From an optimization exercise on the open Yosys and OpenROAD flow, aimed at small area, a short achievable clock period and few clock cycles; shortcuts taken in it are not production practice. At most, simulation tests tie the RTL to the original design; equivalence was not proved. Some runs may be left out. An edit can pass the tests and still lose a function that they never use. Function not checked in runs 2 to 5, 10 and 14: the RTL went through the layout flow alone.

### flow/design.v
`timescale 1ns / 1ps
module MTX_MUL( MP, ready, m1, m2, load, clk );
	input[7:0] m1, m2;
	input load, clk;
	output[17:0] MP;
	output ready;
	reg [4:0] cnt;
	reg pl, run, rdy;
	wire [4:0] idx = ( load & ~pl ) ? 5'd0 : cnt;
	always @( posedge clk ) begin
		pl  <= load;
		cnt <= idx + 5'd1;
		run <= load | ( run & ( idx != 5'd31 ) );
		rdy <= run & ( idx >= 5'd15 ) & ( idx != 5'd31 );
	end
	reg [7:0] a [0:11];
	integer k;
	always @( posedge clk ) begin
		a[0] <= m1;
		for( k = 1; k < 12; k = k + 1 ) a[k] <= a[k-1];
	end
	reg [7:0] ar0, ar1, ar2, ar3;
	always @( posedge clk ) begin
		if( idx[1:0] == 2'b00 ) begin
			ar0 <= a[11];
			ar1 <= a[10];
		end
		if( idx[1:0] == 2'b01 ) begin
			ar2 <= a[10];
			ar3 <= a[9];
		end
	end
	reg [7:0] b0 [0:3];
	reg [7:0] b1 [0:3];
	reg [7:0] b2 [0:3];
	reg [7:0] b3 [0:3];
	always @( posedge clk ) begin
		b0[0] <= ( load && idx[3:2] == 2'd0 ) ? m2 : b0[3];
		b1[0] <= ( load && idx[3:2] == 2'd1 ) ? m2 : b1[3];
		b2[0] <= ( load && idx[3:2] == 2'd2 ) ? m2 : b2[3];
		b3[0] <= ( load && idx[3:2] == 2'd3 ) ? m2 : b3[3];
		for( k = 1; k < 4; k = k + 1 ) begin
			b0[k] <= b0[k-1];
			b1[k] <= b1[k-1];
			b2[k] <= b2[k-1];
			b3[k] <= b3[k-1];
		end
	end
	wire [7:0] b0t = b0[0];
	wire [7:0] b1t = b1[0];
	wire [7:0] b2t = b2[1];
	wire [7:0] b3t = b3[1];
	reg [16:0] cs1a, cs1b;
	reg [17:0] cs2a, cs2b;
	reg [17:0] mp;
	wire s1_1, s1_2, s1_3, s1_4, s1_5, s1_6, s1_7, s1_8, s1_9, s1_10, s1_11, s1_12, s1_13, s1_14, s1_15, s1_16, s1_17, s1_18, s1_19, s1_20, s1_21, s1_22, s1_23, s1_24, s1_25, s1_26, s1_27, s1_28, s1_29, s1_30, s1_31, s1_32, s1_33, s1_34, s1_35, s1_36, s1_37, s1_38, s1_39, s1_40, s1_41, s1_42, s1_43, s1_44, s1_45, s1_46, s1_47, s1_48, s1_49, s1_50, s1_51, s1_52, s1_53, s1_54, s1_55, s1_56, s1_57, s1_58, s1_59, s1_60, s1_61, s1_62, s1_63, s1_64, s1_65, s1_66, s1_67, s1_68, s1_69, s1_70, s1_71, s1_72, s1_73, s1_74, s1_75, s1_76, s1_77, s1_78, s1_79, s1_80, s1_81, s1_82, s1_83, s1_84, s1_85, s1_86, s1_87, s1_88, s1_89, s1_90, s1_91, s1_92, s1_93, s1_94, s1_95, s1_96, s1_97, s1_98, s1_99, s1_100, s1_101, s1_102, s1_103, s1_104, s1_105, s1_106, s1_107, s1_108, s1_109, s1_110, s1_111, s1_112, s1_113, s1_114, s1_115, s1_116, s1_117, s1_118, s1_119, s1_120, s1_121, s1_122, s1_123, s1_124, s1_125, s1_126, s1_127, s1_128, s1_129, s1_130, s1_131, s1_132, s1_133, s1_134, s1_135, s1_136, s1_137, s1_138, s1_139, s1_140, s1_141, s1_142, s1_143, s1_144, s1_145, s1_146, s1_147, s1_148, s1_149, s1_150, s1_151, s1_152, s1_153, s1_154, s1_155, s1_156, s1_157, s1_158, s1_159, s1_160, s1_161, s1_162, s1_163, s1_164, s1_165, s1_166, s1_167, s1_168, s1_169, s1_170, s1_171, s1_172, s1_173, s1_174, s1_175, s1_176, s1_177, s1_178, s1_179, s1_180, s1_181, s1_182, s1_183, s1_184, s1_185, s1_186, s1_187, s1_188, s1_189, s1_190, s1_191, s1_192, s1_193, s1_194, s1_195, s1_196, s1_197, s1_198, s1_199, s1_200, s1_201, s1_202, s1_203, s1_204, s1_205, s1_206, s1_207, s1_208, s1_209, s1_210;
	MTX_FA u_s1_1 ( .a( ~( ar0[0] & b0t[6] ) ), .b( ~( ar0[1] & b0t[5] ) ), .c( 1'b1 ), .s( s1_1 ), .co( s1_2 ) );
	MTX_FA u_s1_3 ( .a( ~( ar0[0] & b0t[7] ) ), .b( ~( ar0[1] & b0t[6] ) ), .c( ~( ar0[2] & b0t[5] ) ), .s( s1_3 ), .co( s1_4 ) );
	MTX_FA u_s1_5 ( .a( ~( ar0[3] & b0t[4] ) ), .b( ~( ar0[4] & b0t[3] ) ), .c( ~( ar0[5] & b0t[2] ) ), .s( s1_5 ), .co( s1_6 ) );
	MTX_FA u_s1_7 ( .a( ~( ar0[1] & b0t[7] ) ), .b( ~( ar0[2] & b0t[6] ) ), .c( ~( ar0[3] & b0t[5] ) ), .s( s1_7 ), .co( s1_8 ) );
	MTX_FA u_s1_9 ( .a( ~( ar0[4] & b0t[4] ) ), .b( ~( ar0[5] & b0t[3] ) ), .c( 1'b1 ), .s( s1_9 ), .co( s1_10 ) );
	MTX_FA u_s1_11 ( .a( ~( ar0[2] & b0t[7] ) ), .b( ~( ar0[3] & b0t[6] ) ), .c( 1'b1 ), .s( s1_11 ), .co( s1_12 ) );
	MTX_FA u_s1_13 ( .a( ~( ar0[0] & b0t[4] ) ), .b( ~( ar0[1] & b0t[3] ) ), .c( 1'b1 ), .s( s1_13 ), .co( s1_14 ) );
	MTX_FA u_s1_15 ( .a( ~( ar0[0] & b0t[5] ) ), .b( ~( ar0[1] & b0t[4] ) ), .c( ~( ar0[2] & b0t[3] ) ), .s( s1_15 ), .co( s1_16 ) );
	MTX_FA u_s1_17 ( .a( ~( ar0[3] & b0t[2] ) ), .b( ~( ar0[4] & b0t[1] ) ), .c( ~( ar0[5] & b0t[0] ) ), .s( s1_17 ), .co( s1_18 ) );
	MTX_FA u_s1_19 ( .a( ~( ar0[2] & b0t[4] ) ), .b( ~( ar0[3] & b0t[3] ) ), .c( ~( ar0[4] & b0t[2] ) ), .s( s1_19 ), .co( s1_20 ) );
	MTX_FA u_s1_21 ( .a( ~( ar0[5] & b0t[1] ) ), .b( ~( ar0[6] & b0t[0] ) ), .c( ~( ar1[0] & b1t[6] ) ), .s( s1_21 ), .co( s1_22 ) );
	MTX_FA u_s1_23 ( .a( ~( ar1[1] & b1t[5] ) ), .b( ~( ar1[2] & b1t[4] ) ), .c( ~( ar1[3] & b1t[3] ) ), .s( s1_23 ), .co( s1_24 ) );
	MTX_FA u_s1_25 ( .a( ~( ar0[6] & b0t[1] ) ), .b( ~( ar0[7] & b0t[0] ) ), .c( ~( ar1[0] & b1t[7] ) ), .s( s1_25 ), .co( s1_26 ) );
	MTX_FA u_s1_27 ( .a( ~( ar1[1] & b1t[6] ) ), .b( ~( ar1[2] & b1t[5] ) ), .c( ~( ar1[3] & b1t[4] ) ), .s( s1_27 ), .co( s1_28 ) );
	MTX_FA u_s1_29 ( .a( ~( ar1[4] & b1t[3] ) ), .b( ~( ar1[5] & b1t[2] ) ), .c( ~( ar1[6] & b1t[1] ) ), .s( s1_29 ), .co( s1_30 ) );
	MTX_FA u_s1_31 ( .a( ~( ar1[7] & b1t[0] ) ), .b( s1_2 ), .c( 1'b1 ), .s( s1_31 ), .co( s1_32 ) );
	MTX_FA u_s1_33 ( .a( ~( ar0[6] & b0t[2] ) ), .b( ~( ar0[7] & b0t[1] ) ), .c( ~( ar1[1] & b1t[7] ) ), .s( s1_33 ), .co( s1_34 ) );
	MTX_FA u_s1_35 ( .a( ~( ar1[2] & b1t[6] ) ), .b( ~( ar1[3] & b1t[5] ) ), .c( ~( ar1[4] & b1t[4] ) ), .s( s1_35 ), .co( s1_36 ) );
	MTX_FA u_s1_37 ( .a( ~( ar1[5] & b1t[3] ) ), .b( ~( ar1[6] & b1t[2] ) ), .c( ~( ar1[7] & b1t[1] ) ), .s( s1_37 ), .co( s1_38 ) );
	MTX_FA u_s1_39 ( .a( s1_4 ), .b( s1_6 ), .c( s1_7 ), .s( s1_39 ), .co( s1_40 ) );
	MTX_FA u_s1_41 ( .a( ~( ar0[4] & b0t[5] ) ), .b( ~( ar0[5] & b0t[4] ) ), .c( ~( ar0[6] & b0t[3] ) ), .s( s1_41 ), .co( s1_42 ) );
	MTX_FA u_s1_43 ( .a( ~( ar0[7] & b0t[2] ) ), .b( ~( ar1[2] & b1t[7] ) ), .c( ~( ar1[3] & b1t[6] ) ), .s( s1_43 ), .co( s1_44 ) );
	MTX_FA u_s1_45 ( .a( ~( ar1[4] & b1t[5] ) ), .b( ~( ar1[5] & b1t[4] ) ), .c( ~( ar1[6] & b1t[3] ) ), .s( s1_45 ), .co( s1_46 ) );
	MTX_FA u_s1_47 ( .a( ~( ar1[7] & b1t[2] ) ), .b( s1_10 ), .c( s1_11 ), .s( s1_47 ), .co( s1_48 ) );
	MTX_FA u_s1_49 ( .a( ~( ar0[3] & b0t[7] ) ), .b( ~( ar0[4] & b0t[6] ) ), .c( ~( ar0[5] & b0t[5] ) ), .s( s1_49 ), .co( s1_50 ) );
	MTX_FA u_s1_51 ( .a( ~( ar0[6] & b0t[4] ) ), .b( ~( ar0[7] & b0t[3] ) ), .c( ~( ar1[3] & b1t[7] ) ), .s( s1_51 ), .co( s1_52 ) );
	MTX_FA u_s1_53 ( .a( ~( ar1[4] & b1t[6] ) ), .b( ~( ar1[5] & b1t[5] ) ), .c( ~( ar1[6] & b1t[4] ) ), .s( s1_53 ), .co( s1_54 ) );
	MTX_FA u_s1_55 ( .a( ~( ar0[4] & b0t[7] ) ), .b( ~( ar0[5] & b0t[6] ) ), .c( ~( ar0[6] & b0t[5] ) ), .s( s1_55 ), .co( s1_56 ) );
	MTX_FA u_s1_57 ( .a( ~( ar0[0] & b0t[3] ) ), .b( ~( ar0[1] & b0t[2] ) ), .c( ~( ar0[2] & b0t[1] ) ), .s( s1_57 ), .co( s1_58 ) );
	MTX_FA u_s1_59 ( .a( ~( ar0[2] & b0t[2] ) ), .b( ~( ar0[3] & b0t[1] ) ), .c( ~( ar0[4] & b0t[0] ) ), .s( s1_59 ), .co( s1_60 ) );
	MTX_FA u_s1_61 ( .a( ~( ar1[0] & b1t[4] ) ), .b( ~( ar1[1] & b1t[3] ) ), .c( ~( ar1[2] & b1t[2] ) ), .s( s1_61 ), .co( s1_62 ) );
	MTX_FA u_s1_63 ( .a( ~( ar1[0] & b1t[5] ) ), .b( ~( ar1[1] & b1t[4] ) ), .c( ~( ar1[2] & b1t[3] ) ), .s( s1_63 ), .co( s1_64 ) );
	MTX_FA u_s1_65 ( .a( ~( ar1[3] & b1t[2] ) ), .b( ~( ar1[4] & b1t[1] ) ), .c( ~( ar1[5] & b1t[0] ) ), .s( s1_65 ), .co( s1_66 ) );
	MTX_FA u_s1_67 ( .a( s1_14 ), .b( s1_15 ), .c( 1'b1 ), .s( s1_67 ), .co( s1_68 ) );
	MTX_FA u_s1_69 ( .a( ~( ar1[4] & b1t[2] ) ), .b( ~( ar1[5] & b1t[1] ) ), .c( ~( ar1[6] & b1t[0] ) ), .s( s1_69 ), .co( s1_70 ) );
	MTX_FA u_s1_71 ( .a( s1_1 ), .b( s1_16 ), .c( s1_18 ), .s( s1_71 ), .co( s1_72 ) );
	MTX_FA u_s1_73 ( .a( s1_19 ), .b( s1_21 ), .c( s1_23 ), .s( s1_73 ), .co( s1_74 ) );
	MTX_FA u_s1_75 ( .a( s1_20 ), .b( s1_22 ), .c( s1_24 ), .s( s1_75 ), .co( s1_76 ) );
	MTX_FA u_s1_77 ( .a( s1_25 ), .b( s1_27 ), .c( s1_29 ), .s( s1_77 ), .co( s1_78 ) );
	MTX_FA u_s1_79 ( .a( s1_3 ), .b( s1_5 ), .c( s1_31 ), .s( s1_79 ), .co( s1_80 ) );
	MTX_FA u_s1_81 ( .a( s1_26 ), .b( s1_28 ), .c( s1_30 ), .s( s1_81 ), .co( s1_82 ) );
	MTX_FA u_s1_83 ( .a( s1_33 ), .b( s1_35 ), .c( s1_37 ), .s( s1_83 ), .co( s1_84 ) );
	MTX_FA u_s1_85 ( .a( s1_9 ), .b( s1_32 ), .c( s1_39 ), .s( s1_85 ), .co( s1_86 ) );
	MTX_FA u_s1_87 ( .a( s1_34 ), .b( s1_36 ), .c( s1_38 ), .s( s1_87 ), .co( s1_88 ) );
	MTX_FA u_s1_89 ( .a( s1_41 ), .b( s1_43 ), .c( s1_45 ), .s( s1_89 ), .co( s1_90 ) );
	MTX_FA u_s1_91 ( .a( s1_8 ), .b( s1_40 ), .c( s1_47 ), .s( s1_91 ), .co( s1_92 ) );
	MTX_FA u_s1_93 ( .a( ~( ar1[7] & b1t[3] ) ), .b( s1_12 ), .c( s1_42 ), .s( s1_93 ), .co( s1_94 ) );
	MTX_FA u_s1_95 ( .a( s1_44 ), .b( s1_46 ), .c( s1_49 ), .s( s1_95 ), .co( s1_96 ) );
	MTX_FA u_s1_97 ( .a( s1_51 ), .b( s1_53 ), .c( s1_48 ), .s( s1_97 ), .co( s1_98 ) );
	MTX_FA u_s1_99 ( .a( ~( ar0[7] & b0t[4] ) ), .b( ~( ar1[4] & b1t[7] ) ), .c( ~( ar1[5] & b1t[6] ) ), .s( s1_99 ), .co( s1_100 ) );
	MTX_FA u_s1_101 ( .a( ~( ar1[6] & b1t[5] ) ), .b( ~( ar1[7] & b1t[4] ) ), .c( s1_50 ), .s( s1_101 ), .co( s1_102 ) );
	MTX_FA u_s1_103 ( .a( s1_52 ), .b( s1_54 ), .c( s1_55 ), .s( s1_103 ), .co( s1_104 ) );
	MTX_FA u_s1_105 ( .a( ~( ar0[5] & b0t[7] ) ), .b( ~( ar0[6] & b0t[6] ) ), .c( ~( ar0[7] & b0t[5] ) ), .s( s1_105 ), .co( s1_106 ) );
	MTX_FA u_s1_107 ( .a( ~( ar1[5] & b1t[7] ) ), .b( ~( ar1[6] & b1t[6] ) ), .c( ~( ar1[7] & b1t[5] ) ), .s( s1_107 ), .co( s1_108 ) );
	MTX_FA u_s1_109 ( .a( ~( ar0[0] & b0t[2] ) ), .b( ~( ar0[1] & b0t[1] ) ), .c( ~( ar0[2] & b0t[0] ) ), .s( s1_109 ), .co( s1_110 ) );
	MTX_FA u_s1_111 ( .a( ~( ar0[3] & b0t[0] ) ), .b( ~( ar1[0] & b1t[3] ) ), .c( ~( ar1[1] & b1t[2] ) ), .s( s1_111 ), .co( s1_112 ) );
	MTX_FA u_s1_113 ( .a( ~( ar1[2] & b1t[1] ) ), .b( ~( ar1[3] & b1t[0] ) ), .c( 1'b1 ), .s( s1_113 ), .co( s1_114 ) );
	MTX_FA u_s1_115 ( .a( ~( ar1[3] & b1t[1] ) ), .b( ~( ar1[4] & b1t[0] ) ), .c( s1_13 ), .s( s1_115 ), .co( s1_116 ) );
	MTX_FA u_s1_117 ( .a( s1_58 ), .b( s1_59 ), .c( s1_61 ), .s( s1_117 ), .co( s1_118 ) );
	MTX_FA u_s1_119 ( .a( s1_17 ), .b( s1_60 ), .c( s1_62 ), .s( s1_119 ), .co( s1_120 ) );
	MTX_FA u_s1_121 ( .a( s1_63 ), .b( s1_65 ), .c( s1_67 ), .s( s1_121 ), .co( s1_122 ) );
	MTX_FA u_s1_123 ( .a( s1_64 ), .b( s1_66 ), .c( s1_69 ), .s( s1_123 ), .co( s1_124 ) );
	MTX_FA u_s1_125 ( .a( s1_68 ), .b( s1_71 ), .c( s1_73 ), .s( s1_125 ), .co( s1_126 ) );
	MTX_FA u_s1_127 ( .a( s1_70 ), .b( s1_72 ), .c( s1_74 ), .s( s1_127 ), .co( s1_128 ) );
	MTX_FA u_s1_129 ( .a( s1_75 ), .b( s1_77 ), .c( s1_79 ), .s( s1_129 ), .co( s1_130 ) );
	MTX_FA u_s1_131 ( .a( s1_76 ), .b( s1_78 ), .c( s1_81 ), .s( s1_131 ), .co( s1_132 ) );
	MTX_FA u_s1_133 ( .a( s1_83 ), .b( s1_80 ), .c( s1_85 ), .s( s1_133 ), .co( s1_134 ) );
	MTX_FA u_s1_135 ( .a( s1_82 ), .b( s1_84 ), .c( s1_87 ), .s( s1_135 ), .co( s1_136 ) );
	MTX_FA u_s1_137 ( .a( s1_89 ), .b( s1_86 ), .c( s1_91 ), .s( s1_137 ), .co( s1_138 ) );
	MTX_FA u_s1_139 ( .a( s1_88 ), .b( s1_90 ), .c( s1_93 ), .s( s1_139 ), .co( s1_140 ) );
	MTX_FA u_s1_141 ( .a( s1_95 ), .b( s1_92 ), .c( s1_97 ), .s( s1_141 ), .co( s1_142 ) );
	MTX_FA u_s1_143 ( .a( s1_99 ), .b( s1_101 ), .c( s1_103 ), .s( s1_143 ), .co( s1_144 ) );
	MTX_FA u_s1_145 ( .a( s1_94 ), .b( s1_96 ), .c( s1_98 ), .s( s1_145 ), .co( s1_146 ) );
	MTX_FA u_s1_147 ( .a( s1_100 ), .b( s1_105 ), .c( s1_107 ), .s( s1_147 ), .co( s1_148 ) );
	MTX_FA u_s1_149 ( .a( s1_56 ), .b( s1_102 ), .c( s1_104 ), .s( s1_149 ), .co( s1_150 ) );
	MTX_FA u_s1_151 ( .a( ~( ar0[6] & b0t[7] ) ), .b( ~( ar0[7] & b0t[6] ) ), .c( ~( ar1[6] & b1t[7] ) ), .s( s1_151 ), .co( s1_152 ) );
	MTX_FA u_s1_153 ( .a( ~( ar1[7] & b1t[6] ) ), .b( s1_106 ), .c( s1_108 ), .s( s1_153 ), .co( s1_154 ) );
	MTX_FA u_s1_155 ( .a( ~( ar0[0] & b0t[1] ) ), .b( ~( ar0[1] & b0t[0] ) ), .c( 1'b1 ), .s( s1_155 ), .co( s1_156 ) );
	MTX_FA u_s1_157 ( .a( ~( ar1[0] & b1t[2] ) ), .b( ~( ar1[1] & b1t[1] ) ), .c( ~( ar1[2] & b1t[0] ) ), .s( s1_157 ), .co( s1_158 ) );
	MTX_FA u_s1_159 ( .a( s1_110 ), .b( s1_111 ), .c( s1_113 ), .s( s1_159 ), .co( s1_160 ) );
	MTX_FA u_s1_161 ( .a( s1_112 ), .b( s1_114 ), .c( s1_115 ), .s( s1_161 ), .co( s1_162 ) );
	MTX_FA u_s1_163 ( .a( s1_116 ), .b( s1_118 ), .c( s1_119 ), .s( s1_163 ), .co( s1_164 ) );
	MTX_FA u_s1_165 ( .a( s1_120 ), .b( s1_123 ), .c( s1_122 ), .s( s1_165 ), .co( s1_166 ) );
	MTX_FA u_s1_167 ( .a( s1_124 ), .b( s1_126 ), .c( s1_127 ), .s( s1_167 ), .co( s1_168 ) );
	MTX_FA u_s1_169 ( .a( s1_128 ), .b( s1_131 ), .c( s1_130 ), .s( s1_169 ), .co( s1_170 ) );
	MTX_FA u_s1_171 ( .a( s1_132 ), .b( s1_135 ), .c( s1_134 ), .s( s1_171 ), .co( s1_172 ) );
	MTX_FA u_s1_173 ( .a( s1_136 ), .b( s1_139 ), .c( s1_138 ), .s( s1_173 ), .co( s1_174 ) );
	MTX_FA u_s1_175 ( .a( s1_140 ), .b( s1_143 ), .c( s1_142 ), .s( s1_175 ), .co( s1_176 ) );
	MTX_FA u_s1_177 ( .a( s1_147 ), .b( s1_144 ), .c( s1_149 ), .s( s1_177 ), .co( s1_178 ) );
	MTX_FA u_s1_179 ( .a( s1_151 ), .b( s1_148 ), .c( s1_153 ), .s( s1_179 ), .co( s1_180 ) );
	MTX_FA u_s1_181 ( .a( ~( ar0[7] & b0t[7] ) ), .b( ~( ar1[7] & b1t[7] ) ), .c( s1_152 ), .s( s1_181 ), .co( s1_182 ) );
	MTX_FA u_s1_183 ( .a( ~( ar1[0] & b1t[1] ) ), .b( ~( ar1[1] & b1t[0] ) ), .c( 1'b1 ), .s( s1_183 ), .co( s1_184 ) );
	MTX_FA u_s1_185 ( .a( s1_109 ), .b( s1_156 ), .c( s1_157 ), .s( s1_185 ), .co( s1_186 ) );
	MTX_FA u_s1_187 ( .a( s1_158 ), .b( s1_57 ), .c( s1_159 ), .s( s1_187 ), .co( s1_188 ) );
	MTX_FA u_s1_189 ( .a( s1_117 ), .b( s1_160 ), .c( s1_161 ), .s( s1_189 ), .co( s1_190 ) );
	MTX_FA u_s1_191 ( .a( s1_121 ), .b( s1_162 ), .c( s1_163 ), .s( s1_191 ), .co( s1_192 ) );
	MTX_FA u_s1_193 ( .a( s1_125 ), .b( s1_164 ), .c( s1_165 ), .s( s1_193 ), .co( s1_194 ) );
	MTX_FA u_s1_195 ( .a( s1_129 ), .b( s1_166 ), .c( s1_167 ), .s( s1_195 ), .co( s1_196 ) );
	MTX_FA u_s1_197 ( .a( s1_133 ), .b( s1_168 ), .c( s1_169 ), .s( s1_197 ), .co( s1_198 ) );
	MTX_FA u_s1_199 ( .a( s1_137 ), .b( s1_170 ), .c( s1_171 ), .s( s1_199 ), .co( s1_200 ) );
	MTX_FA u_s1_201 ( .a( s1_141 ), .b( s1_172 ), .c( s1_173 ), .s( s1_201 ), .co( s1_202 ) );
	MTX_FA u_s1_203 ( .a( s1_145 ), .b( s1_174 ), .c( s1_175 ), .s( s1_203 ), .co( s1_204 ) );
	MTX_FA u_s1_205 ( .a( s1_146 ), .b( s1_177 ), .c( s1_176 ), .s( s1_205 ), .co( s1_206 ) );
	MTX_FA u_s1_207 ( .a( s1_150 ), .b( s1_179 ), .c( s1_178 ), .s( s1_207 ), .co( s1_208 ) );
	MTX_FA u_s1_209 ( .a( s1_154 ), .b( s1_181 ), .c( s1_180 ), .s( s1_209 ), .co( s1_210 ) );
	wire [16:0] s1a = { 1'b1, s1_182, s1_209, s1_207, s1_205, s1_203, s1_201, s1_199, s1_197, s1_195, s1_193, s1_191, s1_189, s1_187, s1_185, s1_155, ~( ar0[0] & b0t[0] ) };
	wire [16:0] s1b = { 1'b1, s1_210, s1_208, s1_206, s1_204, s1_202, s1_200, s1_198, s1_196, s1_194, s1_192, s1_190, s1_188, s1_186, s1_184, s1_183, ~( ar1[0] & b1t[0] ) };
	wire s2_1, s2_2, s2_3, s2_4, s2_5, s2_6, s2_7, s2_8, s2_9, s2_10, s2_11, s2_12, s2_13, s2_14, s2_15, s2_16, s2_17, s2_18, s2_19, s2_20, s2_21, s2_22, s2_23, s2_24, s2_25, s2_26, s2_27, s2_28, s2_29, s2_30, s2_31, s2_32, s2_33, s2_34, s2_35, s2_36, s2_37, s2_38, s2_39, s2_40, s2_41, s2_42, s2_43, s2_44, s2_45, s2_46, s2_47, s2_48, s2_49, s2_50, s2_51, s2_52, s2_53, s2_54, s2_55, s2_56, s2_57, s2_58, s2_59, s2_60, s2_61, s2_62, s2_63, s2_64, s2_65, s2_66, s2_67, s2_68, s2_69, s2_70, s2_71, s2_72, s2_73, s2_74, s2_75, s2_76, s2_77, s2_78, s2_79, s2_80, s2_81, s2_82, s2_83, s2_84, s2_85, s2_86, s2_87, s2_88, s2_89, s2_90, s2_91, s2_92, s2_93, s2_94, s2_95, s2_96, s2_97, s2_98, s2_99, s2_100, s2_101, s2_102, s2_103, s2_104, s2_105, s2_106, s2_107, s2_108, s2_109, s2_110, s2_111, s2_112, s2_113, s2_114, s2_115, s2_116, s2_117, s2_118, s2_119, s2_120, s2_121, s2_122, s2_123, s2_124, s2_125, s2_126, s2_127, s2_128, s2_129, s2_130, s2_131, s2_132, s2_133, s2_134, s2_135, s2_136, s2_137, s2_138, s2_139, s2_140, s2_141, s2_142, s2_143, s2_144, s2_145, s2_146, s2_147, s2_148, s2_149, s2_150, s2_151, s2_152, s2_153, s2_154, s2_155, s2_156, s2_157, s2_158, s2_159, s2_160, s2_161, s2_162, s2_163, s2_164, s2_165, s2_166, s2_167, s2_168, s2_169, s2_170, s2_171, s2_172, s2_173, s2_174, s2_175, s2_176, s2_177, s2_178, s2_179, s2_180, s2_181, s2_182, s2_183, s2_184, s2_185, s2_186, s2_187, s2_188, s2_189, s2_190, s2_191, s2_192, s2_193, s2_194, s2_195, s2_196, s2_197, s2_198, s2_199, s2_200, s2_201, s2_202, s2_203, s2_204, s2_205, s2_206, s2_207, s2_208, s2_209, s2_210, s2_211, s2_212, s2_213, s2_214, s2_215, s2_216, s2_217, s2_218, s2_219, s2_220, s2_221, s2_222, s2_223, s2_224, s2_225, s2_226, s2_227, s2_228, s2_229, s2_230, s2_231, s2_232, s2_233, s2_234, s2_235, s2_236, s2_237, s2_238, s2_239, s2_240, s2_241, s2_242, s2_243, s2_244, s2_245, s2_246, s2_247, s2_248, s2_249, s2_250, s2_251, s2_252, s2_253, s2_254, s2_255, s2_256, s2_257, s2_258, s2_259, s2_260, s2_261, s2_262, s2_263, s2_264, s2_265, s2_266, s2_267, s2_268, s2_269, s2_270, s2_271, s2_272, s2_273, s2_274;
	MTX_FA u_s2_1 ( .a( cs1a[5] ), .b( cs1b[5] ), .c( 1'b1 ), .s( s2_1 ), .co( s2_2 ) );
	MTX_FA u_s2_3 ( .a( cs1a[6] ), .b( cs1b[6] ), .c( ~( ar2[0] & b2t[6] ) ), .s( s2_3 ), .co( s2_4 ) );
	MTX_FA u_s2_5 ( .a( ~( ar2[1] & b2t[5] ) ), .b( ~( ar2[2] & b2t[4] ) ), .c( ~( ar2[3] & b2t[3] ) ), .s( s2_5 ), .co( s2_6 ) );
	MTX_FA u_s2_7 ( .a( cs1a[7] ), .b( cs1b[7] ), .c( ~( ar2[0] & b2t[7] ) ), .s( s2_7 ), .co( s2_8 ) );
	MTX_FA u_s2_9 ( .a( ~( ar2[1] & b2t[6] ) ), .b( ~( ar2[2] & b2t[5] ) ), .c( ~( ar2[3] & b2t[4] ) ), .s( s2_9 ), .co( s2_10 ) );
	MTX_FA u_s2_11 ( .a( ~( ar2[4] & b2t[3] ) ), .b( ~( ar2[5] & b2t[2] ) ), .c( ~( ar2[6] & b2t[1] ) ), .s( s2_11 ), .co( s2_12 ) );
	MTX_FA u_s2_13 ( .a( ~( ar2[7] & b2t[0] ) ), .b( ~( ar3[0] & b3t[7] ) ), .c( 1'b1 ), .s( s2_13 ), .co( s2_14 ) );
	MTX_FA u_s2_15 ( .a( cs1a[8] ), .b( cs1b[8] ), .c( ~( ar2[1] & b2t[7] ) ), .s( s2_15 ), .co( s2_16 ) );
	MTX_FA u_s2_17 ( .a( ~( ar2[2] & b2t[6] ) ), .b( ~( ar2[3] & b2t[5] ) ), .c( ~( ar2[4] & b2t[4] ) ), .s( s2_17 ), .co( s2_18 ) );
	MTX_FA u_s2_19 ( .a( ~( ar2[5] & b2t[3] ) ), .b( ~( ar2[6] & b2t[2] ) ), .c( ~( ar2[7] & b2t[1] ) ), .s( s2_19 ), .co( s2_20 ) );
	MTX_FA u_s2_21 ( .a( ~( ar3[1] & b3t[7] ) ), .b( ~( ar3[2] & b3t[6] ) ), .c( 1'b1 ), .s( s2_21 ), .co( s2_22 ) );
	MTX_FA u_s2_23 ( .a( cs1a[9] ), .b( cs1b[9] ), .c( ~( ar2[2] & b2t[7] ) ), .s( s2_23 ), .co( s2_24 ) );
	MTX_FA u_s2_25 ( .a( ~( ar2[3] & b2t[6] ) ), .b( ~( ar2[4] & b2t[5] ) ), .c( ~( ar2[5] & b2t[4] ) ), .s( s2_25 ), .co( s2_26 ) );
	MTX_FA u_s2_27 ( .a( ~( ar2[6] & b2t[3] ) ), .b( ~( ar2[7] & b2t[2] ) ), .c( 1'b1 ), .s( s2_27 ), .co( s2_28 ) );
	MTX_FA u_s2_29 ( .a( cs1a[10] ), .b( cs1b[10] ), .c( ~( ar2[3] & b2t[7] ) ), .s( s2_29 ), .co( s2_30 ) );
	MTX_FA u_s2_31 ( .a( cs1a[3] ), .b( cs1b[3] ), .c( 1'b1 ), .s( s2_31 ), .co( s2_32 ) );
	MTX_FA u_s2_33 ( .a( cs1a[4] ), .b( cs1b[4] ), .c( ~( ar2[0] & b2t[4] ) ), .s( s2_33 ), .co( s2_34 ) );
	MTX_FA u_s2_35 ( .a( ~( ar2[1] & b2t[3] ) ), .b( ~( ar2[2] & b2t[2] ) ), .c( ~( ar2[3] & b2t[1] ) ), .s( s2_35 ), .co( s2_36 ) );
	MTX_FA u_s2_37 ( .a( ~( ar2[0] & b2t[5] ) ), .b( ~( ar2[1] & b2t[4] ) ), .c( ~( ar2[2] & b2t[3] ) ), .s( s2_37 ), .co( s2_38 ) );
	MTX_FA u_s2_39 ( .a( ~( ar2[3] & b2t[2] ) ), .b( ~( ar2[4] & b2t[1] ) ), .c( ~( ar2[5] & b2t[0] ) ), .s( s2_39 ), .co( s2_40 ) );
	MTX_FA u_s2_41 ( .a( ~( ar3[0] & b3t[5] ) ), .b( ~( ar3[1] & b3t[4] ) ), .c( ~( ar3[2] & b3t[3] ) ), .s( s2_41 ), .co( s2_42 ) );
	MTX_FA u_s2_43 ( .a( ~( ar2[4] & b2t[2] ) ), .b( ~( ar2[5] & b2t[1] ) ), .c( ~( ar2[6] & b2t[0] ) ), .s( s2_43 ), .co( s2_44 ) );
	MTX_FA u_s2_45 ( .a( ~( ar3[0] & b3t[6] ) ), .b( ~( ar3[1] & b3t[5] ) ), .c( ~( ar3[2] & b3t[4] ) ), .s( s2_45 ), .co( s2_46 ) );
	MTX_FA u_s2_47 ( .a( ~( ar3[3] & b3t[3] ) ), .b( ~( ar3[4] & b3t[2] ) ), .c( ~( ar3[5] & b3t[1] ) ), .s( s2_47 ), .co( s2_48 ) );
	MTX_FA u_s2_49 ( .a( ~( ar3[6] & b3t[0] ) ), .b( s2_2 ), .c( 1'b1 ), .s( s2_49 ), .co( s2_50 ) );
	MTX_FA u_s2_51 ( .a( ~( ar3[1] & b3t[6] ) ), .b( ~( ar3[2] & b3t[5] ) ), .c( ~( ar3[3] & b3t[4] ) ), .s( s2_51 ), .co( s2_52 ) );
	MTX_FA u_s2_53 ( .a( ~( ar3[4] & b3t[3] ) ), .b( ~( ar3[5] & b3t[2] ) ), .c( ~( ar3[6] & b3t[1] ) ), .s( s2_53 ), .co( s2_54 ) );
	MTX_FA u_s2_55 ( .a( ~( ar3[7] & b3t[0] ) ), .b( s2_11 ), .c( s2_13 ), .s( s2_55 ), .co( s2_56 ) );
	MTX_FA u_s2_57 ( .a( s2_4 ), .b( s2_6 ), .c( s2_7 ), .s( s2_57 ), .co( s2_58 ) );
	MTX_FA u_s2_59 ( .a( ~( ar3[3] & b3t[5] ) ), .b( ~( ar3[4] & b3t[4] ) ), .c( ~( ar3[5] & b3t[3] ) ), .s( s2_59 ), .co( s2_60 ) );
	MTX_FA u_s2_61 ( .a( ~( ar3[6] & b3t[2] ) ), .b( ~( ar3[7] & b3t[1] ) ), .c( s2_10 ), .s( s2_61 ), .co( s2_62 ) );
	MTX_FA u_s2_63 ( .a( s2_12 ), .b( s2_14 ), .c( s2_15 ), .s( s2_63 ), .co( s2_64 ) );
	MTX_FA u_s2_65 ( .a( s2_17 ), .b( s2_19 ), .c( s2_21 ), .s( s2_65 ), .co( s2_66 ) );
	MTX_FA u_s2_67 ( .a( ~( ar3[2] & b3t[7] ) ), .b( ~( ar3[3] & b3t[6] ) ), .c( ~( ar3[4] & b3t[5] ) ), .s( s2_67 ), .co( s2_68 ) );
	MTX_FA u_s2_69 ( .a( ~( ar3[5] & b3t[4] ) ), .b( ~( ar3[6] & b3t[3] ) ), .c( ~( ar3[7] & b3t[2] ) ), .s( s2_69 ), .co( s2_70 ) );
	MTX_FA u_s2_71 ( .a( s2_16 ), .b( s2_18 ), .c( s2_20 ), .s( s2_71 ), .co( s2_72 ) );
	MTX_FA u_s2_73 ( .a( s2_22 ), .b( s2_23 ), .c( s2_25 ), .s( s2_73 ), .co( s2_74 ) );
	MTX_FA u_s2_75 ( .a( ~( ar2[4] & b2t[6] ) ), .b( ~( ar2[5] & b2t[5] ) ), .c( ~( ar2[6] & b2t[4] ) ), .s( s2_75 ), .co( s2_76 ) );
	MTX_FA u_s2_77 ( .a( ~( ar2[7] & b2t[3] ) ), .b( ~( ar3[3] & b3t[7] ) ), .c( ~( ar3[4] & b3t[6] ) ), .s( s2_77 ), .co( s2_78 ) );
	MTX_FA u_s2_79 ( .a( ~( ar3[5] & b3t[5] ) ), .b( ~( ar3[6] & b3t[4] ) ), .c( ~( ar3[7] & b3t[3] ) ), .s( s2_79 ), .co( s2_80 ) );
	MTX_FA u_s2_81 ( .a( s2_24 ), .b( s2_26 ), .c( s2_28 ), .s( s2_81 ), .co( s2_82 ) );
	MTX_FA u_s2_83 ( .a( cs1a[11] ), .b( cs1b[11] ), .c( ~( ar2[4] & b2t[7] ) ), .s( s2_83 ), .co( s2_84 ) );
	MTX_FA u_s2_85 ( .a( ~( ar2[5] & b2t[6] ) ), .b( ~( ar2[6] & b2t[5] ) ), .c( ~( ar2[7] & b2t[4] ) ), .s( s2_85 ), .co( s2_86 ) );
	MTX_FA u_s2_87 ( .a( ~( ar3[4] & b3t[7] ) ), .b( ~( ar3[5] & b3t[6] ) ), .c( ~( ar3[6] & b3t[5] ) ), .s( s2_87 ), .co( s2_88 ) );
	MTX_FA u_s2_89 ( .a( cs1a[12] ), .b( cs1b[12] ), .c( ~( ar2[5] & b2t[7] ) ), .s( s2_89 ), .co( s2_90 ) );
	MTX_FA u_s2_91 ( .a( cs1a[2] ), .b( cs1b[2] ), .c( ~( ar2[0] & b2t[2] ) ), .s( s2_91 ), .co( s2_92 ) );
	MTX_FA u_s2_93 ( .a( ~( ar2[0] & b2t[3] ) ), .b( ~( ar2[1] & b2t[2] ) ), .c( ~( ar2[2] & b2t[1] ) ), .s( s2_93 ), .co( s2_94 ) );
	MTX_FA u_s2_95 ( .a( ~( ar2[3] & b2t[0] ) ), .b( ~( ar3[0] & b3t[3] ) ), .c( ~( ar3[1] & b3t[2] ) ), .s( s2_95 ), .co( s2_96 ) );
	MTX_FA u_s2_97 ( .a( ~( ar2[4] & b2t[0] ) ), .b( ~( ar3[0] & b3t[4] ) ), .c( ~( ar3[1] & b3t[3] ) ), .s( s2_97 ), .co( s2_98 ) );
	MTX_FA u_s2_99 ( .a( ~( ar3[2] & b3t[2] ) ), .b( ~( ar3[3] & b3t[1] ) ), .c( ~( ar3[4] & b3t[0] ) ), .s( s2_99 ), .co( s2_100 ) );
	MTX_FA u_s2_101 ( .a( s2_32 ), .b( s2_33 ), .c( 1'b1 ), .s( s2_101 ), .co( s2_102 ) );
	MTX_FA u_s2_103 ( .a( ~( ar3[3] & b3t[2] ) ), .b( ~( ar3[4] & b3t[1] ) ), .c( ~( ar3[5] & b3t[0] ) ), .s( s2_103 ), .co( s2_104 ) );
	MTX_FA u_s2_105 ( .a( s2_1 ), .b( s2_34 ), .c( s2_36 ), .s( s2_105 ), .co( s2_106 ) );
	MTX_FA u_s2_107 ( .a( s2_37 ), .b( s2_39 ), .c( s2_41 ), .s( s2_107 ), .co( s2_108 ) );
	MTX_FA u_s2_109 ( .a( s2_3 ), .b( s2_38 ), .c( s2_40 ), .s( s2_109 ), .co( s2_110 ) );
	MTX_FA u_s2_111 ( .a( s2_42 ), .b( s2_43 ), .c( s2_45 ), .s( s2_111 ), .co( s2_112 ) );
	MTX_FA u_s2_113 ( .a( s2_47 ), .b( s2_5 ), .c( s2_49 ), .s( s2_113 ), .co( s2_114 ) );
	MTX_FA u_s2_115 ( .a( s2_44 ), .b( s2_46 ), .c( s2_48 ), .s( s2_115 ), .co( s2_116 ) );
	MTX_FA u_s2_117 ( .a( s2_51 ), .b( s2_53 ), .c( s2_9 ), .s( s2_117 ), .co( s2_118 ) );
	MTX_FA u_s2_119 ( .a( s2_50 ), .b( s2_55 ), .c( s2_57 ), .s( s2_119 ), .co( s2_120 ) );
	MTX_FA u_s2_121 ( .a( s2_52 ), .b( s2_54 ), .c( s2_59 ), .s( s2_121 ), .co( s2_122 ) );
	MTX_FA u_s2_123 ( .a( s2_8 ), .b( s2_56 ), .c( s2_58 ), .s( s2_123 ), .co( s2_124 ) );
	MTX_FA u_s2_125 ( .a( s2_61 ), .b( s2_63 ), .c( s2_65 ), .s( s2_125 ), .co( s2_126 ) );
	MTX_FA u_s2_127 ( .a( s2_27 ), .b( s2_60 ), .c( s2_67 ), .s( s2_127 ), .co( s2_128 ) );
	MTX_FA u_s2_129 ( .a( s2_69 ), .b( s2_62 ), .c( s2_64 ), .s( s2_129 ), .co( s2_130 ) );
	MTX_FA u_s2_131 ( .a( s2_66 ), .b( s2_71 ), .c( s2_73 ), .s( s2_131 ), .co( s2_132 ) );
	MTX_FA u_s2_133 ( .a( s2_29 ), .b( s2_68 ), .c( s2_70 ), .s( s2_133 ), .co( s2_134 ) );
	MTX_FA u_s2_135 ( .a( s2_75 ), .b( s2_77 ), .c( s2_79 ), .s( s2_135 ), .co( s2_136 ) );
	MTX_FA u_s2_137 ( .a( s2_72 ), .b( s2_74 ), .c( s2_81 ), .s( s2_137 ), .co( s2_138 ) );
	MTX_FA u_s2_139 ( .a( ~( ar3[7] & b3t[4] ) ), .b( s2_30 ), .c( s2_76 ), .s( s2_139 ), .co( s2_140 ) );
	MTX_FA u_s2_141 ( .a( s2_78 ), .b( s2_80 ), .c( s2_83 ), .s( s2_141 ), .co( s2_142 ) );
	MTX_FA u_s2_143 ( .a( s2_85 ), .b( s2_87 ), .c( s2_82 ), .s( s2_143 ), .co( s2_144 ) );
	MTX_FA u_s2_145 ( .a( ~( ar2[6] & b2t[6] ) ), .b( ~( ar2[7] & b2t[5] ) ), .c( ~( ar3[5] & b3t[7] ) ), .s( s2_145 ), .co( s2_146 ) );
	MTX_FA u_s2_147 ( .a( ~( ar3[6] & b3t[6] ) ), .b( ~( ar3[7] & b3t[5] ) ), .c( s2_84 ), .s( s2_147 ), .co( s2_148 ) );
	MTX_FA u_s2_149 ( .a( s2_86 ), .b( s2_88 ), .c( s2_89 ), .s( s2_149 ), .co( s2_150 ) );
	MTX_FA u_s2_151 ( .a( cs1a[13] ), .b( cs1b[13] ), .c( ~( ar2[6] & b2t[7] ) ), .s( s2_151 ), .co( s2_152 ) );
	MTX_FA u_s2_153 ( .a( ~( ar2[7] & b2t[6] ) ), .b( ~( ar3[6] & b3t[7] ) ), .c( ~( ar3[7] & b3t[6] ) ), .s( s2_153 ), .co( s2_154 ) );
	MTX_FA u_s2_155 ( .a( cs1a[1] ), .b( cs1b[1] ), .c( ~( ar2[0] & b2t[1] ) ), .s( s2_155 ), .co( s2_156 ) );
	MTX_FA u_s2_157 ( .a( ~( ar2[1] & b2t[1] ) ), .b( ~( ar2[2] & b2t[0] ) ), .c( ~( ar3[0] & b3t[2] ) ), .s( s2_157 ), .co( s2_158 ) );
	MTX_FA u_s2_159 ( .a( ~( ar3[1] & b3t[1] ) ), .b( ~( ar3[2] & b3t[0] ) ), .c( 1'b1 ), .s( s2_159 ), .co( s2_160 ) );
	MTX_FA u_s2_161 ( .a( ~( ar3[2] & b3t[1] ) ), .b( ~( ar3[3] & b3t[0] ) ), .c( s2_31 ), .s( s2_161 ), .co( s2_162 ) );
	MTX_FA u_s2_163 ( .a( s2_92 ), .b( s2_93 ), .c( s2_95 ), .s( s2_163 ), .co( s2_164 ) );
	MTX_FA u_s2_165 ( .a( s2_35 ), .b( s2_94 ), .c( s2_96 ), .s( s2_165 ), .co( s2_166 ) );
	MTX_FA u_s2_167 ( .a( s2_97 ), .b( s2_99 ), .c( s2_101 ), .s( s2_167 ), .co( s2_168 ) );
	MTX_FA u_s2_169 ( .a( s2_100 ), .b( s2_103 ), .c( s2_98 ), .s( s2_169 ), .co( s2_170 ) );
	MTX_FA u_s2_171 ( .a( s2_102 ), .b( s2_105 ), .c( s2_107 ), .s( s2_171 ), .co( s2_172 ) );
	MTX_FA u_s2_173 ( .a( s2_104 ), .b( s2_106 ), .c( s2_108 ), .s( s2_173 ), .co( s2_174 ) );
	MTX_FA u_s2_175 ( .a( s2_109 ), .b( s2_111 ), .c( s2_113 ), .s( s2_175 ), .co( s2_176 ) );
	MTX_FA u_s2_177 ( .a( s2_110 ), .b( s2_112 ), .c( s2_115 ), .s( s2_177 ), .co( s2_178 ) );
	MTX_FA u_s2_179 ( .a( s2_117 ), .b( s2_114 ), .c( s2_119 ), .s( s2_179 ), .co( s2_180 ) );
	MTX_FA u_s2_181 ( .a( s2_116 ), .b( s2_118 ), .c( s2_121 ), .s( s2_181 ), .co( s2_182 ) );
	MTX_FA u_s2_183 ( .a( s2_120 ), .b( s2_123 ), .c( s2_125 ), .s( s2_183 ), .co( s2_184 ) );
	MTX_FA u_s2_185 ( .a( s2_122 ), .b( s2_127 ), .c( s2_124 ), .s( s2_185 ), .co( s2_186 ) );
	MTX_FA u_s2_187 ( .a( s2_126 ), .b( s2_129 ), .c( s2_131 ), .s( s2_187 ), .co( s2_188 ) );
	MTX_FA u_s2_189 ( .a( s2_128 ), .b( s2_133 ), .c( s2_135 ), .s( s2_189 ), .co( s2_190 ) );
	MTX_FA u_s2_191 ( .a( s2_130 ), .b( s2_132 ), .c( s2_137 ), .s( s2_191 ), .co( s2_192 ) );
	MTX_FA u_s2_193 ( .a( s2_134 ), .b( s2_136 ), .c( s2_139 ), .s( s2_193 ), .co( s2_194 ) );
	MTX_FA u_s2_195 ( .a( s2_141 ), .b( s2_138 ), .c( s2_143 ), .s( s2_195 ), .co( s2_196 ) );
	MTX_FA u_s2_197 ( .a( s2_145 ), .b( s2_140 ), .c( s2_142 ), .s( s2_197 ), .co( s2_198 ) );
	MTX_FA u_s2_199 ( .a( s2_147 ), .b( s2_149 ), .c( s2_144 ), .s( s2_199 ), .co( s2_200 ) );
	MTX_FA u_s2_201 ( .a( s2_146 ), .b( s2_151 ), .c( s2_153 ), .s( s2_201 ), .co( s2_202 ) );
	MTX_FA u_s2_203 ( .a( s2_90 ), .b( s2_148 ), .c( s2_150 ), .s( s2_203 ), .co( s2_204 ) );
	MTX_FA u_s2_205 ( .a( cs1a[14] ), .b( cs1b[14] ), .c( ~( ar2[7] & b2t[7] ) ), .s( s2_205 ), .co( s2_206 ) );
	MTX_FA u_s2_207 ( .a( ~( ar3[7] & b3t[7] ) ), .b( s2_152 ), .c( s2_154 ), .s( s2_207 ), .co( s2_208 ) );
	MTX_FA u_s2_209 ( .a( cs1a[0] ), .b( cs1b[0] ), .c( 1'b1 ), .s( s2_209 ), .co( s2_210 ) );
	MTX_FA u_s2_211 ( .a( ~( ar2[1] & b2t[0] ) ), .b( ~( ar3[0] & b3t[1] ) ), .c( ~( ar3[1] & b3t[0] ) ), .s( s2_211 ), .co( s2_212 ) );
	MTX_FA u_s2_213 ( .a( s2_156 ), .b( s2_157 ), .c( s2_159 ), .s( s2_213 ), .co( s2_214 ) );
	MTX_FA u_s2_215 ( .a( s2_158 ), .b( s2_160 ), .c( s2_161 ), .s( s2_215 ), .co( s2_216 ) );
	MTX_FA u_s2_217 ( .a( s2_162 ), .b( s2_164 ), .c( s2_165 ), .s( s2_217 ), .co( s2_218 ) );
	MTX_FA u_s2_219 ( .a( s2_166 ), .b( s2_169 ), .c( s2_168 ), .s( s2_219 ), .co( s2_220 ) );
	MTX_FA u_s2_221 ( .a( s2_170 ), .b( s2_172 ), .c( s2_173 ), .s( s2_221 ), .co( s2_222 ) );
	MTX_FA u_s2_223 ( .a( s2_174 ), .b( s2_177 ), .c( s2_176 ), .s( s2_223 ), .co( s2_224 ) );
	MTX_FA u_s2_225 ( .a( s2_178 ), .b( s2_181 ), .c( s2_180 ), .s( s2_225 ), .co( s2_226 ) );
	MTX_FA u_s2_227 ( .a( s2_182 ), .b( s2_184 ), .c( s2_185 ), .s( s2_227 ), .co( s2_228 ) );
	MTX_FA u_s2_229 ( .a( s2_189 ), .b( s2_186 ), .c( s2_188 ), .s( s2_229 ), .co( s2_230 ) );
	MTX_FA u_s2_231 ( .a( s2_190 ), .b( s2_193 ), .c( s2_192 ), .s( s2_231 ), .co( s2_232 ) );
	MTX_FA u_s2_233 ( .a( s2_194 ), .b( s2_197 ), .c( s2_196 ), .s( s2_233 ), .co( s2_234 ) );
	MTX_FA u_s2_235 ( .a( s2_201 ), .b( s2_198 ), .c( s2_203 ), .s( s2_235 ), .co( s2_236 ) );
	MTX_FA u_s2_237 ( .a( s2_205 ), .b( s2_202 ), .c( s2_207 ), .s( s2_237 ), .co( s2_238 ) );
	MTX_FA u_s2_239 ( .a( cs1a[15] ), .b( cs1b[15] ), .c( s2_206 ), .s( s2_239 ), .co( s2_240 ) );
	MTX_FA u_s2_241 ( .a( ~( ar2[0] & b2t[0] ) ), .b( ~( ar3[0] & b3t[0] ) ), .c( 1'b1 ), .s( s2_241 ), .co( s2_242 ) );
	MTX_FA u_s2_243 ( .a( s2_155 ), .b( s2_210 ), .c( s2_211 ), .s( s2_243 ), .co( s2_244 ) );
	MTX_FA u_s2_245 ( .a( s2_212 ), .b( s2_91 ), .c( s2_213 ), .s( s2_245 ), .co( s2_246 ) );
	MTX_FA u_s2_247 ( .a( s2_163 ), .b( s2_214 ), .c( s2_215 ), .s( s2_247 ), .co( s2_248 ) );
	MTX_FA u_s2_249 ( .a( s2_167 ), .b( s2_216 ), .c( s2_217 ), .s( s2_249 ), .co( s2_250 ) );
	MTX_FA u_s2_251 ( .a( s2_171 ), .b( s2_218 ), .c( s2_219 ), .s( s2_251 ), .co( s2_252 ) );
	MTX_FA u_s2_253 ( .a( s2_175 ), .b( s2_220 ), .c( s2_221 ), .s( s2_253 ), .co( s2_254 ) );
	MTX_FA u_s2_255 ( .a( s2_179 ), .b( s2_222 ), .c( s2_223 ), .s( s2_255 ), .co( s2_256 ) );
	MTX_FA u_s2_257 ( .a( s2_183 ), .b( s2_224 ), .c( s2_225 ), .s( s2_257 ), .co( s2_258 ) );
	MTX_FA u_s2_259 ( .a( s2_187 ), .b( s2_226 ), .c( s2_227 ), .s( s2_259 ), .co( s2_260 ) );
	MTX_FA u_s2_261 ( .a( s2_191 ), .b( s2_228 ), .c( s2_229 ), .s( s2_261 ), .co( s2_262 ) );
	MTX_FA u_s2_263 ( .a( s2_195 ), .b( s2_230 ), .c( s2_231 ), .s( s2_263 ), .co( s2_264 ) );
	MTX_FA u_s2_265 ( .a( s2_199 ), .b( s2_232 ), .c( s2_233 ), .s( s2_265 ), .co( s2_266 ) );
	MTX_FA u_s2_267 ( .a( s2_200 ), .b( s2_235 ), .c( s2_234 ), .s( s2_267 ), .co( s2_268 ) );
	MTX_FA u_s2_269 ( .a( s2_204 ), .b( s2_237 ), .c( s2_236 ), .s( s2_269 ), .co( s2_270 ) );
	MTX_FA u_s2_271 ( .a( s2_208 ), .b( s2_239 ), .c( s2_238 ), .s( s2_271 ), .co( s2_272 ) );
	MTX_FA u_s2_273 ( .a( cs1a[16] ), .b( cs1b[16] ), .c( s2_240 ), .s( s2_273 ), .co( s2_274 ) );
	wire [17:0] s2a = { s2_274, s2_273, s2_271, s2_269, s2_267, s2_265, s2_263, s2_261, s2_259, s2_257, s2_255, s2_253, s2_251, s2_249, s2_247, s2_245, s2_243, s2_209 };
	wire [17:0] s2b = { 1'b1, s2_272, s2_270, s2_268, s2_266, s2_264, s2_262, s2_260, s2_258, s2_256, s2_254, s2_252, s2_250, s2_248, s2_246, s2_244, s2_242, s2_241 };
	always @( posedge clk ) begin
		cs1a <= s1a;
		cs1b <= s1b;
		cs2a <= s2a;
		cs2b <= s2b;
		mp <= ~( cs2a + cs2b + 18'd1 );
	end
	assign ready = rdy & ~load;
	assign MP = mp;
endmodule
module MTX_FA( a, b, c, s, co );
	input a, b, c;
	output s, co;
	assign s = a ^ b ^ c;
	assign co = ( a & b ) | ( a & c ) | ( b & c );
endmodule
module MTX_HAN( a, b, s, co );
	input a, b;
	output s, co;
	assign s = ~( a ^ b );
	assign co = a | b;
endmodule
### flow/run.sh
#!/bin/bash
# synth_recipe.tcl (not shown) runs the flow's synth.tcl, then flattens the netlist and writes it again
# the make line also repeats each setting of config.mk as NAME=value (left out here)
make -C /OpenROAD-flow-scripts/flow DESIGN_CONFIG=/design/flow/config.mk WORK_HOME=/design/flow/orfs CLKGATE_MAP_FILE= SYNTH_SCRIPT=/design/flow/synth_recipe.tcl finish
### flow/constraint.sdc
create_clock -name core_clock -period 9.0 [get_ports {clk}]
set_input_delay 1.8000 -clock core_clock [delete_from_list [all_inputs] [get_ports {clk}]]
set_output_delay 1.8000 -clock core_clock [all_outputs]
set_load 0.01 [all_outputs]
### flow/config.mk
export PLATFORM = sky130hd
export DESIGN_NAME = MTX_MUL
export DESIGN_NICKNAME = MTX_MUL
export VERILOG_FILES = /design/flow/design.v
export SDC_FILE = /design/flow/constraint.sdc
export NUM_CORES = 4
export LEC_CHECK = 0
export ABC_CLOCK_PERIOD_IN_PS = 4000
export CAP_MARGIN = 20
export CORE_MARGIN = 2
export CORE_UTILIZATION = 75
export CTS_BUF_LIST = sky130_fd_sc_hd__clkbuf_8
export CTS_CLUSTER_DIAMETER = 50
export CTS_CLUSTER_SIZE = 20
export SETUP_SLACK_MARGIN = 5.0
export SLEW_MARGIN = 20
export SYNTH_HIERARCHICAL = 1
export SYNTH_MINIMUM_KEEP_SIZE = 0
### Layout detail, run 1

Bar = 10 um. Region (21, 21) to (51, 51) um. Cells in gray, sequential cells in the stronger gray; small squares are vias.
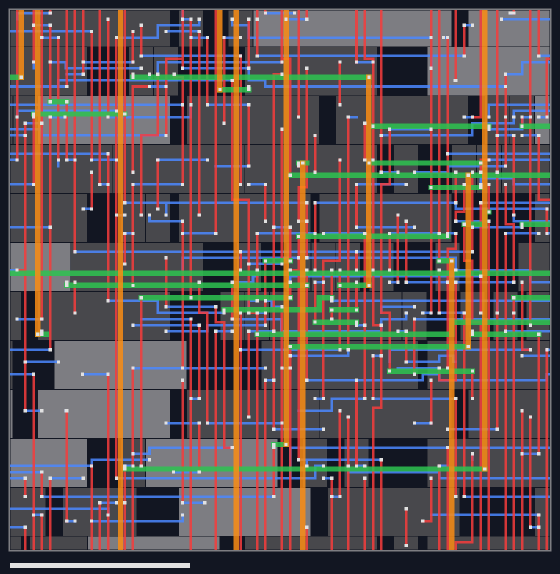
| layer | color |
|---|---|
| met1 | blue |
| met3 | green |
| met2 | red |
| met4 | orange |
sequential cells in the window: 8
most frequent: nand2_1 (27), fa_1 (21), dfxtp_1 (7)
netlist names of flops here include: b2 (4), b1 (3)
cells with their middle in the window: 57

### Top view of the die, run 1

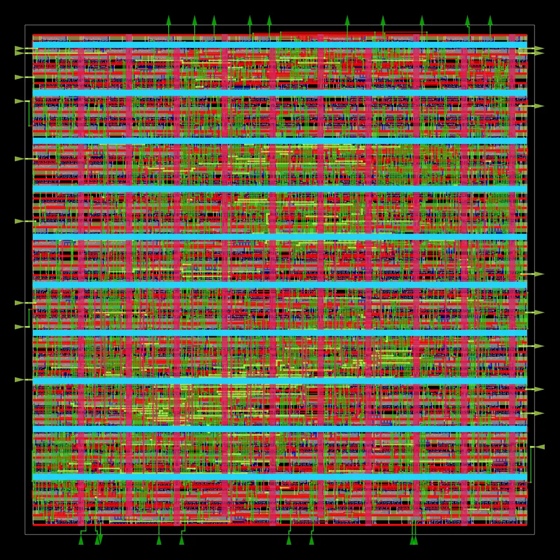
floorplan die height: 144 um
floorplan row count: 51

### Cell classes on the final placement, run 1

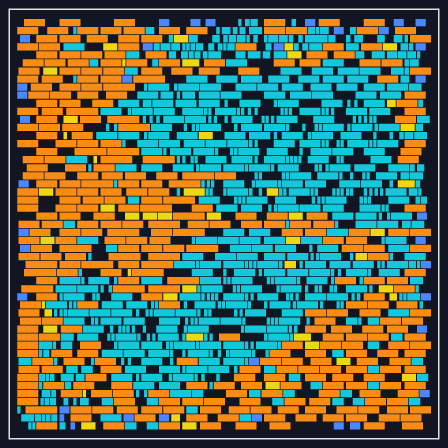
| class | color | cells |
|---|---|---|
| other buffers and delay cells | blue | 36 |
| clock drivers and dummy loads | yellow | 47 |
| all other logic | cyan | 689 |
| flip-flops | orange | 349 |
share of the final layout cell area in sequential cells: 46.1%
cell area after layout: 15800 um2
core region area: 19400 um2
final design utilization: 81.6%

### Selected gate families, run 1

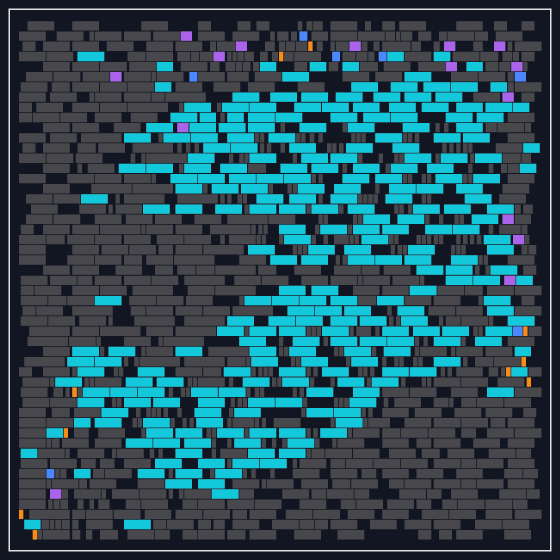
| family | color | cells |
|---|---|---|
| XOR/XNOR gates | purple | 15 |
| AND and OR gates | blue | 7 |
| inverters | orange | 10 |
| adder and majority cells | cyan | 265 |
final non-filler cell total: 1386
most common library cell in the layout ignoring fill and taps: dfxtp_1
fraction of area in multi-input gates: 45.7%

==> impl_results.md, run 1 <==
* Result of the run: timing/DRC/antenna clean
* Worst-case hold path end point: b0[3][1]$_DFF_P_
* Met2 usage at 49.4%
* Root buf cell: clkbuf_8
* Post-Place Cell Area at 15300 um2
* DR WL met2 at 14100 um
* Reg2Reg Setup Slack at 5.20 ns
* Source of the critical timing path: load
* Post-Place Worst Slack at 4.18 ns
* Hold depth at 0
* Setup TNS at 0 ns
* Number of clock-tree buffers in the layout at 28
* Post-synthesis simple-gate area fraction at 8.03%
* Die Span X at 144 um
* Count of flip-flops and latches at 349
* Maximum clock frequency at 252 MHz
* List of cells traversed by the critical path: buf_2 > nor2b_1 > buf_2
* Routed met3 length at 1580 um
* Crit Path Max Fanout at 8
* Synth top cells by count: dfxtp_1, nand2_1, fa_1
* Post-CTS Hold Fix Bufs at 0
* Worst EP required at 7.20 ns
* Met3 demand-to-capacity share in global routing at 4.80%
* Number of synthesized flops with an enable pin at 32
* Input/output buffers at 36
* Average vias per placed instance at 5.68
* Largest register FFs at 96
* Measured slew at the worst slew-check pin at 0.833 ns
* FF+latch area at 7310 um2
* Levels on crit path at 3
* First-pass DRT Iterations at 6
* Register name with the most flops: a
* Netlist area before placement at 14800 um2
* Clock period minus worst slack at 3.97 ns
* Crit path top cell by count: buf_2
* Syn avg cell area at 13.6 um2
* # clock sinks at 349
* Clock-pin slew of the registers on the worst-case setup and hold paths at 0.11 ns
* Number of buffers outside the clock class in the layout at 36
* Largest net degree at the start of global routing at 22
* Share of flip-flops with an asynchronous set or reset at 0%
* Post-detailed-routing wire length at 27700 um
* Dpl hpwl at 21100 um
* CTS tree: done
* Final estimated routing congestion in global placement at 0.889
* Initial Util at 76.1%
* Cell with the largest stage delay on the worst path: buf_2
* Count of cells along the worst register-to-register path at 7
* Cell family with most CP delay: buffers and inverters
* Hold Path Class: reg -> reg
* Min-delay src: b0[2][1]$_DFF_P_
* Kind of launch point of the worst setup path: input port
* Compound-Gate Fraction of Synth Area at 2.25%
* DRC violation count after routing at 0
* Maximum single-stage delay on the critical path at 0.14 ns
* Setup violations, final at 0
* Xor/xnor cell area share of the yosys netlist at 0.889%
* Clock network contribution to total cell area at 3.59%
* Total of flip-flops plus latches after synthesis at 349
* Total clock buffers created by CTS at 27
* Placed cell count at 1339
Testbench counts for the RTL of run 1, summed over its fixed seeds: cycles 6,144.
==> run 2: changes to the inputs <==
--- a/flow/design.v
+++ b/flow/design.v
@@ -5,13 +5,13 @@
 	output[17:0] MP;
 	output ready;
 	reg [4:0] cnt;
-	reg pl, run, rdy;
+	reg pl, run, rdyn;
 	wire [4:0] idx = ( load & ~pl ) ? 5'd0 : cnt;
 	always @( posedge clk ) begin
 		pl  <= load;
 		cnt <= idx + 5'd1;
 		run <= load | ( run & ( idx != 5'd31 ) );
-		rdy <= run & ( idx >= 5'd15 ) & ( idx != 5'd31 );
+		rdyn <= ~( run & ( idx >= 5'd15 ) & ( idx != 5'd31 ) );
 	end
 	reg [7:0] a [0:11];
 	integer k;
@@ -308,7 +308,7 @@
 		cs2b <= s2b;
 		mp <= ~( cs2a + cs2b + 18'd1 );
 	end
-	assign ready = rdy & ~load;
+	assign ready = ~( rdyn | load );
 	assign MP = mp;
 endmodule
 module MTX_FA( a, b, c, s, co );
==> run 2 against run 1 <==
Net effect:
- flip-flop and latch count unchanged
- non-clock buffer count unchanged
- first-iteration DRC count decreased by 12%
- setup slack improved by 0.016 ns
- sequential share of layout area decreased by 0.069 points
- register-to-register slack improved by 0.02 ns
- clock skew decreased by 0.022 ns
- via count decreased by 1.6%
- synthesized cell count unchanged
- final cell count increased by 0.22%
- clock-buffer cell count unchanged
- area after synthesis about the same
- largest cell class unchanged
==> impl_results.md, run 2 <==
* Number of clock-tree buffers in the layout at 28 (unchanged)
* Reg-to-Reg End: cs2a[9]$_DFF_P_ (unchanged)
* Dpl hpwl at 20200 um (was 21100 um)
* FF+latch area at 7310 um2 (unchanged)
* Hold Path Class: reg -> reg (unchanged)
* Reg2Reg Launch Point: b2[1][6]$_DFF_P_ (was b2[1][5]$_DFF_P_)
* Average vias per placed instance at 5.58 (was 5.68)
* Crit Path Max Fanout at 8 (unchanged)
* Final design utilization at 81.7% (was 81.6%)
* Number of buffers outside the clock class in the layout at 36 (unchanged)
* Library cell with the highest instance count after synthesis: dfxtp_1 (unchanged)
* Cell kind with the greatest summed area: registers (unchanged)
* DRC violation count after routing at 0 (unchanged)
* Layout cells sized above 1 at 7.47% (was 7.23%)
* Top cell type by total area after synthesis: dfxtp_1 (unchanged)
* Synth top cells by count: dfxtp_1, nand2_1, fa_1 (unchanged)
* Leading post-synthesis cells by cell area: dfxtp_1, fa_1, nand2_1 (unchanged)
* Xor/xnor cell area share of the yosys netlist at 0.890% (was 0.889%)
* Post-Place Cell Area at 15300 um2 (about the same)
* Share of flip-flops with an asynchronous set or reset at 0% (unchanged)
* Result of the run: timing/DRC/antenna clean (unchanged)
* Post-synthesis simple-gate area fraction at 7.87% (was 8.03%)
* Die ar. at 20800 um2 (about the same)
* Number of synthesized flops with an enable pin at 32 (unchanged)
* CTS tree: done (unchanged)
* Hold depth at 0 (unchanged)
* Floorplan die height at 144 um (about the same)
* Kind of launch point of the worst setup path: input port (unchanged)
* Clock network contribution to total cell area at 3.76% (was 3.59%)
* Largest net degree at the start of global routing at 22 (unchanged)
* Setup violations, final at 0 (unchanged)
* Critical setup path kind: in -> out (unchanged)
* Clock period minus worst slack at 3.95 ns (was 3.97 ns)
* Root buf cell: clkbuf_8 (unchanged)
* Drt first-iter violations at 515 (was 583)
* Count of cells along the worst register-to-register path at 7 (unchanged)
* Input/output buffers at 36 (unchanged)
* Inserted Diodes at 0 (unchanged)
* Clock insertion delay at the later pin of the skew report at 0.59 ns (was 0.62 ns)
* Most common library cell in the layout ignoring fill and taps: dfxtp_1 (unchanged)
* Measured slew at the worst slew-check pin at 0.861 ns (was 0.833 ns)
* Levels on crit path at 3 (unchanged)
* Worst-case hold path end point: b2[3][3]$_DFF_P_ (was b0[3][1]$_DFF_P_)
* Non-clock buffers, area share at 2.21% (about the same)
* Share of the clock period used by the worst path after layout at 43.9% (was 44.1%)
* Adder-Cell Fraction of Synth Area at 34.8% (about the same)
* CP Buf/Inv Count at 2 (unchanged)
* Floorplan row count at 51 (unchanged)
* Post-Place Worst Slack at 4.19 ns (was 4.18 ns)
* Clock-pin slew of the registers on the worst-case setup and hold paths at 0.10 ns (was 0.11 ns)
* Cell family with most CP delay: buffers and inverters (unchanged)
* Number of instances resized during post-cts repair at 8 (unchanged)
* Syn avg cell area at 13.6 um2 (about the same)
* Placed cell count at 1339 (unchanged)
* Cell area after layout at 15900 um2 (was 15800 um2)
* Total of flip-flops plus latches after synthesis at 349 (unchanged)
* Final net count at 1387 (was 1386)
* Count of flip-flops and latches at 349 (unchanged)
* Initial antenna violation count at 0 (unchanged)
* Area share of the leading cell type in the synthesized netlist at 43.0% (about the same)
* Largest register FFs at 96 (unchanged)
* Die Span X at 144 um (about the same)
* Compound-Gate Fraction of Synth Area at 2.33% (was 2.25%)
* # clock sinks at 349 (unchanged)
* Gate count after technology mapping at 1087 (unchanged)
* Cell with the largest stage delay on the worst path: buf_2 (unchanged)
* Maximum number of buffers from clock root to sink at 3 (unchanged)
* Core region area at 19400 um2 (unchanged)
* Worst EP required at 7.20 ns (about the same)
* CTS HTree Levels at 1 (unchanged)
* Initial Util at 76.1% (about the same)
* Crit path top cell by count: buf_2 (unchanged)
* Worst setup path endpoint: ready (unchanged)
* Setup TNS at 0 ns (unchanged)
* Total clock buffers created by CTS at 28 (was 27)
* DR WL met2 at 13600 um (was 14100 um)
* Worst relative slew slack at 42.3% (was 44.5%)
* Reg2Reg Setup Slack at 5.22 ns (was 5.20 ns)
* Netlist area before placement at 14800 um2 (about the same)
* Met2 usage at 47.6% (was 49.4%)
* Maximum clock frequency at 253 MHz (was 252 MHz)
* Routed met3 length at 1380 um (was 1580 um)
* Number of warnings reported in the yosys synthesis log at 12 (unchanged)
* Maximum single-stage delay on the critical path at 0.14 ns (about the same)
* First-pass DRT Iterations at 5 (was 6)
* Post-CTS Hold Fix Bufs at 0 (unchanged)
* Most used cells in the layout excluding fill and tap cells: dfxtp_1, nand2_1, fa_1, clkdlybuf4s50_1 (unchanged)
* Register name with the most flops: a (unchanged)
* Share of the final layout cell area in sequential cells at 46.1% (about the same)
* Source of the critical timing path: load (unchanged)
* List of cells traversed by the critical path: buf_2 > nor2_1 > buf_2 (was buf_2 > nor2b_1 > buf_2)
* Min-delay src: b2[2][3]$_DFF_P_ (was b0[2][1]$_DFF_P_)
* Footprint of the multi-input gates at 7230 um2 (was 7240 um2)
* Portion of the post-synthesis area used by sequential elements at 49.5% (about the same)
* Final estimated routing congestion in global placement at 0.887 (was 0.889)
### Met3 routing, run 2

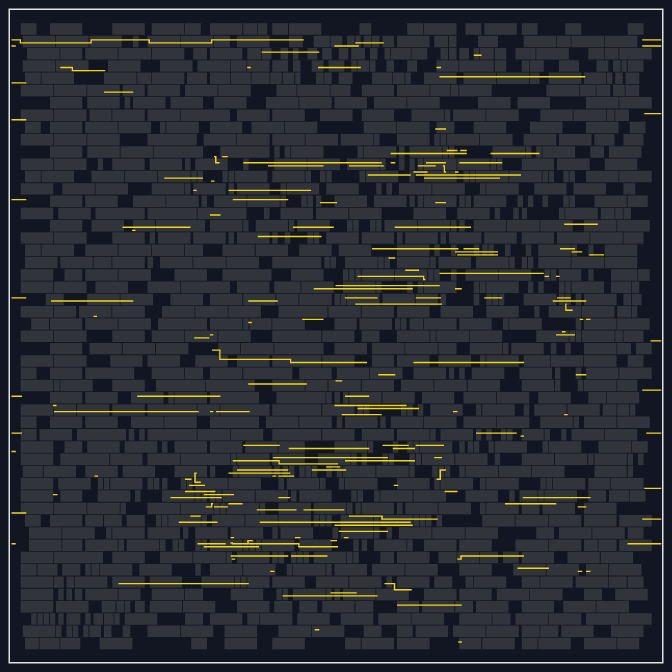
share of all routed wire: 5.2%
main direction: horizontal
met3 demand-to-capacity share in global routing: 3.87%
post-detailed-routing wire length: 26500 um

### Layout detail, run 2

Bar = 10 um. Region (21, 21) to (51, 51) um. Cells in gray, sequential cells in the stronger gray; small squares are vias.
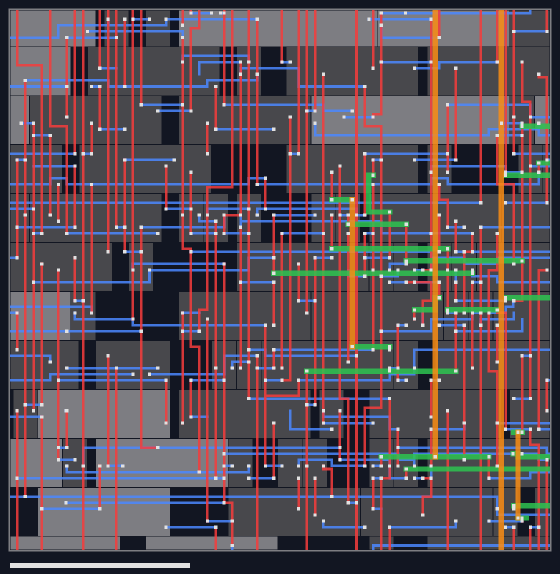
| layer | color |
|---|---|
| met3 | green |
| met2 | red |
| met4 | orange |
| met1 | blue |
most frequent: nand2_1 (32), fa_1 (21), dfxtp_1 (4)
cells with their middle in the window: 61
netlist names of flops here include: b0 (3), ar1 (2)
sequential cells in the window: 6

### Selected gate families, run 2

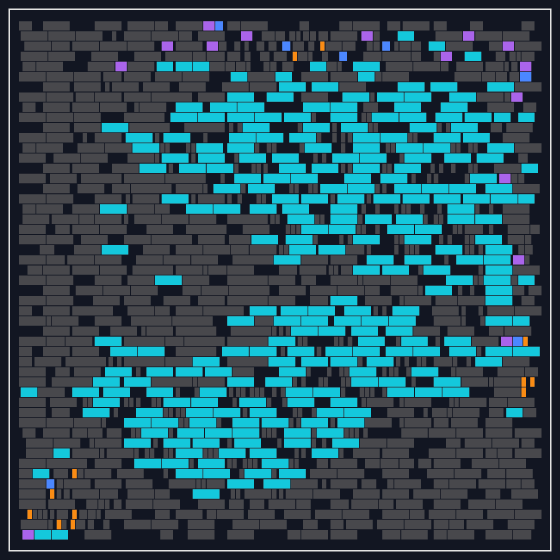
| family | color | cells |
|---|---|---|
| inverters | orange | 12 |
| adder and majority cells | cyan | 265 |
| AND and OR gates | blue | 7 |
| XOR/XNOR gates | purple | 15 |
final non-filler cell total: 1389
fraction of area in multi-input gates: 45.6%

==> run 3: changes to the inputs <==
==> flow/flow/run.sh (new file) <==
#!/bin/bash
# The standard layout (standard.sh), with two changes: ports are buffered with
# buf_1 instead of the default buffer, and CTS uses clkbuf_8 sink clusters
# without dummy loads. Each tool's output goes to flow.log here.
set -euo pipefail
bash standard.sh \
  "BUFFER_PORTS_ARGS=-buffer_cell sky130_fd_sc_hd__buf_1" \
  "CTS_ARGS=-sink_clustering_enable -repair_clock_nets -sink_clustering_size 20 -sink_clustering_max_diameter 50 -buf_list sky130_fd_sc_hd__clkbuf_8 -dont_use_dummy_load" \
  finish > flow.log 2>&1
==> flow/standard.sh (new file) <==
#!/bin/bash
# synth_recipe.tcl (not shown) runs the flow's synth.tcl, then flattens the netlist and writes it again
# the make line also repeats each setting of config.mk as NAME=value (left out here)
make -C /OpenROAD-flow-scripts/flow DESIGN_CONFIG=/design/flow/config.mk WORK_HOME=/design/flow/orfs CLKGATE_MAP_FILE= SYNTH_SCRIPT=/design/flow/synth_recipe.tcl "${@:-finish}"
removed: flow/run.sh
==> run 3 against run 2 <==
Net effect:
- flip-flop and latch count unchanged
- global-route usage down 0.061 points
- via count down 1.4%
- clock skew up 0.037 ns
- non-clock buffer count unchanged
- first-iteration DRC count up 5.2%
- hold slack worse by 0.062 ns
- die area unchanged
- clock-buffer cell count down 1
- critical path type unchanged
==> impl_results.md, run 3 <==
* Number of synthesized flops with an enable pin at 32 (unchanged)
* First-pass DRT Iterations at 5 (unchanged)
* Hold Path Class: reg -> reg (unchanged)
* Final net count at 1386 (was 1387)
* Leading post-synthesis cells by cell area: dfxtp_1, fa_1, nand2_1 (unchanged)
* Maximum single-stage delay on the critical path at 0.14 ns (about the same)
* Library cell with the highest instance count after synthesis: dfxtp_1 (unchanged)
* Post-synthesis simple-gate area fraction at 7.87% (unchanged)
* DRC violation count after routing at 0 (unchanged)
* CTS tree: done (unchanged)
* Post-detailed-routing wire length at 26200 um (was 26500 um)
* Layout cells sized above 1 at 6.09% (was 7.47%)
* Total of flip-flops plus latches after synthesis at 349 (unchanged)
* Maximum clock frequency at 251 MHz (was 253 MHz)
* Post-Place Cell Area at 15000 um2 (was 15300 um2)
* Root buf cell: clkbuf_8 (unchanged)
* Clock-pin slew of the registers on the worst-case setup and hold paths at 0.10 ns (about the same)
* Cell family with most CP delay: buffers and inverters (unchanged)
* Floorplan row count at 51 (unchanged)
* Share of flip-flops with an asynchronous set or reset at 0% (unchanged)
* Core region area at 19400 um2 (unchanged)
* Adder-Cell Fraction of Synth Area at 34.8% (unchanged)
* Initial antenna violation count at 0 (unchanged)
* Register name with the most flops: a (unchanged)
* CP Buf/Inv Count at 2 (unchanged)
* List of cells traversed by the critical path: buf_2 > nor2_1 > clkbuf_2 (was buf_2 > nor2_1 > buf_2)
* Result of the run: timing/DRC/antenna clean (unchanged)
* Number of clock-tree buffers in the layout at 27 (was 28)
* Synth top cells by count: dfxtp_1, nand2_1, fa_1 (unchanged)
* Count of flip-flops and latches at 349 (unchanged)
* Count of cells along the worst register-to-register path at 7 (unchanged)
* DR WL met2 at 13500 um (was 13600 um)
* Total clock buffers created by CTS at 27 (was 28)
* Levels on crit path at 3 (unchanged)
* Final estimated routing congestion in global placement at 0.896 (was 0.887)
* Input/output buffers at 36 (unchanged)
* Xor/xnor cell area share of the yosys netlist at 0.890% (unchanged)
* Placed cell count at 1339 (unchanged)
* Number of instances resized during post-cts repair at 1 (was 8)
* Kind of launch point of the worst setup path: input port (unchanged)
* FF+latch area at 7310 um2 (unchanged)
* WL met1 at 10300 um (was 10400 um)
* Source of the critical timing path: load (unchanged)
* Min-delay src: b2[2][0]$_DFF_P_ (was b2[2][3]$_DFF_P_)
* Post-Place Worst Slack at 4.96 ns (was 4.19 ns)
* Cell kind with the greatest summed area: registers (unchanged)
* Fill cell total of the finished layout at 1164 (was 1079)
* Most common library cell in the layout ignoring fill and taps: dfxtp_1 (unchanged)
* Reg2Reg Launch Point: b2[1][6]$_DFF_P_ (unchanged)
* Footprint of the multi-input gates at 7230 um2 (unchanged)
* Clock insertion delay at the later pin of the skew report at 0.58 ns (was 0.59 ns)
* Share of the clock period used by the worst path after layout at 44.3% (was 43.9%)
* Maximum number of buffers from clock root to sink at 3 (unchanged)
* Worst setup path endpoint: ready (unchanged)
* Largest register FFs at 96 (unchanged)
* Post-CTS Hold Fix Bufs at 0 (unchanged)
* Syn avg cell area at 13.6 um2 (unchanged)
* Cell with the largest stage delay on the worst path: buf_2 (unchanged)
* Top cell type by total area after synthesis: dfxtp_1 (unchanged)
* Most used cells in the layout excluding fill and tap cells: dfxtp_1, nand2_1, fa_1, buf_1 (was dfxtp_1, nand2_1, fa_1, clkdlybuf4s50_1)
* Critical setup path kind: in -> out (unchanged)
* CP Data Arrival Time at 2.18 ns (was 2.15 ns)
* Setup TNS at 0 ns (unchanged)
* Portion of the post-synthesis area used by sequential elements at 49.5% (unchanged)
* Compound-Gate Fraction of Synth Area at 2.33% (unchanged)
* Dpl hpwl at 20100 um (was 20200 um)
* Worst relative slew slack at 35.2% (was 42.3%)
* Crit Path Max Fanout at 8 (unchanged)
* Number of buffers outside the clock class in the layout at 36 (unchanged)
* Average vias per placed instance at 5.59 (was 5.58)
* Initial Util at 76.1% (unchanged)
* Met2 usage at 47.6% (unchanged)
* Reg-to-Reg End: cs2a[9]$_DFF_P_ (unchanged)
* CTS HTree Levels at 1 (unchanged)
* Number of warnings reported in the yosys synthesis log at 12 (unchanged)
* Area share of the leading cell type in the synthesized netlist at 43.0% (unchanged)
* # clock sinks at 349 (unchanged)
* Worst EP required at 7.20 ns (about the same)
* Drt first-iter violations at 542 (was 515)
* Routed met3 length at 1320 um (was 1380 um)
* Setup violations, final at 0 (unchanged)
* Clock network contribution to total cell area at 2.41% (was 3.76%)
* Synth Flop Type: dfxtp_1 (unchanged)
* Inserted Diodes at 0 (unchanged)
* Netlist area before placement at 14800 um2 (unchanged)
* Non-clock buffers, area share at 0.893% (was 2.21%)
* Reg2Reg Setup Slack at 5.23 ns (was 5.22 ns)
* Hold depth at 0 (unchanged)
* Measured slew at the worst slew-check pin at 0.972 ns (was 0.861 ns)
* Largest net degree at the start of global routing at 21 (was 22)
* Gate count after technology mapping at 1087 (unchanged)
* Worst-case hold path end point: b2[3][0]$_DFF_P_ (was b2[3][3]$_DFF_P_)
* Met3 demand-to-capacity share in global routing at 3.71% (was 3.87%)
* Clock period minus worst slack at 3.98 ns (was 3.95 ns)
### Layout detail, run 3

Bar = 10 um. Region (21, 21) to (51, 51) um. Cells in gray, sequential cells in the stronger gray; small squares are vias.
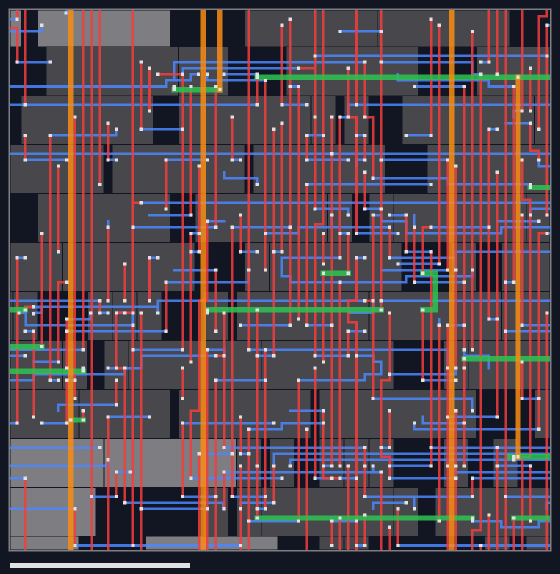
| layer | color |
|---|---|
| met2 | red |
| met3 | green |
| met1 | blue |
| met4 | orange |
sequential cells in the window: 4
cells with their middle in the window: 60
most frequent: nand2_1 (27), fa_1 (27), dfxtp_1 (4)
netlist names of flops here include: b0 (3), a (1)

### Cell classes on the final placement, run 3

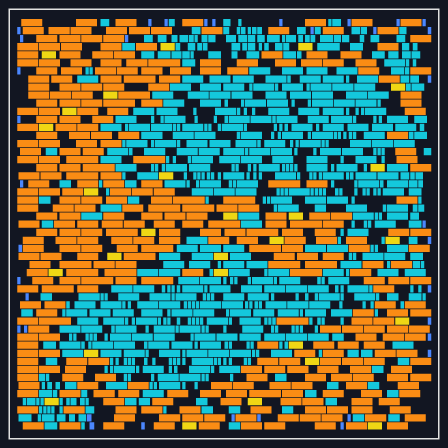
| class | color | cells |
|---|---|---|
| other buffers and delay cells | blue | 36 |
| all other logic | cyan | 689 |
| cells driving clock nets | yellow | 27 |
| flip-flops | orange | 349 |
share of the final layout cell area in sequential cells: 47.4%
final design utilization: 79.5%
cell area after layout: 15400 um2

### Top view of the die, run 3

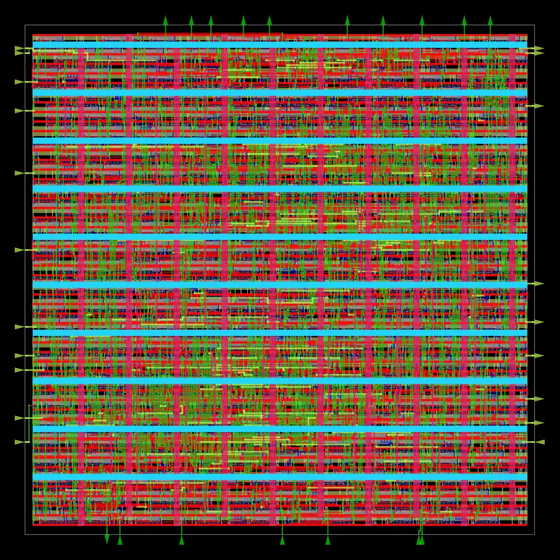
Die ar.: 20800 um2
Die Span X: 144 um
final non-filler cell total: 1366
I/O pin count: 37

==> run 4: changes to the inputs <==
==> flow/flow/run.sh (replaced) <==
#!/bin/bash
# The standard layout (standard.sh), with two changes: ports are buffered with
# buf_1 instead of the default buffer, and CTS uses clkbuf_8 sink clusters
# without dummy loads. Each tool's output goes to flow.log here.
set -euo pipefail
bash standard.sh \
  "BUFFER_PORTS_ARGS=-buffer_cell sky130_fd_sc_hd__buf_1" \
  "CTS_ARGS=-sink_clustering_enable -repair_clock_nets -sink_clustering_size 16 -sink_clustering_max_diameter 50 -buf_list {sky130_fd_sc_hd__clkbuf_4 sky130_fd_sc_hd__clkbuf_8} -dont_use_dummy_load" \
  finish > flow.log 2>&1
--- a/flow/config.mk
+++ b/flow/config.mk
@@ -8,7 +8,7 @@
 export ABC_CLOCK_PERIOD_IN_PS = 4000
 export CAP_MARGIN = 20
 export CORE_MARGIN = 2
-export CORE_UTILIZATION = 75
+export CORE_UTILIZATION = 85
 export CTS_BUF_LIST = sky130_fd_sc_hd__clkbuf_8
 export CTS_CLUSTER_DIAMETER = 50
 export CTS_CLUSTER_SIZE = 20
==> run 4 against run 3 <==
Net effect:
- the run now fails in 3_5_place_dp
- synthesized cell count unchanged
- area after synthesis unchanged
==> impl_results.md, run 4 <==
* Result of the run: did not finish (was timing/DRC/antenna clean)
* Step where the flow halted: 3_5_place_dp
* Run-stopping error: [ERROR DPL-0033] detailed placement checks failed during check placement.
* Initial Util at 86.3% (was 76.1%)
* Dpl hpwl at 24000 um (was 20100 um)
* Top cell type by total area after synthesis: dfxtp_1 (unchanged)
* Floorplan die height at 136 um (was 144 um)
* Floorplan row count at 48 (was 51)
* Area share of the leading cell type in the synthesized netlist at 43.0% (unchanged)
* Final estimated routing congestion in global placement at 0.939 (was 0.896)
* Library cell with the highest instance count after synthesis: dfxtp_1 (unchanged)
* Input/output buffers at 36 (unchanged)
* Total of flip-flops plus latches after synthesis at 349 (unchanged)
* Adder-Cell Fraction of Synth Area at 34.8% (unchanged)
* Share of flip-flops with an asynchronous set or reset at 0% (unchanged)
* Synth top cells by count: dfxtp_1, nand2_1, fa_1 (unchanged)
* Die Span X at 136 um (was 144 um)
* Synth Flop Type: dfxtp_1 (unchanged)
* Number of synthesized flops with an enable pin at 32 (unchanged)
* Post-synthesis simple-gate area fraction at 7.87% (unchanged)
* Leading post-synthesis cells by cell area: dfxtp_1, fa_1, nand2_1 (unchanged)
* Xor/xnor cell area share of the yosys netlist at 0.890% (unchanged)
* Number of distinct library cell variants in the gate-level netlist after synthesis at 44 (unchanged)
* Post-synthesis mux area share at 2.51% (unchanged)
* Compound-Gate Fraction of Synth Area at 2.33% (unchanged)
* Gate count after technology mapping at 1087 (unchanged)
* Number of warnings reported in the yosys synthesis log at 12 (unchanged)
* Syn avg cell area at 13.6 um2 (unchanged)
* Dominant combinational cell family by area after synthesis: adder cells (unchanged)
* Portion of the post-synthesis area used by sequential elements at 49.5% (unchanged)
* Netlist area before placement at 14800 um2 (unchanged)
* I/O pin count at 37 (unchanged)
==> run 5: changes to the inputs <==
--- a/flow/design.v
+++ b/flow/design.v
@@ -13,21 +13,21 @@
 		run <= load | ( run & ( idx != 5'd31 ) );
 		rdyn <= ~( run & ( idx >= 5'd15 ) & ( idx != 5'd31 ) );
 	end
-	reg [7:0] a [0:11];
+	reg [7:0] a [0:12];
 	integer k;
 	always @( posedge clk ) begin
 		a[0] <= m1;
-		for( k = 1; k < 12; k = k + 1 ) a[k] <= a[k-1];
+		for( k = 1; k < 13; k = k + 1 ) a[k] <= a[k-1];
 	end
 	reg [7:0] ar0, ar1, ar2, ar3;
 	always @( posedge clk ) begin
-		if( idx[1:0] == 2'b00 ) begin
-			ar0 <= a[11];
-			ar1 <= a[10];
-		end
 		if( idx[1:0] == 2'b01 ) begin
-			ar2 <= a[10];
-			ar3 <= a[9];
+			ar0 <= a[12];
+			ar1 <= a[11];
+		end
+		if( idx[1:0] == 2'b10 ) begin
+			ar2 <= a[11];
+			ar3 <= a[10];
 		end
 	end
 	reg [7:0] b0 [0:3];
@@ -46,13 +46,12 @@
 			b3[k] <= b3[k-1];
 		end
 	end
-	wire [7:0] b0t = b0[0];
-	wire [7:0] b1t = b1[0];
-	wire [7:0] b2t = b2[1];
-	wire [7:0] b3t = b3[1];
+	wire [7:0] b0t = b0[1];
+	wire [7:0] b1t = b1[1];
+	wire [7:0] b2t = b2[2];
+	wire [7:0] b3t = b3[2];
 	reg [16:0] cs1a, cs1b;
 	reg [17:0] cs2a, cs2b;
-	reg [17:0] mp;
 	wire s1_1, s1_2, s1_3, s1_4, s1_5, s1_6, s1_7, s1_8, s1_9, s1_10, s1_11, s1_12, s1_13, s1_14, s1_15, s1_16, s1_17, s1_18, s1_19, s1_20, s1_21, s1_22, s1_23, s1_24, s1_25, s1_26, s1_27, s1_28, s1_29, s1_30, s1_31, s1_32, s1_33, s1_34, s1_35, s1_36, s1_37, s1_38, s1_39, s1_40, s1_41, s1_42, s1_43, s1_44, s1_45, s1_46, s1_47, s1_48, s1_49, s1_50, s1_51, s1_52, s1_53, s1_54, s1_55, s1_56, s1_57, s1_58, s1_59, s1_60, s1_61, s1_62, s1_63, s1_64, s1_65, s1_66, s1_67, s1_68, s1_69, s1_70, s1_71, s1_72, s1_73, s1_74, s1_75, s1_76, s1_77, s1_78, s1_79, s1_80, s1_81, s1_82, s1_83, s1_84, s1_85, s1_86, s1_87, s1_88, s1_89, s1_90, s1_91, s1_92, s1_93, s1_94, s1_95, s1_96, s1_97, s1_98, s1_99, s1_100, s1_101, s1_102, s1_103, s1_104, s1_105, s1_106, s1_107, s1_108, s1_109, s1_110, s1_111, s1_112, s1_113, s1_114, s1_115, s1_116, s1_117, s1_118, s1_119, s1_120, s1_121, s1_122, s1_123, s1_124, s1_125, s1_126, s1_127, s1_128, s1_129, s1_130, s1_131, s1_132, s1_133, s1_134, s1_135, s1_136, s1_137, s1_138, s1_139, s1_140, s1_141, s1_142, s1_143, s1_144, s1_145, s1_146, s1_147, s1_148, s1_149, s1_150, s1_151, s1_152, s1_153, s1_154, s1_155, s1_156, s1_157, s1_158, s1_159, s1_160, s1_161, s1_162, s1_163, s1_164, s1_165, s1_166, s1_167, s1_168, s1_169, s1_170, s1_171, s1_172, s1_173, s1_174, s1_175, s1_176, s1_177, s1_178, s1_179, s1_180, s1_181, s1_182, s1_183, s1_184, s1_185, s1_186, s1_187, s1_188, s1_189, s1_190, s1_191, s1_192, s1_193, s1_194, s1_195, s1_196, s1_197, s1_198, s1_199, s1_200, s1_201, s1_202, s1_203, s1_204, s1_205, s1_206, s1_207, s1_208, s1_209, s1_210;
 	MTX_FA u_s1_1 ( .a( ~( ar0[0] & b0t[6] ) ), .b( ~( ar0[1] & b0t[5] ) ), .c( 1'b1 ), .s( s1_1 ), .co( s1_2 ) );
 	MTX_FA u_s1_3 ( .a( ~( ar0[0] & b0t[7] ) ), .b( ~( ar0[1] & b0t[6] ) ), .c( ~( ar0[2] & b0t[5] ) ), .s( s1_3 ), .co( s1_4 ) );
@@ -306,10 +305,9 @@
 		cs1b <= s1b;
 		cs2a <= s2a;
 		cs2b <= s2b;
-		mp <= ~( cs2a + cs2b + 18'd1 );
 	end
 	assign ready = ~( rdyn | load );
-	assign MP = mp;
+	assign MP = ~( cs2a + cs2b + 18'd1 );
 endmodule
 module MTX_FA( a, b, c, s, co );
 	input a, b, c;
==> flow/run.sh (new file) <==
#!/bin/bash
# synth_recipe.tcl (not shown) runs the flow's synth.tcl, then flattens the netlist and writes it again
# the make line also repeats each setting of config.mk as NAME=value (left out here)
make -C /OpenROAD-flow-scripts/flow DESIGN_CONFIG=/design/flow/config.mk WORK_HOME=/design/flow/orfs CLKGATE_MAP_FILE= SYNTH_SCRIPT=/design/flow/synth_recipe.tcl finish
--- a/flow/config.mk
+++ b/flow/config.mk
@@ -8,7 +8,7 @@
 export ABC_CLOCK_PERIOD_IN_PS = 4000
 export CAP_MARGIN = 20
 export CORE_MARGIN = 2
-export CORE_UTILIZATION = 85
+export CORE_UTILIZATION = 75
 export CTS_BUF_LIST = sky130_fd_sc_hd__clkbuf_8
 export CTS_CLUSTER_DIAMETER = 50
 export CTS_CLUSTER_SIZE = 20
removed: flow/flow/run.sh
removed: flow/standard.sh
==> run 5 against run 4 <==
Net effect:
- the run now finishes clean
- area after synthesis shrank 1.3%
- synthesized cell count fell by 0.55%
==> impl_results.md, run 5 <==
* Top Usage Layer GRT: met2
* Netlist area before placement at 14600 um2 (was 14800 um2)
* Reg2Reg Setup Slack at 5.17 ns
* Average vias per placed instance at 5.73
* Share of the clock period used by the worst path after layout at 49.3%
* Crit path top cell by count: inv_2
* Non-clock buffers, area share at 2.78%
* Reg-to-Reg End: cs2a[9]$_DFF_P_
* Routed vias at 8006
* First-pass GRT wire length at 46400 um
* Maximum clock frequency at 226 MHz
* Number of distinct library cell variants in the gate-level netlist after synthesis at 40 (was 44)
* Total congestion overflow at 0
* Routed len/inst at 20.9 um
* Syn avg cell area at 13.5 um2 (was 13.6 um2)
* List of cells traversed by the critical path: inv_2 > ha_4 > inv_2 > fa_2 > nand3_2 > nand2_4 > buf_4 > a21oi_4 > o21ai_2 > a31oi_1 > xor2_1 > clkdlybuf4s15_2
* Total clock buffers created by CTS at 26
* Min-delay src: a[5][5]$_DFF_P_
* Crit Path Max Fanout at 3
* Post-synthesis mux area share at 2.47% (was 2.51%)
* Floorplan die height at 143 um (was 136 um)
* Portion of the post-synthesis area used by sequential elements at 48.8% (was 49.5%)
* Number of instances resized during post-cts repair at 102
* Source of the critical timing path: cs2a[0]$_DFF_P_
* Global-route total usage across every layer at 30.4%
* Synth top cells by count: dfxtp_1, nand2_1, fa_1 (unchanged)
* Number of clock-tree buffers in the layout at 29
* Top cell type by total area after synthesis: dfxtp_1 (unchanged)
* Final estimated routing congestion in global placement at 0.901 (was 0.939)
* Most common library cell in the layout ignoring fill and taps: dfxtp_1
* Vias in the first global route at 9037
* I/O pin count at 37 (unchanged)
* Post-CTS Hold Fix Bufs at 0
* Worst-case clock skew at 0.0399 ns
* Fill cell total of the finished layout at 887
* Gate count after technology mapping at 1081 (was 1087)
* Measured slew at the worst slew-check pin at 0.826 ns
* Setup violations, final at 0
* Dominant combinational cell family by area after synthesis: adder cells (unchanged)
* Cell with the largest stage delay on the worst path: fa_2
* Adder-Cell Fraction of Synth Area at 35.3% (was 34.8%)
* Critical setup path kind: reg -> out
* WL met1 at 10700 um
* Placed cell count at 1330
* Cell family with most CP delay: adder cells
* # clock sinks at 339
* DR WL met2 at 15400 um
* Dpl hpwl at 20600 um (was 24000 um)
* Hold depth at 0
* DRC violation count after routing at 0
* Levels on crit path at 12
* Library cell with the highest instance count after synthesis: dfxtp_1 (unchanged)
* Initial antenna violation count at 0
* Setup TNS at 0 ns
* CP Data Arrival Time at 2.63 ns
* Result of the run: timing/DRC/antenna clean (was did not finish)
* Total of flip-flops plus latches after synthesis at 339 (was 349)
* First-pass DRT Iterations at 7
* Kind of launch point of the worst setup path: register
* Core region area at 18900 um2
* Worst relative slew slack at 44.9%
* Number of pins exceeding their max-slew limit in the final report at 0
* Routed met3 length at 1650 um
* Count of nets left with antenna violations after detail routing at 0
* Maximum single-stage delay on the critical path at 0.36 ns
* Setup fix buffers added after clock tree synthesis at 9
* Number of violations of the max-capacitance limit at 0
* Largest net degree at the start of global routing at 22
* Worst Hold Margin at 0.321 ns
* Clock insertion delay at the later pin of the skew report at 0.60 ns
* Top Metal Used: met4
* Post-synthesis simple-gate area fraction at 8.24% (was 7.87%)
* Cell kind with the greatest summed area: multi-input combinational cells
* Die ar. at 20600 um2
* Xor/xnor cell area share of the yosys netlist at 0.962% (was 0.890%)
* Worst EP required at 7.20 ns
* Input/output buffers at 36 (unchanged)
* CP Buf/Inv Count at 4
* Inserted Diodes at 0
* Root buf cell: clkbuf_8
* Most used cells in the layout excluding fill and tap cells: dfxtp_1, nand2_1, fa_1, edfxtp_1
* Largest register FFs at 104
* Register name with the most flops: a
* Reg2Reg Launch Point: b3[2][7]$_DFF_P_
* Worst setup path endpoint: MP[12]
* Final net count at 1400
* Leading post-synthesis cells by cell area: dfxtp_1, fa_1, nand2_1 (unchanged)
* Count of flip-flops and latches at 339
* CTS HTree Levels at 1
* Footprint of the multi-input gates at 7590 um2
* Number of combinational gates with multiple inputs at 684
* Die Span X at 143 um (was 136 um)
* Non-clk invs at 11
* Compound-Gate Fraction of Synth Area at 2.22% (was 2.33%)
* Number of synthesized flops with an enable pin at 32 (unchanged)
* Count of cells along the worst register-to-register path at 7
* Post-Place Cell Area at 15100 um2
* Tapcells at 260
* Clock network contribution to total cell area at 3.73%
* Met1 capacity usage during global routing at 37.7%
* Drt first-iter violations at 588
* Hold Path Class: reg -> reg
* Synth Flop Type: dfxtp_1 (unchanged)
* Clock-pin slew of the registers on the worst-case setup and hold paths at 0.12 ns
* Number of warnings reported in the yosys synthesis log at 12 (unchanged)
* Number of buffers outside the clock class in the layout at 55
* FF+latch area at 7120 um2
* Category of the worst setup path capture point: output pin
* Maximum number of buffers from clock root to sink at 3
* Initial Util at 77.1% (was 86.3%)
* Layout cells sized above 1 at 14.1%
* Unrepaired setup endpoints after global routing: true
* Area share of the leading cell type in the synthesized netlist at 42.2% (was 43.0%)
* Smallest setup slack after layout at 4.57 ns
* Post-Place Worst Slack at 4.17 ns
* Worst-case hold path end point: a[6][5]$_DFF_P_
* Clock period minus worst slack at 4.43 ns
* Met2 usage at 53.8%
* CTS tree: done
* Final number of hold-violating endpoints at 0
* Share of flip-flops with an asynchronous set or reset at 0% (unchanged)
* Synth-to-layout area growth at 10.6%
### Selected gate families, run 5

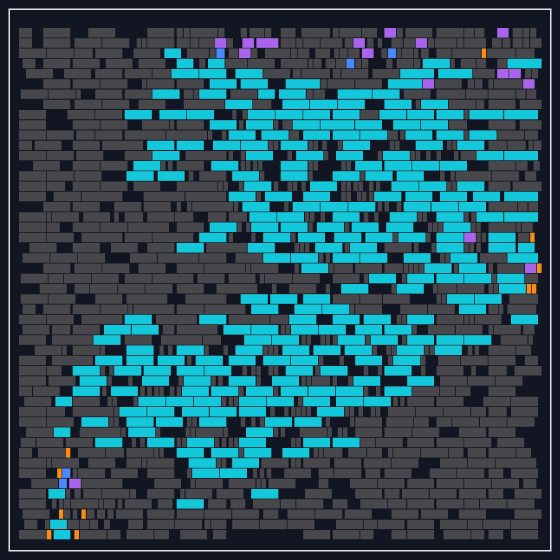
| family | color | cells |
|---|---|---|
| XOR/XNOR gates | purple | 16 |
| adder and majority cells | cyan | 265 |
| inverters | orange | 11 |
| AND and OR gates | blue | 5 |
final non-filler cell total: 1397
fraction of area in multi-input gates: 47.1%

### Cell classes on the final placement, run 5

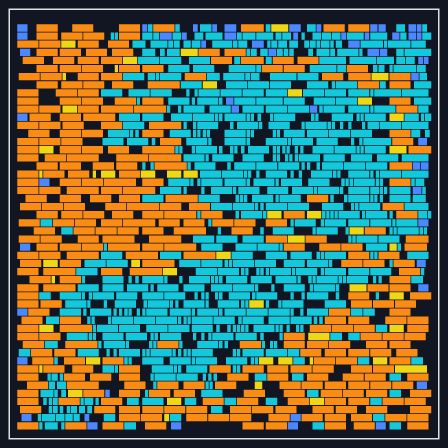
| class | color | cells |
|---|---|---|
| flip-flops | orange | 339 |
| clock drivers and dummy loads | yellow | 48 |
| all other logic | cyan | 695 |
| other buffers and delay cells | blue | 55 |
share of the final layout cell area in sequential cells: 44.1%
cell area after layout: 16100 um2
final design utilization: 85.3%
floorplan row count: 50

### Met3 routing, run 5

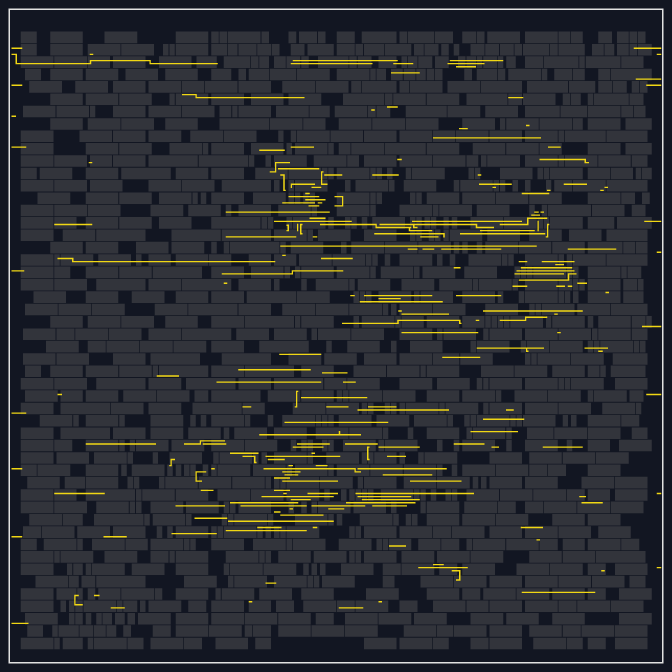
longest straight run: 56.1 um
wire length on this layer: 1650 um
main direction: horizontal
share of all routed wire: 5.7%
post-detailed-routing wire length: 29100 um
met3 demand-to-capacity share in global routing: 4.30%

--- run 6 (changed files replaced; the others as in run 5) ---
==> flow/design.v <==
`timescale 1ns / 1ps
module MTX_MUL( MP, ready, m1, m2, load, clk );
	input[7:0] m1, m2;
	input load, clk;
	output[17:0] MP;
	output ready;
	reg [4:0] cnt;
	reg pl, run, rdy;
	wire [4:0] idx = ( load & ~pl ) ? 5'd0 : cnt;
	always @( posedge clk ) begin
		pl  <= load;
		cnt <= idx + 5'd1;
		run <= load | ( run & ( idx != 5'd31 ) );
		rdy <= run & ( idx >= 5'd15 ) & ( idx != 5'd31 );
	end
	reg [7:0] a [0:11];
	integer k;
	always @( posedge clk ) begin
		a[0] <= m1;
		for( k = 1; k < 12; k = k + 1 ) a[k] <= a[k-1];
	end
	reg [7:0] ar0, ar1, ar2, ar3;
	always @( posedge clk ) begin
		if( idx[1:0] == 2'b00 ) begin
			ar0 <= a[11];
			ar1 <= a[10];
		end
		if( idx[1:0] == 2'b01 ) begin
			ar2 <= a[10];
			ar3 <= a[9];
		end
	end
	reg [7:0] b0 [0:3];
	reg [7:0] b1 [0:3];
	reg [7:0] b2 [0:3];
	reg [7:0] b3 [0:3];
	always @( posedge clk ) begin
		b0[0] <= ( load && idx[3:2] == 2'd0 ) ? m2 : b0[3];
		b1[0] <= ( load && idx[3:2] == 2'd1 ) ? m2 : b1[3];
		b2[0] <= ( load && idx[3:2] == 2'd2 ) ? m2 : b2[3];
		b3[0] <= ( load && idx[3:2] == 2'd3 ) ? m2 : b3[3];
		for( k = 1; k < 4; k = k + 1 ) begin
			b0[k] <= b0[k-1];
			b1[k] <= b1[k-1];
			b2[k] <= b2[k-1];
			b3[k] <= b3[k-1];
		end
	end
	wire [7:0] b0t = b0[0];
	wire [7:0] b1t = b1[0];
	wire [7:0] b2t = b2[1];
	wire [7:0] b3t = b3[1];
	reg [16:0] cs1a, cs1b;
	reg [17:0] cs2a, cs2b;
	reg [17:0] mp;
	wire s1_1, s1_2, s1_3, s1_4, s1_5, s1_6, s1_7, s1_8, s1_9, s1_10, s1_11, s1_12, s1_13, s1_14, s1_15, s1_16, s1_17, s1_18, s1_19, s1_20, s1_21, s1_22, s1_23, s1_24, s1_25, s1_26, s1_27, s1_28, s1_29, s1_30, s1_31, s1_32, s1_33, s1_34, s1_35, s1_36, s1_37, s1_38, s1_39, s1_40, s1_41, s1_42, s1_43, s1_44, s1_45, s1_46, s1_47, s1_48, s1_49, s1_50, s1_51, s1_52, s1_53, s1_54, s1_55, s1_56, s1_57, s1_58, s1_59, s1_60, s1_61, s1_62, s1_63, s1_64, s1_65, s1_66, s1_67, s1_68, s1_69, s1_70, s1_71, s1_72, s1_73, s1_74, s1_75, s1_76, s1_77, s1_78, s1_79, s1_80, s1_81, s1_82, s1_83, s1_84, s1_85, s1_86, s1_87, s1_88, s1_89, s1_90, s1_91, s1_92, s1_93, s1_94, s1_95, s1_96, s1_97, s1_98, s1_99, s1_100, s1_101, s1_102, s1_103, s1_104, s1_105, s1_106, s1_107, s1_108, s1_109, s1_110, s1_111, s1_112, s1_113, s1_114, s1_115, s1_116, s1_117, s1_118, s1_119, s1_120, s1_121, s1_122, s1_123, s1_124, s1_125, s1_126, s1_127, s1_128, s1_129, s1_130, s1_131, s1_132, s1_133, s1_134, s1_135, s1_136, s1_137, s1_138, s1_139, s1_140, s1_141, s1_142, s1_143, s1_144, s1_145, s1_146, s1_147, s1_148, s1_149, s1_150, s1_151, s1_152, s1_153, s1_154, s1_155, s1_156, s1_157, s1_158, s1_159, s1_160, s1_161, s1_162, s1_163, s1_164, s1_165, s1_166, s1_167, s1_168, s1_169, s1_170, s1_171, s1_172, s1_173, s1_174, s1_175, s1_176, s1_177, s1_178, s1_179, s1_180, s1_181, s1_182, s1_183, s1_184, s1_185, s1_186, s1_187, s1_188, s1_189, s1_190, s1_191, s1_192, s1_193, s1_194, s1_195, s1_196, s1_197, s1_198, s1_199, s1_200, s1_201, s1_202, s1_203, s1_204, s1_205, s1_206, s1_207, s1_208, s1_209, s1_210;
	MTX_HA u_s1_1 ( .a( ( ar0[0] & b0t[6] ) ), .b( ( ar0[1] & b0t[5] ) ), .s( s1_1 ), .co( s1_2 ) );
	MTX_FA u_s1_3 ( .a( ( ar0[0] & b0t[7] ) ), .b( ( ar0[1] & b0t[6] ) ), .c( ( ar0[2] & b0t[5] ) ), .s( s1_3 ), .co( s1_4 ) );
	MTX_FA u_s1_5 ( .a( ( ar0[3] & b0t[4] ) ), .b( ( ar0[4] & b0t[3] ) ), .c( ( ar0[5] & b0t[2] ) ), .s( s1_5 ), .co( s1_6 ) );
	MTX_FA u_s1_7 ( .a( ( ar0[1] & b0t[7] ) ), .b( ( ar0[2] & b0t[6] ) ), .c( ( ar0[3] & b0t[5] ) ), .s( s1_7 ), .co( s1_8 ) );
	MTX_HA u_s1_9 ( .a( ( ar0[4] & b0t[4] ) ), .b( ( ar0[5] & b0t[3] ) ), .s( s1_9 ), .co( s1_10 ) );
	MTX_HA u_s1_11 ( .a( ( ar0[2] & b0t[7] ) ), .b( ( ar0[3] & b0t[6] ) ), .s( s1_11 ), .co( s1_12 ) );
	MTX_HA u_s1_13 ( .a( ( ar0[0] & b0t[4] ) ), .b( ( ar0[1] & b0t[3] ) ), .s( s1_13 ), .co( s1_14 ) );
	MTX_FA u_s1_15 ( .a( ( ar0[0] & b0t[5] ) ), .b( ( ar0[1] & b0t[4] ) ), .c( ( ar0[2] & b0t[3] ) ), .s( s1_15 ), .co( s1_16 ) );
	MTX_FA u_s1_17 ( .a( ( ar0[3] & b0t[2] ) ), .b( ( ar0[4] & b0t[1] ) ), .c( ( ar0[5] & b0t[0] ) ), .s( s1_17 ), .co( s1_18 ) );
	MTX_FA u_s1_19 ( .a( ( ar0[2] & b0t[4] ) ), .b( ( ar0[3] & b0t[3] ) ), .c( ( ar0[4] & b0t[2] ) ), .s( s1_19 ), .co( s1_20 ) );
	MTX_FA u_s1_21 ( .a( ( ar0[5] & b0t[1] ) ), .b( ( ar0[6] & b0t[0] ) ), .c( ( ar1[0] & b1t[6] ) ), .s( s1_21 ), .co( s1_22 ) );
	MTX_FA u_s1_23 ( .a( ( ar1[1] & b1t[5] ) ), .b( ( ar1[2] & b1t[4] ) ), .c( ( ar1[3] & b1t[3] ) ), .s( s1_23 ), .co( s1_24 ) );
	MTX_FA u_s1_25 ( .a( ( ar0[6] & b0t[1] ) ), .b( ( ar0[7] & b0t[0] ) ), .c( ( ar1[0] & b1t[7] ) ), .s( s1_25 ), .co( s1_26 ) );
	MTX_FA u_s1_27 ( .a( ( ar1[1] & b1t[6] ) ), .b( ( ar1[2] & b1t[5] ) ), .c( ( ar1[3] & b1t[4] ) ), .s( s1_27 ), .co( s1_28 ) );
	MTX_FA u_s1_29 ( .a( ( ar1[4] & b1t[3] ) ), .b( ( ar1[5] & b1t[2] ) ), .c( ( ar1[6] & b1t[1] ) ), .s( s1_29 ), .co( s1_30 ) );
	MTX_HA u_s1_31 ( .a( ( ar1[7] & b1t[0] ) ), .b( s1_2 ), .s( s1_31 ), .co( s1_32 ) );
	MTX_FA u_s1_33 ( .a( ( ar0[6] & b0t[2] ) ), .b( ( ar0[7] & b0t[1] ) ), .c( ( ar1[1] & b1t[7] ) ), .s( s1_33 ), .co( s1_34 ) );
	MTX_FA u_s1_35 ( .a( ( ar1[2] & b1t[6] ) ), .b( ( ar1[3] & b1t[5] ) ), .c( ( ar1[4] & b1t[4] ) ), .s( s1_35 ), .co( s1_36 ) );
	MTX_FA u_s1_37 ( .a( ( ar1[5] & b1t[3] ) ), .b( ( ar1[6] & b1t[2] ) ), .c( ( ar1[7] & b1t[1] ) ), .s( s1_37 ), .co( s1_38 ) );
	MTX_FA u_s1_39 ( .a( s1_4 ), .b( s1_6 ), .c( s1_7 ), .s( s1_39 ), .co( s1_40 ) );
	MTX_FA u_s1_41 ( .a( ( ar0[4] & b0t[5] ) ), .b( ( ar0[5] & b0t[4] ) ), .c( ( ar0[6] & b0t[3] ) ), .s( s1_41 ), .co( s1_42 ) );
	MTX_FA u_s1_43 ( .a( ( ar0[7] & b0t[2] ) ), .b( ( ar1[2] & b1t[7] ) ), .c( ( ar1[3] & b1t[6] ) ), .s( s1_43 ), .co( s1_44 ) );
	MTX_FA u_s1_45 ( .a( ( ar1[4] & b1t[5] ) ), .b( ( ar1[5] & b1t[4] ) ), .c( ( ar1[6] & b1t[3] ) ), .s( s1_45 ), .co( s1_46 ) );
	MTX_FA u_s1_47 ( .a( ( ar1[7] & b1t[2] ) ), .b( s1_10 ), .c( s1_11 ), .s( s1_47 ), .co( s1_48 ) );
	MTX_FA u_s1_49 ( .a( ( ar0[3] & b0t[7] ) ), .b( ( ar0[4] & b0t[6] ) ), .c( ( ar0[5] & b0t[5] ) ), .s( s1_49 ), .co( s1_50 ) );
	MTX_FA u_s1_51 ( .a( ( ar0[6] & b0t[4] ) ), .b( ( ar0[7] & b0t[3] ) ), .c( ( ar1[3] & b1t[7] ) ), .s( s1_51 ), .co( s1_52 ) );
	MTX_FA u_s1_53 ( .a( ( ar1[4] & b1t[6] ) ), .b( ( ar1[5] & b1t[5] ) ), .c( ( ar1[6] & b1t[4] ) ), .s( s1_53 ), .co( s1_54 ) );
	MTX_FA u_s1_55 ( .a( ( ar0[4] & b0t[7] ) ), .b( ( ar0[5] & b0t[6] ) ), .c( ( ar0[6] & b0t[5] ) ), .s( s1_55 ), .co( s1_56 ) );
	MTX_FA u_s1_57 ( .a( ( ar0[0] & b0t[3] ) ), .b( ( ar0[1] & b0t[2] ) ), .c( ( ar0[2] & b0t[1] ) ), .s( s1_57 ), .co( s1_58 ) );
	MTX_FA u_s1_59 ( .a( ( ar0[2] & b0t[2] ) ), .b( ( ar0[3] & b0t[1] ) ), .c( ( ar0[4] & b0t[0] ) ), .s( s1_59 ), .co( s1_60 ) );
	MTX_FA u_s1_61 ( .a( ( ar1[0] & b1t[4] ) ), .b( ( ar1[1] & b1t[3] ) ), .c( ( ar1[2] & b1t[2] ) ), .s( s1_61 ), .co( s1_62 ) );
	MTX_FA u_s1_63 ( .a( ( ar1[0] & b1t[5] ) ), .b( ( ar1[1] & b1t[4] ) ), .c( ( ar1[2] & b1t[3] ) ), .s( s1_63 ), .co( s1_64 ) );
	MTX_FA u_s1_65 ( .a( ( ar1[3] & b1t[2] ) ), .b( ( ar1[4] & b1t[1] ) ), .c( ( ar1[5] & b1t[0] ) ), .s( s1_65 ), .co( s1_66 ) );
	MTX_HA u_s1_67 ( .a( s1_14 ), .b( s1_15 ), .s( s1_67 ), .co( s1_68 ) );
	MTX_FA u_s1_69 ( .a( ( ar1[4] & b1t[2] ) ), .b( ( ar1[5] & b1t[1] ) ), .c( ( ar1[6] & b1t[0] ) ), .s( s1_69 ), .co( s1_70 ) );
	MTX_FA u_s1_71 ( .a( s1_1 ), .b( s1_16 ), .c( s1_18 ), .s( s1_71 ), .co( s1_72 ) );
	MTX_FA u_s1_73 ( .a( s1_19 ), .b( s1_21 ), .c( s1_23 ), .s( s1_73 ), .co( s1_74 ) );
	MTX_FA u_s1_75 ( .a( s1_20 ), .b( s1_22 ), .c( s1_24 ), .s( s1_75 ), .co( s1_76 ) );
	MTX_FA u_s1_77 ( .a( s1_25 ), .b( s1_27 ), .c( s1_29 ), .s( s1_77 ), .co( s1_78 ) );
	MTX_FA u_s1_79 ( .a( s1_3 ), .b( s1_5 ), .c( s1_31 ), .s( s1_79 ), .co( s1_80 ) );
	MTX_FA u_s1_81 ( .a( s1_26 ), .b( s1_28 ), .c( s1_30 ), .s( s1_81 ), .co( s1_82 ) );
	MTX_FA u_s1_83 ( .a( s1_33 ), .b( s1_35 ), .c( s1_37 ), .s( s1_83 ), .co( s1_84 ) );
	MTX_FA u_s1_85 ( .a( s1_9 ), .b( s1_32 ), .c( s1_39 ), .s( s1_85 ), .co( s1_86 ) );
	MTX_FA u_s1_87 ( .a( s1_34 ), .b( s1_36 ), .c( s1_38 ), .s( s1_87 ), .co( s1_88 ) );
	MTX_FA u_s1_89 ( .a( s1_41 ), .b( s1_43 ), .c( s1_45 ), .s( s1_89 ), .co( s1_90 ) );
	MTX_FA u_s1_91 ( .a( s1_8 ), .b( s1_40 ), .c( s1_47 ), .s( s1_91 ), .co( s1_92 ) );
	MTX_FA u_s1_93 ( .a( ( ar1[7] & b1t[3] ) ), .b( s1_12 ), .c( s1_42 ), .s( s1_93 ), .co( s1_94 ) );
	MTX_FA u_s1_95 ( .a( s1_44 ), .b( s1_46 ), .c( s1_49 ), .s( s1_95 ), .co( s1_96 ) );
	MTX_FA u_s1_97 ( .a( s1_51 ), .b( s1_53 ), .c( s1_48 ), .s( s1_97 ), .co( s1_98 ) );
	MTX_FA u_s1_99 ( .a( ( ar0[7] & b0t[4] ) ), .b( ( ar1[4] & b1t[7] ) ), .c( ( ar1[5] & b1t[6] ) ), .s( s1_99 ), .co( s1_100 ) );
	MTX_FA u_s1_101 ( .a( ( ar1[6] & b1t[5] ) ), .b( ( ar1[7] & b1t[4] ) ), .c( s1_50 ), .s( s1_101 ), .co( s1_102 ) );
	MTX_FA u_s1_103 ( .a( s1_52 ), .b( s1_54 ), .c( s1_55 ), .s( s1_103 ), .co( s1_104 ) );
	MTX_FA u_s1_105 ( .a( ( ar0[5] & b0t[7] ) ), .b( ( ar0[6] & b0t[6] ) ), .c( ( ar0[7] & b0t[5] ) ), .s( s1_105 ), .co( s1_106 ) );
	MTX_FA u_s1_107 ( .a( ( ar1[5] & b1t[7] ) ), .b( ( ar1[6] & b1t[6] ) ), .c( ( ar1[7] & b1t[5] ) ), .s( s1_107 ), .co( s1_108 ) );
	MTX_FA u_s1_109 ( .a( ( ar0[0] & b0t[2] ) ), .b( ( ar0[1] & b0t[1] ) ), .c( ( ar0[2] & b0t[0] ) ), .s( s1_109 ), .co( s1_110 ) );
	MTX_FA u_s1_111 ( .a( ( ar0[3] & b0t[0] ) ), .b( ( ar1[0] & b1t[3] ) ), .c( ( ar1[1] & b1t[2] ) ), .s( s1_111 ), .co( s1_112 ) );
	MTX_HA u_s1_113 ( .a( ( ar1[2] & b1t[1] ) ), .b( ( ar1[3] & b1t[0] ) ), .s( s1_113 ), .co( s1_114 ) );
	MTX_FA u_s1_115 ( .a( ( ar1[3] & b1t[1] ) ), .b( ( ar1[4] & b1t[0] ) ), .c( s1_13 ), .s( s1_115 ), .co( s1_116 ) );
	MTX_FA u_s1_117 ( .a( s1_58 ), .b( s1_59 ), .c( s1_61 ), .s( s1_117 ), .co( s1_118 ) );
	MTX_FA u_s1_119 ( .a( s1_17 ), .b( s1_60 ), .c( s1_62 ), .s( s1_119 ), .co( s1_120 ) );
	MTX_FA u_s1_121 ( .a( s1_63 ), .b( s1_65 ), .c( s1_67 ), .s( s1_121 ), .co( s1_122 ) );
	MTX_FA u_s1_123 ( .a( s1_64 ), .b( s1_66 ), .c( s1_69 ), .s( s1_123 ), .co( s1_124 ) );
	MTX_FA u_s1_125 ( .a( s1_68 ), .b( s1_71 ), .c( s1_73 ), .s( s1_125 ), .co( s1_126 ) );
	MTX_FA u_s1_127 ( .a( s1_70 ), .b( s1_72 ), .c( s1_74 ), .s( s1_127 ), .co( s1_128 ) );
	MTX_FA u_s1_129 ( .a( s1_75 ), .b( s1_77 ), .c( s1_79 ), .s( s1_129 ), .co( s1_130 ) );
	MTX_FA u_s1_131 ( .a( s1_76 ), .b( s1_78 ), .c( s1_81 ), .s( s1_131 ), .co( s1_132 ) );
	MTX_FA u_s1_133 ( .a( s1_83 ), .b( s1_80 ), .c( s1_85 ), .s( s1_133 ), .co( s1_134 ) );
	MTX_FA u_s1_135 ( .a( s1_82 ), .b( s1_84 ), .c( s1_87 ), .s( s1_135 ), .co( s1_136 ) );
	MTX_FA u_s1_137 ( .a( s1_89 ), .b( s1_86 ), .c( s1_91 ), .s( s1_137 ), .co( s1_138 ) );
	MTX_FA u_s1_139 ( .a( s1_88 ), .b( s1_90 ), .c( s1_93 ), .s( s1_139 ), .co( s1_140 ) );
	MTX_FA u_s1_141 ( .a( s1_95 ), .b( s1_92 ), .c( s1_97 ), .s( s1_141 ), .co( s1_142 ) );
	MTX_FA u_s1_143 ( .a( s1_99 ), .b( s1_101 ), .c( s1_103 ), .s( s1_143 ), .co( s1_144 ) );
	MTX_FA u_s1_145 ( .a( s1_94 ), .b( s1_96 ), .c( s1_98 ), .s( s1_145 ), .co( s1_146 ) );
	MTX_FA u_s1_147 ( .a( s1_100 ), .b( s1_105 ), .c( s1_107 ), .s( s1_147 ), .co( s1_148 ) );
	MTX_FA u_s1_149 ( .a( s1_56 ), .b( s1_102 ), .c( s1_104 ), .s( s1_149 ), .co( s1_150 ) );
	MTX_FA u_s1_151 ( .a( ( ar0[6] & b0t[7] ) ), .b( ( ar0[7] & b0t[6] ) ), .c( ( ar1[6] & b1t[7] ) ), .s( s1_151 ), .co( s1_152 ) );
	MTX_FA u_s1_153 ( .a( ( ar1[7] & b1t[6] ) ), .b( s1_106 ), .c( s1_108 ), .s( s1_153 ), .co( s1_154 ) );
	MTX_HA u_s1_155 ( .a( ( ar0[0] & b0t[1] ) ), .b( ( ar0[1] & b0t[0] ) ), .s( s1_155 ), .co( s1_156 ) );
	MTX_FA u_s1_157 ( .a( ( ar1[0] & b1t[2] ) ), .b( ( ar1[1] & b1t[1] ) ), .c( ( ar1[2] & b1t[0] ) ), .s( s1_157 ), .co( s1_158 ) );
	MTX_FA u_s1_159 ( .a( s1_110 ), .b( s1_111 ), .c( s1_113 ), .s( s1_159 ), .co( s1_160 ) );
	MTX_FA u_s1_161 ( .a( s1_112 ), .b( s1_114 ), .c( s1_115 ), .s( s1_161 ), .co( s1_162 ) );
	MTX_FA u_s1_163 ( .a( s1_116 ), .b( s1_118 ), .c( s1_119 ), .s( s1_163 ), .co( s1_164 ) );
	MTX_FA u_s1_165 ( .a( s1_120 ), .b( s1_123 ), .c( s1_122 ), .s( s1_165 ), .co( s1_166 ) );
	MTX_FA u_s1_167 ( .a( s1_124 ), .b( s1_126 ), .c( s1_127 ), .s( s1_167 ), .co( s1_168 ) );
	MTX_FA u_s1_169 ( .a( s1_128 ), .b( s1_131 ), .c( s1_130 ), .s( s1_169 ), .co( s1_170 ) );
	MTX_FA u_s1_171 ( .a( s1_132 ), .b( s1_135 ), .c( s1_134 ), .s( s1_171 ), .co( s1_172 ) );
	MTX_FA u_s1_173 ( .a( s1_136 ), .b( s1_139 ), .c( s1_138 ), .s( s1_173 ), .co( s1_174 ) );
	MTX_FA u_s1_175 ( .a( s1_140 ), .b( s1_143 ), .c( s1_142 ), .s( s1_175 ), .co( s1_176 ) );
	MTX_FA u_s1_177 ( .a( s1_147 ), .b( s1_144 ), .c( s1_149 ), .s( s1_177 ), .co( s1_178 ) );
	MTX_FA u_s1_179 ( .a( s1_151 ), .b( s1_148 ), .c( s1_153 ), .s( s1_179 ), .co( s1_180 ) );
	MTX_FA u_s1_181 ( .a( ( ar0[7] & b0t[7] ) ), .b( ( ar1[7] & b1t[7] ) ), .c( s1_152 ), .s( s1_181 ), .co( s1_182 ) );
	MTX_HA u_s1_183 ( .a( ( ar1[0] & b1t[1] ) ), .b( ( ar1[1] & b1t[0] ) ), .s( s1_183 ), .co( s1_184 ) );
	MTX_FA u_s1_185 ( .a( s1_109 ), .b( s1_156 ), .c( s1_157 ), .s( s1_185 ), .co( s1_186 ) );
	MTX_FA u_s1_187 ( .a( s1_158 ), .b( s1_57 ), .c( s1_159 ), .s( s1_187 ), .co( s1_188 ) );
	MTX_FA u_s1_189 ( .a( s1_117 ), .b( s1_160 ), .c( s1_161 ), .s( s1_189 ), .co( s1_190 ) );
	MTX_FA u_s1_191 ( .a( s1_121 ), .b( s1_162 ), .c( s1_163 ), .s( s1_191 ), .co( s1_192 ) );
	MTX_FA u_s1_193 ( .a( s1_125 ), .b( s1_164 ), .c( s1_165 ), .s( s1_193 ), .co( s1_194 ) );
	MTX_FA u_s1_195 ( .a( s1_129 ), .b( s1_166 ), .c( s1_167 ), .s( s1_195 ), .co( s1_196 ) );
	MTX_FA u_s1_197 ( .a( s1_133 ), .b( s1_168 ), .c( s1_169 ), .s( s1_197 ), .co( s1_198 ) );
	MTX_FA u_s1_199 ( .a( s1_137 ), .b( s1_170 ), .c( s1_171 ), .s( s1_199 ), .co( s1_200 ) );
	MTX_FA u_s1_201 ( .a( s1_141 ), .b( s1_172 ), .c( s1_173 ), .s( s1_201 ), .co( s1_202 ) );
	MTX_FA u_s1_203 ( .a( s1_145 ), .b( s1_174 ), .c( s1_175 ), .s( s1_203 ), .co( s1_204 ) );
	MTX_FA u_s1_205 ( .a( s1_146 ), .b( s1_177 ), .c( s1_176 ), .s( s1_205 ), .co( s1_206 ) );
	MTX_FA u_s1_207 ( .a( s1_150 ), .b( s1_179 ), .c( s1_178 ), .s( s1_207 ), .co( s1_208 ) );
	MTX_FA u_s1_209 ( .a( s1_154 ), .b( s1_181 ), .c( s1_180 ), .s( s1_209 ), .co( s1_210 ) );
	wire [16:0] s1a = { 1'b0, s1_182, s1_209, s1_207, s1_205, s1_203, s1_201, s1_199, s1_197, s1_195, s1_193, s1_191, s1_189, s1_187, s1_185, s1_155, ( ar0[0] & b0t[0] ) };
	wire [16:0] s1b = { 1'b0, s1_210, s1_208, s1_206, s1_204, s1_202, s1_200, s1_198, s1_196, s1_194, s1_192, s1_190, s1_188, s1_186, s1_184, s1_183, ( ar1[0] & b1t[0] ) };
	wire s2_1, s2_2, s2_3, s2_4, s2_5, s2_6, s2_7, s2_8, s2_9, s2_10, s2_11, s2_12, s2_13, s2_14, s2_15, s2_16, s2_17, s2_18, s2_19, s2_20, s2_21, s2_22, s2_23, s2_24, s2_25, s2_26, s2_27, s2_28, s2_29, s2_30, s2_31, s2_32, s2_33, s2_34, s2_35, s2_36, s2_37, s2_38, s2_39, s2_40, s2_41, s2_42, s2_43, s2_44, s2_45, s2_46, s2_47, s2_48, s2_49, s2_50, s2_51, s2_52, s2_53, s2_54, s2_55, s2_56, s2_57, s2_58, s2_59, s2_60, s2_61, s2_62, s2_63, s2_64, s2_65, s2_66, s2_67, s2_68, s2_69, s2_70, s2_71, s2_72, s2_73, s2_74, s2_75, s2_76, s2_77, s2_78, s2_79, s2_80, s2_81, s2_82, s2_83, s2_84, s2_85, s2_86, s2_87, s2_88, s2_89, s2_90, s2_91, s2_92, s2_93, s2_94, s2_95, s2_96, s2_97, s2_98, s2_99, s2_100, s2_101, s2_102, s2_103, s2_104, s2_105, s2_106, s2_107, s2_108, s2_109, s2_110, s2_111, s2_112, s2_113, s2_114, s2_115, s2_116, s2_117, s2_118, s2_119, s2_120, s2_121, s2_122, s2_123, s2_124, s2_125, s2_126, s2_127, s2_128, s2_129, s2_130, s2_131, s2_132, s2_133, s2_134, s2_135, s2_136, s2_137, s2_138, s2_139, s2_140, s2_141, s2_142, s2_143, s2_144, s2_145, s2_146, s2_147, s2_148, s2_149, s2_150, s2_151, s2_152, s2_153, s2_154, s2_155, s2_156, s2_157, s2_158, s2_159, s2_160, s2_161, s2_162, s2_163, s2_164, s2_165, s2_166, s2_167, s2_168, s2_169, s2_170, s2_171, s2_172, s2_173, s2_174, s2_175, s2_176, s2_177, s2_178, s2_179, s2_180, s2_181, s2_182, s2_183, s2_184, s2_185, s2_186, s2_187, s2_188, s2_189, s2_190, s2_191, s2_192, s2_193, s2_194, s2_195, s2_196, s2_197, s2_198, s2_199, s2_200, s2_201, s2_202, s2_203, s2_204, s2_205, s2_206, s2_207, s2_208, s2_209, s2_210, s2_211, s2_212, s2_213, s2_214, s2_215, s2_216, s2_217, s2_218, s2_219, s2_220, s2_221, s2_222, s2_223, s2_224, s2_225, s2_226, s2_227, s2_228, s2_229, s2_230, s2_231, s2_232, s2_233, s2_234, s2_235, s2_236, s2_237, s2_238, s2_239, s2_240, s2_241, s2_242, s2_243, s2_244, s2_245, s2_246, s2_247, s2_248, s2_249, s2_250, s2_251, s2_252, s2_253, s2_254, s2_255, s2_256, s2_257, s2_258, s2_259, s2_260, s2_261, s2_262, s2_263, s2_264, s2_265, s2_266, s2_267, s2_268, s2_269, s2_270, s2_271, s2_272, s2_273, s2_274;
	MTX_HA u_s2_1 ( .a( ( ar2[0] & b2t[5] ) ), .b( ( ar2[1] & b2t[4] ) ), .s( s2_1 ), .co( s2_2 ) );
	MTX_FA u_s2_3 ( .a( ( ar2[0] & b2t[6] ) ), .b( ( ar2[1] & b2t[5] ) ), .c( ( ar2[2] & b2t[4] ) ), .s( s2_3 ), .co( s2_4 ) );
	MTX_FA u_s2_5 ( .a( ( ar2[3] & b2t[3] ) ), .b( ( ar2[4] & b2t[2] ) ), .c( ( ar2[5] & b2t[1] ) ), .s( s2_5 ), .co( s2_6 ) );
	MTX_FA u_s2_7 ( .a( ( ar2[0] & b2t[7] ) ), .b( ( ar2[1] & b2t[6] ) ), .c( ( ar2[2] & b2t[5] ) ), .s( s2_7 ), .co( s2_8 ) );
	MTX_FA u_s2_9 ( .a( ( ar2[3] & b2t[4] ) ), .b( ( ar2[4] & b2t[3] ) ), .c( ( ar2[5] & b2t[2] ) ), .s( s2_9 ), .co( s2_10 ) );
	MTX_FA u_s2_11 ( .a( ( ar2[6] & b2t[1] ) ), .b( ( ar2[7] & b2t[0] ) ), .c( ( ar3[0] & b3t[7] ) ), .s( s2_11 ), .co( s2_12 ) );
	MTX_HA u_s2_13 ( .a( ( ar3[1] & b3t[6] ) ), .b( ( ar3[2] & b3t[5] ) ), .s( s2_13 ), .co( s2_14 ) );
	MTX_FA u_s2_15 ( .a( ( ar2[1] & b2t[7] ) ), .b( ( ar2[2] & b2t[6] ) ), .c( ( ar2[3] & b2t[5] ) ), .s( s2_15 ), .co( s2_16 ) );
	MTX_FA u_s2_17 ( .a( ( ar2[4] & b2t[4] ) ), .b( ( ar2[5] & b2t[3] ) ), .c( ( ar2[6] & b2t[2] ) ), .s( s2_17 ), .co( s2_18 ) );
	MTX_FA u_s2_19 ( .a( ( ar2[7] & b2t[1] ) ), .b( ( ar3[1] & b3t[7] ) ), .c( ( ar3[2] & b3t[6] ) ), .s( s2_19 ), .co( s2_20 ) );
	MTX_HA u_s2_21 ( .a( ( ar3[3] & b3t[5] ) ), .b( ( ar3[4] & b3t[4] ) ), .s( s2_21 ), .co( s2_22 ) );
	MTX_FA u_s2_23 ( .a( ( ar2[2] & b2t[7] ) ), .b( ( ar2[3] & b2t[6] ) ), .c( ( ar2[4] & b2t[5] ) ), .s( s2_23 ), .co( s2_24 ) );
	MTX_FA u_s2_25 ( .a( ( ar2[5] & b2t[4] ) ), .b( ( ar2[6] & b2t[3] ) ), .c( ( ar2[7] & b2t[2] ) ), .s( s2_25 ), .co( s2_26 ) );
	MTX_HA u_s2_27 ( .a( ( ar3[2] & b3t[7] ) ), .b( ( ar3[3] & b3t[6] ) ), .s( s2_27 ), .co( s2_28 ) );
	MTX_FA u_s2_29 ( .a( ( ar2[3] & b2t[7] ) ), .b( ( ar2[4] & b2t[6] ) ), .c( ( ar2[5] & b2t[5] ) ), .s( s2_29 ), .co( s2_30 ) );
	MTX_HA u_s2_31 ( .a( ( ar2[0] & b2t[3] ) ), .b( ( ar2[1] & b2t[2] ) ), .s( s2_31 ), .co( s2_32 ) );
	MTX_FA u_s2_33 ( .a( ( ar2[0] & b2t[4] ) ), .b( ( ar2[1] & b2t[3] ) ), .c( ( ar2[2] & b2t[2] ) ), .s( s2_33 ), .co( s2_34 ) );
	MTX_FA u_s2_35 ( .a( ( ar2[3] & b2t[1] ) ), .b( ( ar2[4] & b2t[0] ) ), .c( ( ar3[0] & b3t[4] ) ), .s( s2_35 ), .co( s2_36 ) );
	MTX_FA u_s2_37 ( .a( ( ar2[2] & b2t[3] ) ), .b( ( ar2[3] & b2t[2] ) ), .c( ( ar2[4] & b2t[1] ) ), .s( s2_37 ), .co( s2_38 ) );
	MTX_FA u_s2_39 ( .a( ( ar2[5] & b2t[0] ) ), .b( ( ar3[0] & b3t[5] ) ), .c( ( ar3[1] & b3t[4] ) ), .s( s2_39 ), .co( s2_40 ) );
	MTX_FA u_s2_41 ( .a( ( ar3[2] & b3t[3] ) ), .b( ( ar3[3] & b3t[2] ) ), .c( ( ar3[4] & b3t[1] ) ), .s( s2_41 ), .co( s2_42 ) );
	MTX_FA u_s2_43 ( .a( ( ar2[6] & b2t[0] ) ), .b( ( ar3[0] & b3t[6] ) ), .c( ( ar3[1] & b3t[5] ) ), .s( s2_43 ), .co( s2_44 ) );
	MTX_FA u_s2_45 ( .a( ( ar3[2] & b3t[4] ) ), .b( ( ar3[3] & b3t[3] ) ), .c( ( ar3[4] & b3t[2] ) ), .s( s2_45 ), .co( s2_46 ) );
	MTX_FA u_s2_47 ( .a( ( ar3[5] & b3t[1] ) ), .b( ( ar3[6] & b3t[0] ) ), .c( cs1a[6] ), .s( s2_47 ), .co( s2_48 ) );
	MTX_HA u_s2_49 ( .a( cs1b[6] ), .b( s2_2 ), .s( s2_49 ), .co( s2_50 ) );
	MTX_FA u_s2_51 ( .a( ( ar3[3] & b3t[4] ) ), .b( ( ar3[4] & b3t[3] ) ), .c( ( ar3[5] & b3t[2] ) ), .s( s2_51 ), .co( s2_52 ) );
	MTX_FA u_s2_53 ( .a( ( ar3[6] & b3t[1] ) ), .b( ( ar3[7] & b3t[0] ) ), .c( cs1a[7] ), .s( s2_53 ), .co( s2_54 ) );
	MTX_FA u_s2_55 ( .a( cs1b[7] ), .b( s2_11 ), .c( s2_13 ), .s( s2_55 ), .co( s2_56 ) );
	MTX_FA u_s2_57 ( .a( s2_4 ), .b( s2_6 ), .c( s2_7 ), .s( s2_57 ), .co( s2_58 ) );
	MTX_FA u_s2_59 ( .a( ( ar3[5] & b3t[3] ) ), .b( ( ar3[6] & b3t[2] ) ), .c( ( ar3[7] & b3t[1] ) ), .s( s2_59 ), .co( s2_60 ) );
	MTX_FA u_s2_61 ( .a( cs1a[8] ), .b( cs1b[8] ), .c( s2_10 ), .s( s2_61 ), .co( s2_62 ) );
	MTX_FA u_s2_63 ( .a( s2_12 ), .b( s2_14 ), .c( s2_15 ), .s( s2_63 ), .co( s2_64 ) );
	MTX_FA u_s2_65 ( .a( s2_17 ), .b( s2_19 ), .c( s2_21 ), .s( s2_65 ), .co( s2_66 ) );
	MTX_FA u_s2_67 ( .a( ( ar3[4] & b3t[5] ) ), .b( ( ar3[5] & b3t[4] ) ), .c( ( ar3[6] & b3t[3] ) ), .s( s2_67 ), .co( s2_68 ) );
	MTX_FA u_s2_69 ( .a( ( ar3[7] & b3t[2] ) ), .b( cs1a[9] ), .c( cs1b[9] ), .s( s2_69 ), .co( s2_70 ) );
	MTX_FA u_s2_71 ( .a( s2_16 ), .b( s2_18 ), .c( s2_20 ), .s( s2_71 ), .co( s2_72 ) );
	MTX_FA u_s2_73 ( .a( s2_22 ), .b( s2_23 ), .c( s2_25 ), .s( s2_73 ), .co( s2_74 ) );
	MTX_FA u_s2_75 ( .a( ( ar2[6] & b2t[4] ) ), .b( ( ar2[7] & b2t[3] ) ), .c( ( ar3[3] & b3t[7] ) ), .s( s2_75 ), .co( s2_76 ) );
	MTX_FA u_s2_77 ( .a( ( ar3[4] & b3t[6] ) ), .b( ( ar3[5] & b3t[5] ) ), .c( ( ar3[6] & b3t[4] ) ), .s( s2_77 ), .co( s2_78 ) );
	MTX_FA u_s2_79 ( .a( ( ar3[7] & b3t[3] ) ), .b( cs1a[10] ), .c( cs1b[10] ), .s( s2_79 ), .co( s2_80 ) );
	MTX_FA u_s2_81 ( .a( s2_24 ), .b( s2_26 ), .c( s2_28 ), .s( s2_81 ), .co( s2_82 ) );
	MTX_FA u_s2_83 ( .a( ( ar2[4] & b2t[7] ) ), .b( ( ar2[5] & b2t[6] ) ), .c( ( ar2[6] & b2t[5] ) ), .s( s2_83 ), .co( s2_84 ) );
	MTX_FA u_s2_85 ( .a( ( ar2[7] & b2t[4] ) ), .b( ( ar3[4] & b3t[7] ) ), .c( ( ar3[5] & b3t[6] ) ), .s( s2_85 ), .co( s2_86 ) );
	MTX_FA u_s2_87 ( .a( ( ar3[6] & b3t[5] ) ), .b( ( ar3[7] & b3t[4] ) ), .c( cs1a[11] ), .s( s2_87 ), .co( s2_88 ) );
	MTX_FA u_s2_89 ( .a( ( ar2[5] & b2t[7] ) ), .b( ( ar2[6] & b2t[6] ) ), .c( ( ar2[7] & b2t[5] ) ), .s( s2_89 ), .co( s2_90 ) );
	MTX_FA u_s2_91 ( .a( ( ar2[0] & b2t[2] ) ), .b( ( ar2[1] & b2t[1] ) ), .c( ( ar2[2] & b2t[0] ) ), .s( s2_91 ), .co( s2_92 ) );
	MTX_FA u_s2_93 ( .a( ( ar2[2] & b2t[1] ) ), .b( ( ar2[3] & b2t[0] ) ), .c( ( ar3[0] & b3t[3] ) ), .s( s2_93 ), .co( s2_94 ) );
	MTX_FA u_s2_95 ( .a( ( ar3[1] & b3t[2] ) ), .b( ( ar3[2] & b3t[1] ) ), .c( ( ar3[3] & b3t[0] ) ), .s( s2_95 ), .co( s2_96 ) );
	MTX_FA u_s2_97 ( .a( ( ar3[1] & b3t[3] ) ), .b( ( ar3[2] & b3t[2] ) ), .c( ( ar3[3] & b3t[1] ) ), .s( s2_97 ), .co( s2_98 ) );
	MTX_FA u_s2_99 ( .a( ( ar3[4] & b3t[0] ) ), .b( cs1a[4] ), .c( cs1b[4] ), .s( s2_99 ), .co( s2_100 ) );
	MTX_HA u_s2_101 ( .a( s2_32 ), .b( s2_33 ), .s( s2_101 ), .co( s2_102 ) );
	MTX_FA u_s2_103 ( .a( ( ar3[5] & b3t[0] ) ), .b( cs1a[5] ), .c( cs1b[5] ), .s( s2_103 ), .co( s2_104 ) );
	MTX_FA u_s2_105 ( .a( s2_1 ), .b( s2_34 ), .c( s2_36 ), .s( s2_105 ), .co( s2_106 ) );
	MTX_FA u_s2_107 ( .a( s2_37 ), .b( s2_39 ), .c( s2_41 ), .s( s2_107 ), .co( s2_108 ) );
	MTX_FA u_s2_109 ( .a( s2_3 ), .b( s2_38 ), .c( s2_40 ), .s( s2_109 ), .co( s2_110 ) );
	MTX_FA u_s2_111 ( .a( s2_42 ), .b( s2_43 ), .c( s2_45 ), .s( s2_111 ), .co( s2_112 ) );
	MTX_FA u_s2_113 ( .a( s2_47 ), .b( s2_5 ), .c( s2_49 ), .s( s2_113 ), .co( s2_114 ) );
	MTX_FA u_s2_115 ( .a( s2_44 ), .b( s2_46 ), .c( s2_48 ), .s( s2_115 ), .co( s2_116 ) );
	MTX_FA u_s2_117 ( .a( s2_51 ), .b( s2_53 ), .c( s2_9 ), .s( s2_117 ), .co( s2_118 ) );
	MTX_FA u_s2_119 ( .a( s2_50 ), .b( s2_55 ), .c( s2_57 ), .s( s2_119 ), .co( s2_120 ) );
	MTX_FA u_s2_121 ( .a( s2_52 ), .b( s2_54 ), .c( s2_59 ), .s( s2_121 ), .co( s2_122 ) );
	MTX_FA u_s2_123 ( .a( s2_8 ), .b( s2_56 ), .c( s2_58 ), .s( s2_123 ), .co( s2_124 ) );
	MTX_FA u_s2_125 ( .a( s2_61 ), .b( s2_63 ), .c( s2_65 ), .s( s2_125 ), .co( s2_126 ) );
	MTX_FA u_s2_127 ( .a( s2_27 ), .b( s2_60 ), .c( s2_67 ), .s( s2_127 ), .co( s2_128 ) );
	MTX_FA u_s2_129 ( .a( s2_69 ), .b( s2_62 ), .c( s2_64 ), .s( s2_129 ), .co( s2_130 ) );
	MTX_FA u_s2_131 ( .a( s2_66 ), .b( s2_71 ), .c( s2_73 ), .s( s2_131 ), .co( s2_132 ) );
	MTX_FA u_s2_133 ( .a( s2_29 ), .b( s2_68 ), .c( s2_70 ), .s( s2_133 ), .co( s2_134 ) );
	MTX_FA u_s2_135 ( .a( s2_75 ), .b( s2_77 ), .c( s2_79 ), .s( s2_135 ), .co( s2_136 ) );
	MTX_FA u_s2_137 ( .a( s2_72 ), .b( s2_74 ), .c( s2_81 ), .s( s2_137 ), .co( s2_138 ) );
	MTX_FA u_s2_139 ( .a( cs1b[11] ), .b( s2_30 ), .c( s2_76 ), .s( s2_139 ), .co( s2_140 ) );
	MTX_FA u_s2_141 ( .a( s2_78 ), .b( s2_80 ), .c( s2_83 ), .s( s2_141 ), .co( s2_142 ) );
	MTX_FA u_s2_143 ( .a( s2_85 ), .b( s2_87 ), .c( s2_82 ), .s( s2_143 ), .co( s2_144 ) );
	MTX_FA u_s2_145 ( .a( ( ar3[5] & b3t[7] ) ), .b( ( ar3[6] & b3t[6] ) ), .c( ( ar3[7] & b3t[5] ) ), .s( s2_145 ), .co( s2_146 ) );
	MTX_FA u_s2_147 ( .a( cs1a[12] ), .b( cs1b[12] ), .c( s2_84 ), .s( s2_147 ), .co( s2_148 ) );
	MTX_FA u_s2_149 ( .a( s2_86 ), .b( s2_88 ), .c( s2_89 ), .s( s2_149 ), .co( s2_150 ) );
	MTX_FA u_s2_151 ( .a( ( ar2[6] & b2t[7] ) ), .b( ( ar2[7] & b2t[6] ) ), .c( ( ar3[6] & b3t[7] ) ), .s( s2_151 ), .co( s2_152 ) );
	MTX_FA u_s2_153 ( .a( ( ar3[7] & b3t[6] ) ), .b( cs1a[13] ), .c( cs1b[13] ), .s( s2_153 ), .co( s2_154 ) );
	MTX_FA u_s2_155 ( .a( ( ar2[0] & b2t[1] ) ), .b( ( ar2[1] & b2t[0] ) ), .c( ( ar3[0] & b3t[1] ) ), .s( s2_155 ), .co( s2_156 ) );
	MTX_FA u_s2_157 ( .a( ( ar3[0] & b3t[2] ) ), .b( ( ar3[1] & b3t[1] ) ), .c( ( ar3[2] & b3t[0] ) ), .s( s2_157 ), .co( s2_158 ) );
	MTX_HA u_s2_159 ( .a( cs1a[2] ), .b( cs1b[2] ), .s( s2_159 ), .co( s2_160 ) );
	MTX_FA u_s2_161 ( .a( cs1a[3] ), .b( cs1b[3] ), .c( s2_31 ), .s( s2_161 ), .co( s2_162 ) );
	MTX_FA u_s2_163 ( .a( s2_92 ), .b( s2_93 ), .c( s2_95 ), .s( s2_163 ), .co( s2_164 ) );
	MTX_FA u_s2_165 ( .a( s2_35 ), .b( s2_94 ), .c( s2_96 ), .s( s2_165 ), .co( s2_166 ) );
	MTX_FA u_s2_167 ( .a( s2_97 ), .b( s2_99 ), .c( s2_101 ), .s( s2_167 ), .co( s2_168 ) );
	MTX_FA u_s2_169 ( .a( s2_100 ), .b( s2_103 ), .c( s2_98 ), .s( s2_169 ), .co( s2_170 ) );
	MTX_FA u_s2_171 ( .a( s2_102 ), .b( s2_105 ), .c( s2_107 ), .s( s2_171 ), .co( s2_172 ) );
	MTX_FA u_s2_173 ( .a( s2_104 ), .b( s2_106 ), .c( s2_108 ), .s( s2_173 ), .co( s2_174 ) );
	MTX_FA u_s2_175 ( .a( s2_109 ), .b( s2_111 ), .c( s2_113 ), .s( s2_175 ), .co( s2_176 ) );
	MTX_FA u_s2_177 ( .a( s2_110 ), .b( s2_112 ), .c( s2_115 ), .s( s2_177 ), .co( s2_178 ) );
	MTX_FA u_s2_179 ( .a( s2_117 ), .b( s2_114 ), .c( s2_119 ), .s( s2_179 ), .co( s2_180 ) );
	MTX_FA u_s2_181 ( .a( s2_116 ), .b( s2_118 ), .c( s2_121 ), .s( s2_181 ), .co( s2_182 ) );
	MTX_FA u_s2_183 ( .a( s2_120 ), .b( s2_123 ), .c( s2_125 ), .s( s2_183 ), .co( s2_184 ) );
	MTX_FA u_s2_185 ( .a( s2_122 ), .b( s2_127 ), .c( s2_124 ), .s( s2_185 ), .co( s2_186 ) );
	MTX_FA u_s2_187 ( .a( s2_126 ), .b( s2_129 ), .c( s2_131 ), .s( s2_187 ), .co( s2_188 ) );
	MTX_FA u_s2_189 ( .a( s2_128 ), .b( s2_133 ), .c( s2_135 ), .s( s2_189 ), .co( s2_190 ) );
	MTX_FA u_s2_191 ( .a( s2_130 ), .b( s2_132 ), .c( s2_137 ), .s( s2_191 ), .co( s2_192 ) );
	MTX_FA u_s2_193 ( .a( s2_134 ), .b( s2_136 ), .c( s2_139 ), .s( s2_193 ), .co( s2_194 ) );
	MTX_FA u_s2_195 ( .a( s2_141 ), .b( s2_138 ), .c( s2_143 ), .s( s2_195 ), .co( s2_196 ) );
	MTX_FA u_s2_197 ( .a( s2_145 ), .b( s2_140 ), .c( s2_142 ), .s( s2_197 ), .co( s2_198 ) );
	MTX_FA u_s2_199 ( .a( s2_147 ), .b( s2_149 ), .c( s2_144 ), .s( s2_199 ), .co( s2_200 ) );
	MTX_FA u_s2_201 ( .a( s2_146 ), .b( s2_151 ), .c( s2_153 ), .s( s2_201 ), .co( s2_202 ) );
	MTX_FA u_s2_203 ( .a( s2_90 ), .b( s2_148 ), .c( s2_150 ), .s( s2_203 ), .co( s2_204 ) );
	MTX_FA u_s2_205 ( .a( ( ar2[7] & b2t[7] ) ), .b( ( ar3[7] & b3t[7] ) ), .c( cs1a[14] ), .s( s2_205 ), .co( s2_206 ) );
	MTX_FA u_s2_207 ( .a( cs1b[14] ), .b( s2_152 ), .c( s2_154 ), .s( s2_207 ), .co( s2_208 ) );
	MTX_HA u_s2_209 ( .a( ( ar2[0] & b2t[0] ) ), .b( ( ar3[0] & b3t[0] ) ), .s( s2_209 ), .co( s2_210 ) );
	MTX_FA u_s2_211 ( .a( ( ar3[1] & b3t[0] ) ), .b( cs1a[1] ), .c( cs1b[1] ), .s( s2_211 ), .co( s2_212 ) );
	MTX_FA u_s2_213 ( .a( s2_156 ), .b( s2_157 ), .c( s2_159 ), .s( s2_213 ), .co( s2_214 ) );
	MTX_FA u_s2_215 ( .a( s2_158 ), .b( s2_160 ), .c( s2_161 ), .s( s2_215 ), .co( s2_216 ) );
	MTX_FA u_s2_217 ( .a( s2_162 ), .b( s2_164 ), .c( s2_165 ), .s( s2_217 ), .co( s2_218 ) );
	MTX_FA u_s2_219 ( .a( s2_166 ), .b( s2_169 ), .c( s2_168 ), .s( s2_219 ), .co( s2_220 ) );
	MTX_FA u_s2_221 ( .a( s2_170 ), .b( s2_172 ), .c( s2_173 ), .s( s2_221 ), .co( s2_222 ) );
	MTX_FA u_s2_223 ( .a( s2_174 ), .b( s2_177 ), .c( s2_176 ), .s( s2_223 ), .co( s2_224 ) );
	MTX_FA u_s2_225 ( .a( s2_178 ), .b( s2_181 ), .c( s2_180 ), .s( s2_225 ), .co( s2_226 ) );
	MTX_FA u_s2_227 ( .a( s2_182 ), .b( s2_184 ), .c( s2_185 ), .s( s2_227 ), .co( s2_228 ) );
	MTX_FA u_s2_229 ( .a( s2_189 ), .b( s2_186 ), .c( s2_188 ), .s( s2_229 ), .co( s2_230 ) );
	MTX_FA u_s2_231 ( .a( s2_190 ), .b( s2_193 ), .c( s2_192 ), .s( s2_231 ), .co( s2_232 ) );
	MTX_FA u_s2_233 ( .a( s2_194 ), .b( s2_197 ), .c( s2_196 ), .s( s2_233 ), .co( s2_234 ) );
	MTX_FA u_s2_235 ( .a( s2_201 ), .b( s2_198 ), .c( s2_203 ), .s( s2_235 ), .co( s2_236 ) );
	MTX_FA u_s2_237 ( .a( s2_205 ), .b( s2_202 ), .c( s2_207 ), .s( s2_237 ), .co( s2_238 ) );
	MTX_FA u_s2_239 ( .a( cs1a[15] ), .b( cs1b[15] ), .c( s2_206 ), .s( s2_239 ), .co( s2_240 ) );
	MTX_HA u_s2_241 ( .a( cs1a[0] ), .b( cs1b[0] ), .s( s2_241 ), .co( s2_242 ) );
	MTX_FA u_s2_243 ( .a( s2_155 ), .b( s2_210 ), .c( s2_211 ), .s( s2_243 ), .co( s2_244 ) );
	MTX_FA u_s2_245 ( .a( s2_212 ), .b( s2_91 ), .c( s2_213 ), .s( s2_245 ), .co( s2_246 ) );
	MTX_FA u_s2_247 ( .a( s2_163 ), .b( s2_214 ), .c( s2_215 ), .s( s2_247 ), .co( s2_248 ) );
	MTX_FA u_s2_249 ( .a( s2_167 ), .b( s2_216 ), .c( s2_217 ), .s( s2_249 ), .co( s2_250 ) );
	MTX_FA u_s2_251 ( .a( s2_171 ), .b( s2_218 ), .c( s2_219 ), .s( s2_251 ), .co( s2_252 ) );
	MTX_FA u_s2_253 ( .a( s2_175 ), .b( s2_220 ), .c( s2_221 ), .s( s2_253 ), .co( s2_254 ) );
	MTX_FA u_s2_255 ( .a( s2_179 ), .b( s2_222 ), .c( s2_223 ), .s( s2_255 ), .co( s2_256 ) );
	MTX_FA u_s2_257 ( .a( s2_183 ), .b( s2_224 ), .c( s2_225 ), .s( s2_257 ), .co( s2_258 ) );
	MTX_FA u_s2_259 ( .a( s2_187 ), .b( s2_226 ), .c( s2_227 ), .s( s2_259 ), .co( s2_260 ) );
	MTX_FA u_s2_261 ( .a( s2_191 ), .b( s2_228 ), .c( s2_229 ), .s( s2_261 ), .co( s2_262 ) );
	MTX_FA u_s2_263 ( .a( s2_195 ), .b( s2_230 ), .c( s2_231 ), .s( s2_263 ), .co( s2_264 ) );
	MTX_FA u_s2_265 ( .a( s2_199 ), .b( s2_232 ), .c( s2_233 ), .s( s2_265 ), .co( s2_266 ) );
	MTX_FA u_s2_267 ( .a( s2_200 ), .b( s2_235 ), .c( s2_234 ), .s( s2_267 ), .co( s2_268 ) );
	MTX_FA u_s2_269 ( .a( s2_204 ), .b( s2_237 ), .c( s2_236 ), .s( s2_269 ), .co( s2_270 ) );
	MTX_FA u_s2_271 ( .a( s2_208 ), .b( s2_239 ), .c( s2_238 ), .s( s2_271 ), .co( s2_272 ) );
	MTX_FA u_s2_273 ( .a( cs1a[16] ), .b( cs1b[16] ), .c( s2_240 ), .s( s2_273 ), .co( s2_274 ) );
	wire [17:0] s2a = { s2_274, s2_273, s2_271, s2_269, s2_267, s2_265, s2_263, s2_261, s2_259, s2_257, s2_255, s2_253, s2_251, s2_249, s2_247, s2_245, s2_243, s2_209 };
	wire [17:0] s2b = { 1'b0, s2_272, s2_270, s2_268, s2_266, s2_264, s2_262, s2_260, s2_258, s2_256, s2_254, s2_252, s2_250, s2_248, s2_246, s2_244, s2_242, s2_241 };
	always @( posedge clk ) begin
		cs1a <= s1a;
		cs1b <= s1b;
		cs2a <= s2a;
		cs2b <= s2b;
		mp <= cs2a + cs2b;
	end
	assign ready = rdy & ~load;
	assign MP = mp;
endmodule
module MTX_FA( a, b, c, s, co );
	input a, b, c;
	output s, co;
	assign s = a ^ b ^ c;
	assign co = ( a & b ) | ( a & c ) | ( b & c );
endmodule
module MTX_HA( a, b, s, co );
	input a, b;
	output s, co;
	assign s = a ^ b;
	assign co = a & b;
endmodule
==> flow/config.mk <==
export PLATFORM = sky130hd
export DESIGN_NAME = MTX_MUL
export DESIGN_NICKNAME = MTX_MUL
export VERILOG_FILES = /design/flow/design.v
export SDC_FILE = /design/flow/constraint.sdc
export NUM_CORES = 4
export LEC_CHECK = 0
export ABC_CLOCK_PERIOD_IN_PS = 4000
export CAP_MARGIN = 20
export CORE_MARGIN = 2
export CORE_UTILIZATION = 40
export SETUP_SLACK_MARGIN = 4.9
export SLEW_MARGIN = 20
export SYNTH_HIERARCHICAL = 1
export SYNTH_MINIMUM_KEEP_SIZE = 0
==> run 6 against run 5 <==
Net effect:
- still clean on timing, DRC and antenna
- via count decreased by 5.7%
- final cell count increased by 14%
- global-route usage decreased by 15 points
- die area increased by 90%
- maximum frequency increased by 12%
- largest cell class unchanged
==> impl_results.md, run 6 <==
* Number of violations of the max-capacitance limit at 0 (unchanged)
* Netlist area before placement at 15000 um2 (was 14600 um2)
* Floorplan row count at 70 (was 50)
* Top Usage Layer GRT: met2 (unchanged)
* List of cells traversed by the critical path: buf_2 > nor2b_1 > buf_2 (was inv_2 > ha_4 > inv_2 > fa_2 > nand3_2 > nand2_4 > buf_4 > a21oi_4 > o21ai_2 > a31oi_1 > xor2_1 > clkdlybuf4s15_2)
* Setup TNS at 0 ns (unchanged)
* Clock period minus worst slack at 3.97 ns (was 4.43 ns)
* Result of the run: timing/DRC/antenna clean (unchanged)
* Die Span X at 198 um (was 143 um)
* FF+latch area at 7310 um2 (was 7120 um2)
* Initial antenna violation count at 0 (unchanged)
* Kind of launch point of the worst setup path: input port (was register)
* Non-clock buffers, area share at 2.03% (was 2.78%)
* Category of the worst setup path capture point: output pin (unchanged)
* Average vias per placed instance at 4.75 (was 5.73)
* Post-Place Worst Slack at 4.18 ns (was 4.17 ns)
* First-pass DRT Iterations at 4 (was 7)
* Vias in the first global route at 8121 (was 9037)
* Placed cell count at 1524 (was 1330)
* Cell family with most CP delay: buffers and inverters (was adder cells)
* Global-route total usage across every layer at 15.6% (was 30.4%)
* Layout cells sized above 1 at 9.17% (was 14.1%)
* Post-Place Cell Area at 15900 um2 (was 15100 um2)
* Largest register FFs at 96 (was 104)
* Count of nets left with antenna violations after detail routing at 0 (unchanged)
* Post-synthesis simple-gate area fraction at 12.1% (was 8.24%)
* Inserted Diodes at 0 (unchanged)
* Maximum single-stage delay on the critical path at 0.14 ns (was 0.36 ns)
* Compound-Gate Fraction of Synth Area at 2.12% (was 2.22%)
* Most common library cell in the layout ignoring fill and taps: dfxtp_1 (unchanged)
* First-pass GRT wire length at 45500 um (was 46400 um)
* Critical setup path kind: in -> out (was reg -> out)
* Worst-case clock skew at 0.0141 ns (was 0.0399 ns)
* Final net count at 1378 (was 1400)
* Number of clock-tree buffers in the layout at 46 (was 29)
* CP Buf/Inv Count at 2 (was 4)
* Share of flip-flops with an asynchronous set or reset at 0% (unchanged)
* Post-synthesis mux area share at 2.40% (was 2.47%)
* Crit path top cell by count: buf_2 (was inv_2)
* Number of buffers outside the clock class in the layout at 36 (was 55)
* Cell with the largest stage delay on the worst path: buf_2 (was fa_2)
* Routed vias at 7551 (was 8006)
* Cell kind with the greatest summed area: multi-input combinational cells (unchanged)
* Setup violations, final at 0 (unchanged)
* Hold depth at 0 (unchanged)
* Crit Path Max Fanout at 8 (was 3)
* CTS HTree Levels at 2 (was 1)
* Floorplan die height at 198 um (was 143 um)
* Smallest setup slack after layout at 5.03 ns (was 4.57 ns)
* Number of synthesized flops with an enable pin at 32 (unchanged)
* Number of combinational gates with multiple inputs at 661 (was 684)
* Clock insertion delay at the later pin of the skew report at 0.55 ns (was 0.60 ns)
* Die ar. at 39000 um2 (was 20600 um2)
* Top Metal Used: met4 (unchanged)
* Maximum number of buffers from clock root to sink at 3 (unchanged)
* Final number of hold-violating endpoints at 0 (unchanged)
* Dominant combinational cell family by area after synthesis: adder cells (unchanged)
* Hold Path Class: reg -> reg (unchanged)
* Number of pins exceeding their max-slew limit in the final report at 0 (unchanged)
* Root buf cell: clkbuf_16 (was clkbuf_8)
* Library cell with the highest instance count after synthesis: dfxtp_1 (unchanged)
* Min-delay src: b3[0][2]$_DFF_P_ (was a[5][5]$_DFF_P_)
* Area share of the leading cell type in the synthesized netlist at 42.3% (was 42.2%)
* Source of the critical timing path: load (was cs2a[0]$_DFF_P_)
* Setup fix buffers added after clock tree synthesis at 0 (was 9)
* Initial Util at 40.7% (was 77.1%)
* Number of distinct library cell variants in the gate-level netlist after synthesis at 42 (was 40)
* DRC violation count after routing at 0 (unchanged)
* Leading post-synthesis cells by cell area: dfxtp_1, fa_1, and2_1 (was dfxtp_1, fa_1, nand2_1)
* Total clock buffers created by CTS at 37 (was 26)
* DR WL met2 at 14100 um (was 15400 um)
* Unrepaired setup endpoints after global routing: false (was true)
* Routed len/inst at 17.9 um (was 20.9 um)
* Worst setup path endpoint: ready (was MP[12])
* Worst relative slew slack at 43.7% (was 44.9%)
* Share of the clock period used by the worst path after layout at 44.1% (was 49.3%)
* Non-clk invs at 10 (was 11)
* Portion of the post-synthesis area used by sequential elements at 48.8% (about the same)
* Post-CTS Hold Fix Bufs at 0 (unchanged)
* Largest net degree at the start of global routing at 17 (was 22)
* Final estimated routing congestion in global placement at 0.843 (was 0.901)
* Total congestion overflow at 0 (unchanged)
* # clock sinks at 349 (was 339)
* Dpl hpwl at 21600 um (was 20600 um)
* Levels on crit path at 3 (was 12)
* Number of instances resized during post-cts repair at 7 (was 102)
* Register name with the most flops: a (unchanged)
* Syn avg cell area at 14.7 um2 (was 13.5 um2)
* Reg2Reg Setup Slack at 5.27 ns (was 5.17 ns)
* Xor/xnor cell area share of the yosys netlist at 0.935% (was 0.962%)
* Core region area at 36800 um2 (was 18900 um2)
* Reg-to-Reg End: cs2a[9]$_DFF_P_ (unchanged)
* Top cell type by total area after synthesis: dfxtp_1 (unchanged)
* Reg2Reg Launch Point: ar2[4]$_DFFE_PN_ (was b3[2][7]$_DFF_P_)
* Clock-pin slew of the registers on the worst-case setup and hold paths at 0.06 ns (was 0.12 ns)
* Adder-Cell Fraction of Synth Area at 33.3% (was 35.3%)
* Post-detailed-routing wire length at 28500 um (was 29100 um)
* Footprint of the multi-input gates at 7640 um2 (was 7590 um2)
* Most used cells in the layout excluding fill and tap cells: dfxtp_1, and2_1, fa_1, ha_1, clkbuf_16 (was dfxtp_1, nand2_1, fa_1, edfxtp_1)
* Routed met3 length at 1270 um (was 1650 um)
* Worst Hold Margin at 0.318 ns (was 0.321 ns)
Testbench counts for the RTL of run 6, summed over its fixed seeds: cycles 6,144.
### Layout detail, run 6

Bar = 10 um. Region (34, 34) to (64, 64) um. Cells in gray, sequential cells in the stronger gray; small squares are vias.
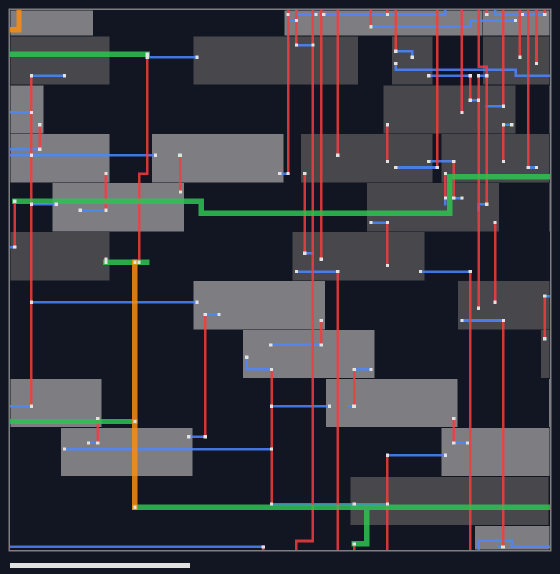
| layer | color |
|---|---|
| met1 | blue |
| met2 | red |
| met3 | green |
| met4 | orange |
most frequent: dfxtp_1 (11), fa_1 (7), clkbuf_16 (3)
sequential cells in the window: 12
netlist names of flops here include: a (10)
cells with their middle in the window: 24

### Cell classes on the final placement, run 6

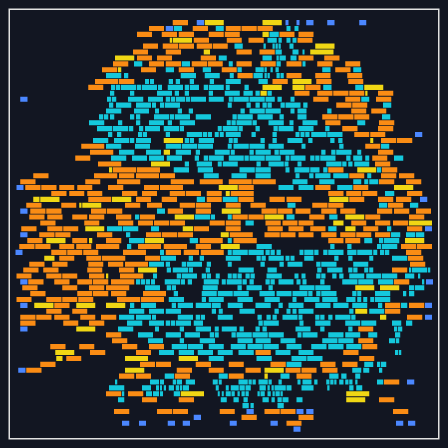
| class | color | cells |
|---|---|---|
| all other logic | cyan | 671 |
| flip-flops | orange | 349 |
| other buffers and delay cells | blue | 36 |
| clock drivers and dummy loads | yellow | 67 |
share of the final layout cell area in sequential cells: 42.4%
cell area after layout: 17200 um2
final design utilization: 46.8%

### Selected gate families, run 6

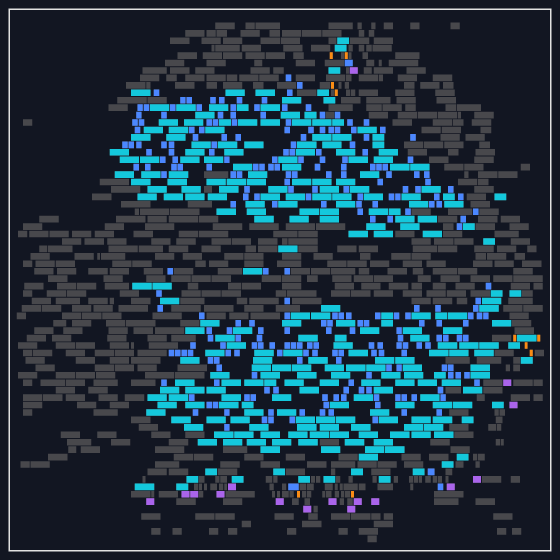
| family | color | cells |
|---|---|---|
| AND and OR gates | blue | 260 |
| adder and majority cells | cyan | 265 |
| inverters | orange | 10 |
| XOR/XNOR gates | purple | 16 |
final non-filler cell total: 1591
fraction of area in multi-input gates: 44.3%

==> run 7: too many edits to list; what changed since run 6 <==
flow/design.v: 325 -> 381 lines; modules unchanged: 1
  MTX_MUL: edited, 312 -> 368 lines
  MTX_HAN: new, 6 lines
  removed: MTX_HA
==> module MTX_HAN as of run 7 <==
module MTX_HAN( a, b, s, co );
	input a, b;
	output s, co;
	assign s = ~( a ^ b );
	assign co = a | b;
endmodule
==> flow/flow/run.sh (new file) <==
#!/bin/bash
# The standard layout (standard.sh), with two changes: ports are buffered with
# buf_1 instead of the default buffer, and CTS uses clkbuf_8 sink clusters
# without dummy loads. Each tool's output goes to flow.log here.
set -euo pipefail
bash standard.sh \
  "BUFFER_PORTS_ARGS=-buffer_cell sky130_fd_sc_hd__buf_1" \
  "CTS_ARGS=-sink_clustering_enable -repair_clock_nets -sink_clustering_size 10 -sink_clustering_max_diameter 35 -buf_list sky130_fd_sc_hd__clkbuf_4 -dont_use_dummy_load" \
  finish > flow.log 2>&1
==> flow/standard.sh (new file) <==
#!/bin/bash
# synth_recipe.tcl (not shown) runs the flow's synth.tcl, then flattens the netlist and writes it again
# the make line also repeats each setting of config.mk as NAME=value (left out here)
make -C /OpenROAD-flow-scripts/flow DESIGN_CONFIG=/design/flow/config.mk WORK_HOME=/design/flow/orfs CLKGATE_MAP_FILE= SYNTH_SCRIPT=/design/flow/synth_recipe.tcl "${@:-finish}"
--- a/flow/config.mk
+++ b/flow/config.mk
@@ -9,6 +9,9 @@
 export CAP_MARGIN = 20
 export CORE_MARGIN = 2
-export CORE_UTILIZATION = 40
-export SETUP_SLACK_MARGIN = 4.9
+export CORE_UTILIZATION = 80
+export CTS_BUF_LIST = sky130_fd_sc_hd__clkbuf_8
+export CTS_CLUSTER_DIAMETER = 50
+export CTS_CLUSTER_SIZE = 20
+export SETUP_SLACK_MARGIN = 5.0
 export SLEW_MARGIN = 20
 export SYNTH_HIERARCHICAL = 1
removed: flow/run.sh
==> run 7 against run 6 <==
Net effect:
- register-to-register slack lost 0.08 ns
- design area is 12% lower
- maximum frequency is essentially flat
- critical path depth unchanged
- final cell count fell by 17%
- synthesized cell count grew 4.0%
- die area shrank 51%
==> impl_results.md, run 7 <==
* Levels on crit path at 3 (unchanged)
* Tapcells at 229 (was 468)
* Share of the clock period used by the worst path after layout at 44.1% (about the same)
* Final net count at 1381 (was 1378)
* Clock network contribution to total cell area at 2.28% (was 7.59%)
* Input/output buffers at 36 (unchanged)
* Reg-to-Reg End: cs1a[9]$_DFF_P_ (was cs2a[9]$_DFF_P_)
* Critical setup path kind: in -> out (unchanged)
* Setup TNS at 0 ns (unchanged)
* Met1 capacity usage during global routing at 38.0% (was 20.2%)
* Unrepaired setup endpoints after global routing: false (unchanged)
* CP Buf/Inv Count at 2 (unchanged)
* DRC violation count after routing at 0 (unchanged)
* Worst relative slew slack at 39.7% (was 43.7%)
* Hold Path Class: reg -> reg (unchanged)
* CTS HTree Levels at 2 (unchanged)
* Number of clock-tree buffers in the layout at 46 (unchanged)
* Worst EP required at 7.20 ns (about the same)
* Global-route total usage across every layer at 30.5% (was 15.6%)
* Adder-Cell Fraction of Synth Area at 35.3% (was 33.3%)
* Average vias per placed instance at 5.87 (was 4.75)
* Category of the worst setup path capture point: output pin (unchanged)
* Final estimated routing congestion in global placement at 0.943 (was 0.843)
* Non-clock buffers, area share at 0.907% (was 2.03%)
* Post-Place Cell Area at 14800 um2 (was 15900 um2)
* First-pass GRT wire length at 44700 um (was 45500 um)
* Worst-case clock skew at 0.0929 ns (was 0.0141 ns)
* Routed len/inst at 20.4 um (was 17.9 um)
* Maximum single-stage delay on the critical path at 0.14 ns (about the same)
* Share of flip-flops with an asynchronous set or reset at 0% (unchanged)
* Reg2Reg Setup Slack at 5.19 ns (was 5.27 ns)
* Reg2Reg Launch Point: ar0[4]$_DFFE_PN_ (was ar2[4]$_DFFE_PN_)
* Final number of hold-violating endpoints at 0 (unchanged)
* Number of synthesized flops with an enable pin at 32 (unchanged)
* Vias in the first global route at 8903 (was 8121)
* Count of cells along the worst register-to-register path at 7 (unchanged)
* CP Data Arrival Time at 2.17 ns (about the same)
* Number of distinct library cell variants in the gate-level netlist after synthesis at 42 (unchanged)
* Crit Path Max Fanout at 8 (unchanged)
* Xor/xnor cell area share of the yosys netlist at 0.661% (was 0.935%)
* Inserted Diodes at 1 (was 0)
* CTS tree: done (unchanged)
* Initial antenna violation count at 1 (was 0)
* Placed cell count at 1279 (was 1524)
* Top Metal Used: met4 (unchanged)
* Die ar. at 19300 um2 (was 39000 um2)
* Maximum number of buffers from clock root to sink at 3 (unchanged)
* Floorplan die height at 139 um (was 198 um)
* Final non-filler cell total at 1326 (was 1591)
* Cell family with most CP delay: buffers and inverters (unchanged)
* Portion of the post-synthesis area used by sequential elements at 49.8% (was 48.8%)
* Most used cells in the layout excluding fill and tap cells: dfxtp_1, nand2_1, fa_1, clkbuf_4, buf_1 (was dfxtp_1, and2_1, fa_1, ha_1, clkbuf_16)
* I/O pin count at 37 (unchanged)
* Leading post-synthesis cells by cell area: dfxtp_1, fa_1, nand2_1 (was dfxtp_1, fa_1, and2_1)
* Register name with the most flops: a (unchanged)
* Library cell with the highest instance count after synthesis: dfxtp_1 (unchanged)
* Largest register FFs at 96 (unchanged)
* Netlist area before placement at 14600 um2 (was 15000 um2)
* Routed met3 length at 2010 um (was 1270 um)
* Number of instances resized during post-cts repair at 1 (was 7)
* Top Usage Layer GRT: met2 (unchanged)
* List of cells traversed by the critical path: buf_2 > nor2_1 > clkbuf_2 (was buf_2 > nor2b_1 > buf_2)
* Worst setup path endpoint: ready (unchanged)
* Dpl hpwl at 20200 um (was 21600 um)
* Post-CTS Hold Fix Bufs at 0 (unchanged)
* Source of the critical timing path: load (unchanged)
* Layout cells sized above 1 at 7.85% (was 9.17%)
* Gate count after technology mapping at 1063 (was 1022)
* Post-synthesis simple-gate area fraction at 7.99% (was 12.1%)
* Cell kind with the greatest summed area: registers (was multi-input combinational cells)
* Smallest setup slack after layout at 5.03 ns (about the same)
* Most common library cell in the layout ignoring fill and taps: dfxtp_1 (unchanged)
* Dominant combinational cell family by area after synthesis: adder cells (unchanged)
* Die Span X at 139 um (was 198 um)
* Kind of launch point of the worst setup path: input port (unchanged)
* Result of the run: timing/DRC/antenna clean (unchanged)
* Worst Hold Margin at 0.286 ns (was 0.318 ns)
* Drt first-iter violations at 597 (was 342)
* Top cell type by total area after synthesis: dfxtp_1 (unchanged)
* Synth-to-layout area growth at 4.03% (was 14.9%)
* First-pass DRT Iterations at 7 (was 4)
* Maximum clock frequency at 252 MHz (about the same)
* Cell with the largest stage delay on the worst path: buf_2 (unchanged)
* # clock sinks at 347 (was 349)
Testbench counts for the RTL of run 7, summed over its fixed seeds: cycles 6,144.
### Met3 routing, run 7

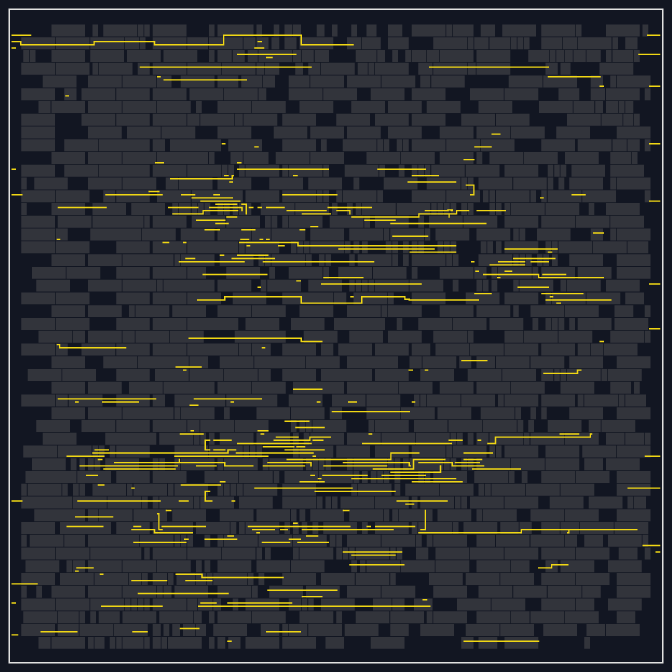
nets with wire on the layer: 144
longest straight run: 49.2 um
post-detailed-routing wire length: 27100 um
met3 demand-to-capacity share in global routing: 6.35%
routed vias: 7783

### Layout detail, run 7

Bar = 10 um. Region (20, 20) to (50, 50) um. Cells in gray, sequential cells in the stronger gray; small squares are vias.
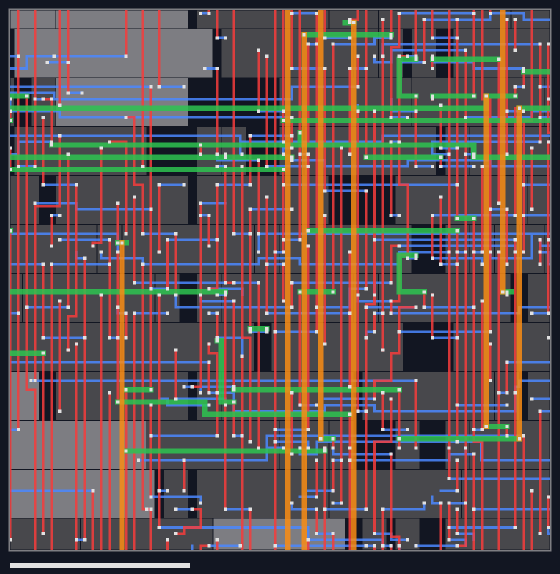
| layer | color |
|---|---|
| met2 | red |
| met3 | green |
| met1 | blue |
| met4 | orange |
cells with their middle in the window: 64
sequential cells in the window: 5
netlist names of flops here include: ar0 (2)
most frequent: fa_1 (31), nand2_1 (27), edfxtp_1 (3)

### Cell classes on the final placement, run 7

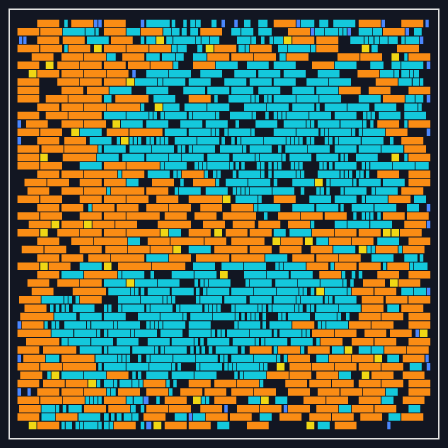
| class | color | cells |
|---|---|---|
| other buffers and delay cells | blue | 36 |
| all other logic | cyan | 667 |
| flip-flops | orange | 347 |
| cells driving clock nets | yellow | 46 |
share of the final layout cell area in sequential cells: 47.9%
core region area: 17900 um2
cell area after layout: 15200 um2
floorplan row count: 49
final design utilization: 84.7%

==> run 8: changes to the inputs <==
==> flow/flow/run.sh (replaced) <==
#!/bin/bash
# The standard layout (standard.sh), with two changes: ports are buffered with
# buf_1 instead of the default buffer, and CTS uses clkbuf_8 sink clusters
# without dummy loads. Each tool's output goes to flow.log here.
set -euo pipefail
bash standard.sh \
  "BUFFER_PORTS_ARGS=-buffer_cell sky130_fd_sc_hd__buf_1" \
  "CTS_ARGS=-sink_clustering_enable -repair_clock_nets -sink_clustering_size 20 -sink_clustering_max_diameter 50 -buf_list sky130_fd_sc_hd__clkbuf_8 -dont_use_dummy_load" \
  finish > flow.log 2>&1
--- a/flow/config.mk
+++ b/flow/config.mk
@@ -8,7 +8,7 @@
 export ABC_CLOCK_PERIOD_IN_PS = 4000
 export CAP_MARGIN = 20
 export CORE_MARGIN = 2
-export CORE_UTILIZATION = 80
+export CORE_UTILIZATION = 75
 export CTS_BUF_LIST = sky130_fd_sc_hd__clkbuf_8
 export CTS_CLUSTER_DIAMETER = 50
 export CTS_CLUSTER_SIZE = 20
==> run 8 against run 7 <==
Net effect:
- via count decreased by 3.6%
- area after synthesis stayed put
- sequential share of layout area decreased by 0.15 points
- maximum frequency fell by 0.12%
- clock-buffer cell count down 20
- core utilization shrank 4.2 points
- global-route usage decreased by 2.5 points
- critical path type unchanged
- critical endpoint unchanged
==> impl_results.md, run 8 <==
* Result of the run: timing/DRC/antenna clean (unchanged)
* Initial Util at 77.2% (was 81.4%)
* Number of instances resized during post-cts repair at 2 (was 1)
* Count of nets left with antenna violations after detail routing at 0 (unchanged)
* Post-CTS Hold Fix Bufs at 0 (unchanged)
* Post-synthesis simple-gate area fraction at 7.99% (unchanged)
* Non-clock buffers, area share at 0.904% (was 0.907%)
* Leading post-synthesis cells by cell area: dfxtp_1, fa_1, nand2_1 (unchanged)
* Smallest setup slack after layout at 5.02 ns (was 5.03 ns)
* Input/output buffers at 36 (unchanged)
* Die ar. at 20600 um2 (was 19300 um2)
* Netlist area before placement at 14600 um2 (unchanged)
* Setup fix buffers added after clock tree synthesis at 0 (unchanged)
* Final design utilization at 80.5% (was 84.7%)
* Gate count after technology mapping at 1063 (unchanged)
* Placed cell count at 1310 (was 1279)
* Global-route total usage across every layer at 28.0% (was 30.5%)
* Min-delay src: b2[2][4]$_DFF_P_ (was b3[2][6]$_DFF_P_)
* Cell family with most CP delay: buffers and inverters (unchanged)
* Floorplan die height at 143 um (was 139 um)
* Met1 capacity usage during global routing at 36.0% (was 38.0%)
* Number of violations of the max-capacitance limit at 0 (unchanged)
* Layout cells sized above 1 at 6.13% (was 7.85%)
* Count of cells along the worst register-to-register path at 7 (unchanged)
* Drt first-iter violations at 516 (was 597)
* Adder-Cell Fraction of Synth Area at 35.3% (unchanged)
* Kind of launch point of the worst setup path: input port (unchanged)
* Vias in the first global route at 8469 (was 8903)
* Total of flip-flops plus latches after synthesis at 347 (unchanged)
* Top cell type by total area after synthesis: dfxtp_1 (unchanged)
* Worst EP required at 7.20 ns (about the same)
* Reg2Reg Setup Slack at 5.18 ns (was 5.19 ns)
* Maximum clock frequency at 251 MHz (was 252 MHz)
* Compound-Gate Fraction of Synth Area at 1.57% (unchanged)
* Average vias per placed instance at 5.62 (was 5.87)
* Syn avg cell area at 13.7 um2 (unchanged)
* Library cell with the highest instance count after synthesis: dfxtp_1 (unchanged)
* CTS tree: done (unchanged)
* Largest net degree at the start of global routing at 21 (was 17)
* Most common library cell in the layout ignoring fill and taps: dfxtp_1 (unchanged)
* Final number of hold-violating endpoints at 0 (unchanged)
* Share of flip-flops with an asynchronous set or reset at 0% (unchanged)
* Post-synthesis mux area share at 2.47% (unchanged)
* Total clock buffers created by CTS at 26 (was 46)
* Share of the final layout cell area in sequential cells at 47.8% (was 47.9%)
* Tapcells at 260 (was 229)
* CTS HTree Levels at 1 (was 2)
* Area share of the leading cell type in the synthesized netlist at 43.3% (unchanged)
* Post-Place Worst Slack at 4.94 ns (was 4.96 ns)
* # clock sinks at 347 (unchanged)
* Inserted Diodes at 0 (was 1)
* Worst-case clock skew at 0.0666 ns (was 0.0929 ns)
* Reg2Reg Launch Point: ar0[1]$_DFFE_PN_ (was ar0[4]$_DFFE_PN_)
* Cell kind with the greatest summed area: registers (unchanged)
* Xor/xnor cell area share of the yosys netlist at 0.661% (unchanged)
* Maximum number of buffers from clock root to sink at 3 (unchanged)
### Layout detail, run 8

Bar = 10 um. Region (21, 21) to (51, 51) um. Cells in gray, sequential cells in the stronger gray; small squares are vias.
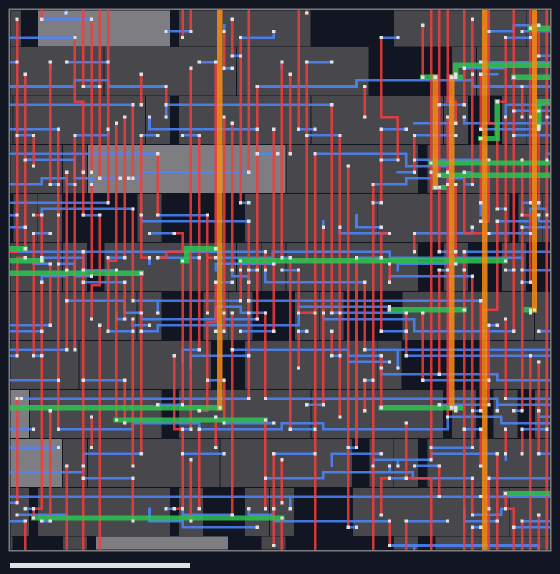
| layer | color |
|---|---|
| met2 | red |
| met3 | green |
| met1 | blue |
| met4 | orange |
netlist names of flops here include: a (1), ar1 (1)
cells with their middle in the window: 63
sequential cells in the window: 2
most frequent: nand2_1 (33), fa_1 (28)

### Met3 routing, run 8

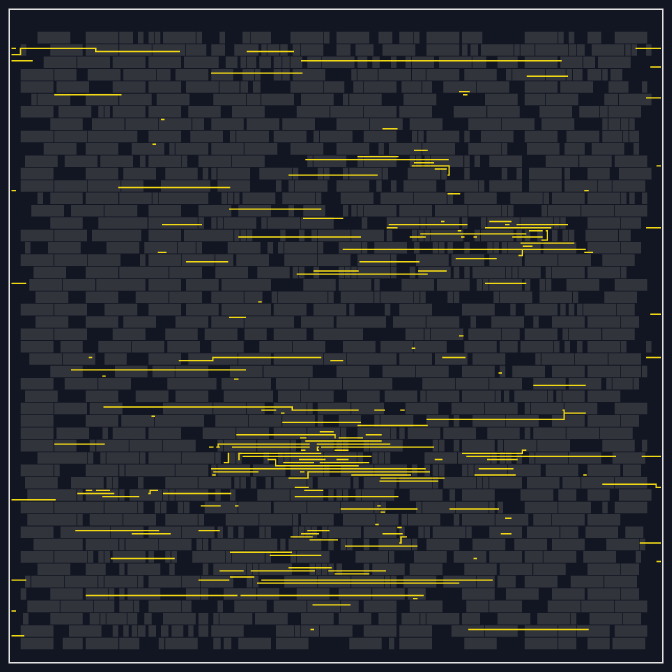
wire length on this layer: 1780 um
main direction: horizontal
share of all routed wire: 6.9%
met3 demand-to-capacity share in global routing: 5.66%
routed vias: 7502
post-detailed-routing wire length: 25900 um

### Selected gate families, run 8

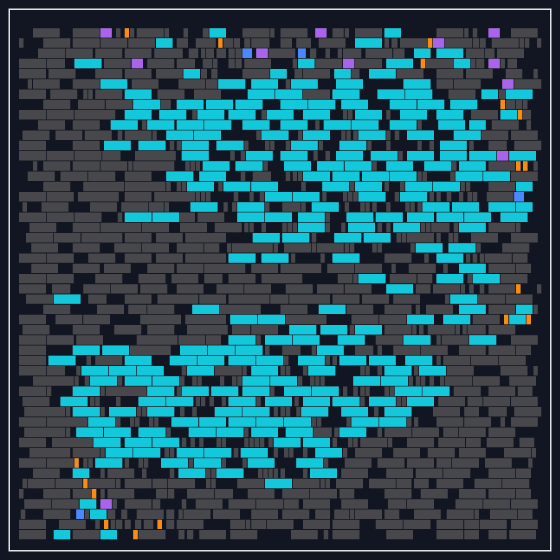
| family | color | cells |
|---|---|---|
| inverters | orange | 17 |
| AND and OR gates | blue | 4 |
| XOR/XNOR gates | purple | 11 |
| adder and majority cells | cyan | 265 |
final non-filler cell total: 1336
fraction of area in multi-input gates: 46.4%

==> run 9: changes to the inputs <==
--- a/flow/flow/run.sh
+++ b/flow/flow/run.sh
@@ -6,4 +6,4 @@
 bash standard.sh \
   "BUFFER_PORTS_ARGS=-buffer_cell sky130_fd_sc_hd__buf_1" \
   "CTS_ARGS=-sink_clustering_enable -repair_clock_nets -sink_clustering_size 20 -sink_clustering_max_diameter 50 -buf_list sky130_fd_sc_hd__clkbuf_8 -dont_use_dummy_load" \
-  finish > flow.log 2>&1
+  SETUP_SLACK_MARGIN=5.1 finish > flow.log 2>&1
==> run 9 against run 8 <==
Net effect:
- die area did not move
- non-clock buffer count up 7
- via count hardly changed
- still clean
- critical endpoint unchanged
- maximum frequency grew 2.3%
==> impl_results.md, run 9 <==
* # clock sinks at 347 (unchanged)
* Netlist area before placement at 14600 um2 (unchanged)
* Maximum single-stage delay on the critical path at 0.12 ns (was 0.14 ns)
* Count of cells along the worst register-to-register path at 7 (unchanged)
* Share of flip-flops with an asynchronous set or reset at 0% (unchanged)
* Number of pins exceeding their max-slew limit in the final report at 0 (unchanged)
* DR WL met2 at 13300 um (was 13100 um)
* Kind of launch point of the worst setup path: input port (unchanged)
* Number of synthesized flops with an enable pin at 32 (unchanged)
* CTS HTree Levels at 1 (unchanged)
* Worst-case hold path end point: b1[2][3]$_DFF_P_ (was b2[3][4]$_DFF_P_)
* Vias in the first global route at 8204 (was 8469)
* Initial Util at 77.2% (unchanged)
* Count of flip-flops and latches at 347 (unchanged)
* Met1 capacity usage during global routing at 36.0% (about the same)
* Number of distinct library cell variants in the gate-level netlist after synthesis at 42 (unchanged)
* Number of instances resized during post-cts repair at 4 (was 2)
* Synth Flop Type: dfxtp_1 (unchanged)
* Crit Path Max Fanout at 8 (unchanged)
* Final net count at 1368 (was 1361)
* CP Buf/Inv Count at 2 (unchanged)
* Adder-Cell Fraction of Synth Area at 35.3% (unchanged)
* Number of buffers outside the clock class in the layout at 43 (was 36)
* I/O pin count at 37 (unchanged)
* Top cell type by total area after synthesis: dfxtp_1 (unchanged)
* Area share of the leading cell type in the synthesized netlist at 43.3% (unchanged)
* Unrepaired setup endpoints after global routing: true (was false)
* Layout cells sized above 1 at 7.29% (was 6.13%)
* Setup TNS at 0 ns (unchanged)
* Floorplan row count at 50 (unchanged)
* Clock network contribution to total cell area at 2.34% (was 2.35%)
* Levels on crit path at 3 (unchanged)
* Number of combinational gates with multiple inputs at 650 (unchanged)
* Hold Path Class: reg -> reg (unchanged)
* Maximum clock frequency at 257 MHz (was 251 MHz)
* Die ar. at 20600 um2 (unchanged)
* Reg2Reg Setup Slack at 5.20 ns (was 5.18 ns)
* Top Metal Used: met4 (unchanged)
* Maximum number of buffers from clock root to sink at 3 (unchanged)
* Setup fix buffers added after clock tree synthesis at 0 (unchanged)
* Compound-Gate Fraction of Synth Area at 1.57% (unchanged)
* Initial antenna violation count at 0 (unchanged)
* Measured slew at the worst slew-check pin at 0.864 ns (was 0.948 ns)
* Source of the critical timing path: load (unchanged)
* Count of nets left with antenna violations after detail routing at 0 (unchanged)
* Total of flip-flops plus latches after synthesis at 347 (unchanged)
* Largest net degree at the start of global routing at 21 (unchanged)
* Post-synthesis simple-gate area fraction at 7.99% (unchanged)
* Hold depth at 0 (unchanged)
* Portion of the post-synthesis area used by sequential elements at 49.8% (unchanged)
* Dpl hpwl at 19700 um (was 19600 um)
* Final number of hold-violating endpoints at 0 (unchanged)
* Result of the run: timing/DRC/antenna clean (unchanged)
* Gate count after technology mapping at 1063 (unchanged)
* Inserted Diodes at 0 (unchanged)
* Final estimated routing congestion in global placement at 0.914 (was 0.924)
* Setup violations, final at 0 (unchanged)
* First-pass DRT Iterations at 5 (unchanged)
* CP Data Arrival Time at 2.09 ns (was 2.18 ns)
* Worst Hold Margin at 0.266 ns (was 0.305 ns)
* Met2 usage at 46.7% (was 47.3%)
* Clock period minus worst slack at 3.89 ns (was 3.98 ns)
* Clock insertion delay at the later pin of the skew report at 0.57 ns (was 0.58 ns)
* Routed met3 length at 1330 um (was 1780 um)
* Non-clk invs at 17 (unchanged)
* Number of violations of the max-capacitance limit at 0 (unchanged)
* Reg-to-Reg End: cs2a[8]$_DFF_P_ (was cs1a[9]$_DFF_P_)
* Routed len/inst at 19.1 um (was 19.4 um)
* Clock-pin slew of the registers on the worst-case setup and hold paths at 0.11 ns (about the same)
* Min-delay src: b1[1][3]$_DFF_P_ (was b2[2][4]$_DFF_P_)
* Total congestion overflow at 0 (unchanged)
* FF+latch area at 7270 um2 (about the same)
### Selected gate families, run 9

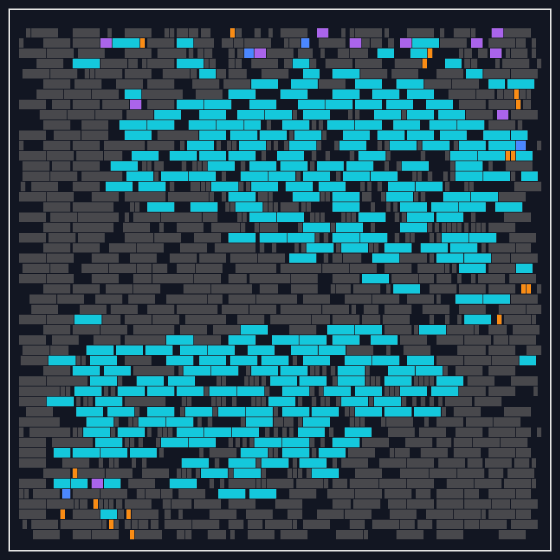
| family | color | cells |
|---|---|---|
| inverters | orange | 17 |
| XOR/XNOR gates | purple | 11 |
| AND and OR gates | blue | 4 |
| adder and majority cells | cyan | 265 |
fraction of area in multi-input gates: 46.2%
final non-filler cell total: 1343

### Met3 routing, run 9

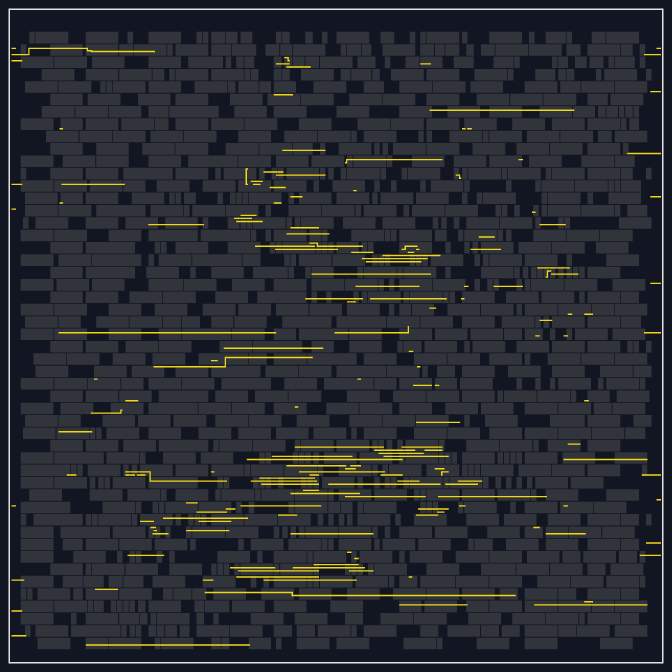
longest straight run: 49.0 um
main direction: horizontal
nets with wire on the layer: 107
met3 demand-to-capacity share in global routing: 4.30%
routed vias: 7503
post-detailed-routing wire length: 25700 um

### Cell classes on the final placement, run 9

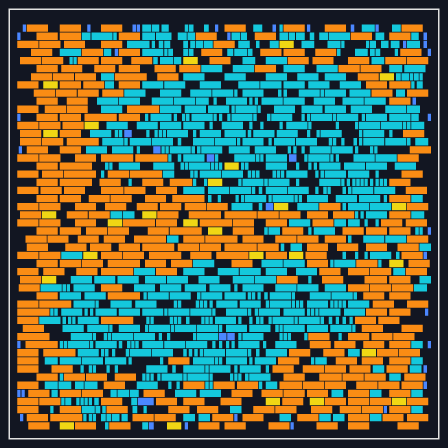
| class | color | cells |
|---|---|---|
| other buffers and delay cells | blue | 43 |
| all other logic | cyan | 667 |
| flip-flops | orange | 347 |
| cells driving clock nets | yellow | 26 |
share of the final layout cell area in sequential cells: 47.6%
final design utilization: 80.9%
core region area: 18900 um2
cell area after layout: 15300 um2

==> run 10: changes to the inputs <==
--- a/flow/design.v
+++ b/flow/design.v
@@ -5,13 +5,12 @@
 	output[17:0] MP;
 	output ready;
 	reg [4:0] cnt;
-	reg pl, run, rdyn;
+	reg pl, rdyn;
 	wire [4:0] idx = ( load & ~pl ) ? 5'd0 : cnt;
 	always @( posedge clk ) begin
-		pl  <= load;
-		cnt <= idx + 5'd1;
-		run <= load | ( run & ( idx != 5'd31 ) );
-		rdyn <= ~( run & ( idx >= 5'd15 ) & ( idx != 5'd31 ) );
+		pl <= load;
+		if( load | ( cnt != 5'd31 ) ) cnt <= idx + 5'd1;
+		rdyn <= ~( ( idx >= 5'd15 ) & ( idx != 5'd31 ) );
 	end
 	reg [7:0] a [0:11];
 	integer k;
@@ -35,10 +34,10 @@
 	reg [7:0] b2 [0:3];
 	reg [7:0] b3 [0:3];
 	always @( posedge clk ) begin
-		b0[0] <= ( load && idx[3:2] == 2'd0 ) ? m2 : b0[3];
-		b1[0] <= ( load && idx[3:2] == 2'd1 ) ? m2 : b1[3];
-		b2[0] <= ( load && idx[3:2] == 2'd2 ) ? m2 : b2[3];
-		b3[0] <= ( load && idx[3:2] == 2'd3 ) ? m2 : b3[3];
+		b0[0] <= ( idx[4:2] == 3'd0 ) ? m2 : b0[3];
+		b1[0] <= ( idx[4:2] == 3'd1 ) ? m2 : b1[3];
+		b2[0] <= ( idx[4:2] == 3'd2 ) ? m2 : b2[3];
+		b3[0] <= ( idx[4:2] == 3'd3 ) ? m2 : b3[3];
 		for( k = 1; k < 4; k = k + 1 ) begin
 			b0[k] <= b0[k-1];
 			b1[k] <= b1[k-1];
==> flow/flow/run.sh (replaced) <==
#!/bin/bash
# The standard layout (standard.sh), with two changes: ports are buffered with
# buf_1 instead of the default buffer, and CTS uses small clkbuf_4 sink clusters
# without dummy loads. Each tool's output goes to flow.log here.
set -euo pipefail
bash standard.sh \
  "BUFFER_PORTS_ARGS=-buffer_cell sky130_fd_sc_hd__buf_1" \
  "CTS_ARGS=-sink_clustering_enable -repair_clock_nets -sink_clustering_size 10 -sink_clustering_max_diameter 35 -buf_list sky130_fd_sc_hd__clkbuf_4 -dont_use_dummy_load" \
  finish > flow.log 2>&1
--- a/flow/config.mk
+++ b/flow/config.mk
@@ -8,7 +8,7 @@
 export ABC_CLOCK_PERIOD_IN_PS = 4000
 export CAP_MARGIN = 20
 export CORE_MARGIN = 2
-export CORE_UTILIZATION = 75
+export CORE_UTILIZATION = 80
 export CTS_BUF_LIST = sky130_fd_sc_hd__clkbuf_8
 export CTS_CLUSTER_DIAMETER = 50
 export CTS_CLUSTER_SIZE = 20
==> run 10 against run 9 <==
Net effect:
- flip-flop and latch count fell by 1
- hold slack improved by 0.012 ns
- clock-buffer cell count rose by 20
- non-clock buffer count fell by 7
- global-route usage rose by 4.2 points
- critical endpoint unchanged
==> impl_results.md, run 10 <==
* DRC violation count after routing at 0 (unchanged)
* Share of flip-flops with an asynchronous set or reset at 0% (unchanged)
* List of cells traversed by the critical path: buf_1 > nor2_1 > buf_2 (was buf_8 > nor2_2 > buf_2)
* Cell kind with the greatest summed area: registers (unchanged)
* Setup TNS at 0 ns (unchanged)
* Xor/xnor cell area share of the yosys netlist at 0.777% (was 0.661%)
* CP Buf/Inv Count at 2 (unchanged)
* Setup violations, final at 0 (unchanged)
* Final net count at 1377 (was 1368)
* Met3 demand-to-capacity share in global routing at 6.47% (was 4.30%)
* Source of the critical timing path: load (unchanged)
* Worst Hold Margin at 0.278 ns (was 0.266 ns)
* Min-delay src: b1[2][4]$_DFF_P_ (was b1[1][3]$_DFF_P_)
* # clock sinks at 346 (was 347)
* Category of the worst setup path capture point: output pin (unchanged)
* Critical setup path kind: in -> out (unchanged)
* Placed cell count at 1277 (was 1310)
* Library cell with the highest instance count after synthesis: dfxtp_1 (unchanged)
* Root buf cell: clkbuf_4 (was clkbuf_8)
* Count of cells along the worst register-to-register path at 7 (unchanged)
* Post-CTS Hold Fix Bufs at 0 (unchanged)
* Share of the clock period used by the worst path after layout at 44.2% (was 43.2%)
* CTS HTree Levels at 2 (was 1)
* Number of buffers outside the clock class in the layout at 36 (was 43)
* Syn avg cell area at 13.8 um2 (was 13.7 um2)
* Reg2Reg Setup Slack at 5.22 ns (was 5.20 ns)
* Dpl hpwl at 20900 um (was 19700 um)
* Worst setup path endpoint: ready (unchanged)
* Maximum clock frequency at 251 MHz (was 257 MHz)
* Global-route total usage across every layer at 31.6% (was 27.4%)
* Routed vias at 7791 (was 7503)
* Input/output buffers at 36 (unchanged)
* Hold depth at 0 (unchanged)
* Most used cells in the layout excluding fill and tap cells: dfxtp_1, nand2_1, fa_1, clkbuf_4, edfxtp_1 (was dfxtp_1, nand2_1, fa_1, buf_1, edfxtp_1)
* Floorplan row count at 49 (was 50)
* Vias in the first global route at 9131 (was 8204)
* Total of flip-flops plus latches after synthesis at 346 (was 347)
* Cell family with most CP delay: buffers and inverters (unchanged)
* Drt first-iter violations at 550 (was 394)
* Compound-Gate Fraction of Synth Area at 1.45% (was 1.57%)
* Netlist area before placement at 14700 um2 (was 14600 um2)
* CP Data Arrival Time at 2.18 ns (was 2.09 ns)
* Maximum number of buffers from clock root to sink at 3 (unchanged)
* First-pass GRT wire length at 46400 um (was 42200 um)
* Register name with the most flops: a (unchanged)
* Number of violations of the max-capacitance limit at 0 (unchanged)
* Worst EP required at 7.20 ns (about the same)
* Average vias per placed instance at 5.88 (was 5.59)
* Initial Util at 81.6% (was 77.2%)
* Routed len/inst at 21.2 um (was 19.1 um)
* Kind of launch point of the worst setup path: input port (unchanged)
* Non-clock buffers, area share at 0.896% (was 1.31%)
* Gate count after technology mapping at 1062 (was 1063)
* Number of pins exceeding their max-slew limit in the final report at 0 (unchanged)
* Total congestion overflow at 0 (unchanged)
* Leading post-synthesis cells by cell area: dfxtp_1, fa_1, edfxtp_1 (was dfxtp_1, fa_1, nand2_1)
* CTS tree: done (unchanged)
* Met2 usage at 53.6% (was 46.7%)
* Worst-case clock skew at 0.0675 ns (was 0.0657 ns)
* Core region area at 18000 um2 (was 18900 um2)
* Fill cell total of the finished layout at 886 (was 1110)
* Result of the run: timing/DRC/antenna clean (unchanged)
* Post-synthesis simple-gate area fraction at 8.39% (was 7.99%)
* Most common library cell in the layout ignoring fill and taps: dfxtp_1 (unchanged)
### Layout detail, run 10

Bar = 10 um. Region (20, 20) to (50, 50) um. Cells in gray, sequential cells in the stronger gray; small squares are vias.
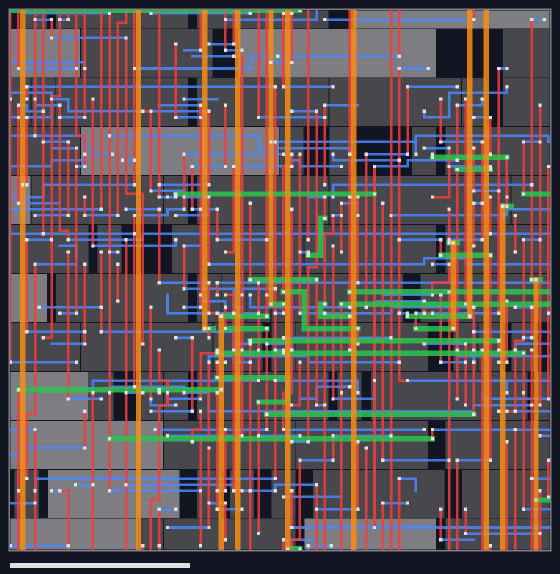
| layer | color |
|---|---|
| met4 | orange |
| met2 | red |
| met3 | green |
| met1 | blue |
sequential cells in the window: 8
cells with their middle in the window: 65
most frequent: nand2_1 (29), fa_1 (28), dfxtp_1 (5)
netlist names of flops here include: a (2), ar0 (2), b1 (2)

### Selected gate families, run 10

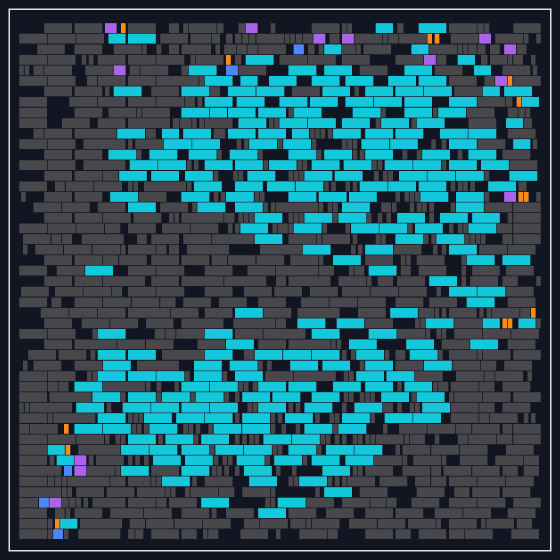
| family | color | cells |
|---|---|---|
| AND and OR gates | blue | 5 |
| inverters | orange | 14 |
| XOR/XNOR gates | purple | 13 |
| adder and majority cells | cyan | 263 |
fraction of area in multi-input gates: 46.7%
final non-filler cell total: 1324

### Top view of the die, run 10

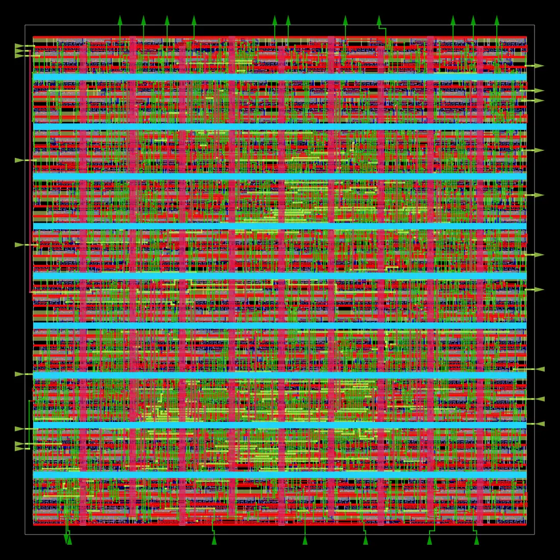
cell area after layout: 15200 um2
final design utilization: 84.8%
floorplan die height: 139 um
Die ar.: 19400 um2
post-detailed-routing wire length: 28100 um

==> run 11: changes to the inputs <==
--- a/flow/design.v
+++ b/flow/design.v
@@ -5,12 +5,13 @@
 	output[17:0] MP;
 	output ready;
 	reg [4:0] cnt;
-	reg pl, rdyn;
+	reg pl, run, rdyn;
 	wire [4:0] idx = ( load & ~pl ) ? 5'd0 : cnt;
 	always @( posedge clk ) begin
-		pl <= load;
-		if( load | ( cnt != 5'd31 ) ) cnt <= idx + 5'd1;
-		rdyn <= ~( ( idx >= 5'd15 ) & ( idx != 5'd31 ) );
+		pl  <= load;
+		cnt <= idx + 5'd1;
+		run <= load | ( run & ( idx != 5'd31 ) );
+		rdyn <= ~( run & ( idx >= 5'd15 ) & ( idx != 5'd31 ) );
 	end
 	reg [7:0] a [0:11];
 	integer k;
@@ -34,10 +35,10 @@
 	reg [7:0] b2 [0:3];
 	reg [7:0] b3 [0:3];
 	always @( posedge clk ) begin
-		b0[0] <= ( idx[4:2] == 3'd0 ) ? m2 : b0[3];
-		b1[0] <= ( idx[4:2] == 3'd1 ) ? m2 : b1[3];
-		b2[0] <= ( idx[4:2] == 3'd2 ) ? m2 : b2[3];
-		b3[0] <= ( idx[4:2] == 3'd3 ) ? m2 : b3[3];
+		b0[0] <= ( load && idx[3:2] == 2'd0 ) ? m2 : b0[3];
+		b1[0] <= ( load && idx[3:2] == 2'd1 ) ? m2 : b1[3];
+		b2[0] <= ( load && idx[3:2] == 2'd2 ) ? m2 : b2[3];
+		b3[0] <= ( load && idx[3:2] == 2'd3 ) ? m2 : b3[3];
 		for( k = 1; k < 4; k = k + 1 ) begin
 			b0[k] <= b0[k-1];
 			b1[k] <= b1[k-1];
@@ -89,16 +90,20 @@
 	MTX_FA u_s1_67 ( .a( s1_14 ), .b( s1_15 ), .c( s1_17 ), .s( s1_67 ), .co( s1_68 ) );
 	MTX_FA u_s1_69 ( .a( ~( ar1[5] & b1t[1] ) ), .b( ~( ar1[6] & b1t[0] ) ), .c( s1_1 ), .s( s1_69 ), .co( s1_70 ) );
 	MTX_FA u_s1_71 ( .a( s1_16 ), .b( s1_18 ), .c( s1_19 ), .s( s1_71 ), .co( s1_72 ) );
-	MTX_FA u_s1_73 ( .a( s1_21 ), .b( s1_23 ), .c( 1'b1 ), .s( s1_73 ), .co( s1_74 ) );
+	MTX_XNOR u_s1_73 ( .a( s1_21 ), .b( s1_23 ), .y( s1_73 ) );
+	MTX_OR u_s1_74 ( .a( s1_21 ), .b( s1_23 ), .y( s1_74 ) );
 	MTX_FA u_s1_75 ( .a( s1_20 ), .b( s1_22 ), .c( s1_24 ), .s( s1_75 ), .co( s1_76 ) );
 	MTX_FA u_s1_77 ( .a( s1_25 ), .b( s1_27 ), .c( s1_29 ), .s( s1_77 ), .co( s1_78 ) );
-	MTX_FA u_s1_79 ( .a( s1_5 ), .b( s1_31 ), .c( 1'b1 ), .s( s1_79 ), .co( s1_80 ) );
+	MTX_XNOR u_s1_79 ( .a( s1_5 ), .b( s1_31 ), .y( s1_79 ) );
+	MTX_OR u_s1_80 ( .a( s1_5 ), .b( s1_31 ), .y( s1_80 ) );
 	MTX_FA u_s1_81 ( .a( s1_26 ), .b( s1_28 ), .c( s1_30 ), .s( s1_81 ), .co( s1_82 ) );
 	MTX_FA u_s1_83 ( .a( s1_33 ), .b( s1_35 ), .c( s1_32 ), .s( s1_83 ), .co( s1_84 ) );
-	MTX_FA u_s1_85 ( .a( s1_37 ), .b( s1_39 ), .c( 1'b1 ), .s( s1_85 ), .co( s1_86 ) );
+	MTX_XNOR u_s1_85 ( .a( s1_37 ), .b( s1_39 ), .y( s1_85 ) );
+	MTX_OR u_s1_86 ( .a( s1_37 ), .b( s1_39 ), .y( s1_86 ) );
 	MTX_FA u_s1_87 ( .a( s1_34 ), .b( s1_36 ), .c( s1_41 ), .s( s1_87 ), .co( s1_88 ) );
 	MTX_FA u_s1_89 ( .a( s1_43 ), .b( s1_45 ), .c( s1_38 ), .s( s1_89 ), .co( s1_90 ) );
-	MTX_FA u_s1_91 ( .a( s1_40 ), .b( s1_47 ), .c( 1'b1 ), .s( s1_91 ), .co( s1_92 ) );
+	MTX_XNOR u_s1_91 ( .a( s1_40 ), .b( s1_47 ), .y( s1_91 ) );
+	MTX_OR u_s1_92 ( .a( s1_40 ), .b( s1_47 ), .y( s1_92 ) );
 	MTX_FA u_s1_93 ( .a( ~( ar1[7] & b1t[3] ) ), .b( s1_12 ), .c( s1_42 ), .s( s1_93 ), .co( s1_94 ) );
 	MTX_FA u_s1_95 ( .a( s1_44 ), .b( s1_46 ), .c( s1_49 ), .s( s1_95 ), .co( s1_96 ) );
 	MTX_FA u_s1_97 ( .a( s1_51 ), .b( s1_53 ), .c( s1_48 ), .s( s1_97 ), .co( s1_98 ) );
@@ -111,9 +116,11 @@
 	MTX_FA u_s1_111 ( .a( ~( ar0[3] & b0t[0] ) ), .b( ~( ar1[0] & b1t[3] ) ), .c( ~( ar1[1] & b1t[2] ) ), .s( s1_111 ), .co( s1_112 ) );
 	MTX_FA u_s1_113 ( .a( ~( ar1[2] & b1t[1] ) ), .b( ~( ar1[3] & b1t[0] ) ), .c( s1_57 ), .s( s1_113 ), .co( s1_114 ) );
 	MTX_FA u_s1_115 ( .a( ~( ar1[4] & b1t[0] ) ), .b( s1_13 ), .c( s1_58 ), .s( s1_115 ), .co( s1_116 ) );
-	MTX_FA u_s1_117 ( .a( s1_59 ), .b( s1_61 ), .c( 1'b1 ), .s( s1_117 ), .co( s1_118 ) );
+	MTX_XNOR u_s1_117 ( .a( s1_59 ), .b( s1_61 ), .y( s1_117 ) );
+	MTX_OR u_s1_118 ( .a( s1_59 ), .b( s1_61 ), .y( s1_118 ) );
 	MTX_FA u_s1_119 ( .a( s1_60 ), .b( s1_62 ), .c( s1_63 ), .s( s1_119 ), .co( s1_120 ) );
-	MTX_FA u_s1_121 ( .a( s1_65 ), .b( s1_67 ), .c( 1'b1 ), .s( s1_121 ), .co( s1_122 ) );
+	MTX_XNOR u_s1_121 ( .a( s1_65 ), .b( s1_67 ), .y( s1_121 ) );
+	MTX_OR u_s1_122 ( .a( s1_65 ), .b( s1_67 ), .y( s1_122 ) );
 	MTX_FA u_s1_123 ( .a( s1_64 ), .b( s1_66 ), .c( s1_68 ), .s( s1_123 ), .co( s1_124 ) );
 	MTX_FA u_s1_125 ( .a( s1_69 ), .b( s1_71 ), .c( s1_73 ), .s( s1_125 ), .co( s1_126 ) );
 	MTX_FA u_s1_127 ( .a( s1_70 ), .b( s1_72 ), .c( s1_74 ), .s( s1_127 ), .co( s1_128 ) );
@@ -145,7 +152,8 @@
 	MTX_FA u_s1_179 ( .a( s1_151 ), .b( s1_148 ), .c( s1_153 ), .s( s1_179 ), .co( s1_180 ) );
 	MTX_FA u_s1_181 ( .a( ~( ar0[7] & b0t[7] ) ), .b( ~( ar1[7] & b1t[7] ) ), .c( s1_152 ), .s( s1_181 ), .co( s1_182 ) );
 	MTX_FA u_s1_183 ( .a( s1_109 ), .b( s1_156 ), .c( s1_157 ), .s( s1_183 ), .co( s1_184 ) );
-	MTX_FA u_s1_185 ( .a( s1_158 ), .b( s1_159 ), .c( 1'b1 ), .s( s1_185 ), .co( s1_186 ) );
+	MTX_XNOR u_s1_185 ( .a( s1_158 ), .b( s1_159 ), .y( s1_185 ) );
+	MTX_OR u_s1_186 ( .a( s1_158 ), .b( s1_159 ), .y( s1_186 ) );
 	MTX_FA u_s1_187 ( .a( s1_117 ), .b( s1_160 ), .c( s1_161 ), .s( s1_187 ), .co( s1_188 ) );
 	MTX_FA u_s1_189 ( .a( s1_121 ), .b( s1_162 ), .c( s1_163 ), .s( s1_189 ), .co( s1_190 ) );
 	MTX_FA u_s1_191 ( .a( s1_125 ), .b( s1_164 ), .c( s1_165 ), .s( s1_191 ), .co( s1_192 ) );
@@ -213,19 +221,24 @@
 	MTX_FA u_s2_101 ( .a( s2_32 ), .b( s2_33 ), .c( s2_35 ), .s( s2_101 ), .co( s2_102 ) );
 	MTX_FA u_s2_103 ( .a( ~( ar3[4] & b3t[1] ) ), .b( ~( ar3[5] & b3t[0] ) ), .c( s2_1 ), .s( s2_103 ), .co( s2_104 ) );
 	MTX_FA u_s2_105 ( .a( s2_34 ), .b( s2_36 ), .c( s2_37 ), .s( s2_105 ), .co( s2_106 ) );
-	MTX_FA u_s2_107 ( .a( s2_39 ), .b( s2_41 ), .c( 1'b1 ), .s( s2_107 ), .co( s2_108 ) );
+	MTX_XNOR u_s2_107 ( .a( s2_39 ), .b( s2_41 ), .y( s2_107 ) );
+	MTX_OR u_s2_108 ( .a( s2_39 ), .b( s2_41 ), .y( s2_108 ) );
 	MTX_FA u_s2_109 ( .a( s2_38 ), .b( s2_40 ), .c( s2_42 ), .s( s2_109 ), .co( s2_110 ) );
 	MTX_FA u_s2_111 ( .a( s2_43 ), .b( s2_45 ), .c( s2_47 ), .s( s2_111 ), .co( s2_112 ) );
-	MTX_FA u_s2_113 ( .a( s2_5 ), .b( s2_49 ), .c( 1'b1 ), .s( s2_113 ), .co( s2_114 ) );
+	MTX_XNOR u_s2_113 ( .a( s2_5 ), .b( s2_49 ), .y( s2_113 ) );
+	MTX_OR u_s2_114 ( .a( s2_5 ), .b( s2_49 ), .y( s2_114 ) );
 	MTX_FA u_s2_115 ( .a( s2_44 ), .b( s2_46 ), .c( s2_48 ), .s( s2_115 ), .co( s2_116 ) );
 	MTX_FA u_s2_117 ( .a( s2_51 ), .b( s2_53 ), .c( s2_50 ), .s( s2_117 ), .co( s2_118 ) );
-	MTX_FA u_s2_119 ( .a( s2_55 ), .b( s2_57 ), .c( 1'b1 ), .s( s2_119 ), .co( s2_120 ) );
+	MTX_XNOR u_s2_119 ( .a( s2_55 ), .b( s2_57 ), .y( s2_119 ) );
+	MTX_OR u_s2_120 ( .a( s2_55 ), .b( s2_57 ), .y( s2_120 ) );
 	MTX_FA u_s2_121 ( .a( s2_52 ), .b( s2_54 ), .c( s2_59 ), .s( s2_121 ), .co( s2_122 ) );
 	MTX_FA u_s2_123 ( .a( s2_56 ), .b( s2_58 ), .c( s2_61 ), .s( s2_123 ), .co( s2_124 ) );
-	MTX_FA u_s2_125 ( .a( s2_63 ), .b( s2_65 ), .c( 1'b1 ), .s( s2_125 ), .co( s2_126 ) );
+	MTX_XNOR u_s2_125 ( .a( s2_63 ), .b( s2_65 ), .y( s2_125 ) );
+	MTX_OR u_s2_126 ( .a( s2_63 ), .b( s2_65 ), .y( s2_126 ) );
 	MTX_FA u_s2_127 ( .a( s2_60 ), .b( s2_67 ), .c( s2_62 ), .s( s2_127 ), .co( s2_128 ) );
 	MTX_FA u_s2_129 ( .a( s2_64 ), .b( s2_66 ), .c( s2_69 ), .s( s2_129 ), .co( s2_130 ) );
-	MTX_FA u_s2_131 ( .a( s2_71 ), .b( s2_73 ), .c( 1'b1 ), .s( s2_131 ), .co( s2_132 ) );
+	MTX_XNOR u_s2_131 ( .a( s2_71 ), .b( s2_73 ), .y( s2_131 ) );
+	MTX_OR u_s2_132 ( .a( s2_71 ), .b( s2_73 ), .y( s2_132 ) );
 	MTX_FA u_s2_133 ( .a( s2_29 ), .b( s2_68 ), .c( s2_75 ), .s( s2_133 ), .co( s2_134 ) );
 	MTX_FA u_s2_135 ( .a( s2_77 ), .b( s2_79 ), .c( s2_70 ), .s( s2_135 ), .co( s2_136 ) );
 	MTX_FA u_s2_137 ( .a( s2_72 ), .b( s2_74 ), .c( s2_81 ), .s( s2_137 ), .co( s2_138 ) );
@@ -241,9 +254,11 @@
 	MTX_FA u_s2_157 ( .a( ~( ar2[1] & b2t[1] ) ), .b( ~( ar2[2] & b2t[0] ) ), .c( ~( ar3[0] & b3t[2] ) ), .s( s2_157 ), .co( s2_158 ) );
 	MTX_FA u_s2_159 ( .a( ~( ar3[1] & b3t[1] ) ), .b( ~( ar3[2] & b3t[0] ) ), .c( s2_91 ), .s( s2_159 ), .co( s2_160 ) );
 	MTX_FA u_s2_161 ( .a( ~( ar3[3] & b3t[0] ) ), .b( s2_31 ), .c( s2_92 ), .s( s2_161 ), .co( s2_162 ) );
-	MTX_FA u_s2_163 ( .a( s2_93 ), .b( s2_95 ), .c( 1'b1 ), .s( s2_163 ), .co( s2_164 ) );
+	MTX_XNOR u_s2_163 ( .a( s2_93 ), .b( s2_95 ), .y( s2_163 ) );
+	MTX_OR u_s2_164 ( .a( s2_93 ), .b( s2_95 ), .y( s2_164 ) );
 	MTX_FA u_s2_165 ( .a( s2_94 ), .b( s2_96 ), .c( s2_97 ), .s( s2_165 ), .co( s2_166 ) );
-	MTX_FA u_s2_167 ( .a( s2_99 ), .b( s2_101 ), .c( 1'b1 ), .s( s2_167 ), .co( s2_168 ) );
+	MTX_XNOR u_s2_167 ( .a( s2_99 ), .b( s2_101 ), .y( s2_167 ) );
+	MTX_OR u_s2_168 ( .a( s2_99 ), .b( s2_101 ), .y( s2_168 ) );
 	MTX_FA u_s2_169 ( .a( s2_100 ), .b( s2_98 ), .c( s2_102 ), .s( s2_169 ), .co( s2_170 ) );
 	MTX_FA u_s2_171 ( .a( s2_103 ), .b( s2_105 ), .c( s2_107 ), .s( s2_171 ), .co( s2_172 ) );
 	MTX_FA u_s2_173 ( .a( s2_104 ), .b( s2_106 ), .c( s2_108 ), .s( s2_173 ), .co( s2_174 ) );
@@ -281,7 +296,8 @@
 	MTX_FA u_s2_237 ( .a( s2_205 ), .b( s2_202 ), .c( s2_207 ), .s( s2_237 ), .co( s2_238 ) );
 	MTX_FA u_s2_239 ( .a( cs1a[15] ), .b( cs1b[15] ), .c( s2_206 ), .s( s2_239 ), .co( s2_240 ) );
 	MTX_FA u_s2_241 ( .a( s2_155 ), .b( s2_210 ), .c( s2_211 ), .s( s2_241 ), .co( s2_242 ) );
-	MTX_FA u_s2_243 ( .a( s2_212 ), .b( s2_213 ), .c( 1'b1 ), .s( s2_243 ), .co( s2_244 ) );
+	MTX_XNOR u_s2_243 ( .a( s2_212 ), .b( s2_213 ), .y( s2_243 ) );
+	MTX_OR u_s2_244 ( .a( s2_212 ), .b( s2_213 ), .y( s2_244 ) );
 	MTX_FA u_s2_245 ( .a( s2_163 ), .b( s2_214 ), .c( s2_215 ), .s( s2_245 ), .co( s2_246 ) );
 	MTX_FA u_s2_247 ( .a( s2_167 ), .b( s2_216 ), .c( s2_217 ), .s( s2_247 ), .co( s2_248 ) );
 	MTX_FA u_s2_249 ( .a( s2_171 ), .b( s2_218 ), .c( s2_219 ), .s( s2_249 ), .co( s2_250 ) );
@@ -372,9 +388,13 @@
 	assign s = a ^ b ^ c;
 	assign co = ( a & b ) | ( a & c ) | ( b & c );
 endmodule
-module MTX_HAN( a, b, s, co );
+module MTX_XNOR( a, b, y );
 	input a, b;
-	output s, co;
-	assign s = ~( a ^ b );
-	assign co = a | b;
+	output y;
+	assign y = ~( a ^ b );
+endmodule
+module MTX_OR( a, b, y );
+	input a, b;
+	output y;
+	assign y = a | b;
 endmodule
==> flow/flow/run.sh (replaced) <==
#!/bin/bash
# The standard layout (standard.sh), with two changes: ports are buffered with
# buf_1 instead of the default buffer, and CTS uses clkbuf_8 sink clusters
# without dummy loads. Each tool's output goes to flow.log here.
set -euo pipefail
bash standard.sh \
  "BUFFER_PORTS_ARGS=-buffer_cell sky130_fd_sc_hd__buf_1" \
  "CTS_ARGS=-sink_clustering_enable -repair_clock_nets -sink_clustering_size 20 -sink_clustering_max_diameter 50 -buf_list sky130_fd_sc_hd__clkbuf_8 -dont_use_dummy_load" \
  SETUP_SLACK_MARGIN=5.2 finish > flow.log 2>&1
--- a/flow/config.mk
+++ b/flow/config.mk
@@ -8,7 +8,7 @@
 export ABC_CLOCK_PERIOD_IN_PS = 4000
 export CAP_MARGIN = 20
 export CORE_MARGIN = 2
-export CORE_UTILIZATION = 80
+export CORE_UTILIZATION = 75
 export CTS_BUF_LIST = sky130_fd_sc_hd__clkbuf_8
 export CTS_CLUSTER_DIAMETER = 50
 export CTS_CLUSTER_SIZE = 20
==> run 11 against run 10 <==
Net effect:
- area after synthesis fell by 1.0%
- global-route usage down 4.0 points
- final cell count grew 2.3%
- highest routed layer unchanged
==> impl_results.md, run 11 <==
* Result of the run: timing/DRC/antenna clean (unchanged)
* Final number of hold-violating endpoints at 0 (unchanged)
* Number of combinational gates with multiple inputs at 650 (was 652)
* Clock-pin slew of the registers on the worst-case setup and hold paths at 0.10 ns (was 0.09 ns)
* Die ar. at 20500 um2 (was 19400 um2)
* Total of flip-flops plus latches after synthesis at 347 (was 346)
* Worst-case clock skew at 0.0848 ns (was 0.0675 ns)
* Clock insertion delay at the later pin of the skew report at 0.60 ns (was 0.65 ns)
* Root buf cell: clkbuf_8 (was clkbuf_4)
* Worst Hold Margin at 0.273 ns (was 0.278 ns)
* Layout cells sized above 1 at 8.68% (was 8.32%)
* Synth-to-layout area growth at 5.22% (was 3.91%)
* Fill cell total of the finished layout at 1075 (was 886)
* List of cells traversed by the critical path: buf_6 > nor2_4 > buf_6 (was buf_1 > nor2_1 > buf_2)
* Post-synthesis simple-gate area fraction at 8.68% (was 8.39%)
* Critical setup path kind: in -> out (unchanged)
* Share of the clock period used by the worst path after layout at 43.2% (was 44.2%)
* Netlist area before placement at 14500 um2 (was 14700 um2)
* Cell area after layout at 15300 um2 (was 15200 um2)
* WL met1 at 9960 um (was 10200 um)
* Total congestion overflow at 0 (unchanged)
* Vias in the first global route at 8391 (was 9131)
* Compound-Gate Fraction of Synth Area at 1.58% (was 1.45%)
* DR WL met2 at 13600 um (was 14500 um)
* Count of cells along the worst register-to-register path at 7 (unchanged)
* Met3 demand-to-capacity share in global routing at 4.23% (was 6.47%)
* Final design utilization at 81.0% (was 84.8%)
* Min-delay src: b0[1][5]$_DFF_P_ (was b1[2][4]$_DFF_P_)
* Clock network contribution to total cell area at 2.43% (was 2.27%)
* Inserted Diodes at 0 (was 1)
* Dpl hpwl at 19700 um (was 20900 um)
* Unrepaired setup endpoints after global routing: true (was false)
* Routed met3 length at 1510 um (was 1790 um)
* Largest net degree at the start of global routing at 21 (was 17)
* Synth top cells by count: dfxtp_1, nand2_1, fa_1 (unchanged)
* Leading post-synthesis cells by cell area: dfxtp_1, fa_1, nand2_1 (was dfxtp_1, fa_1, edfxtp_1)
* Initial Util at 77.0% (was 81.6%)
* Adder-Cell Fraction of Synth Area at 33.4% (was 35.0%)
* Footprint of the multi-input gates at 6950 um2 (was 7110 um2)
* Met2 usage at 48.6% (was 53.6%)
* Post-CTS Hold Fix Bufs at 0 (unchanged)
* Non-clock buffers, area share at 1.82% (was 0.896%)
* Cell kind with the greatest summed area: registers (unchanged)
* Number of buffers outside the clock class in the layout at 53 (was 36)
* Input/output buffers at 36 (unchanged)
* Number of instances resized during post-cts repair at 5 (was 1)
* Global-route total usage across every layer at 27.6% (was 31.6%)
* Register name with the most flops: a (unchanged)
* Post-Place Worst Slack at 4.95 ns (was 4.99 ns)
* Cell with the largest stage delay on the worst path: buf_6 (was buf_2)
* Setup violations, final at 0 (unchanged)
* Routed len/inst at 19.4 um (was 21.2 um)
* CP Buf/Inv Count at 2 (unchanged)
* # clock sinks at 347 (was 346)
* Die Span X at 143 um (was 139 um)
* Gate count after technology mapping at 1078 (was 1062)
* DRC violation count after routing at 0 (unchanged)
* Initial antenna violation count at 0 (was 1)
* Library cell with the highest instance count after synthesis: dfxtp_1 (unchanged)
* Maximum clock frequency at 257 MHz (was 251 MHz)
* Non-clk invs at 17 (was 14)
* Reg2Reg Launch Point: ar2[5]$_DFFE_PN_ (was b0[0][4]$_DFF_P_)
* Final net count at 1364 (was 1377)
* Total clock buffers created by CTS at 27 (was 46)
* Portion of the post-synthesis area used by sequential elements at 50.1% (was 49.8%)
* FF+latch area at 7280 um2 (was 7300 um2)
* Category of the worst setup path capture point: output pin (unchanged)
* Core region area at 18800 um2 (was 18000 um2)
* Syn avg cell area at 13.5 um2 (was 13.8 um2)
* Number of synthesized flops with an enable pin at 32 (was 37)
* First-pass GRT wire length at 42300 um (was 46400 um)
* CTS tree: done (unchanged)
* Top Metal Used: met4 (unchanged)
* Routed vias at 7689 (was 7791)
* Tapcells at 260 (was 229)
* Reg-to-Reg End: cs2a[9]$_DFF_P_ (was cs1a[11]$_DFF_P_)
* Placed cell count at 1310 (was 1277)
* Maximum single-stage delay on the critical path at 0.11 ns (was 0.15 ns)
* CP Data Arrival Time at 2.09 ns (was 2.18 ns)
* Cell family with most CP delay: buffers and inverters (unchanged)
* Number of distinct library cell variants in the gate-level netlist after synthesis at 43 (was 46)
* Final estimated routing congestion in global placement at 0.918 (was 0.900)
* I/O pin count at 37 (unchanged)
* Share of flip-flops with an asynchronous set or reset at 0% (unchanged)
* Xor/xnor cell area share of the yosys netlist at 1.57% (was 0.777%)
* Hold depth at 0 (unchanged)
* Drt first-iter violations at 500 (was 550)
* Source of the critical timing path: load (unchanged)
* Floorplan die height at 143 um (was 139 um)
* Post-detailed-routing wire length at 26300 um (was 28100 um)
* Setup TNS at 0 ns (unchanged)
* CTS HTree Levels at 1 (was 2)
* Area share of the leading cell type in the synthesized netlist at 43.5% (was 42.2%)
* Measured slew at the worst slew-check pin at 0.907 ns (was 0.999 ns)
* Top Usage Layer GRT: met2 (unchanged)
* Worst relative slew slack at 39.3% (was 33.1%)
* Hold Path Class: reg -> reg (unchanged)
* Crit path top cell by count: buf_6
* Count of nets left with antenna violations after detail routing at 0 (unchanged)
* Kind of launch point of the worst setup path: input port (unchanged)
* Number of violations of the max-capacitance limit at 0 (unchanged)
* Maximum number of buffers from clock root to sink at 3 (unchanged)
* Reg2Reg Setup Slack at 5.28 ns (was 5.22 ns)
* Number of pins exceeding their max-slew limit in the final report at 0 (unchanged)
* Post-synthesis mux area share at 2.48% (was 2.46%)
* Most common library cell in the layout ignoring fill and taps: dfxtp_1 (unchanged)
* Clock period minus worst slack at 3.89 ns (was 3.98 ns)
* Number of clock-tree buffers in the layout at 27 (was 46)
* Most used cells in the layout excluding fill and tap cells: dfxtp_1, nand2_1, fa_1, buf_1, edfxtp_1 (was dfxtp_1, nand2_1, fa_1, clkbuf_4, edfxtp_1)
* Post-Place Cell Area at 14700 um2 (was 14900 um2)
* Worst EP required at 7.20 ns (about the same)
* Levels on crit path at 3 (unchanged)
* Crit Path Max Fanout at 8 (was 5)
* Count of flip-flops and latches at 347 (was 346)
* First-pass DRT Iterations at 7 (was 5)
* Smallest setup slack after layout at 5.11 ns (was 5.02 ns)
* Average vias per placed instance at 5.68 (was 5.88)
* Dominant combinational cell family by area after synthesis: adder cells (unchanged)
* Worst setup path endpoint: ready (unchanged)
* Synth Flop Type: dfxtp_1 (unchanged)
* Largest register FFs at 96 (unchanged)
* Met1 capacity usage during global routing at 35.0% (was 38.7%)
* Number of warnings reported in the yosys synthesis log at 12 (unchanged)
* Top cell type by total area after synthesis: dfxtp_1 (unchanged)
* Worst-case hold path end point: b0[2][5]$_DFF_P_ (was b1[3][4]$_DFF_P_)
* Setup fix buffers added after clock tree synthesis at 0 (unchanged)
Testbench counts for the RTL of run 11, summed over its fixed seeds: cycles 6,144.
### Selected gate families, run 11

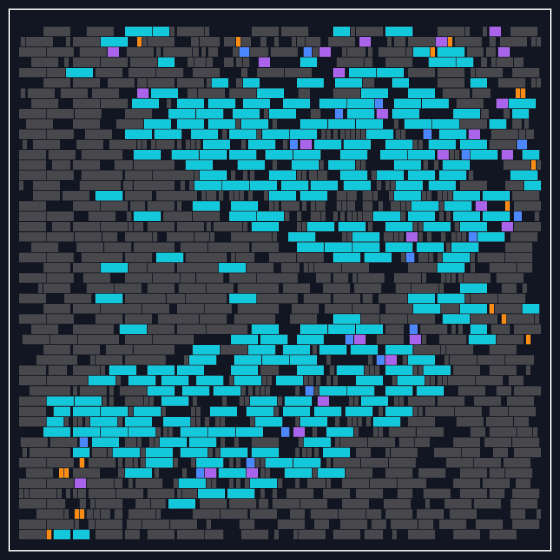
| family | color | cells |
|---|---|---|
| XOR/XNOR gates | purple | 26 |
| AND and OR gates | blue | 19 |
| adder and majority cells | cyan | 250 |
| inverters | orange | 17 |
final non-filler cell total: 1354
fraction of area in multi-input gates: 45.5%

### Cell classes on the final placement, run 11

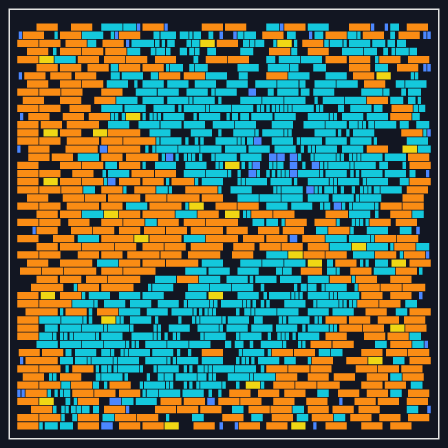
| class | color | cells |
|---|---|---|
| all other logic | cyan | 667 |
| other buffers and delay cells | blue | 53 |
| cells driving clock nets | yellow | 27 |
| flip-flops | orange | 347 |
share of the final layout cell area in sequential cells: 47.7%
floorplan row count: 50

### Layout detail, run 11

Bar = 10 um. Region (21, 21) to (51, 51) um. Cells in gray, sequential cells in the stronger gray; small squares are vias.
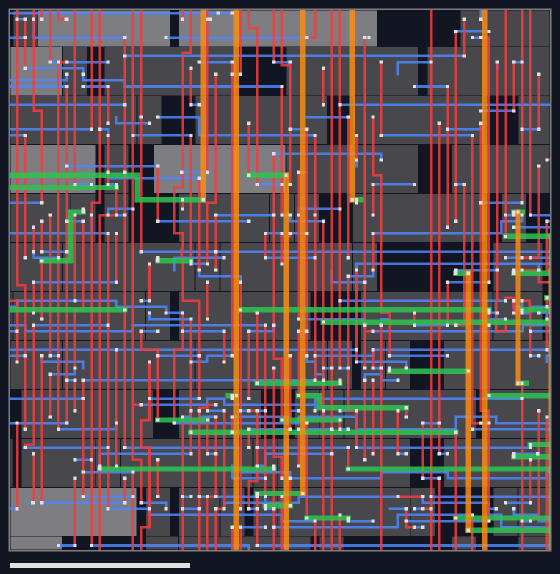
| layer | color |
|---|---|
| met2 | red |
| met4 | orange |
| met1 | blue |
| met3 | green |
netlist names of flops here include: a (2)
cells with their middle in the window: 62
sequential cells in the window: 5
most frequent: nand2_1 (30), fa_1 (23), dfxtp_1 (4)

==> run 12: changes to the inputs <==
--- a/flow/flow/run.sh
+++ b/flow/flow/run.sh
@@ -6,4 +6,4 @@
 bash standard.sh \
   "BUFFER_PORTS_ARGS=-buffer_cell sky130_fd_sc_hd__buf_1" \
   "CTS_ARGS=-sink_clustering_enable -repair_clock_nets -sink_clustering_size 20 -sink_clustering_max_diameter 50 -buf_list sky130_fd_sc_hd__clkbuf_8 -dont_use_dummy_load" \
-  SETUP_SLACK_MARGIN=5.2 finish > flow.log 2>&1
+  SETUP_SLACK_MARGIN=5.35 finish > flow.log 2>&1
==> run 12 against run 11 <==
Net effect:
- routed wire length grew 0.63%
- flip-flop and latch count is the same
- synthesized cell count is the same
- die area is the same
- maximum frequency is essentially flat
- register-to-register slack gained 0.08 ns
- setup slack lost 0.0010 ns
- design area grew 0.73%
- non-clock buffer count grew 12
- critical endpoint unchanged
==> impl_results.md, run 12 <==
* Result of the run: timing/DRC/antenna clean (unchanged)
* Average vias per placed instance at 5.68 (about the same)
* Floorplan die height at 143 um (unchanged)
* Number of instances resized during post-cts repair at 14 (was 5)
* Share of flip-flops with an asynchronous set or reset at 0% (unchanged)
* Smallest setup slack after layout at 5.11 ns (about the same)
* Fill cell total of the finished layout at 1051 (was 1075)
* Setup TNS at 0 ns (unchanged)
* Placed cell count at 1310 (unchanged)
* Tapcells at 260 (unchanged)
* Most used cells in the layout excluding fill and tap cells: dfxtp_1, nand2_1, fa_1, buf_1, edfxtp_1 (unchanged)
* Number of combinational gates with multiple inputs at 650 (unchanged)
* Reg-to-Reg End: cs2a[9]$_DFF_P_ (unchanged)
* Synth Flop Type: dfxtp_1 (unchanged)
* Setup fix buffers added after clock tree synthesis at 18 (was 0)
* Maximum number of buffers from clock root to sink at 3 (unchanged)
* FF+latch area at 7290 um2 (was 7280 um2)
* Crit path top cell by count: buf_6 (unchanged)
* Netlist area before placement at 14500 um2 (unchanged)
* WL met1 at 9960 um (about the same)
* Non-clock buffers, area share at 2.39% (was 1.82%)
* Routed met3 length at 1610 um (was 1510 um)
* Final net count at 1376 (was 1364)
* Number of violations of the max-capacitance limit at 0 (unchanged)
* Cell with the largest stage delay on the worst path: buf_6 (unchanged)
* CTS HTree Levels at 1 (unchanged)
* Total congestion overflow at 0 (unchanged)
* Layout cells sized above 1 at 10.7% (was 8.68%)
* Count of flip-flops and latches at 347 (unchanged)
* Vias in the first global route at 8500 (was 8391)
* Leading post-synthesis cells by cell area: dfxtp_1, fa_1, nand2_1 (unchanged)
* Largest register FFs at 96 (unchanged)
* Number of warnings reported in the yosys synthesis log at 12 (unchanged)
* Maximum clock frequency at 257 MHz (about the same)
* Post-CTS Hold Fix Bufs at 0 (unchanged)
* Clock insertion delay at the later pin of the skew report at 0.60 ns (about the same)
* Inserted Diodes at 0 (unchanged)
* Adder-Cell Fraction of Synth Area at 33.4% (unchanged)
* Area share of the leading cell type in the synthesized netlist at 43.5% (unchanged)
* CP Data Arrival Time at 2.09 ns (about the same)
* Largest net degree at the start of global routing at 21 (unchanged)
* Global-route total usage across every layer at 27.8% (was 27.6%)
* Min-delay src: b0[1][5]$_DFF_P_ (unchanged)
* Worst EP required at 7.20 ns (about the same)
* Die Span X at 143 um (unchanged)
* Source of the critical timing path: load (unchanged)
* Worst relative slew slack at 39.0% (was 39.3%)
* Share of the clock period used by the worst path after layout at 43.3% (was 43.2%)
* Non-clk invs at 17 (unchanged)
* Floorplan row count at 50 (unchanged)
* Post-synthesis simple-gate area fraction at 8.68% (unchanged)
* Top cell type by total area after synthesis: dfxtp_1 (unchanged)
* CTS tree: done (unchanged)
* Initial Util at 77.0% (unchanged)
* Drt first-iter violations at 521 (was 500)
* Number of buffers outside the clock class in the layout at 65 (was 53)
* Hold depth at 0 (unchanged)
* Cell family with most CP delay: buffers and inverters (unchanged)
* Worst-case hold path end point: b0[2][5]$_DFF_P_ (unchanged)
* Worst Hold Margin at 0.263 ns (was 0.273 ns)
* # clock sinks at 347 (unchanged)
* Input/output buffers at 36 (unchanged)
* Library cell with the highest instance count after synthesis: dfxtp_1 (unchanged)
* Kind of launch point of the worst setup path: input port (unchanged)
* Initial antenna violation count at 0 (unchanged)
* Levels on crit path at 3 (unchanged)
* Compound-Gate Fraction of Synth Area at 1.58% (unchanged)
* Category of the worst setup path capture point: output pin (unchanged)
* Number of distinct library cell variants in the gate-level netlist after synthesis at 43 (unchanged)
* Portion of the post-synthesis area used by sequential elements at 50.1% (unchanged)
* Number of synthesized flops with an enable pin at 32 (unchanged)
* Synth-to-layout area growth at 5.99% (was 5.22%)
* Total clock buffers created by CTS at 27 (unchanged)
* First-pass DRT Iterations at 5 (was 7)
* Critical setup path kind: in -> out (unchanged)
* Met2 usage at 48.7% (was 48.6%)
* Die ar. at 20500 um2 (unchanged)
* First-pass GRT wire length at 42700 um (was 42300 um)
* Post-synthesis mux area share at 2.48% (unchanged)
* Top Usage Layer GRT: met2 (unchanged)
* Dominant combinational cell family by area after synthesis: adder cells (unchanged)
* Gate count after technology mapping at 1078 (unchanged)
* Syn avg cell area at 13.5 um2 (unchanged)
* CP Buf/Inv Count at 2 (unchanged)
* List of cells traversed by the critical path: buf_6 > nor2_4 > buf_6 (unchanged)
* I/O pin count at 37 (unchanged)
### Selected gate families, run 12

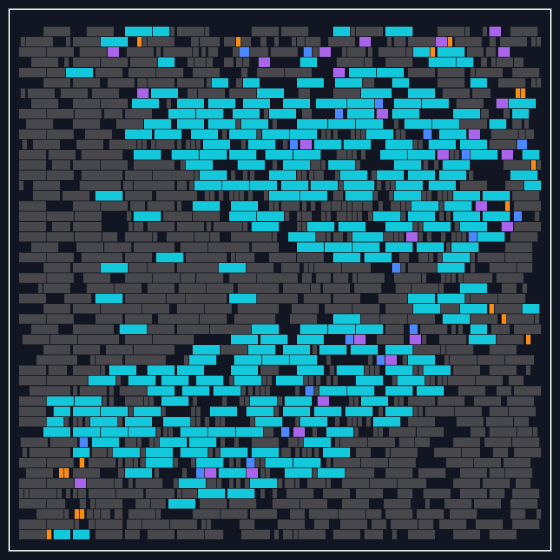
| family | color | cells |
|---|---|---|
| inverters | orange | 17 |
| AND and OR gates | blue | 19 |
| XOR/XNOR gates | purple | 26 |
| adder and majority cells | cyan | 250 |
fraction of area in multi-input gates: 45.3%
final non-filler cell total: 1366

### Cell classes on the final placement, run 12

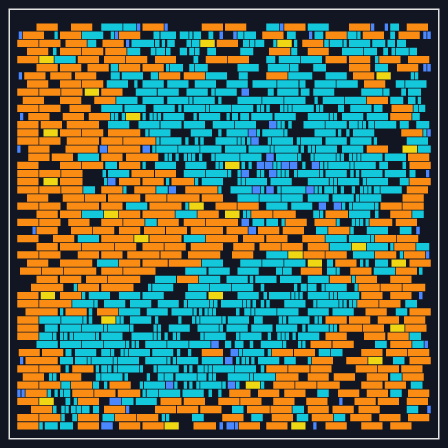
| class | color | cells |
|---|---|---|
| all other logic | cyan | 667 |
| other buffers and delay cells | blue | 65 |
| flip-flops | orange | 347 |
| cells driving clock nets | yellow | 27 |
final design utilization: 81.6%
share of the final layout cell area in sequential cells: 47.4%
cell area after layout: 15400 um2
core region area: 18800 um2

### Met3 routing, run 12

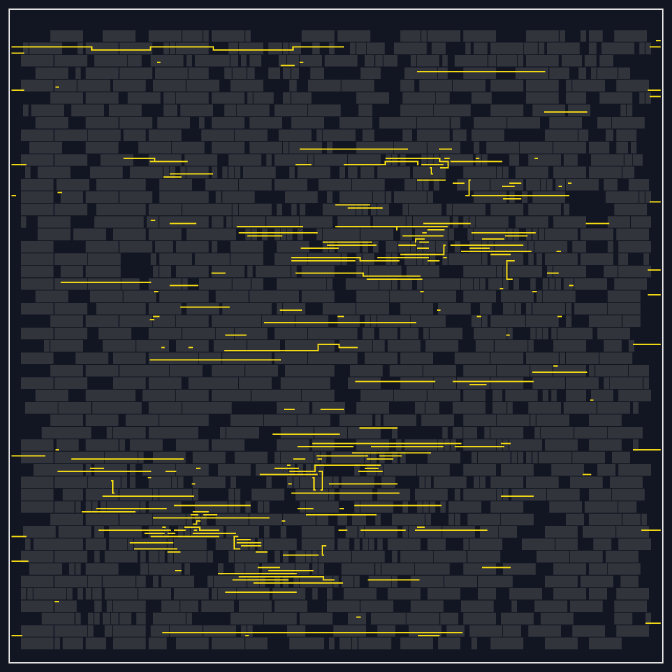
nets with wire on the layer: 126
main direction: horizontal
wire length on this layer: 1610 um
routed vias: 7764
post-detailed-routing wire length: 26500 um
met3 demand-to-capacity share in global routing: 4.53%

==> run 13: changes to the inputs <==
==> flow/flow/run.sh (replaced) <==
#!/bin/bash
# The standard layout (standard.sh), with three changes: ports are buffered with
# buf_1 instead of the default buffer; CTS uses clkbuf_8 sink clusters without
# dummy loads; and timing repair aims at 5.1 ns of setup slack (a 3.9 ns period),
# the clock itself staying at the design's period.
# make's output goes to flow.log here; each ORFS step also keeps its own log
# under orfs/logs/.
set -euo pipefail
bash standard.sh \
  "BUFFER_PORTS_ARGS=-buffer_cell sky130_fd_sc_hd__buf_1" \
  "CTS_ARGS=-sink_clustering_enable -repair_clock_nets -sink_clustering_size 20 -sink_clustering_max_diameter 50 -buf_list sky130_fd_sc_hd__clkbuf_8 -dont_use_dummy_load" \
  SETUP_SLACK_MARGIN=5.1 \
  finish > flow.log 2>&1
==> run 13 against run 12 <==
Net effect:
- still clean on timing, DRC and antenna
- via count shrank 3.2%
- first-iteration DRC count shrank 16%
- hold slack lost 0.0013 ns
- non-clock buffer count shrank 28
- highest routed layer unchanged
==> impl_results.md, run 13 <==
* Tapcells at 260 (unchanged)
* Inserted Diodes at 0 (unchanged)
* Hold Path Class: reg -> reg (unchanged)
* Maximum clock frequency at 257 MHz (about the same)
* CTS tree: done (unchanged)
* Result of the run: timing/DRC/antenna clean (unchanged)
* Worst-case clock skew at 0.0820 ns (was 0.0906 ns)
* Routed len/inst at 19.6 um (was 19.4 um)
* Setup TNS at 0 ns (unchanged)
* Top Metal Used: met4 (unchanged)
* Synth-to-layout area growth at 4.27% (was 5.99%)
* Total congestion overflow at 0 (unchanged)
* Post-Place Worst Slack at 4.96 ns (was 4.95 ns)
* Netlist area before placement at 14500 um2 (unchanged)
* Levels on crit path at 3 (unchanged)
* Cell family with most CP delay: buffers and inverters (unchanged)
* Number of distinct library cell variants in the gate-level netlist after synthesis at 43 (unchanged)
* Share of flip-flops with an asynchronous set or reset at 0% (unchanged)
* Footprint of the multi-input gates at 6940 um2 (was 6960 um2)
* Number of synthesized flops with an enable pin at 32 (unchanged)
* Count of cells along the worst register-to-register path at 7 (was 8)
* Top cell type by total area after synthesis: dfxtp_1 (unchanged)
* Maximum single-stage delay on the critical path at 0.11 ns (about the same)
* Synth Flop Type: dfxtp_1 (unchanged)
* Count of flip-flops and latches at 347 (unchanged)
* I/O pin count at 37 (unchanged)
* Measured slew at the worst slew-check pin at 0.938 ns (was 0.912 ns)
* Number of warnings reported in the yosys synthesis log at 12 (unchanged)
* Post-Place Cell Area at 14700 um2 (about the same)
* Worst relative slew slack at 37.3% (was 39.0%)
* Category of the worst setup path capture point: output pin (unchanged)
* Post-CTS Hold Fix Bufs at 0 (unchanged)
* Syn avg cell area at 13.5 um2 (unchanged)
* Total clock buffers created by CTS at 26 (was 27)
* Reg2Reg Setup Slack at 5.25 ns (was 5.36 ns)
* First-pass GRT wire length at 42800 um (was 42700 um)
* Number of violations of the max-capacitance limit at 0 (unchanged)
* Post-synthesis mux area share at 2.48% (unchanged)
* First-pass DRT Iterations at 5 (unchanged)
* Core region area at 18800 um2 (unchanged)
* Routed met3 length at 1560 um (was 1610 um)
* List of cells traversed by the critical path: buf_12 > nor2_4 > buf_6 (was buf_6 > nor2_4 > buf_6)
* Clock-pin slew of the registers on the worst-case setup and hold paths at 0.11 ns (was 0.10 ns)
* Count of nets left with antenna violations after detail routing at 0 (unchanged)
* Initial antenna violation count at 0 (unchanged)
* Layout cells sized above 1 at 6.50% (was 10.7%)
* Final net count at 1347 (was 1376)
* Clock insertion delay at the later pin of the skew report at 0.58 ns (was 0.60 ns)
* Final number of hold-violating endpoints at 0 (unchanged)
* Worst setup path endpoint: ready (unchanged)
* Global-route total usage across every layer at 28.0% (was 27.8%)
* Most used cells in the layout excluding fill and tap cells: dfxtp_1, nand2_1, fa_1, buf_1, edfxtp_1 (unchanged)
* Vias in the first global route at 8428 (was 8500)
* Number of combinational gates with multiple inputs at 650 (unchanged)
* Worst EP required at 7.20 ns (about the same)
* CP Data Arrival Time at 2.09 ns (about the same)
* Synth top cells by count: dfxtp_1, nand2_1, fa_1 (unchanged)
* Post-synthesis simple-gate area fraction at 8.68% (unchanged)
* Placed cell count at 1310 (unchanged)
* Initial Util at 77.0% (unchanged)
* Input/output buffers at 36 (unchanged)
* Reg-to-Reg End: cs2a[9]$_DFF_P_ (unchanged)
* Die ar. at 20500 um2 (unchanged)
* Number of clock-tree buffers in the layout at 26 (was 27)
* DR WL met2 at 13600 um (was 13700 um)
* Met2 usage at 48.5% (was 48.7%)
* Register name with the most flops: a (unchanged)
* Non-clock buffers, area share at 1.10% (was 2.39%)
* Compound-Gate Fraction of Synth Area at 1.58% (unchanged)
* Reg2Reg Launch Point: ar2[4]$_DFFE_PN_ (unchanged)
* DRC violation count after routing at 0 (unchanged)
* Smallest setup slack after layout at 5.11 ns (about the same)
* Floorplan row count at 50 (unchanged)
* Min-delay src: b0[1][3]$_DFF_P_ (was b0[1][5]$_DFF_P_)
* Cell kind with the greatest summed area: registers (unchanged)
* Number of buffers outside the clock class in the layout at 37 (was 65)
* Average vias per placed instance at 5.62 (was 5.68)
* Source of the critical timing path: load (unchanged)
* Critical setup path kind: in -> out (unchanged)
* Worst-case hold path end point: b0[2][3]$_DFF_P_ (was b0[2][5]$_DFF_P_)
* Root buf cell: clkbuf_8 (unchanged)
* Hold depth at 0 (unchanged)
* Worst Hold Margin at 0.262 ns (was 0.263 ns)
* Clock network contribution to total cell area at 2.37% (was 2.42%)
* Share of the final layout cell area in sequential cells at 48.1% (was 47.4%)
* Top Usage Layer GRT: met2 (unchanged)
* CP Buf/Inv Count at 2 (unchanged)
* Clock period minus worst slack at 3.89 ns (about the same)
* Adder-Cell Fraction of Synth Area at 33.4% (unchanged)
* Leading post-synthesis cells by cell area: dfxtp_1, fa_1, nand2_1 (unchanged)
* Cell area after layout at 15100 um2 (was 15400 um2)
* Drt first-iter violations at 438 (was 521)
* Cell with the largest stage delay on the worst path: buf_6 (unchanged)
* Fill cell total of the finished layout at 1060 (was 1051)
* Total of flip-flops plus latches after synthesis at 347 (unchanged)
* Met1 capacity usage during global routing at 35.6% (was 34.9%)
* Maximum number of buffers from clock root to sink at 3 (unchanged)
* WL met1 at 9890 um (was 9960 um)
* Gate count after technology mapping at 1078 (unchanged)
* CTS HTree Levels at 1 (unchanged)
* Dpl hpwl at 19900 um (was 19700 um)
* Xor/xnor cell area share of the yosys netlist at 1.57% (unchanged)
* Area share of the leading cell type in the synthesized netlist at 43.5% (unchanged)
* Fraction of area in multi-input gates at 45.9% (was 45.3%)
* Setup fix buffers added after clock tree synthesis at 1 (was 18)
* Number of instances resized during post-cts repair at 8 (was 14)
* Most common library cell in the layout ignoring fill and taps: dfxtp_1 (unchanged)
* Crit Path Max Fanout at 2 (was 8)
* Kind of launch point of the worst setup path: input port (unchanged)
* Dominant combinational cell family by area after synthesis: adder cells (unchanged)
* Non-clk invs at 17 (unchanged)
* Largest net degree at the start of global routing at 21 (unchanged)
* Share of the clock period used by the worst path after layout at 43.2% (was 43.3%)
* FF+latch area at 7270 um2 (was 7290 um2)
* Number of pins exceeding their max-slew limit in the final report at 0 (unchanged)
* Unrepaired setup endpoints after global routing: true (unchanged)
* Library cell with the highest instance count after synthesis: dfxtp_1 (unchanged)
* Setup violations, final at 0 (unchanged)
* # clock sinks at 347 (unchanged)
* Largest register FFs at 96 (unchanged)
* Portion of the post-synthesis area used by sequential elements at 50.1% (unchanged)
* Final estimated routing congestion in global placement at 0.909 (was 0.918)
### Met3 routing, run 13

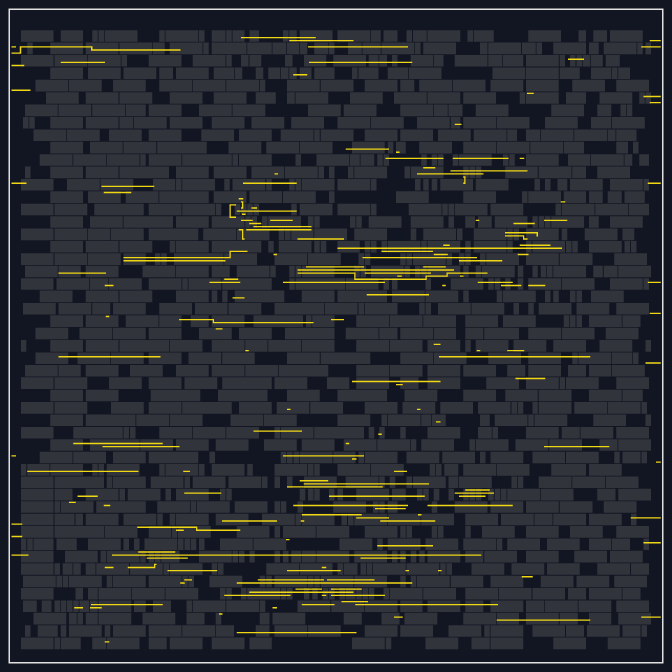
longest straight run: 80.7 um
main direction: horizontal
wire length on this layer: 1560 um
share of all routed wire: 6.0%
met3 demand-to-capacity share in global routing: 4.29%
post-detailed-routing wire length: 26100 um
routed vias: 7513

### Layout detail, run 13

Bar = 10 um. Region (21, 21) to (51, 51) um. Cells in gray, sequential cells in the stronger gray; small squares are vias.
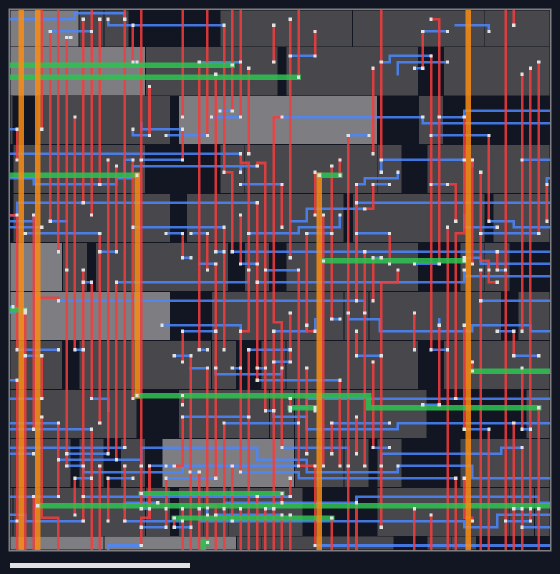
| layer | color |
|---|---|
| met4 | orange |
| met3 | green |
| met2 | red |
| met1 | blue |
cells with their middle in the window: 56
netlist names of flops here include: ar1 (2)
sequential cells in the window: 4
most frequent: nand2_1 (26), fa_1 (24), edfxtp_1 (3)

### Top view of the die, run 13

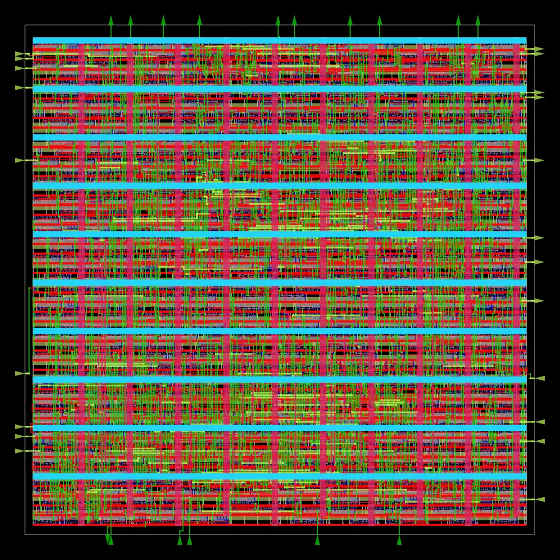
final non-filler cell total: 1337
final design utilization: 80.3%
Die Span X: 143 um

## Run 14: large edit since run 13, in outline
flow/design.v: 400 -> 392 lines; modules unchanged: 3
  MTX_MUL: edited, 383 -> 375 lines
==> run 14 against run 13 <==
Net effect:
- critical endpoint is now MP[16]
- sequential share of layout area fell by 1.2 points
- critical path type is now reg -> out
- hold slack lost 0.010 ns
- via count hardly changed
- critical path depth grew 7
- global-route usage increased by 0.37 points
- still clean on timing, DRC and antenna
- flip-flop and latch count shrank 11
- core utilization increased by 0.41 points
- die area down 2.1%
==> impl_results.md, run 14 <==
* Area share of the leading cell type in the synthesized netlist at 42.9% (was 43.5%)
* Levels on crit path at 10 (was 3)
* Floorplan row count at 50 (unchanged)
* Worst relative slew slack at 37.6% (was 37.3%)
* Cell with the largest stage delay on the worst path: fa_1 (was buf_6)
* Global-route total usage across every layer at 28.4% (was 28.0%)
* WL met1 at 10300 um (was 9890 um)
* Source of the critical timing path: cs2a[0]$_DFF_P_ (was load)
* Final number of hold-violating endpoints at 0 (unchanged)
* Number of combinational gates with multiple inputs at 638 (was 650)
* Setup fix buffers added after clock tree synthesis at 9 (was 1)
* First-pass GRT wire length at 43000 um (was 42800 um)
* Post-CTS Hold Fix Bufs at 0 (unchanged)
* Number of clock-tree buffers in the layout at 26 (unchanged)
* Cell family with most CP delay: adder cells (was buffers and inverters)
* Post-synthesis mux area share at 2.54% (was 2.48%)
* Min-delay src: b2[0][4]$_DFF_P_ (was b0[1][3]$_DFF_P_)
* Count of nets left with antenna violations after detail routing at 0 (unchanged)
* FF+latch area at 7060 um2 (was 7270 um2)
* Core region area at 18600 um2 (was 18800 um2)
* Unrepaired setup endpoints after global routing: true (unchanged)
* Post-Place Cell Area at 14400 um2 (was 14700 um2)
* Non-clock buffers, area share at 1.80% (was 1.10%)
* Smallest setup slack after layout at 4.42 ns (was 5.11 ns)
* Post-Place Worst Slack at 4.67 ns (was 4.96 ns)
* Tapcells at 234 (was 260)
* Top Metal Used: met4 (unchanged)
* Crit Path Max Fanout at 2 (unchanged)
* Synth top cells by count: dfxtp_1, nand2_1, fa_1 (unchanged)
* Portion of the post-synthesis area used by sequential elements at 49.7% (was 50.1%)
* Worst Hold Margin at 0.251 ns (was 0.262 ns)
* Root buf cell: clkbuf_8 (unchanged)
* Footprint of the multi-input gates at 7000 um2 (was 6940 um2)
* Initial antenna violation count at 0 (unchanged)
* Result of the run: timing/DRC/antenna clean (unchanged)
* CP Data Arrival Time at 2.78 ns (was 2.09 ns)
* Number of distinct library cell variants in the gate-level netlist after synthesis at 37 (was 43)
* Total of flip-flops plus latches after synthesis at 336 (was 347)
* Final estimated routing congestion in global placement at 0.937 (was 0.909)
* Drt first-iter violations at 452 (was 438)
* Register name with the most flops: a (unchanged)
* CTS HTree Levels at 1 (unchanged)
* DRC violation count after routing at 0 (unchanged)
* Share of the final layout cell area in sequential cells at 46.9% (was 48.1%)
* Largest net degree at the start of global routing at 21 (unchanged)
* Met2 usage at 49.3% (was 48.5%)
* First-pass DRT Iterations at 5 (unchanged)
* Leading post-synthesis cells by cell area: dfxtp_1, fa_1, nand2_1 (unchanged)
* Most common library cell in the layout ignoring fill and taps: dfxtp_1 (unchanged)
* Vias in the first global route at 8439 (was 8428)
* Count of flip-flops and latches at 336 (was 347)
* Kind of launch point of the worst setup path: register (was input port)
* Inserted Diodes at 0 (unchanged)
* Share of the clock period used by the worst path after layout at 50.8% (was 43.2%)
* Final net count at 1335 (was 1347)
* Maximum single-stage delay on the critical path at 0.49 ns (was 0.11 ns)
* Post-synthesis simple-gate area fraction at 8.71% (was 8.68%)
* Xor/xnor cell area share of the yosys netlist at 1.42% (was 1.57%)
* Fill cell total of the finished layout at 1019 (was 1060)
* Maximum number of buffers from clock root to sink at 3 (unchanged)
* Reg-to-Reg End: cs2a[10]$_DFF_P_ (was cs2a[9]$_DFF_P_)
* Non-clk invs at 19 (was 17)
* Count of cells along the worst register-to-register path at 7 (unchanged)
* Total clock buffers created by CTS at 26 (unchanged)
* Most used cells in the layout excluding fill and tap cells: dfxtp_1, nand2_1, fa_1, mux2_2, edfxtp_1 (was dfxtp_1, nand2_1, fa_1, buf_1, edfxtp_1)
* DR WL met2 at 13500 um (was 13600 um)
* Number of warnings reported in the yosys synthesis log at 12 (unchanged)
* # clock sinks at 336 (was 347)
* Measured slew at the worst slew-check pin at 0.936 ns (was 0.938 ns)
* Syn avg cell area at 13.4 um2 (was 13.5 um2)
* Initial Util at 76.1% (was 77.0%)
* Die ar. at 20000 um2 (was 20500 um2)
* Reg2Reg Setup Slack at 5.24 ns (was 5.25 ns)
* Largest register FFs at 104 (was 96)
* Clock network contribution to total cell area at 2.38% (was 2.37%)
* Average vias per placed instance at 5.77 (was 5.62)
* Worst-case hold path end point: b2[1][4]$_DFF_P_ (was b0[2][3]$_DFF_P_)
* Input/output buffers at 36 (unchanged)
* CP Buf/Inv Count at 2 (unchanged)
* Compound-Gate Fraction of Synth Area at 1.55% (was 1.58%)
* Routed len/inst at 20.2 um (was 19.6 um)
* Top cell type by total area after synthesis: dfxtp_1 (unchanged)
* Category of the worst setup path capture point: output pin (unchanged)
* Clock insertion delay at the later pin of the skew report at 0.56 ns (was 0.58 ns)
* Hold depth at 0 (unchanged)
* Synth Flop Type: dfxtp_1 (unchanged)
* Dominant combinational cell family by area after synthesis: adder cells (unchanged)
* Maximum clock frequency at 219 MHz (was 257 MHz)
* CTS tree: done (unchanged)
* Setup violations, final at 0 (unchanged)
* Crit path top cell by count: ha_4
* Worst EP required at 7.20 ns (about the same)
* Number of synthesized flops with an enable pin at 32 (unchanged)
* Number of instances resized during post-cts repair at 44 (was 8)
* Number of buffers outside the clock class in the layout at 48 (was 37)
* Total congestion overflow at 0 (unchanged)
* Hold Path Class: reg -> reg (unchanged)
* Number of violations of the max-capacitance limit at 0 (unchanged)
* Critical setup path kind: reg -> out (was in -> out)
* Dpl hpwl at 19900 um (about the same)
* Number of pins exceeding their max-slew limit in the final report at 0 (unchanged)
* Top Usage Layer GRT: met2 (unchanged)
* Reg2Reg Launch Point: b2[2][7]$_DFF_P_ (was ar2[4]$_DFFE_PN_)
* I/O pin count at 37 (unchanged)
* Met1 capacity usage during global routing at 36.1% (was 35.6%)
* Library cell with the highest instance count after synthesis: dfxtp_1 (unchanged)
* Adder-Cell Fraction of Synth Area at 33.9% (was 33.4%)
* Gate count after technology mapping at 1059 (was 1078)
* Layout cells sized above 1 at 11.8% (was 6.50%)
* Placed cell count at 1263 (was 1310)
* Clock-pin slew of the registers on the worst-case setup and hold paths at 0.11 ns (about the same)
* Worst-case clock skew at 0.0660 ns (was 0.0820 ns)
* Setup TNS at 0 ns (unchanged)
* Routed met3 length at 1410 um (was 1560 um)
* List of cells traversed by the critical path: inv_2 > ha_4 > ha_4 > nand2b_4 > a211oi_4 > nor2_4 > o311ai_4 > a21oi_2 > fa_1 > buf_2 (was buf_12 > nor2_4 > buf_6)
* Clock period minus worst slack at 4.58 ns (was 3.89 ns)
* Share of flip-flops with an asynchronous set or reset at 0% (unchanged)
* Worst setup path endpoint: MP[16] (was ready)
* Netlist area before placement at 14200 um2 (was 14500 um2)
* Cell kind with the greatest summed area: registers (unchanged)
* Synth-to-layout area growth at 6.05% (was 4.27%)
### Top view of the die, run 14

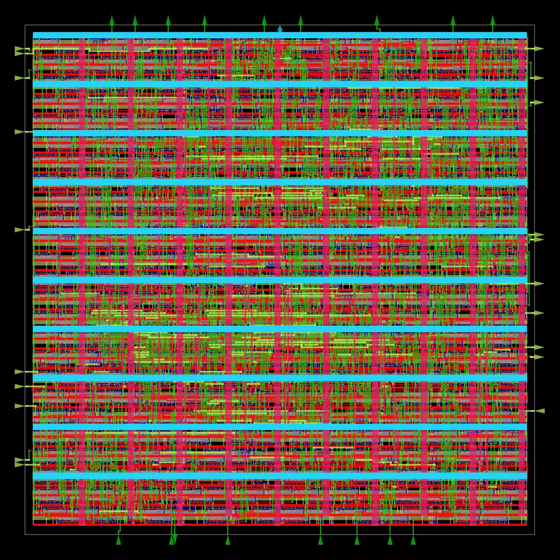
cell area after layout: 15000 um2
final non-filler cell total: 1301
Die Span X: 142 um
final design utilization: 80.7%

### Selected gate families, run 14

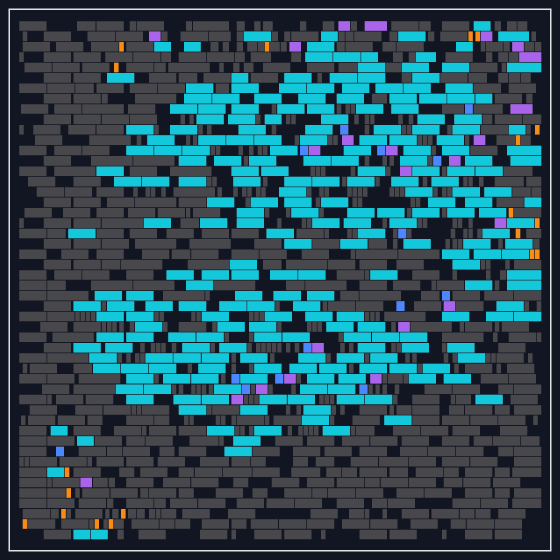
| family | color | cells |
|---|---|---|
| adder and majority cells | cyan | 248 |
| AND and OR gates | blue | 14 |
| XOR/XNOR gates | purple | 23 |
| inverters | orange | 19 |
fraction of area in multi-input gates: 46.5%

### Met3 routing, run 14

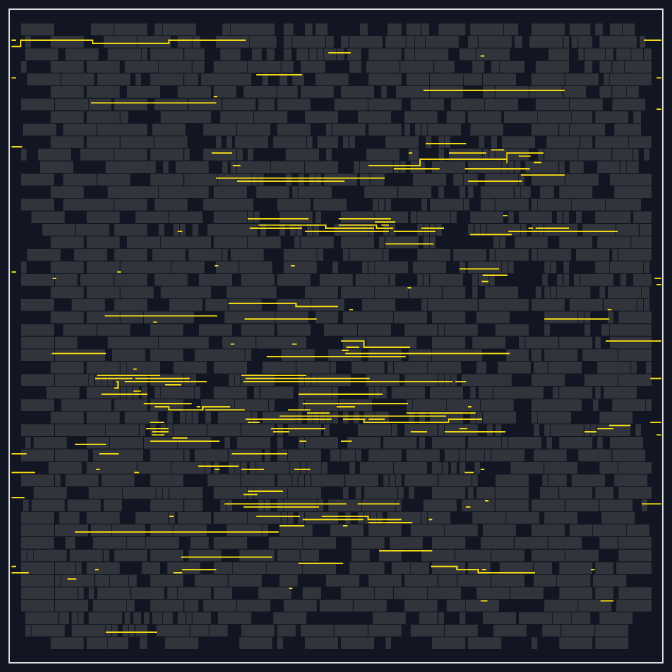
share of all routed wire: 5.4%
wire length on this layer: 1420 um
main direction: horizontal
longest straight run: 45.1 um
post-detailed-routing wire length: 26300 um
routed vias: 7509
met3 demand-to-capacity share in global routing: 4.83%


==> screenshots <==
Top view of the die.
shot_01.png
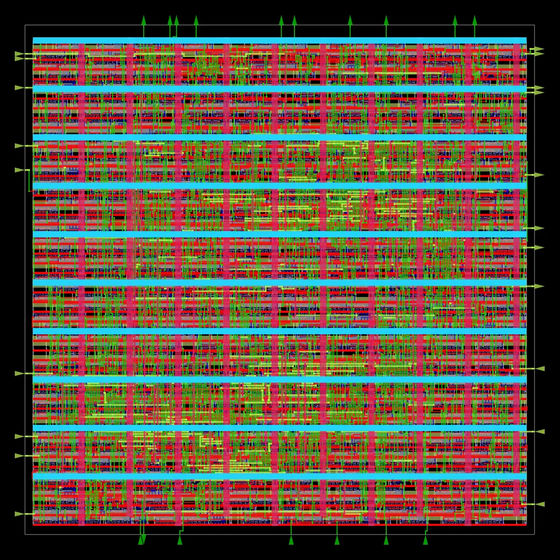
shot_02.png
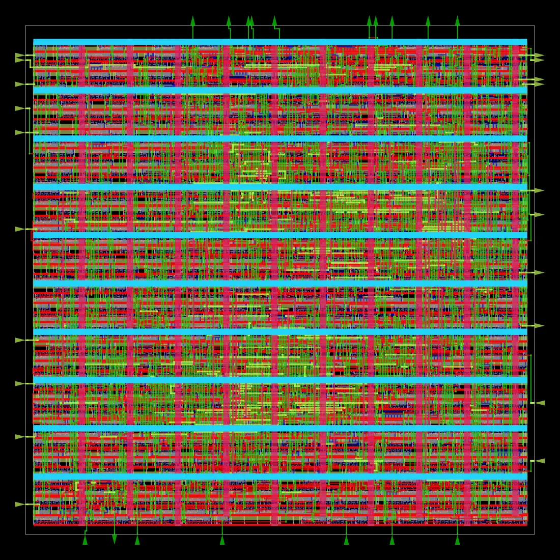
shot_03.png
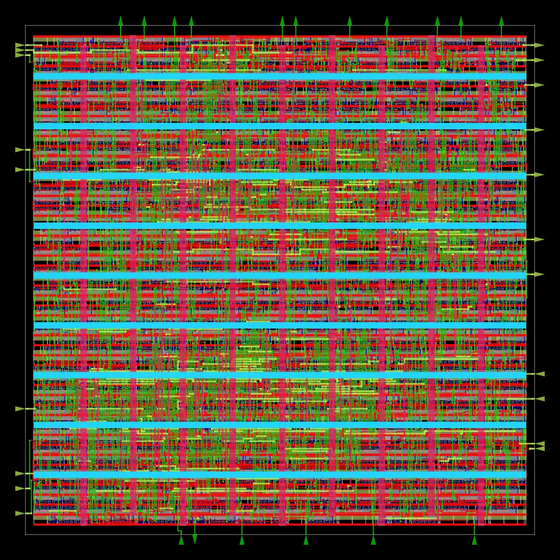
shot_04.png
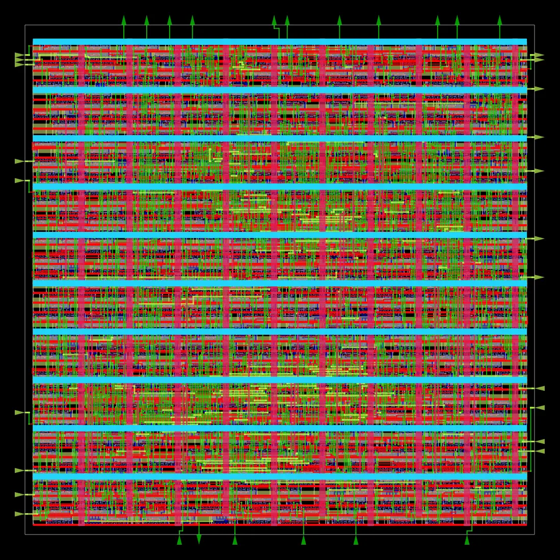
shot_05.png
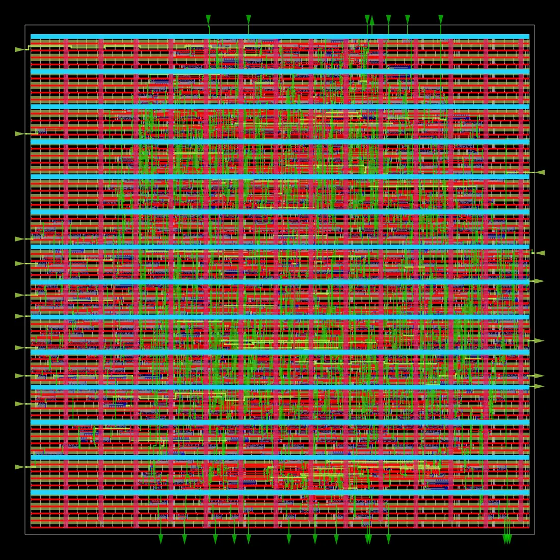
| picture | from |
|---|---|
| shot_01.png | run 12 |
| shot_05.png | run 6 |
| shot_04.png | run 9 |
| shot_03.png | run 7 |
| shot_02.png | run 5 |
- lowest utilization: shot_05.png
- largest die: shot_05.png

==> port drivers added, routing unchanged <==
Ports are ideal in the flow. The routed layouts listed here were re-timed in OpenROAD. Step 1, drivers: a clkbuf_16 drives clk and a buf_2 each remaining input, both assumed. Step 2 moves the port delays by t, midway between the first and last clock arrival at a register: inputs arrive t later, outputs are due t later. That takes back most of the time a late clock gives input paths. Slacks: ideal / step 1 / step 2; pairs: ideal / step 1.
run	shift t [ns]	setup WS [ns]	latest minus earliest clock arrival (ns)	worst data-port slew with drivers (ns)
run 1	0.633	5.030 / 5.009 / 5.009	0.051 / 0.050	0.04
run 2	0.617	5.046 / 5.025 / 5.025	0.030 / 0.030	0.04
run 3	0.588	5.017 / 5.000 / 5.000	0.065 / 0.065	0.03
run 5	0.621	4.565 / 4.520 / 5.018	0.042 / 0.042	0.03
run 6	0.595	5.027 / 5.008 / 5.008	0.015 / 0.015	0.03
run 7	0.693	5.028 / 5.002 / 5.002	0.094 / 0.094	0.03
run 8	0.590	5.023 / 5.004 / 5.004	0.067 / 0.066	0.04
run 9	0.579	5.111 / 5.070 / 5.070	0.066 / 0.066	0.05
run 10	0.652	5.019 / 4.997 / 4.997	0.073 / 0.072	0.05
run 11	0.597	5.108 / 5.077 / 5.077	0.086 / 0.085	0.04
run 12	0.602	5.107 / 5.076 / 5.076	0.091 / 0.091	0.04
run 13	0.585	5.109 / 5.058 / 5.058	0.084 / 0.084	0.07
run 14	0.566	4.425 / 4.385 / 4.950	0.067 / 0.067	0.04
After both steps every run listed still meets setup and hold. For run 13, which loses most, drivers alone change the setup slack by -0.051 ns; drivers and shift together by -0.051 ns.
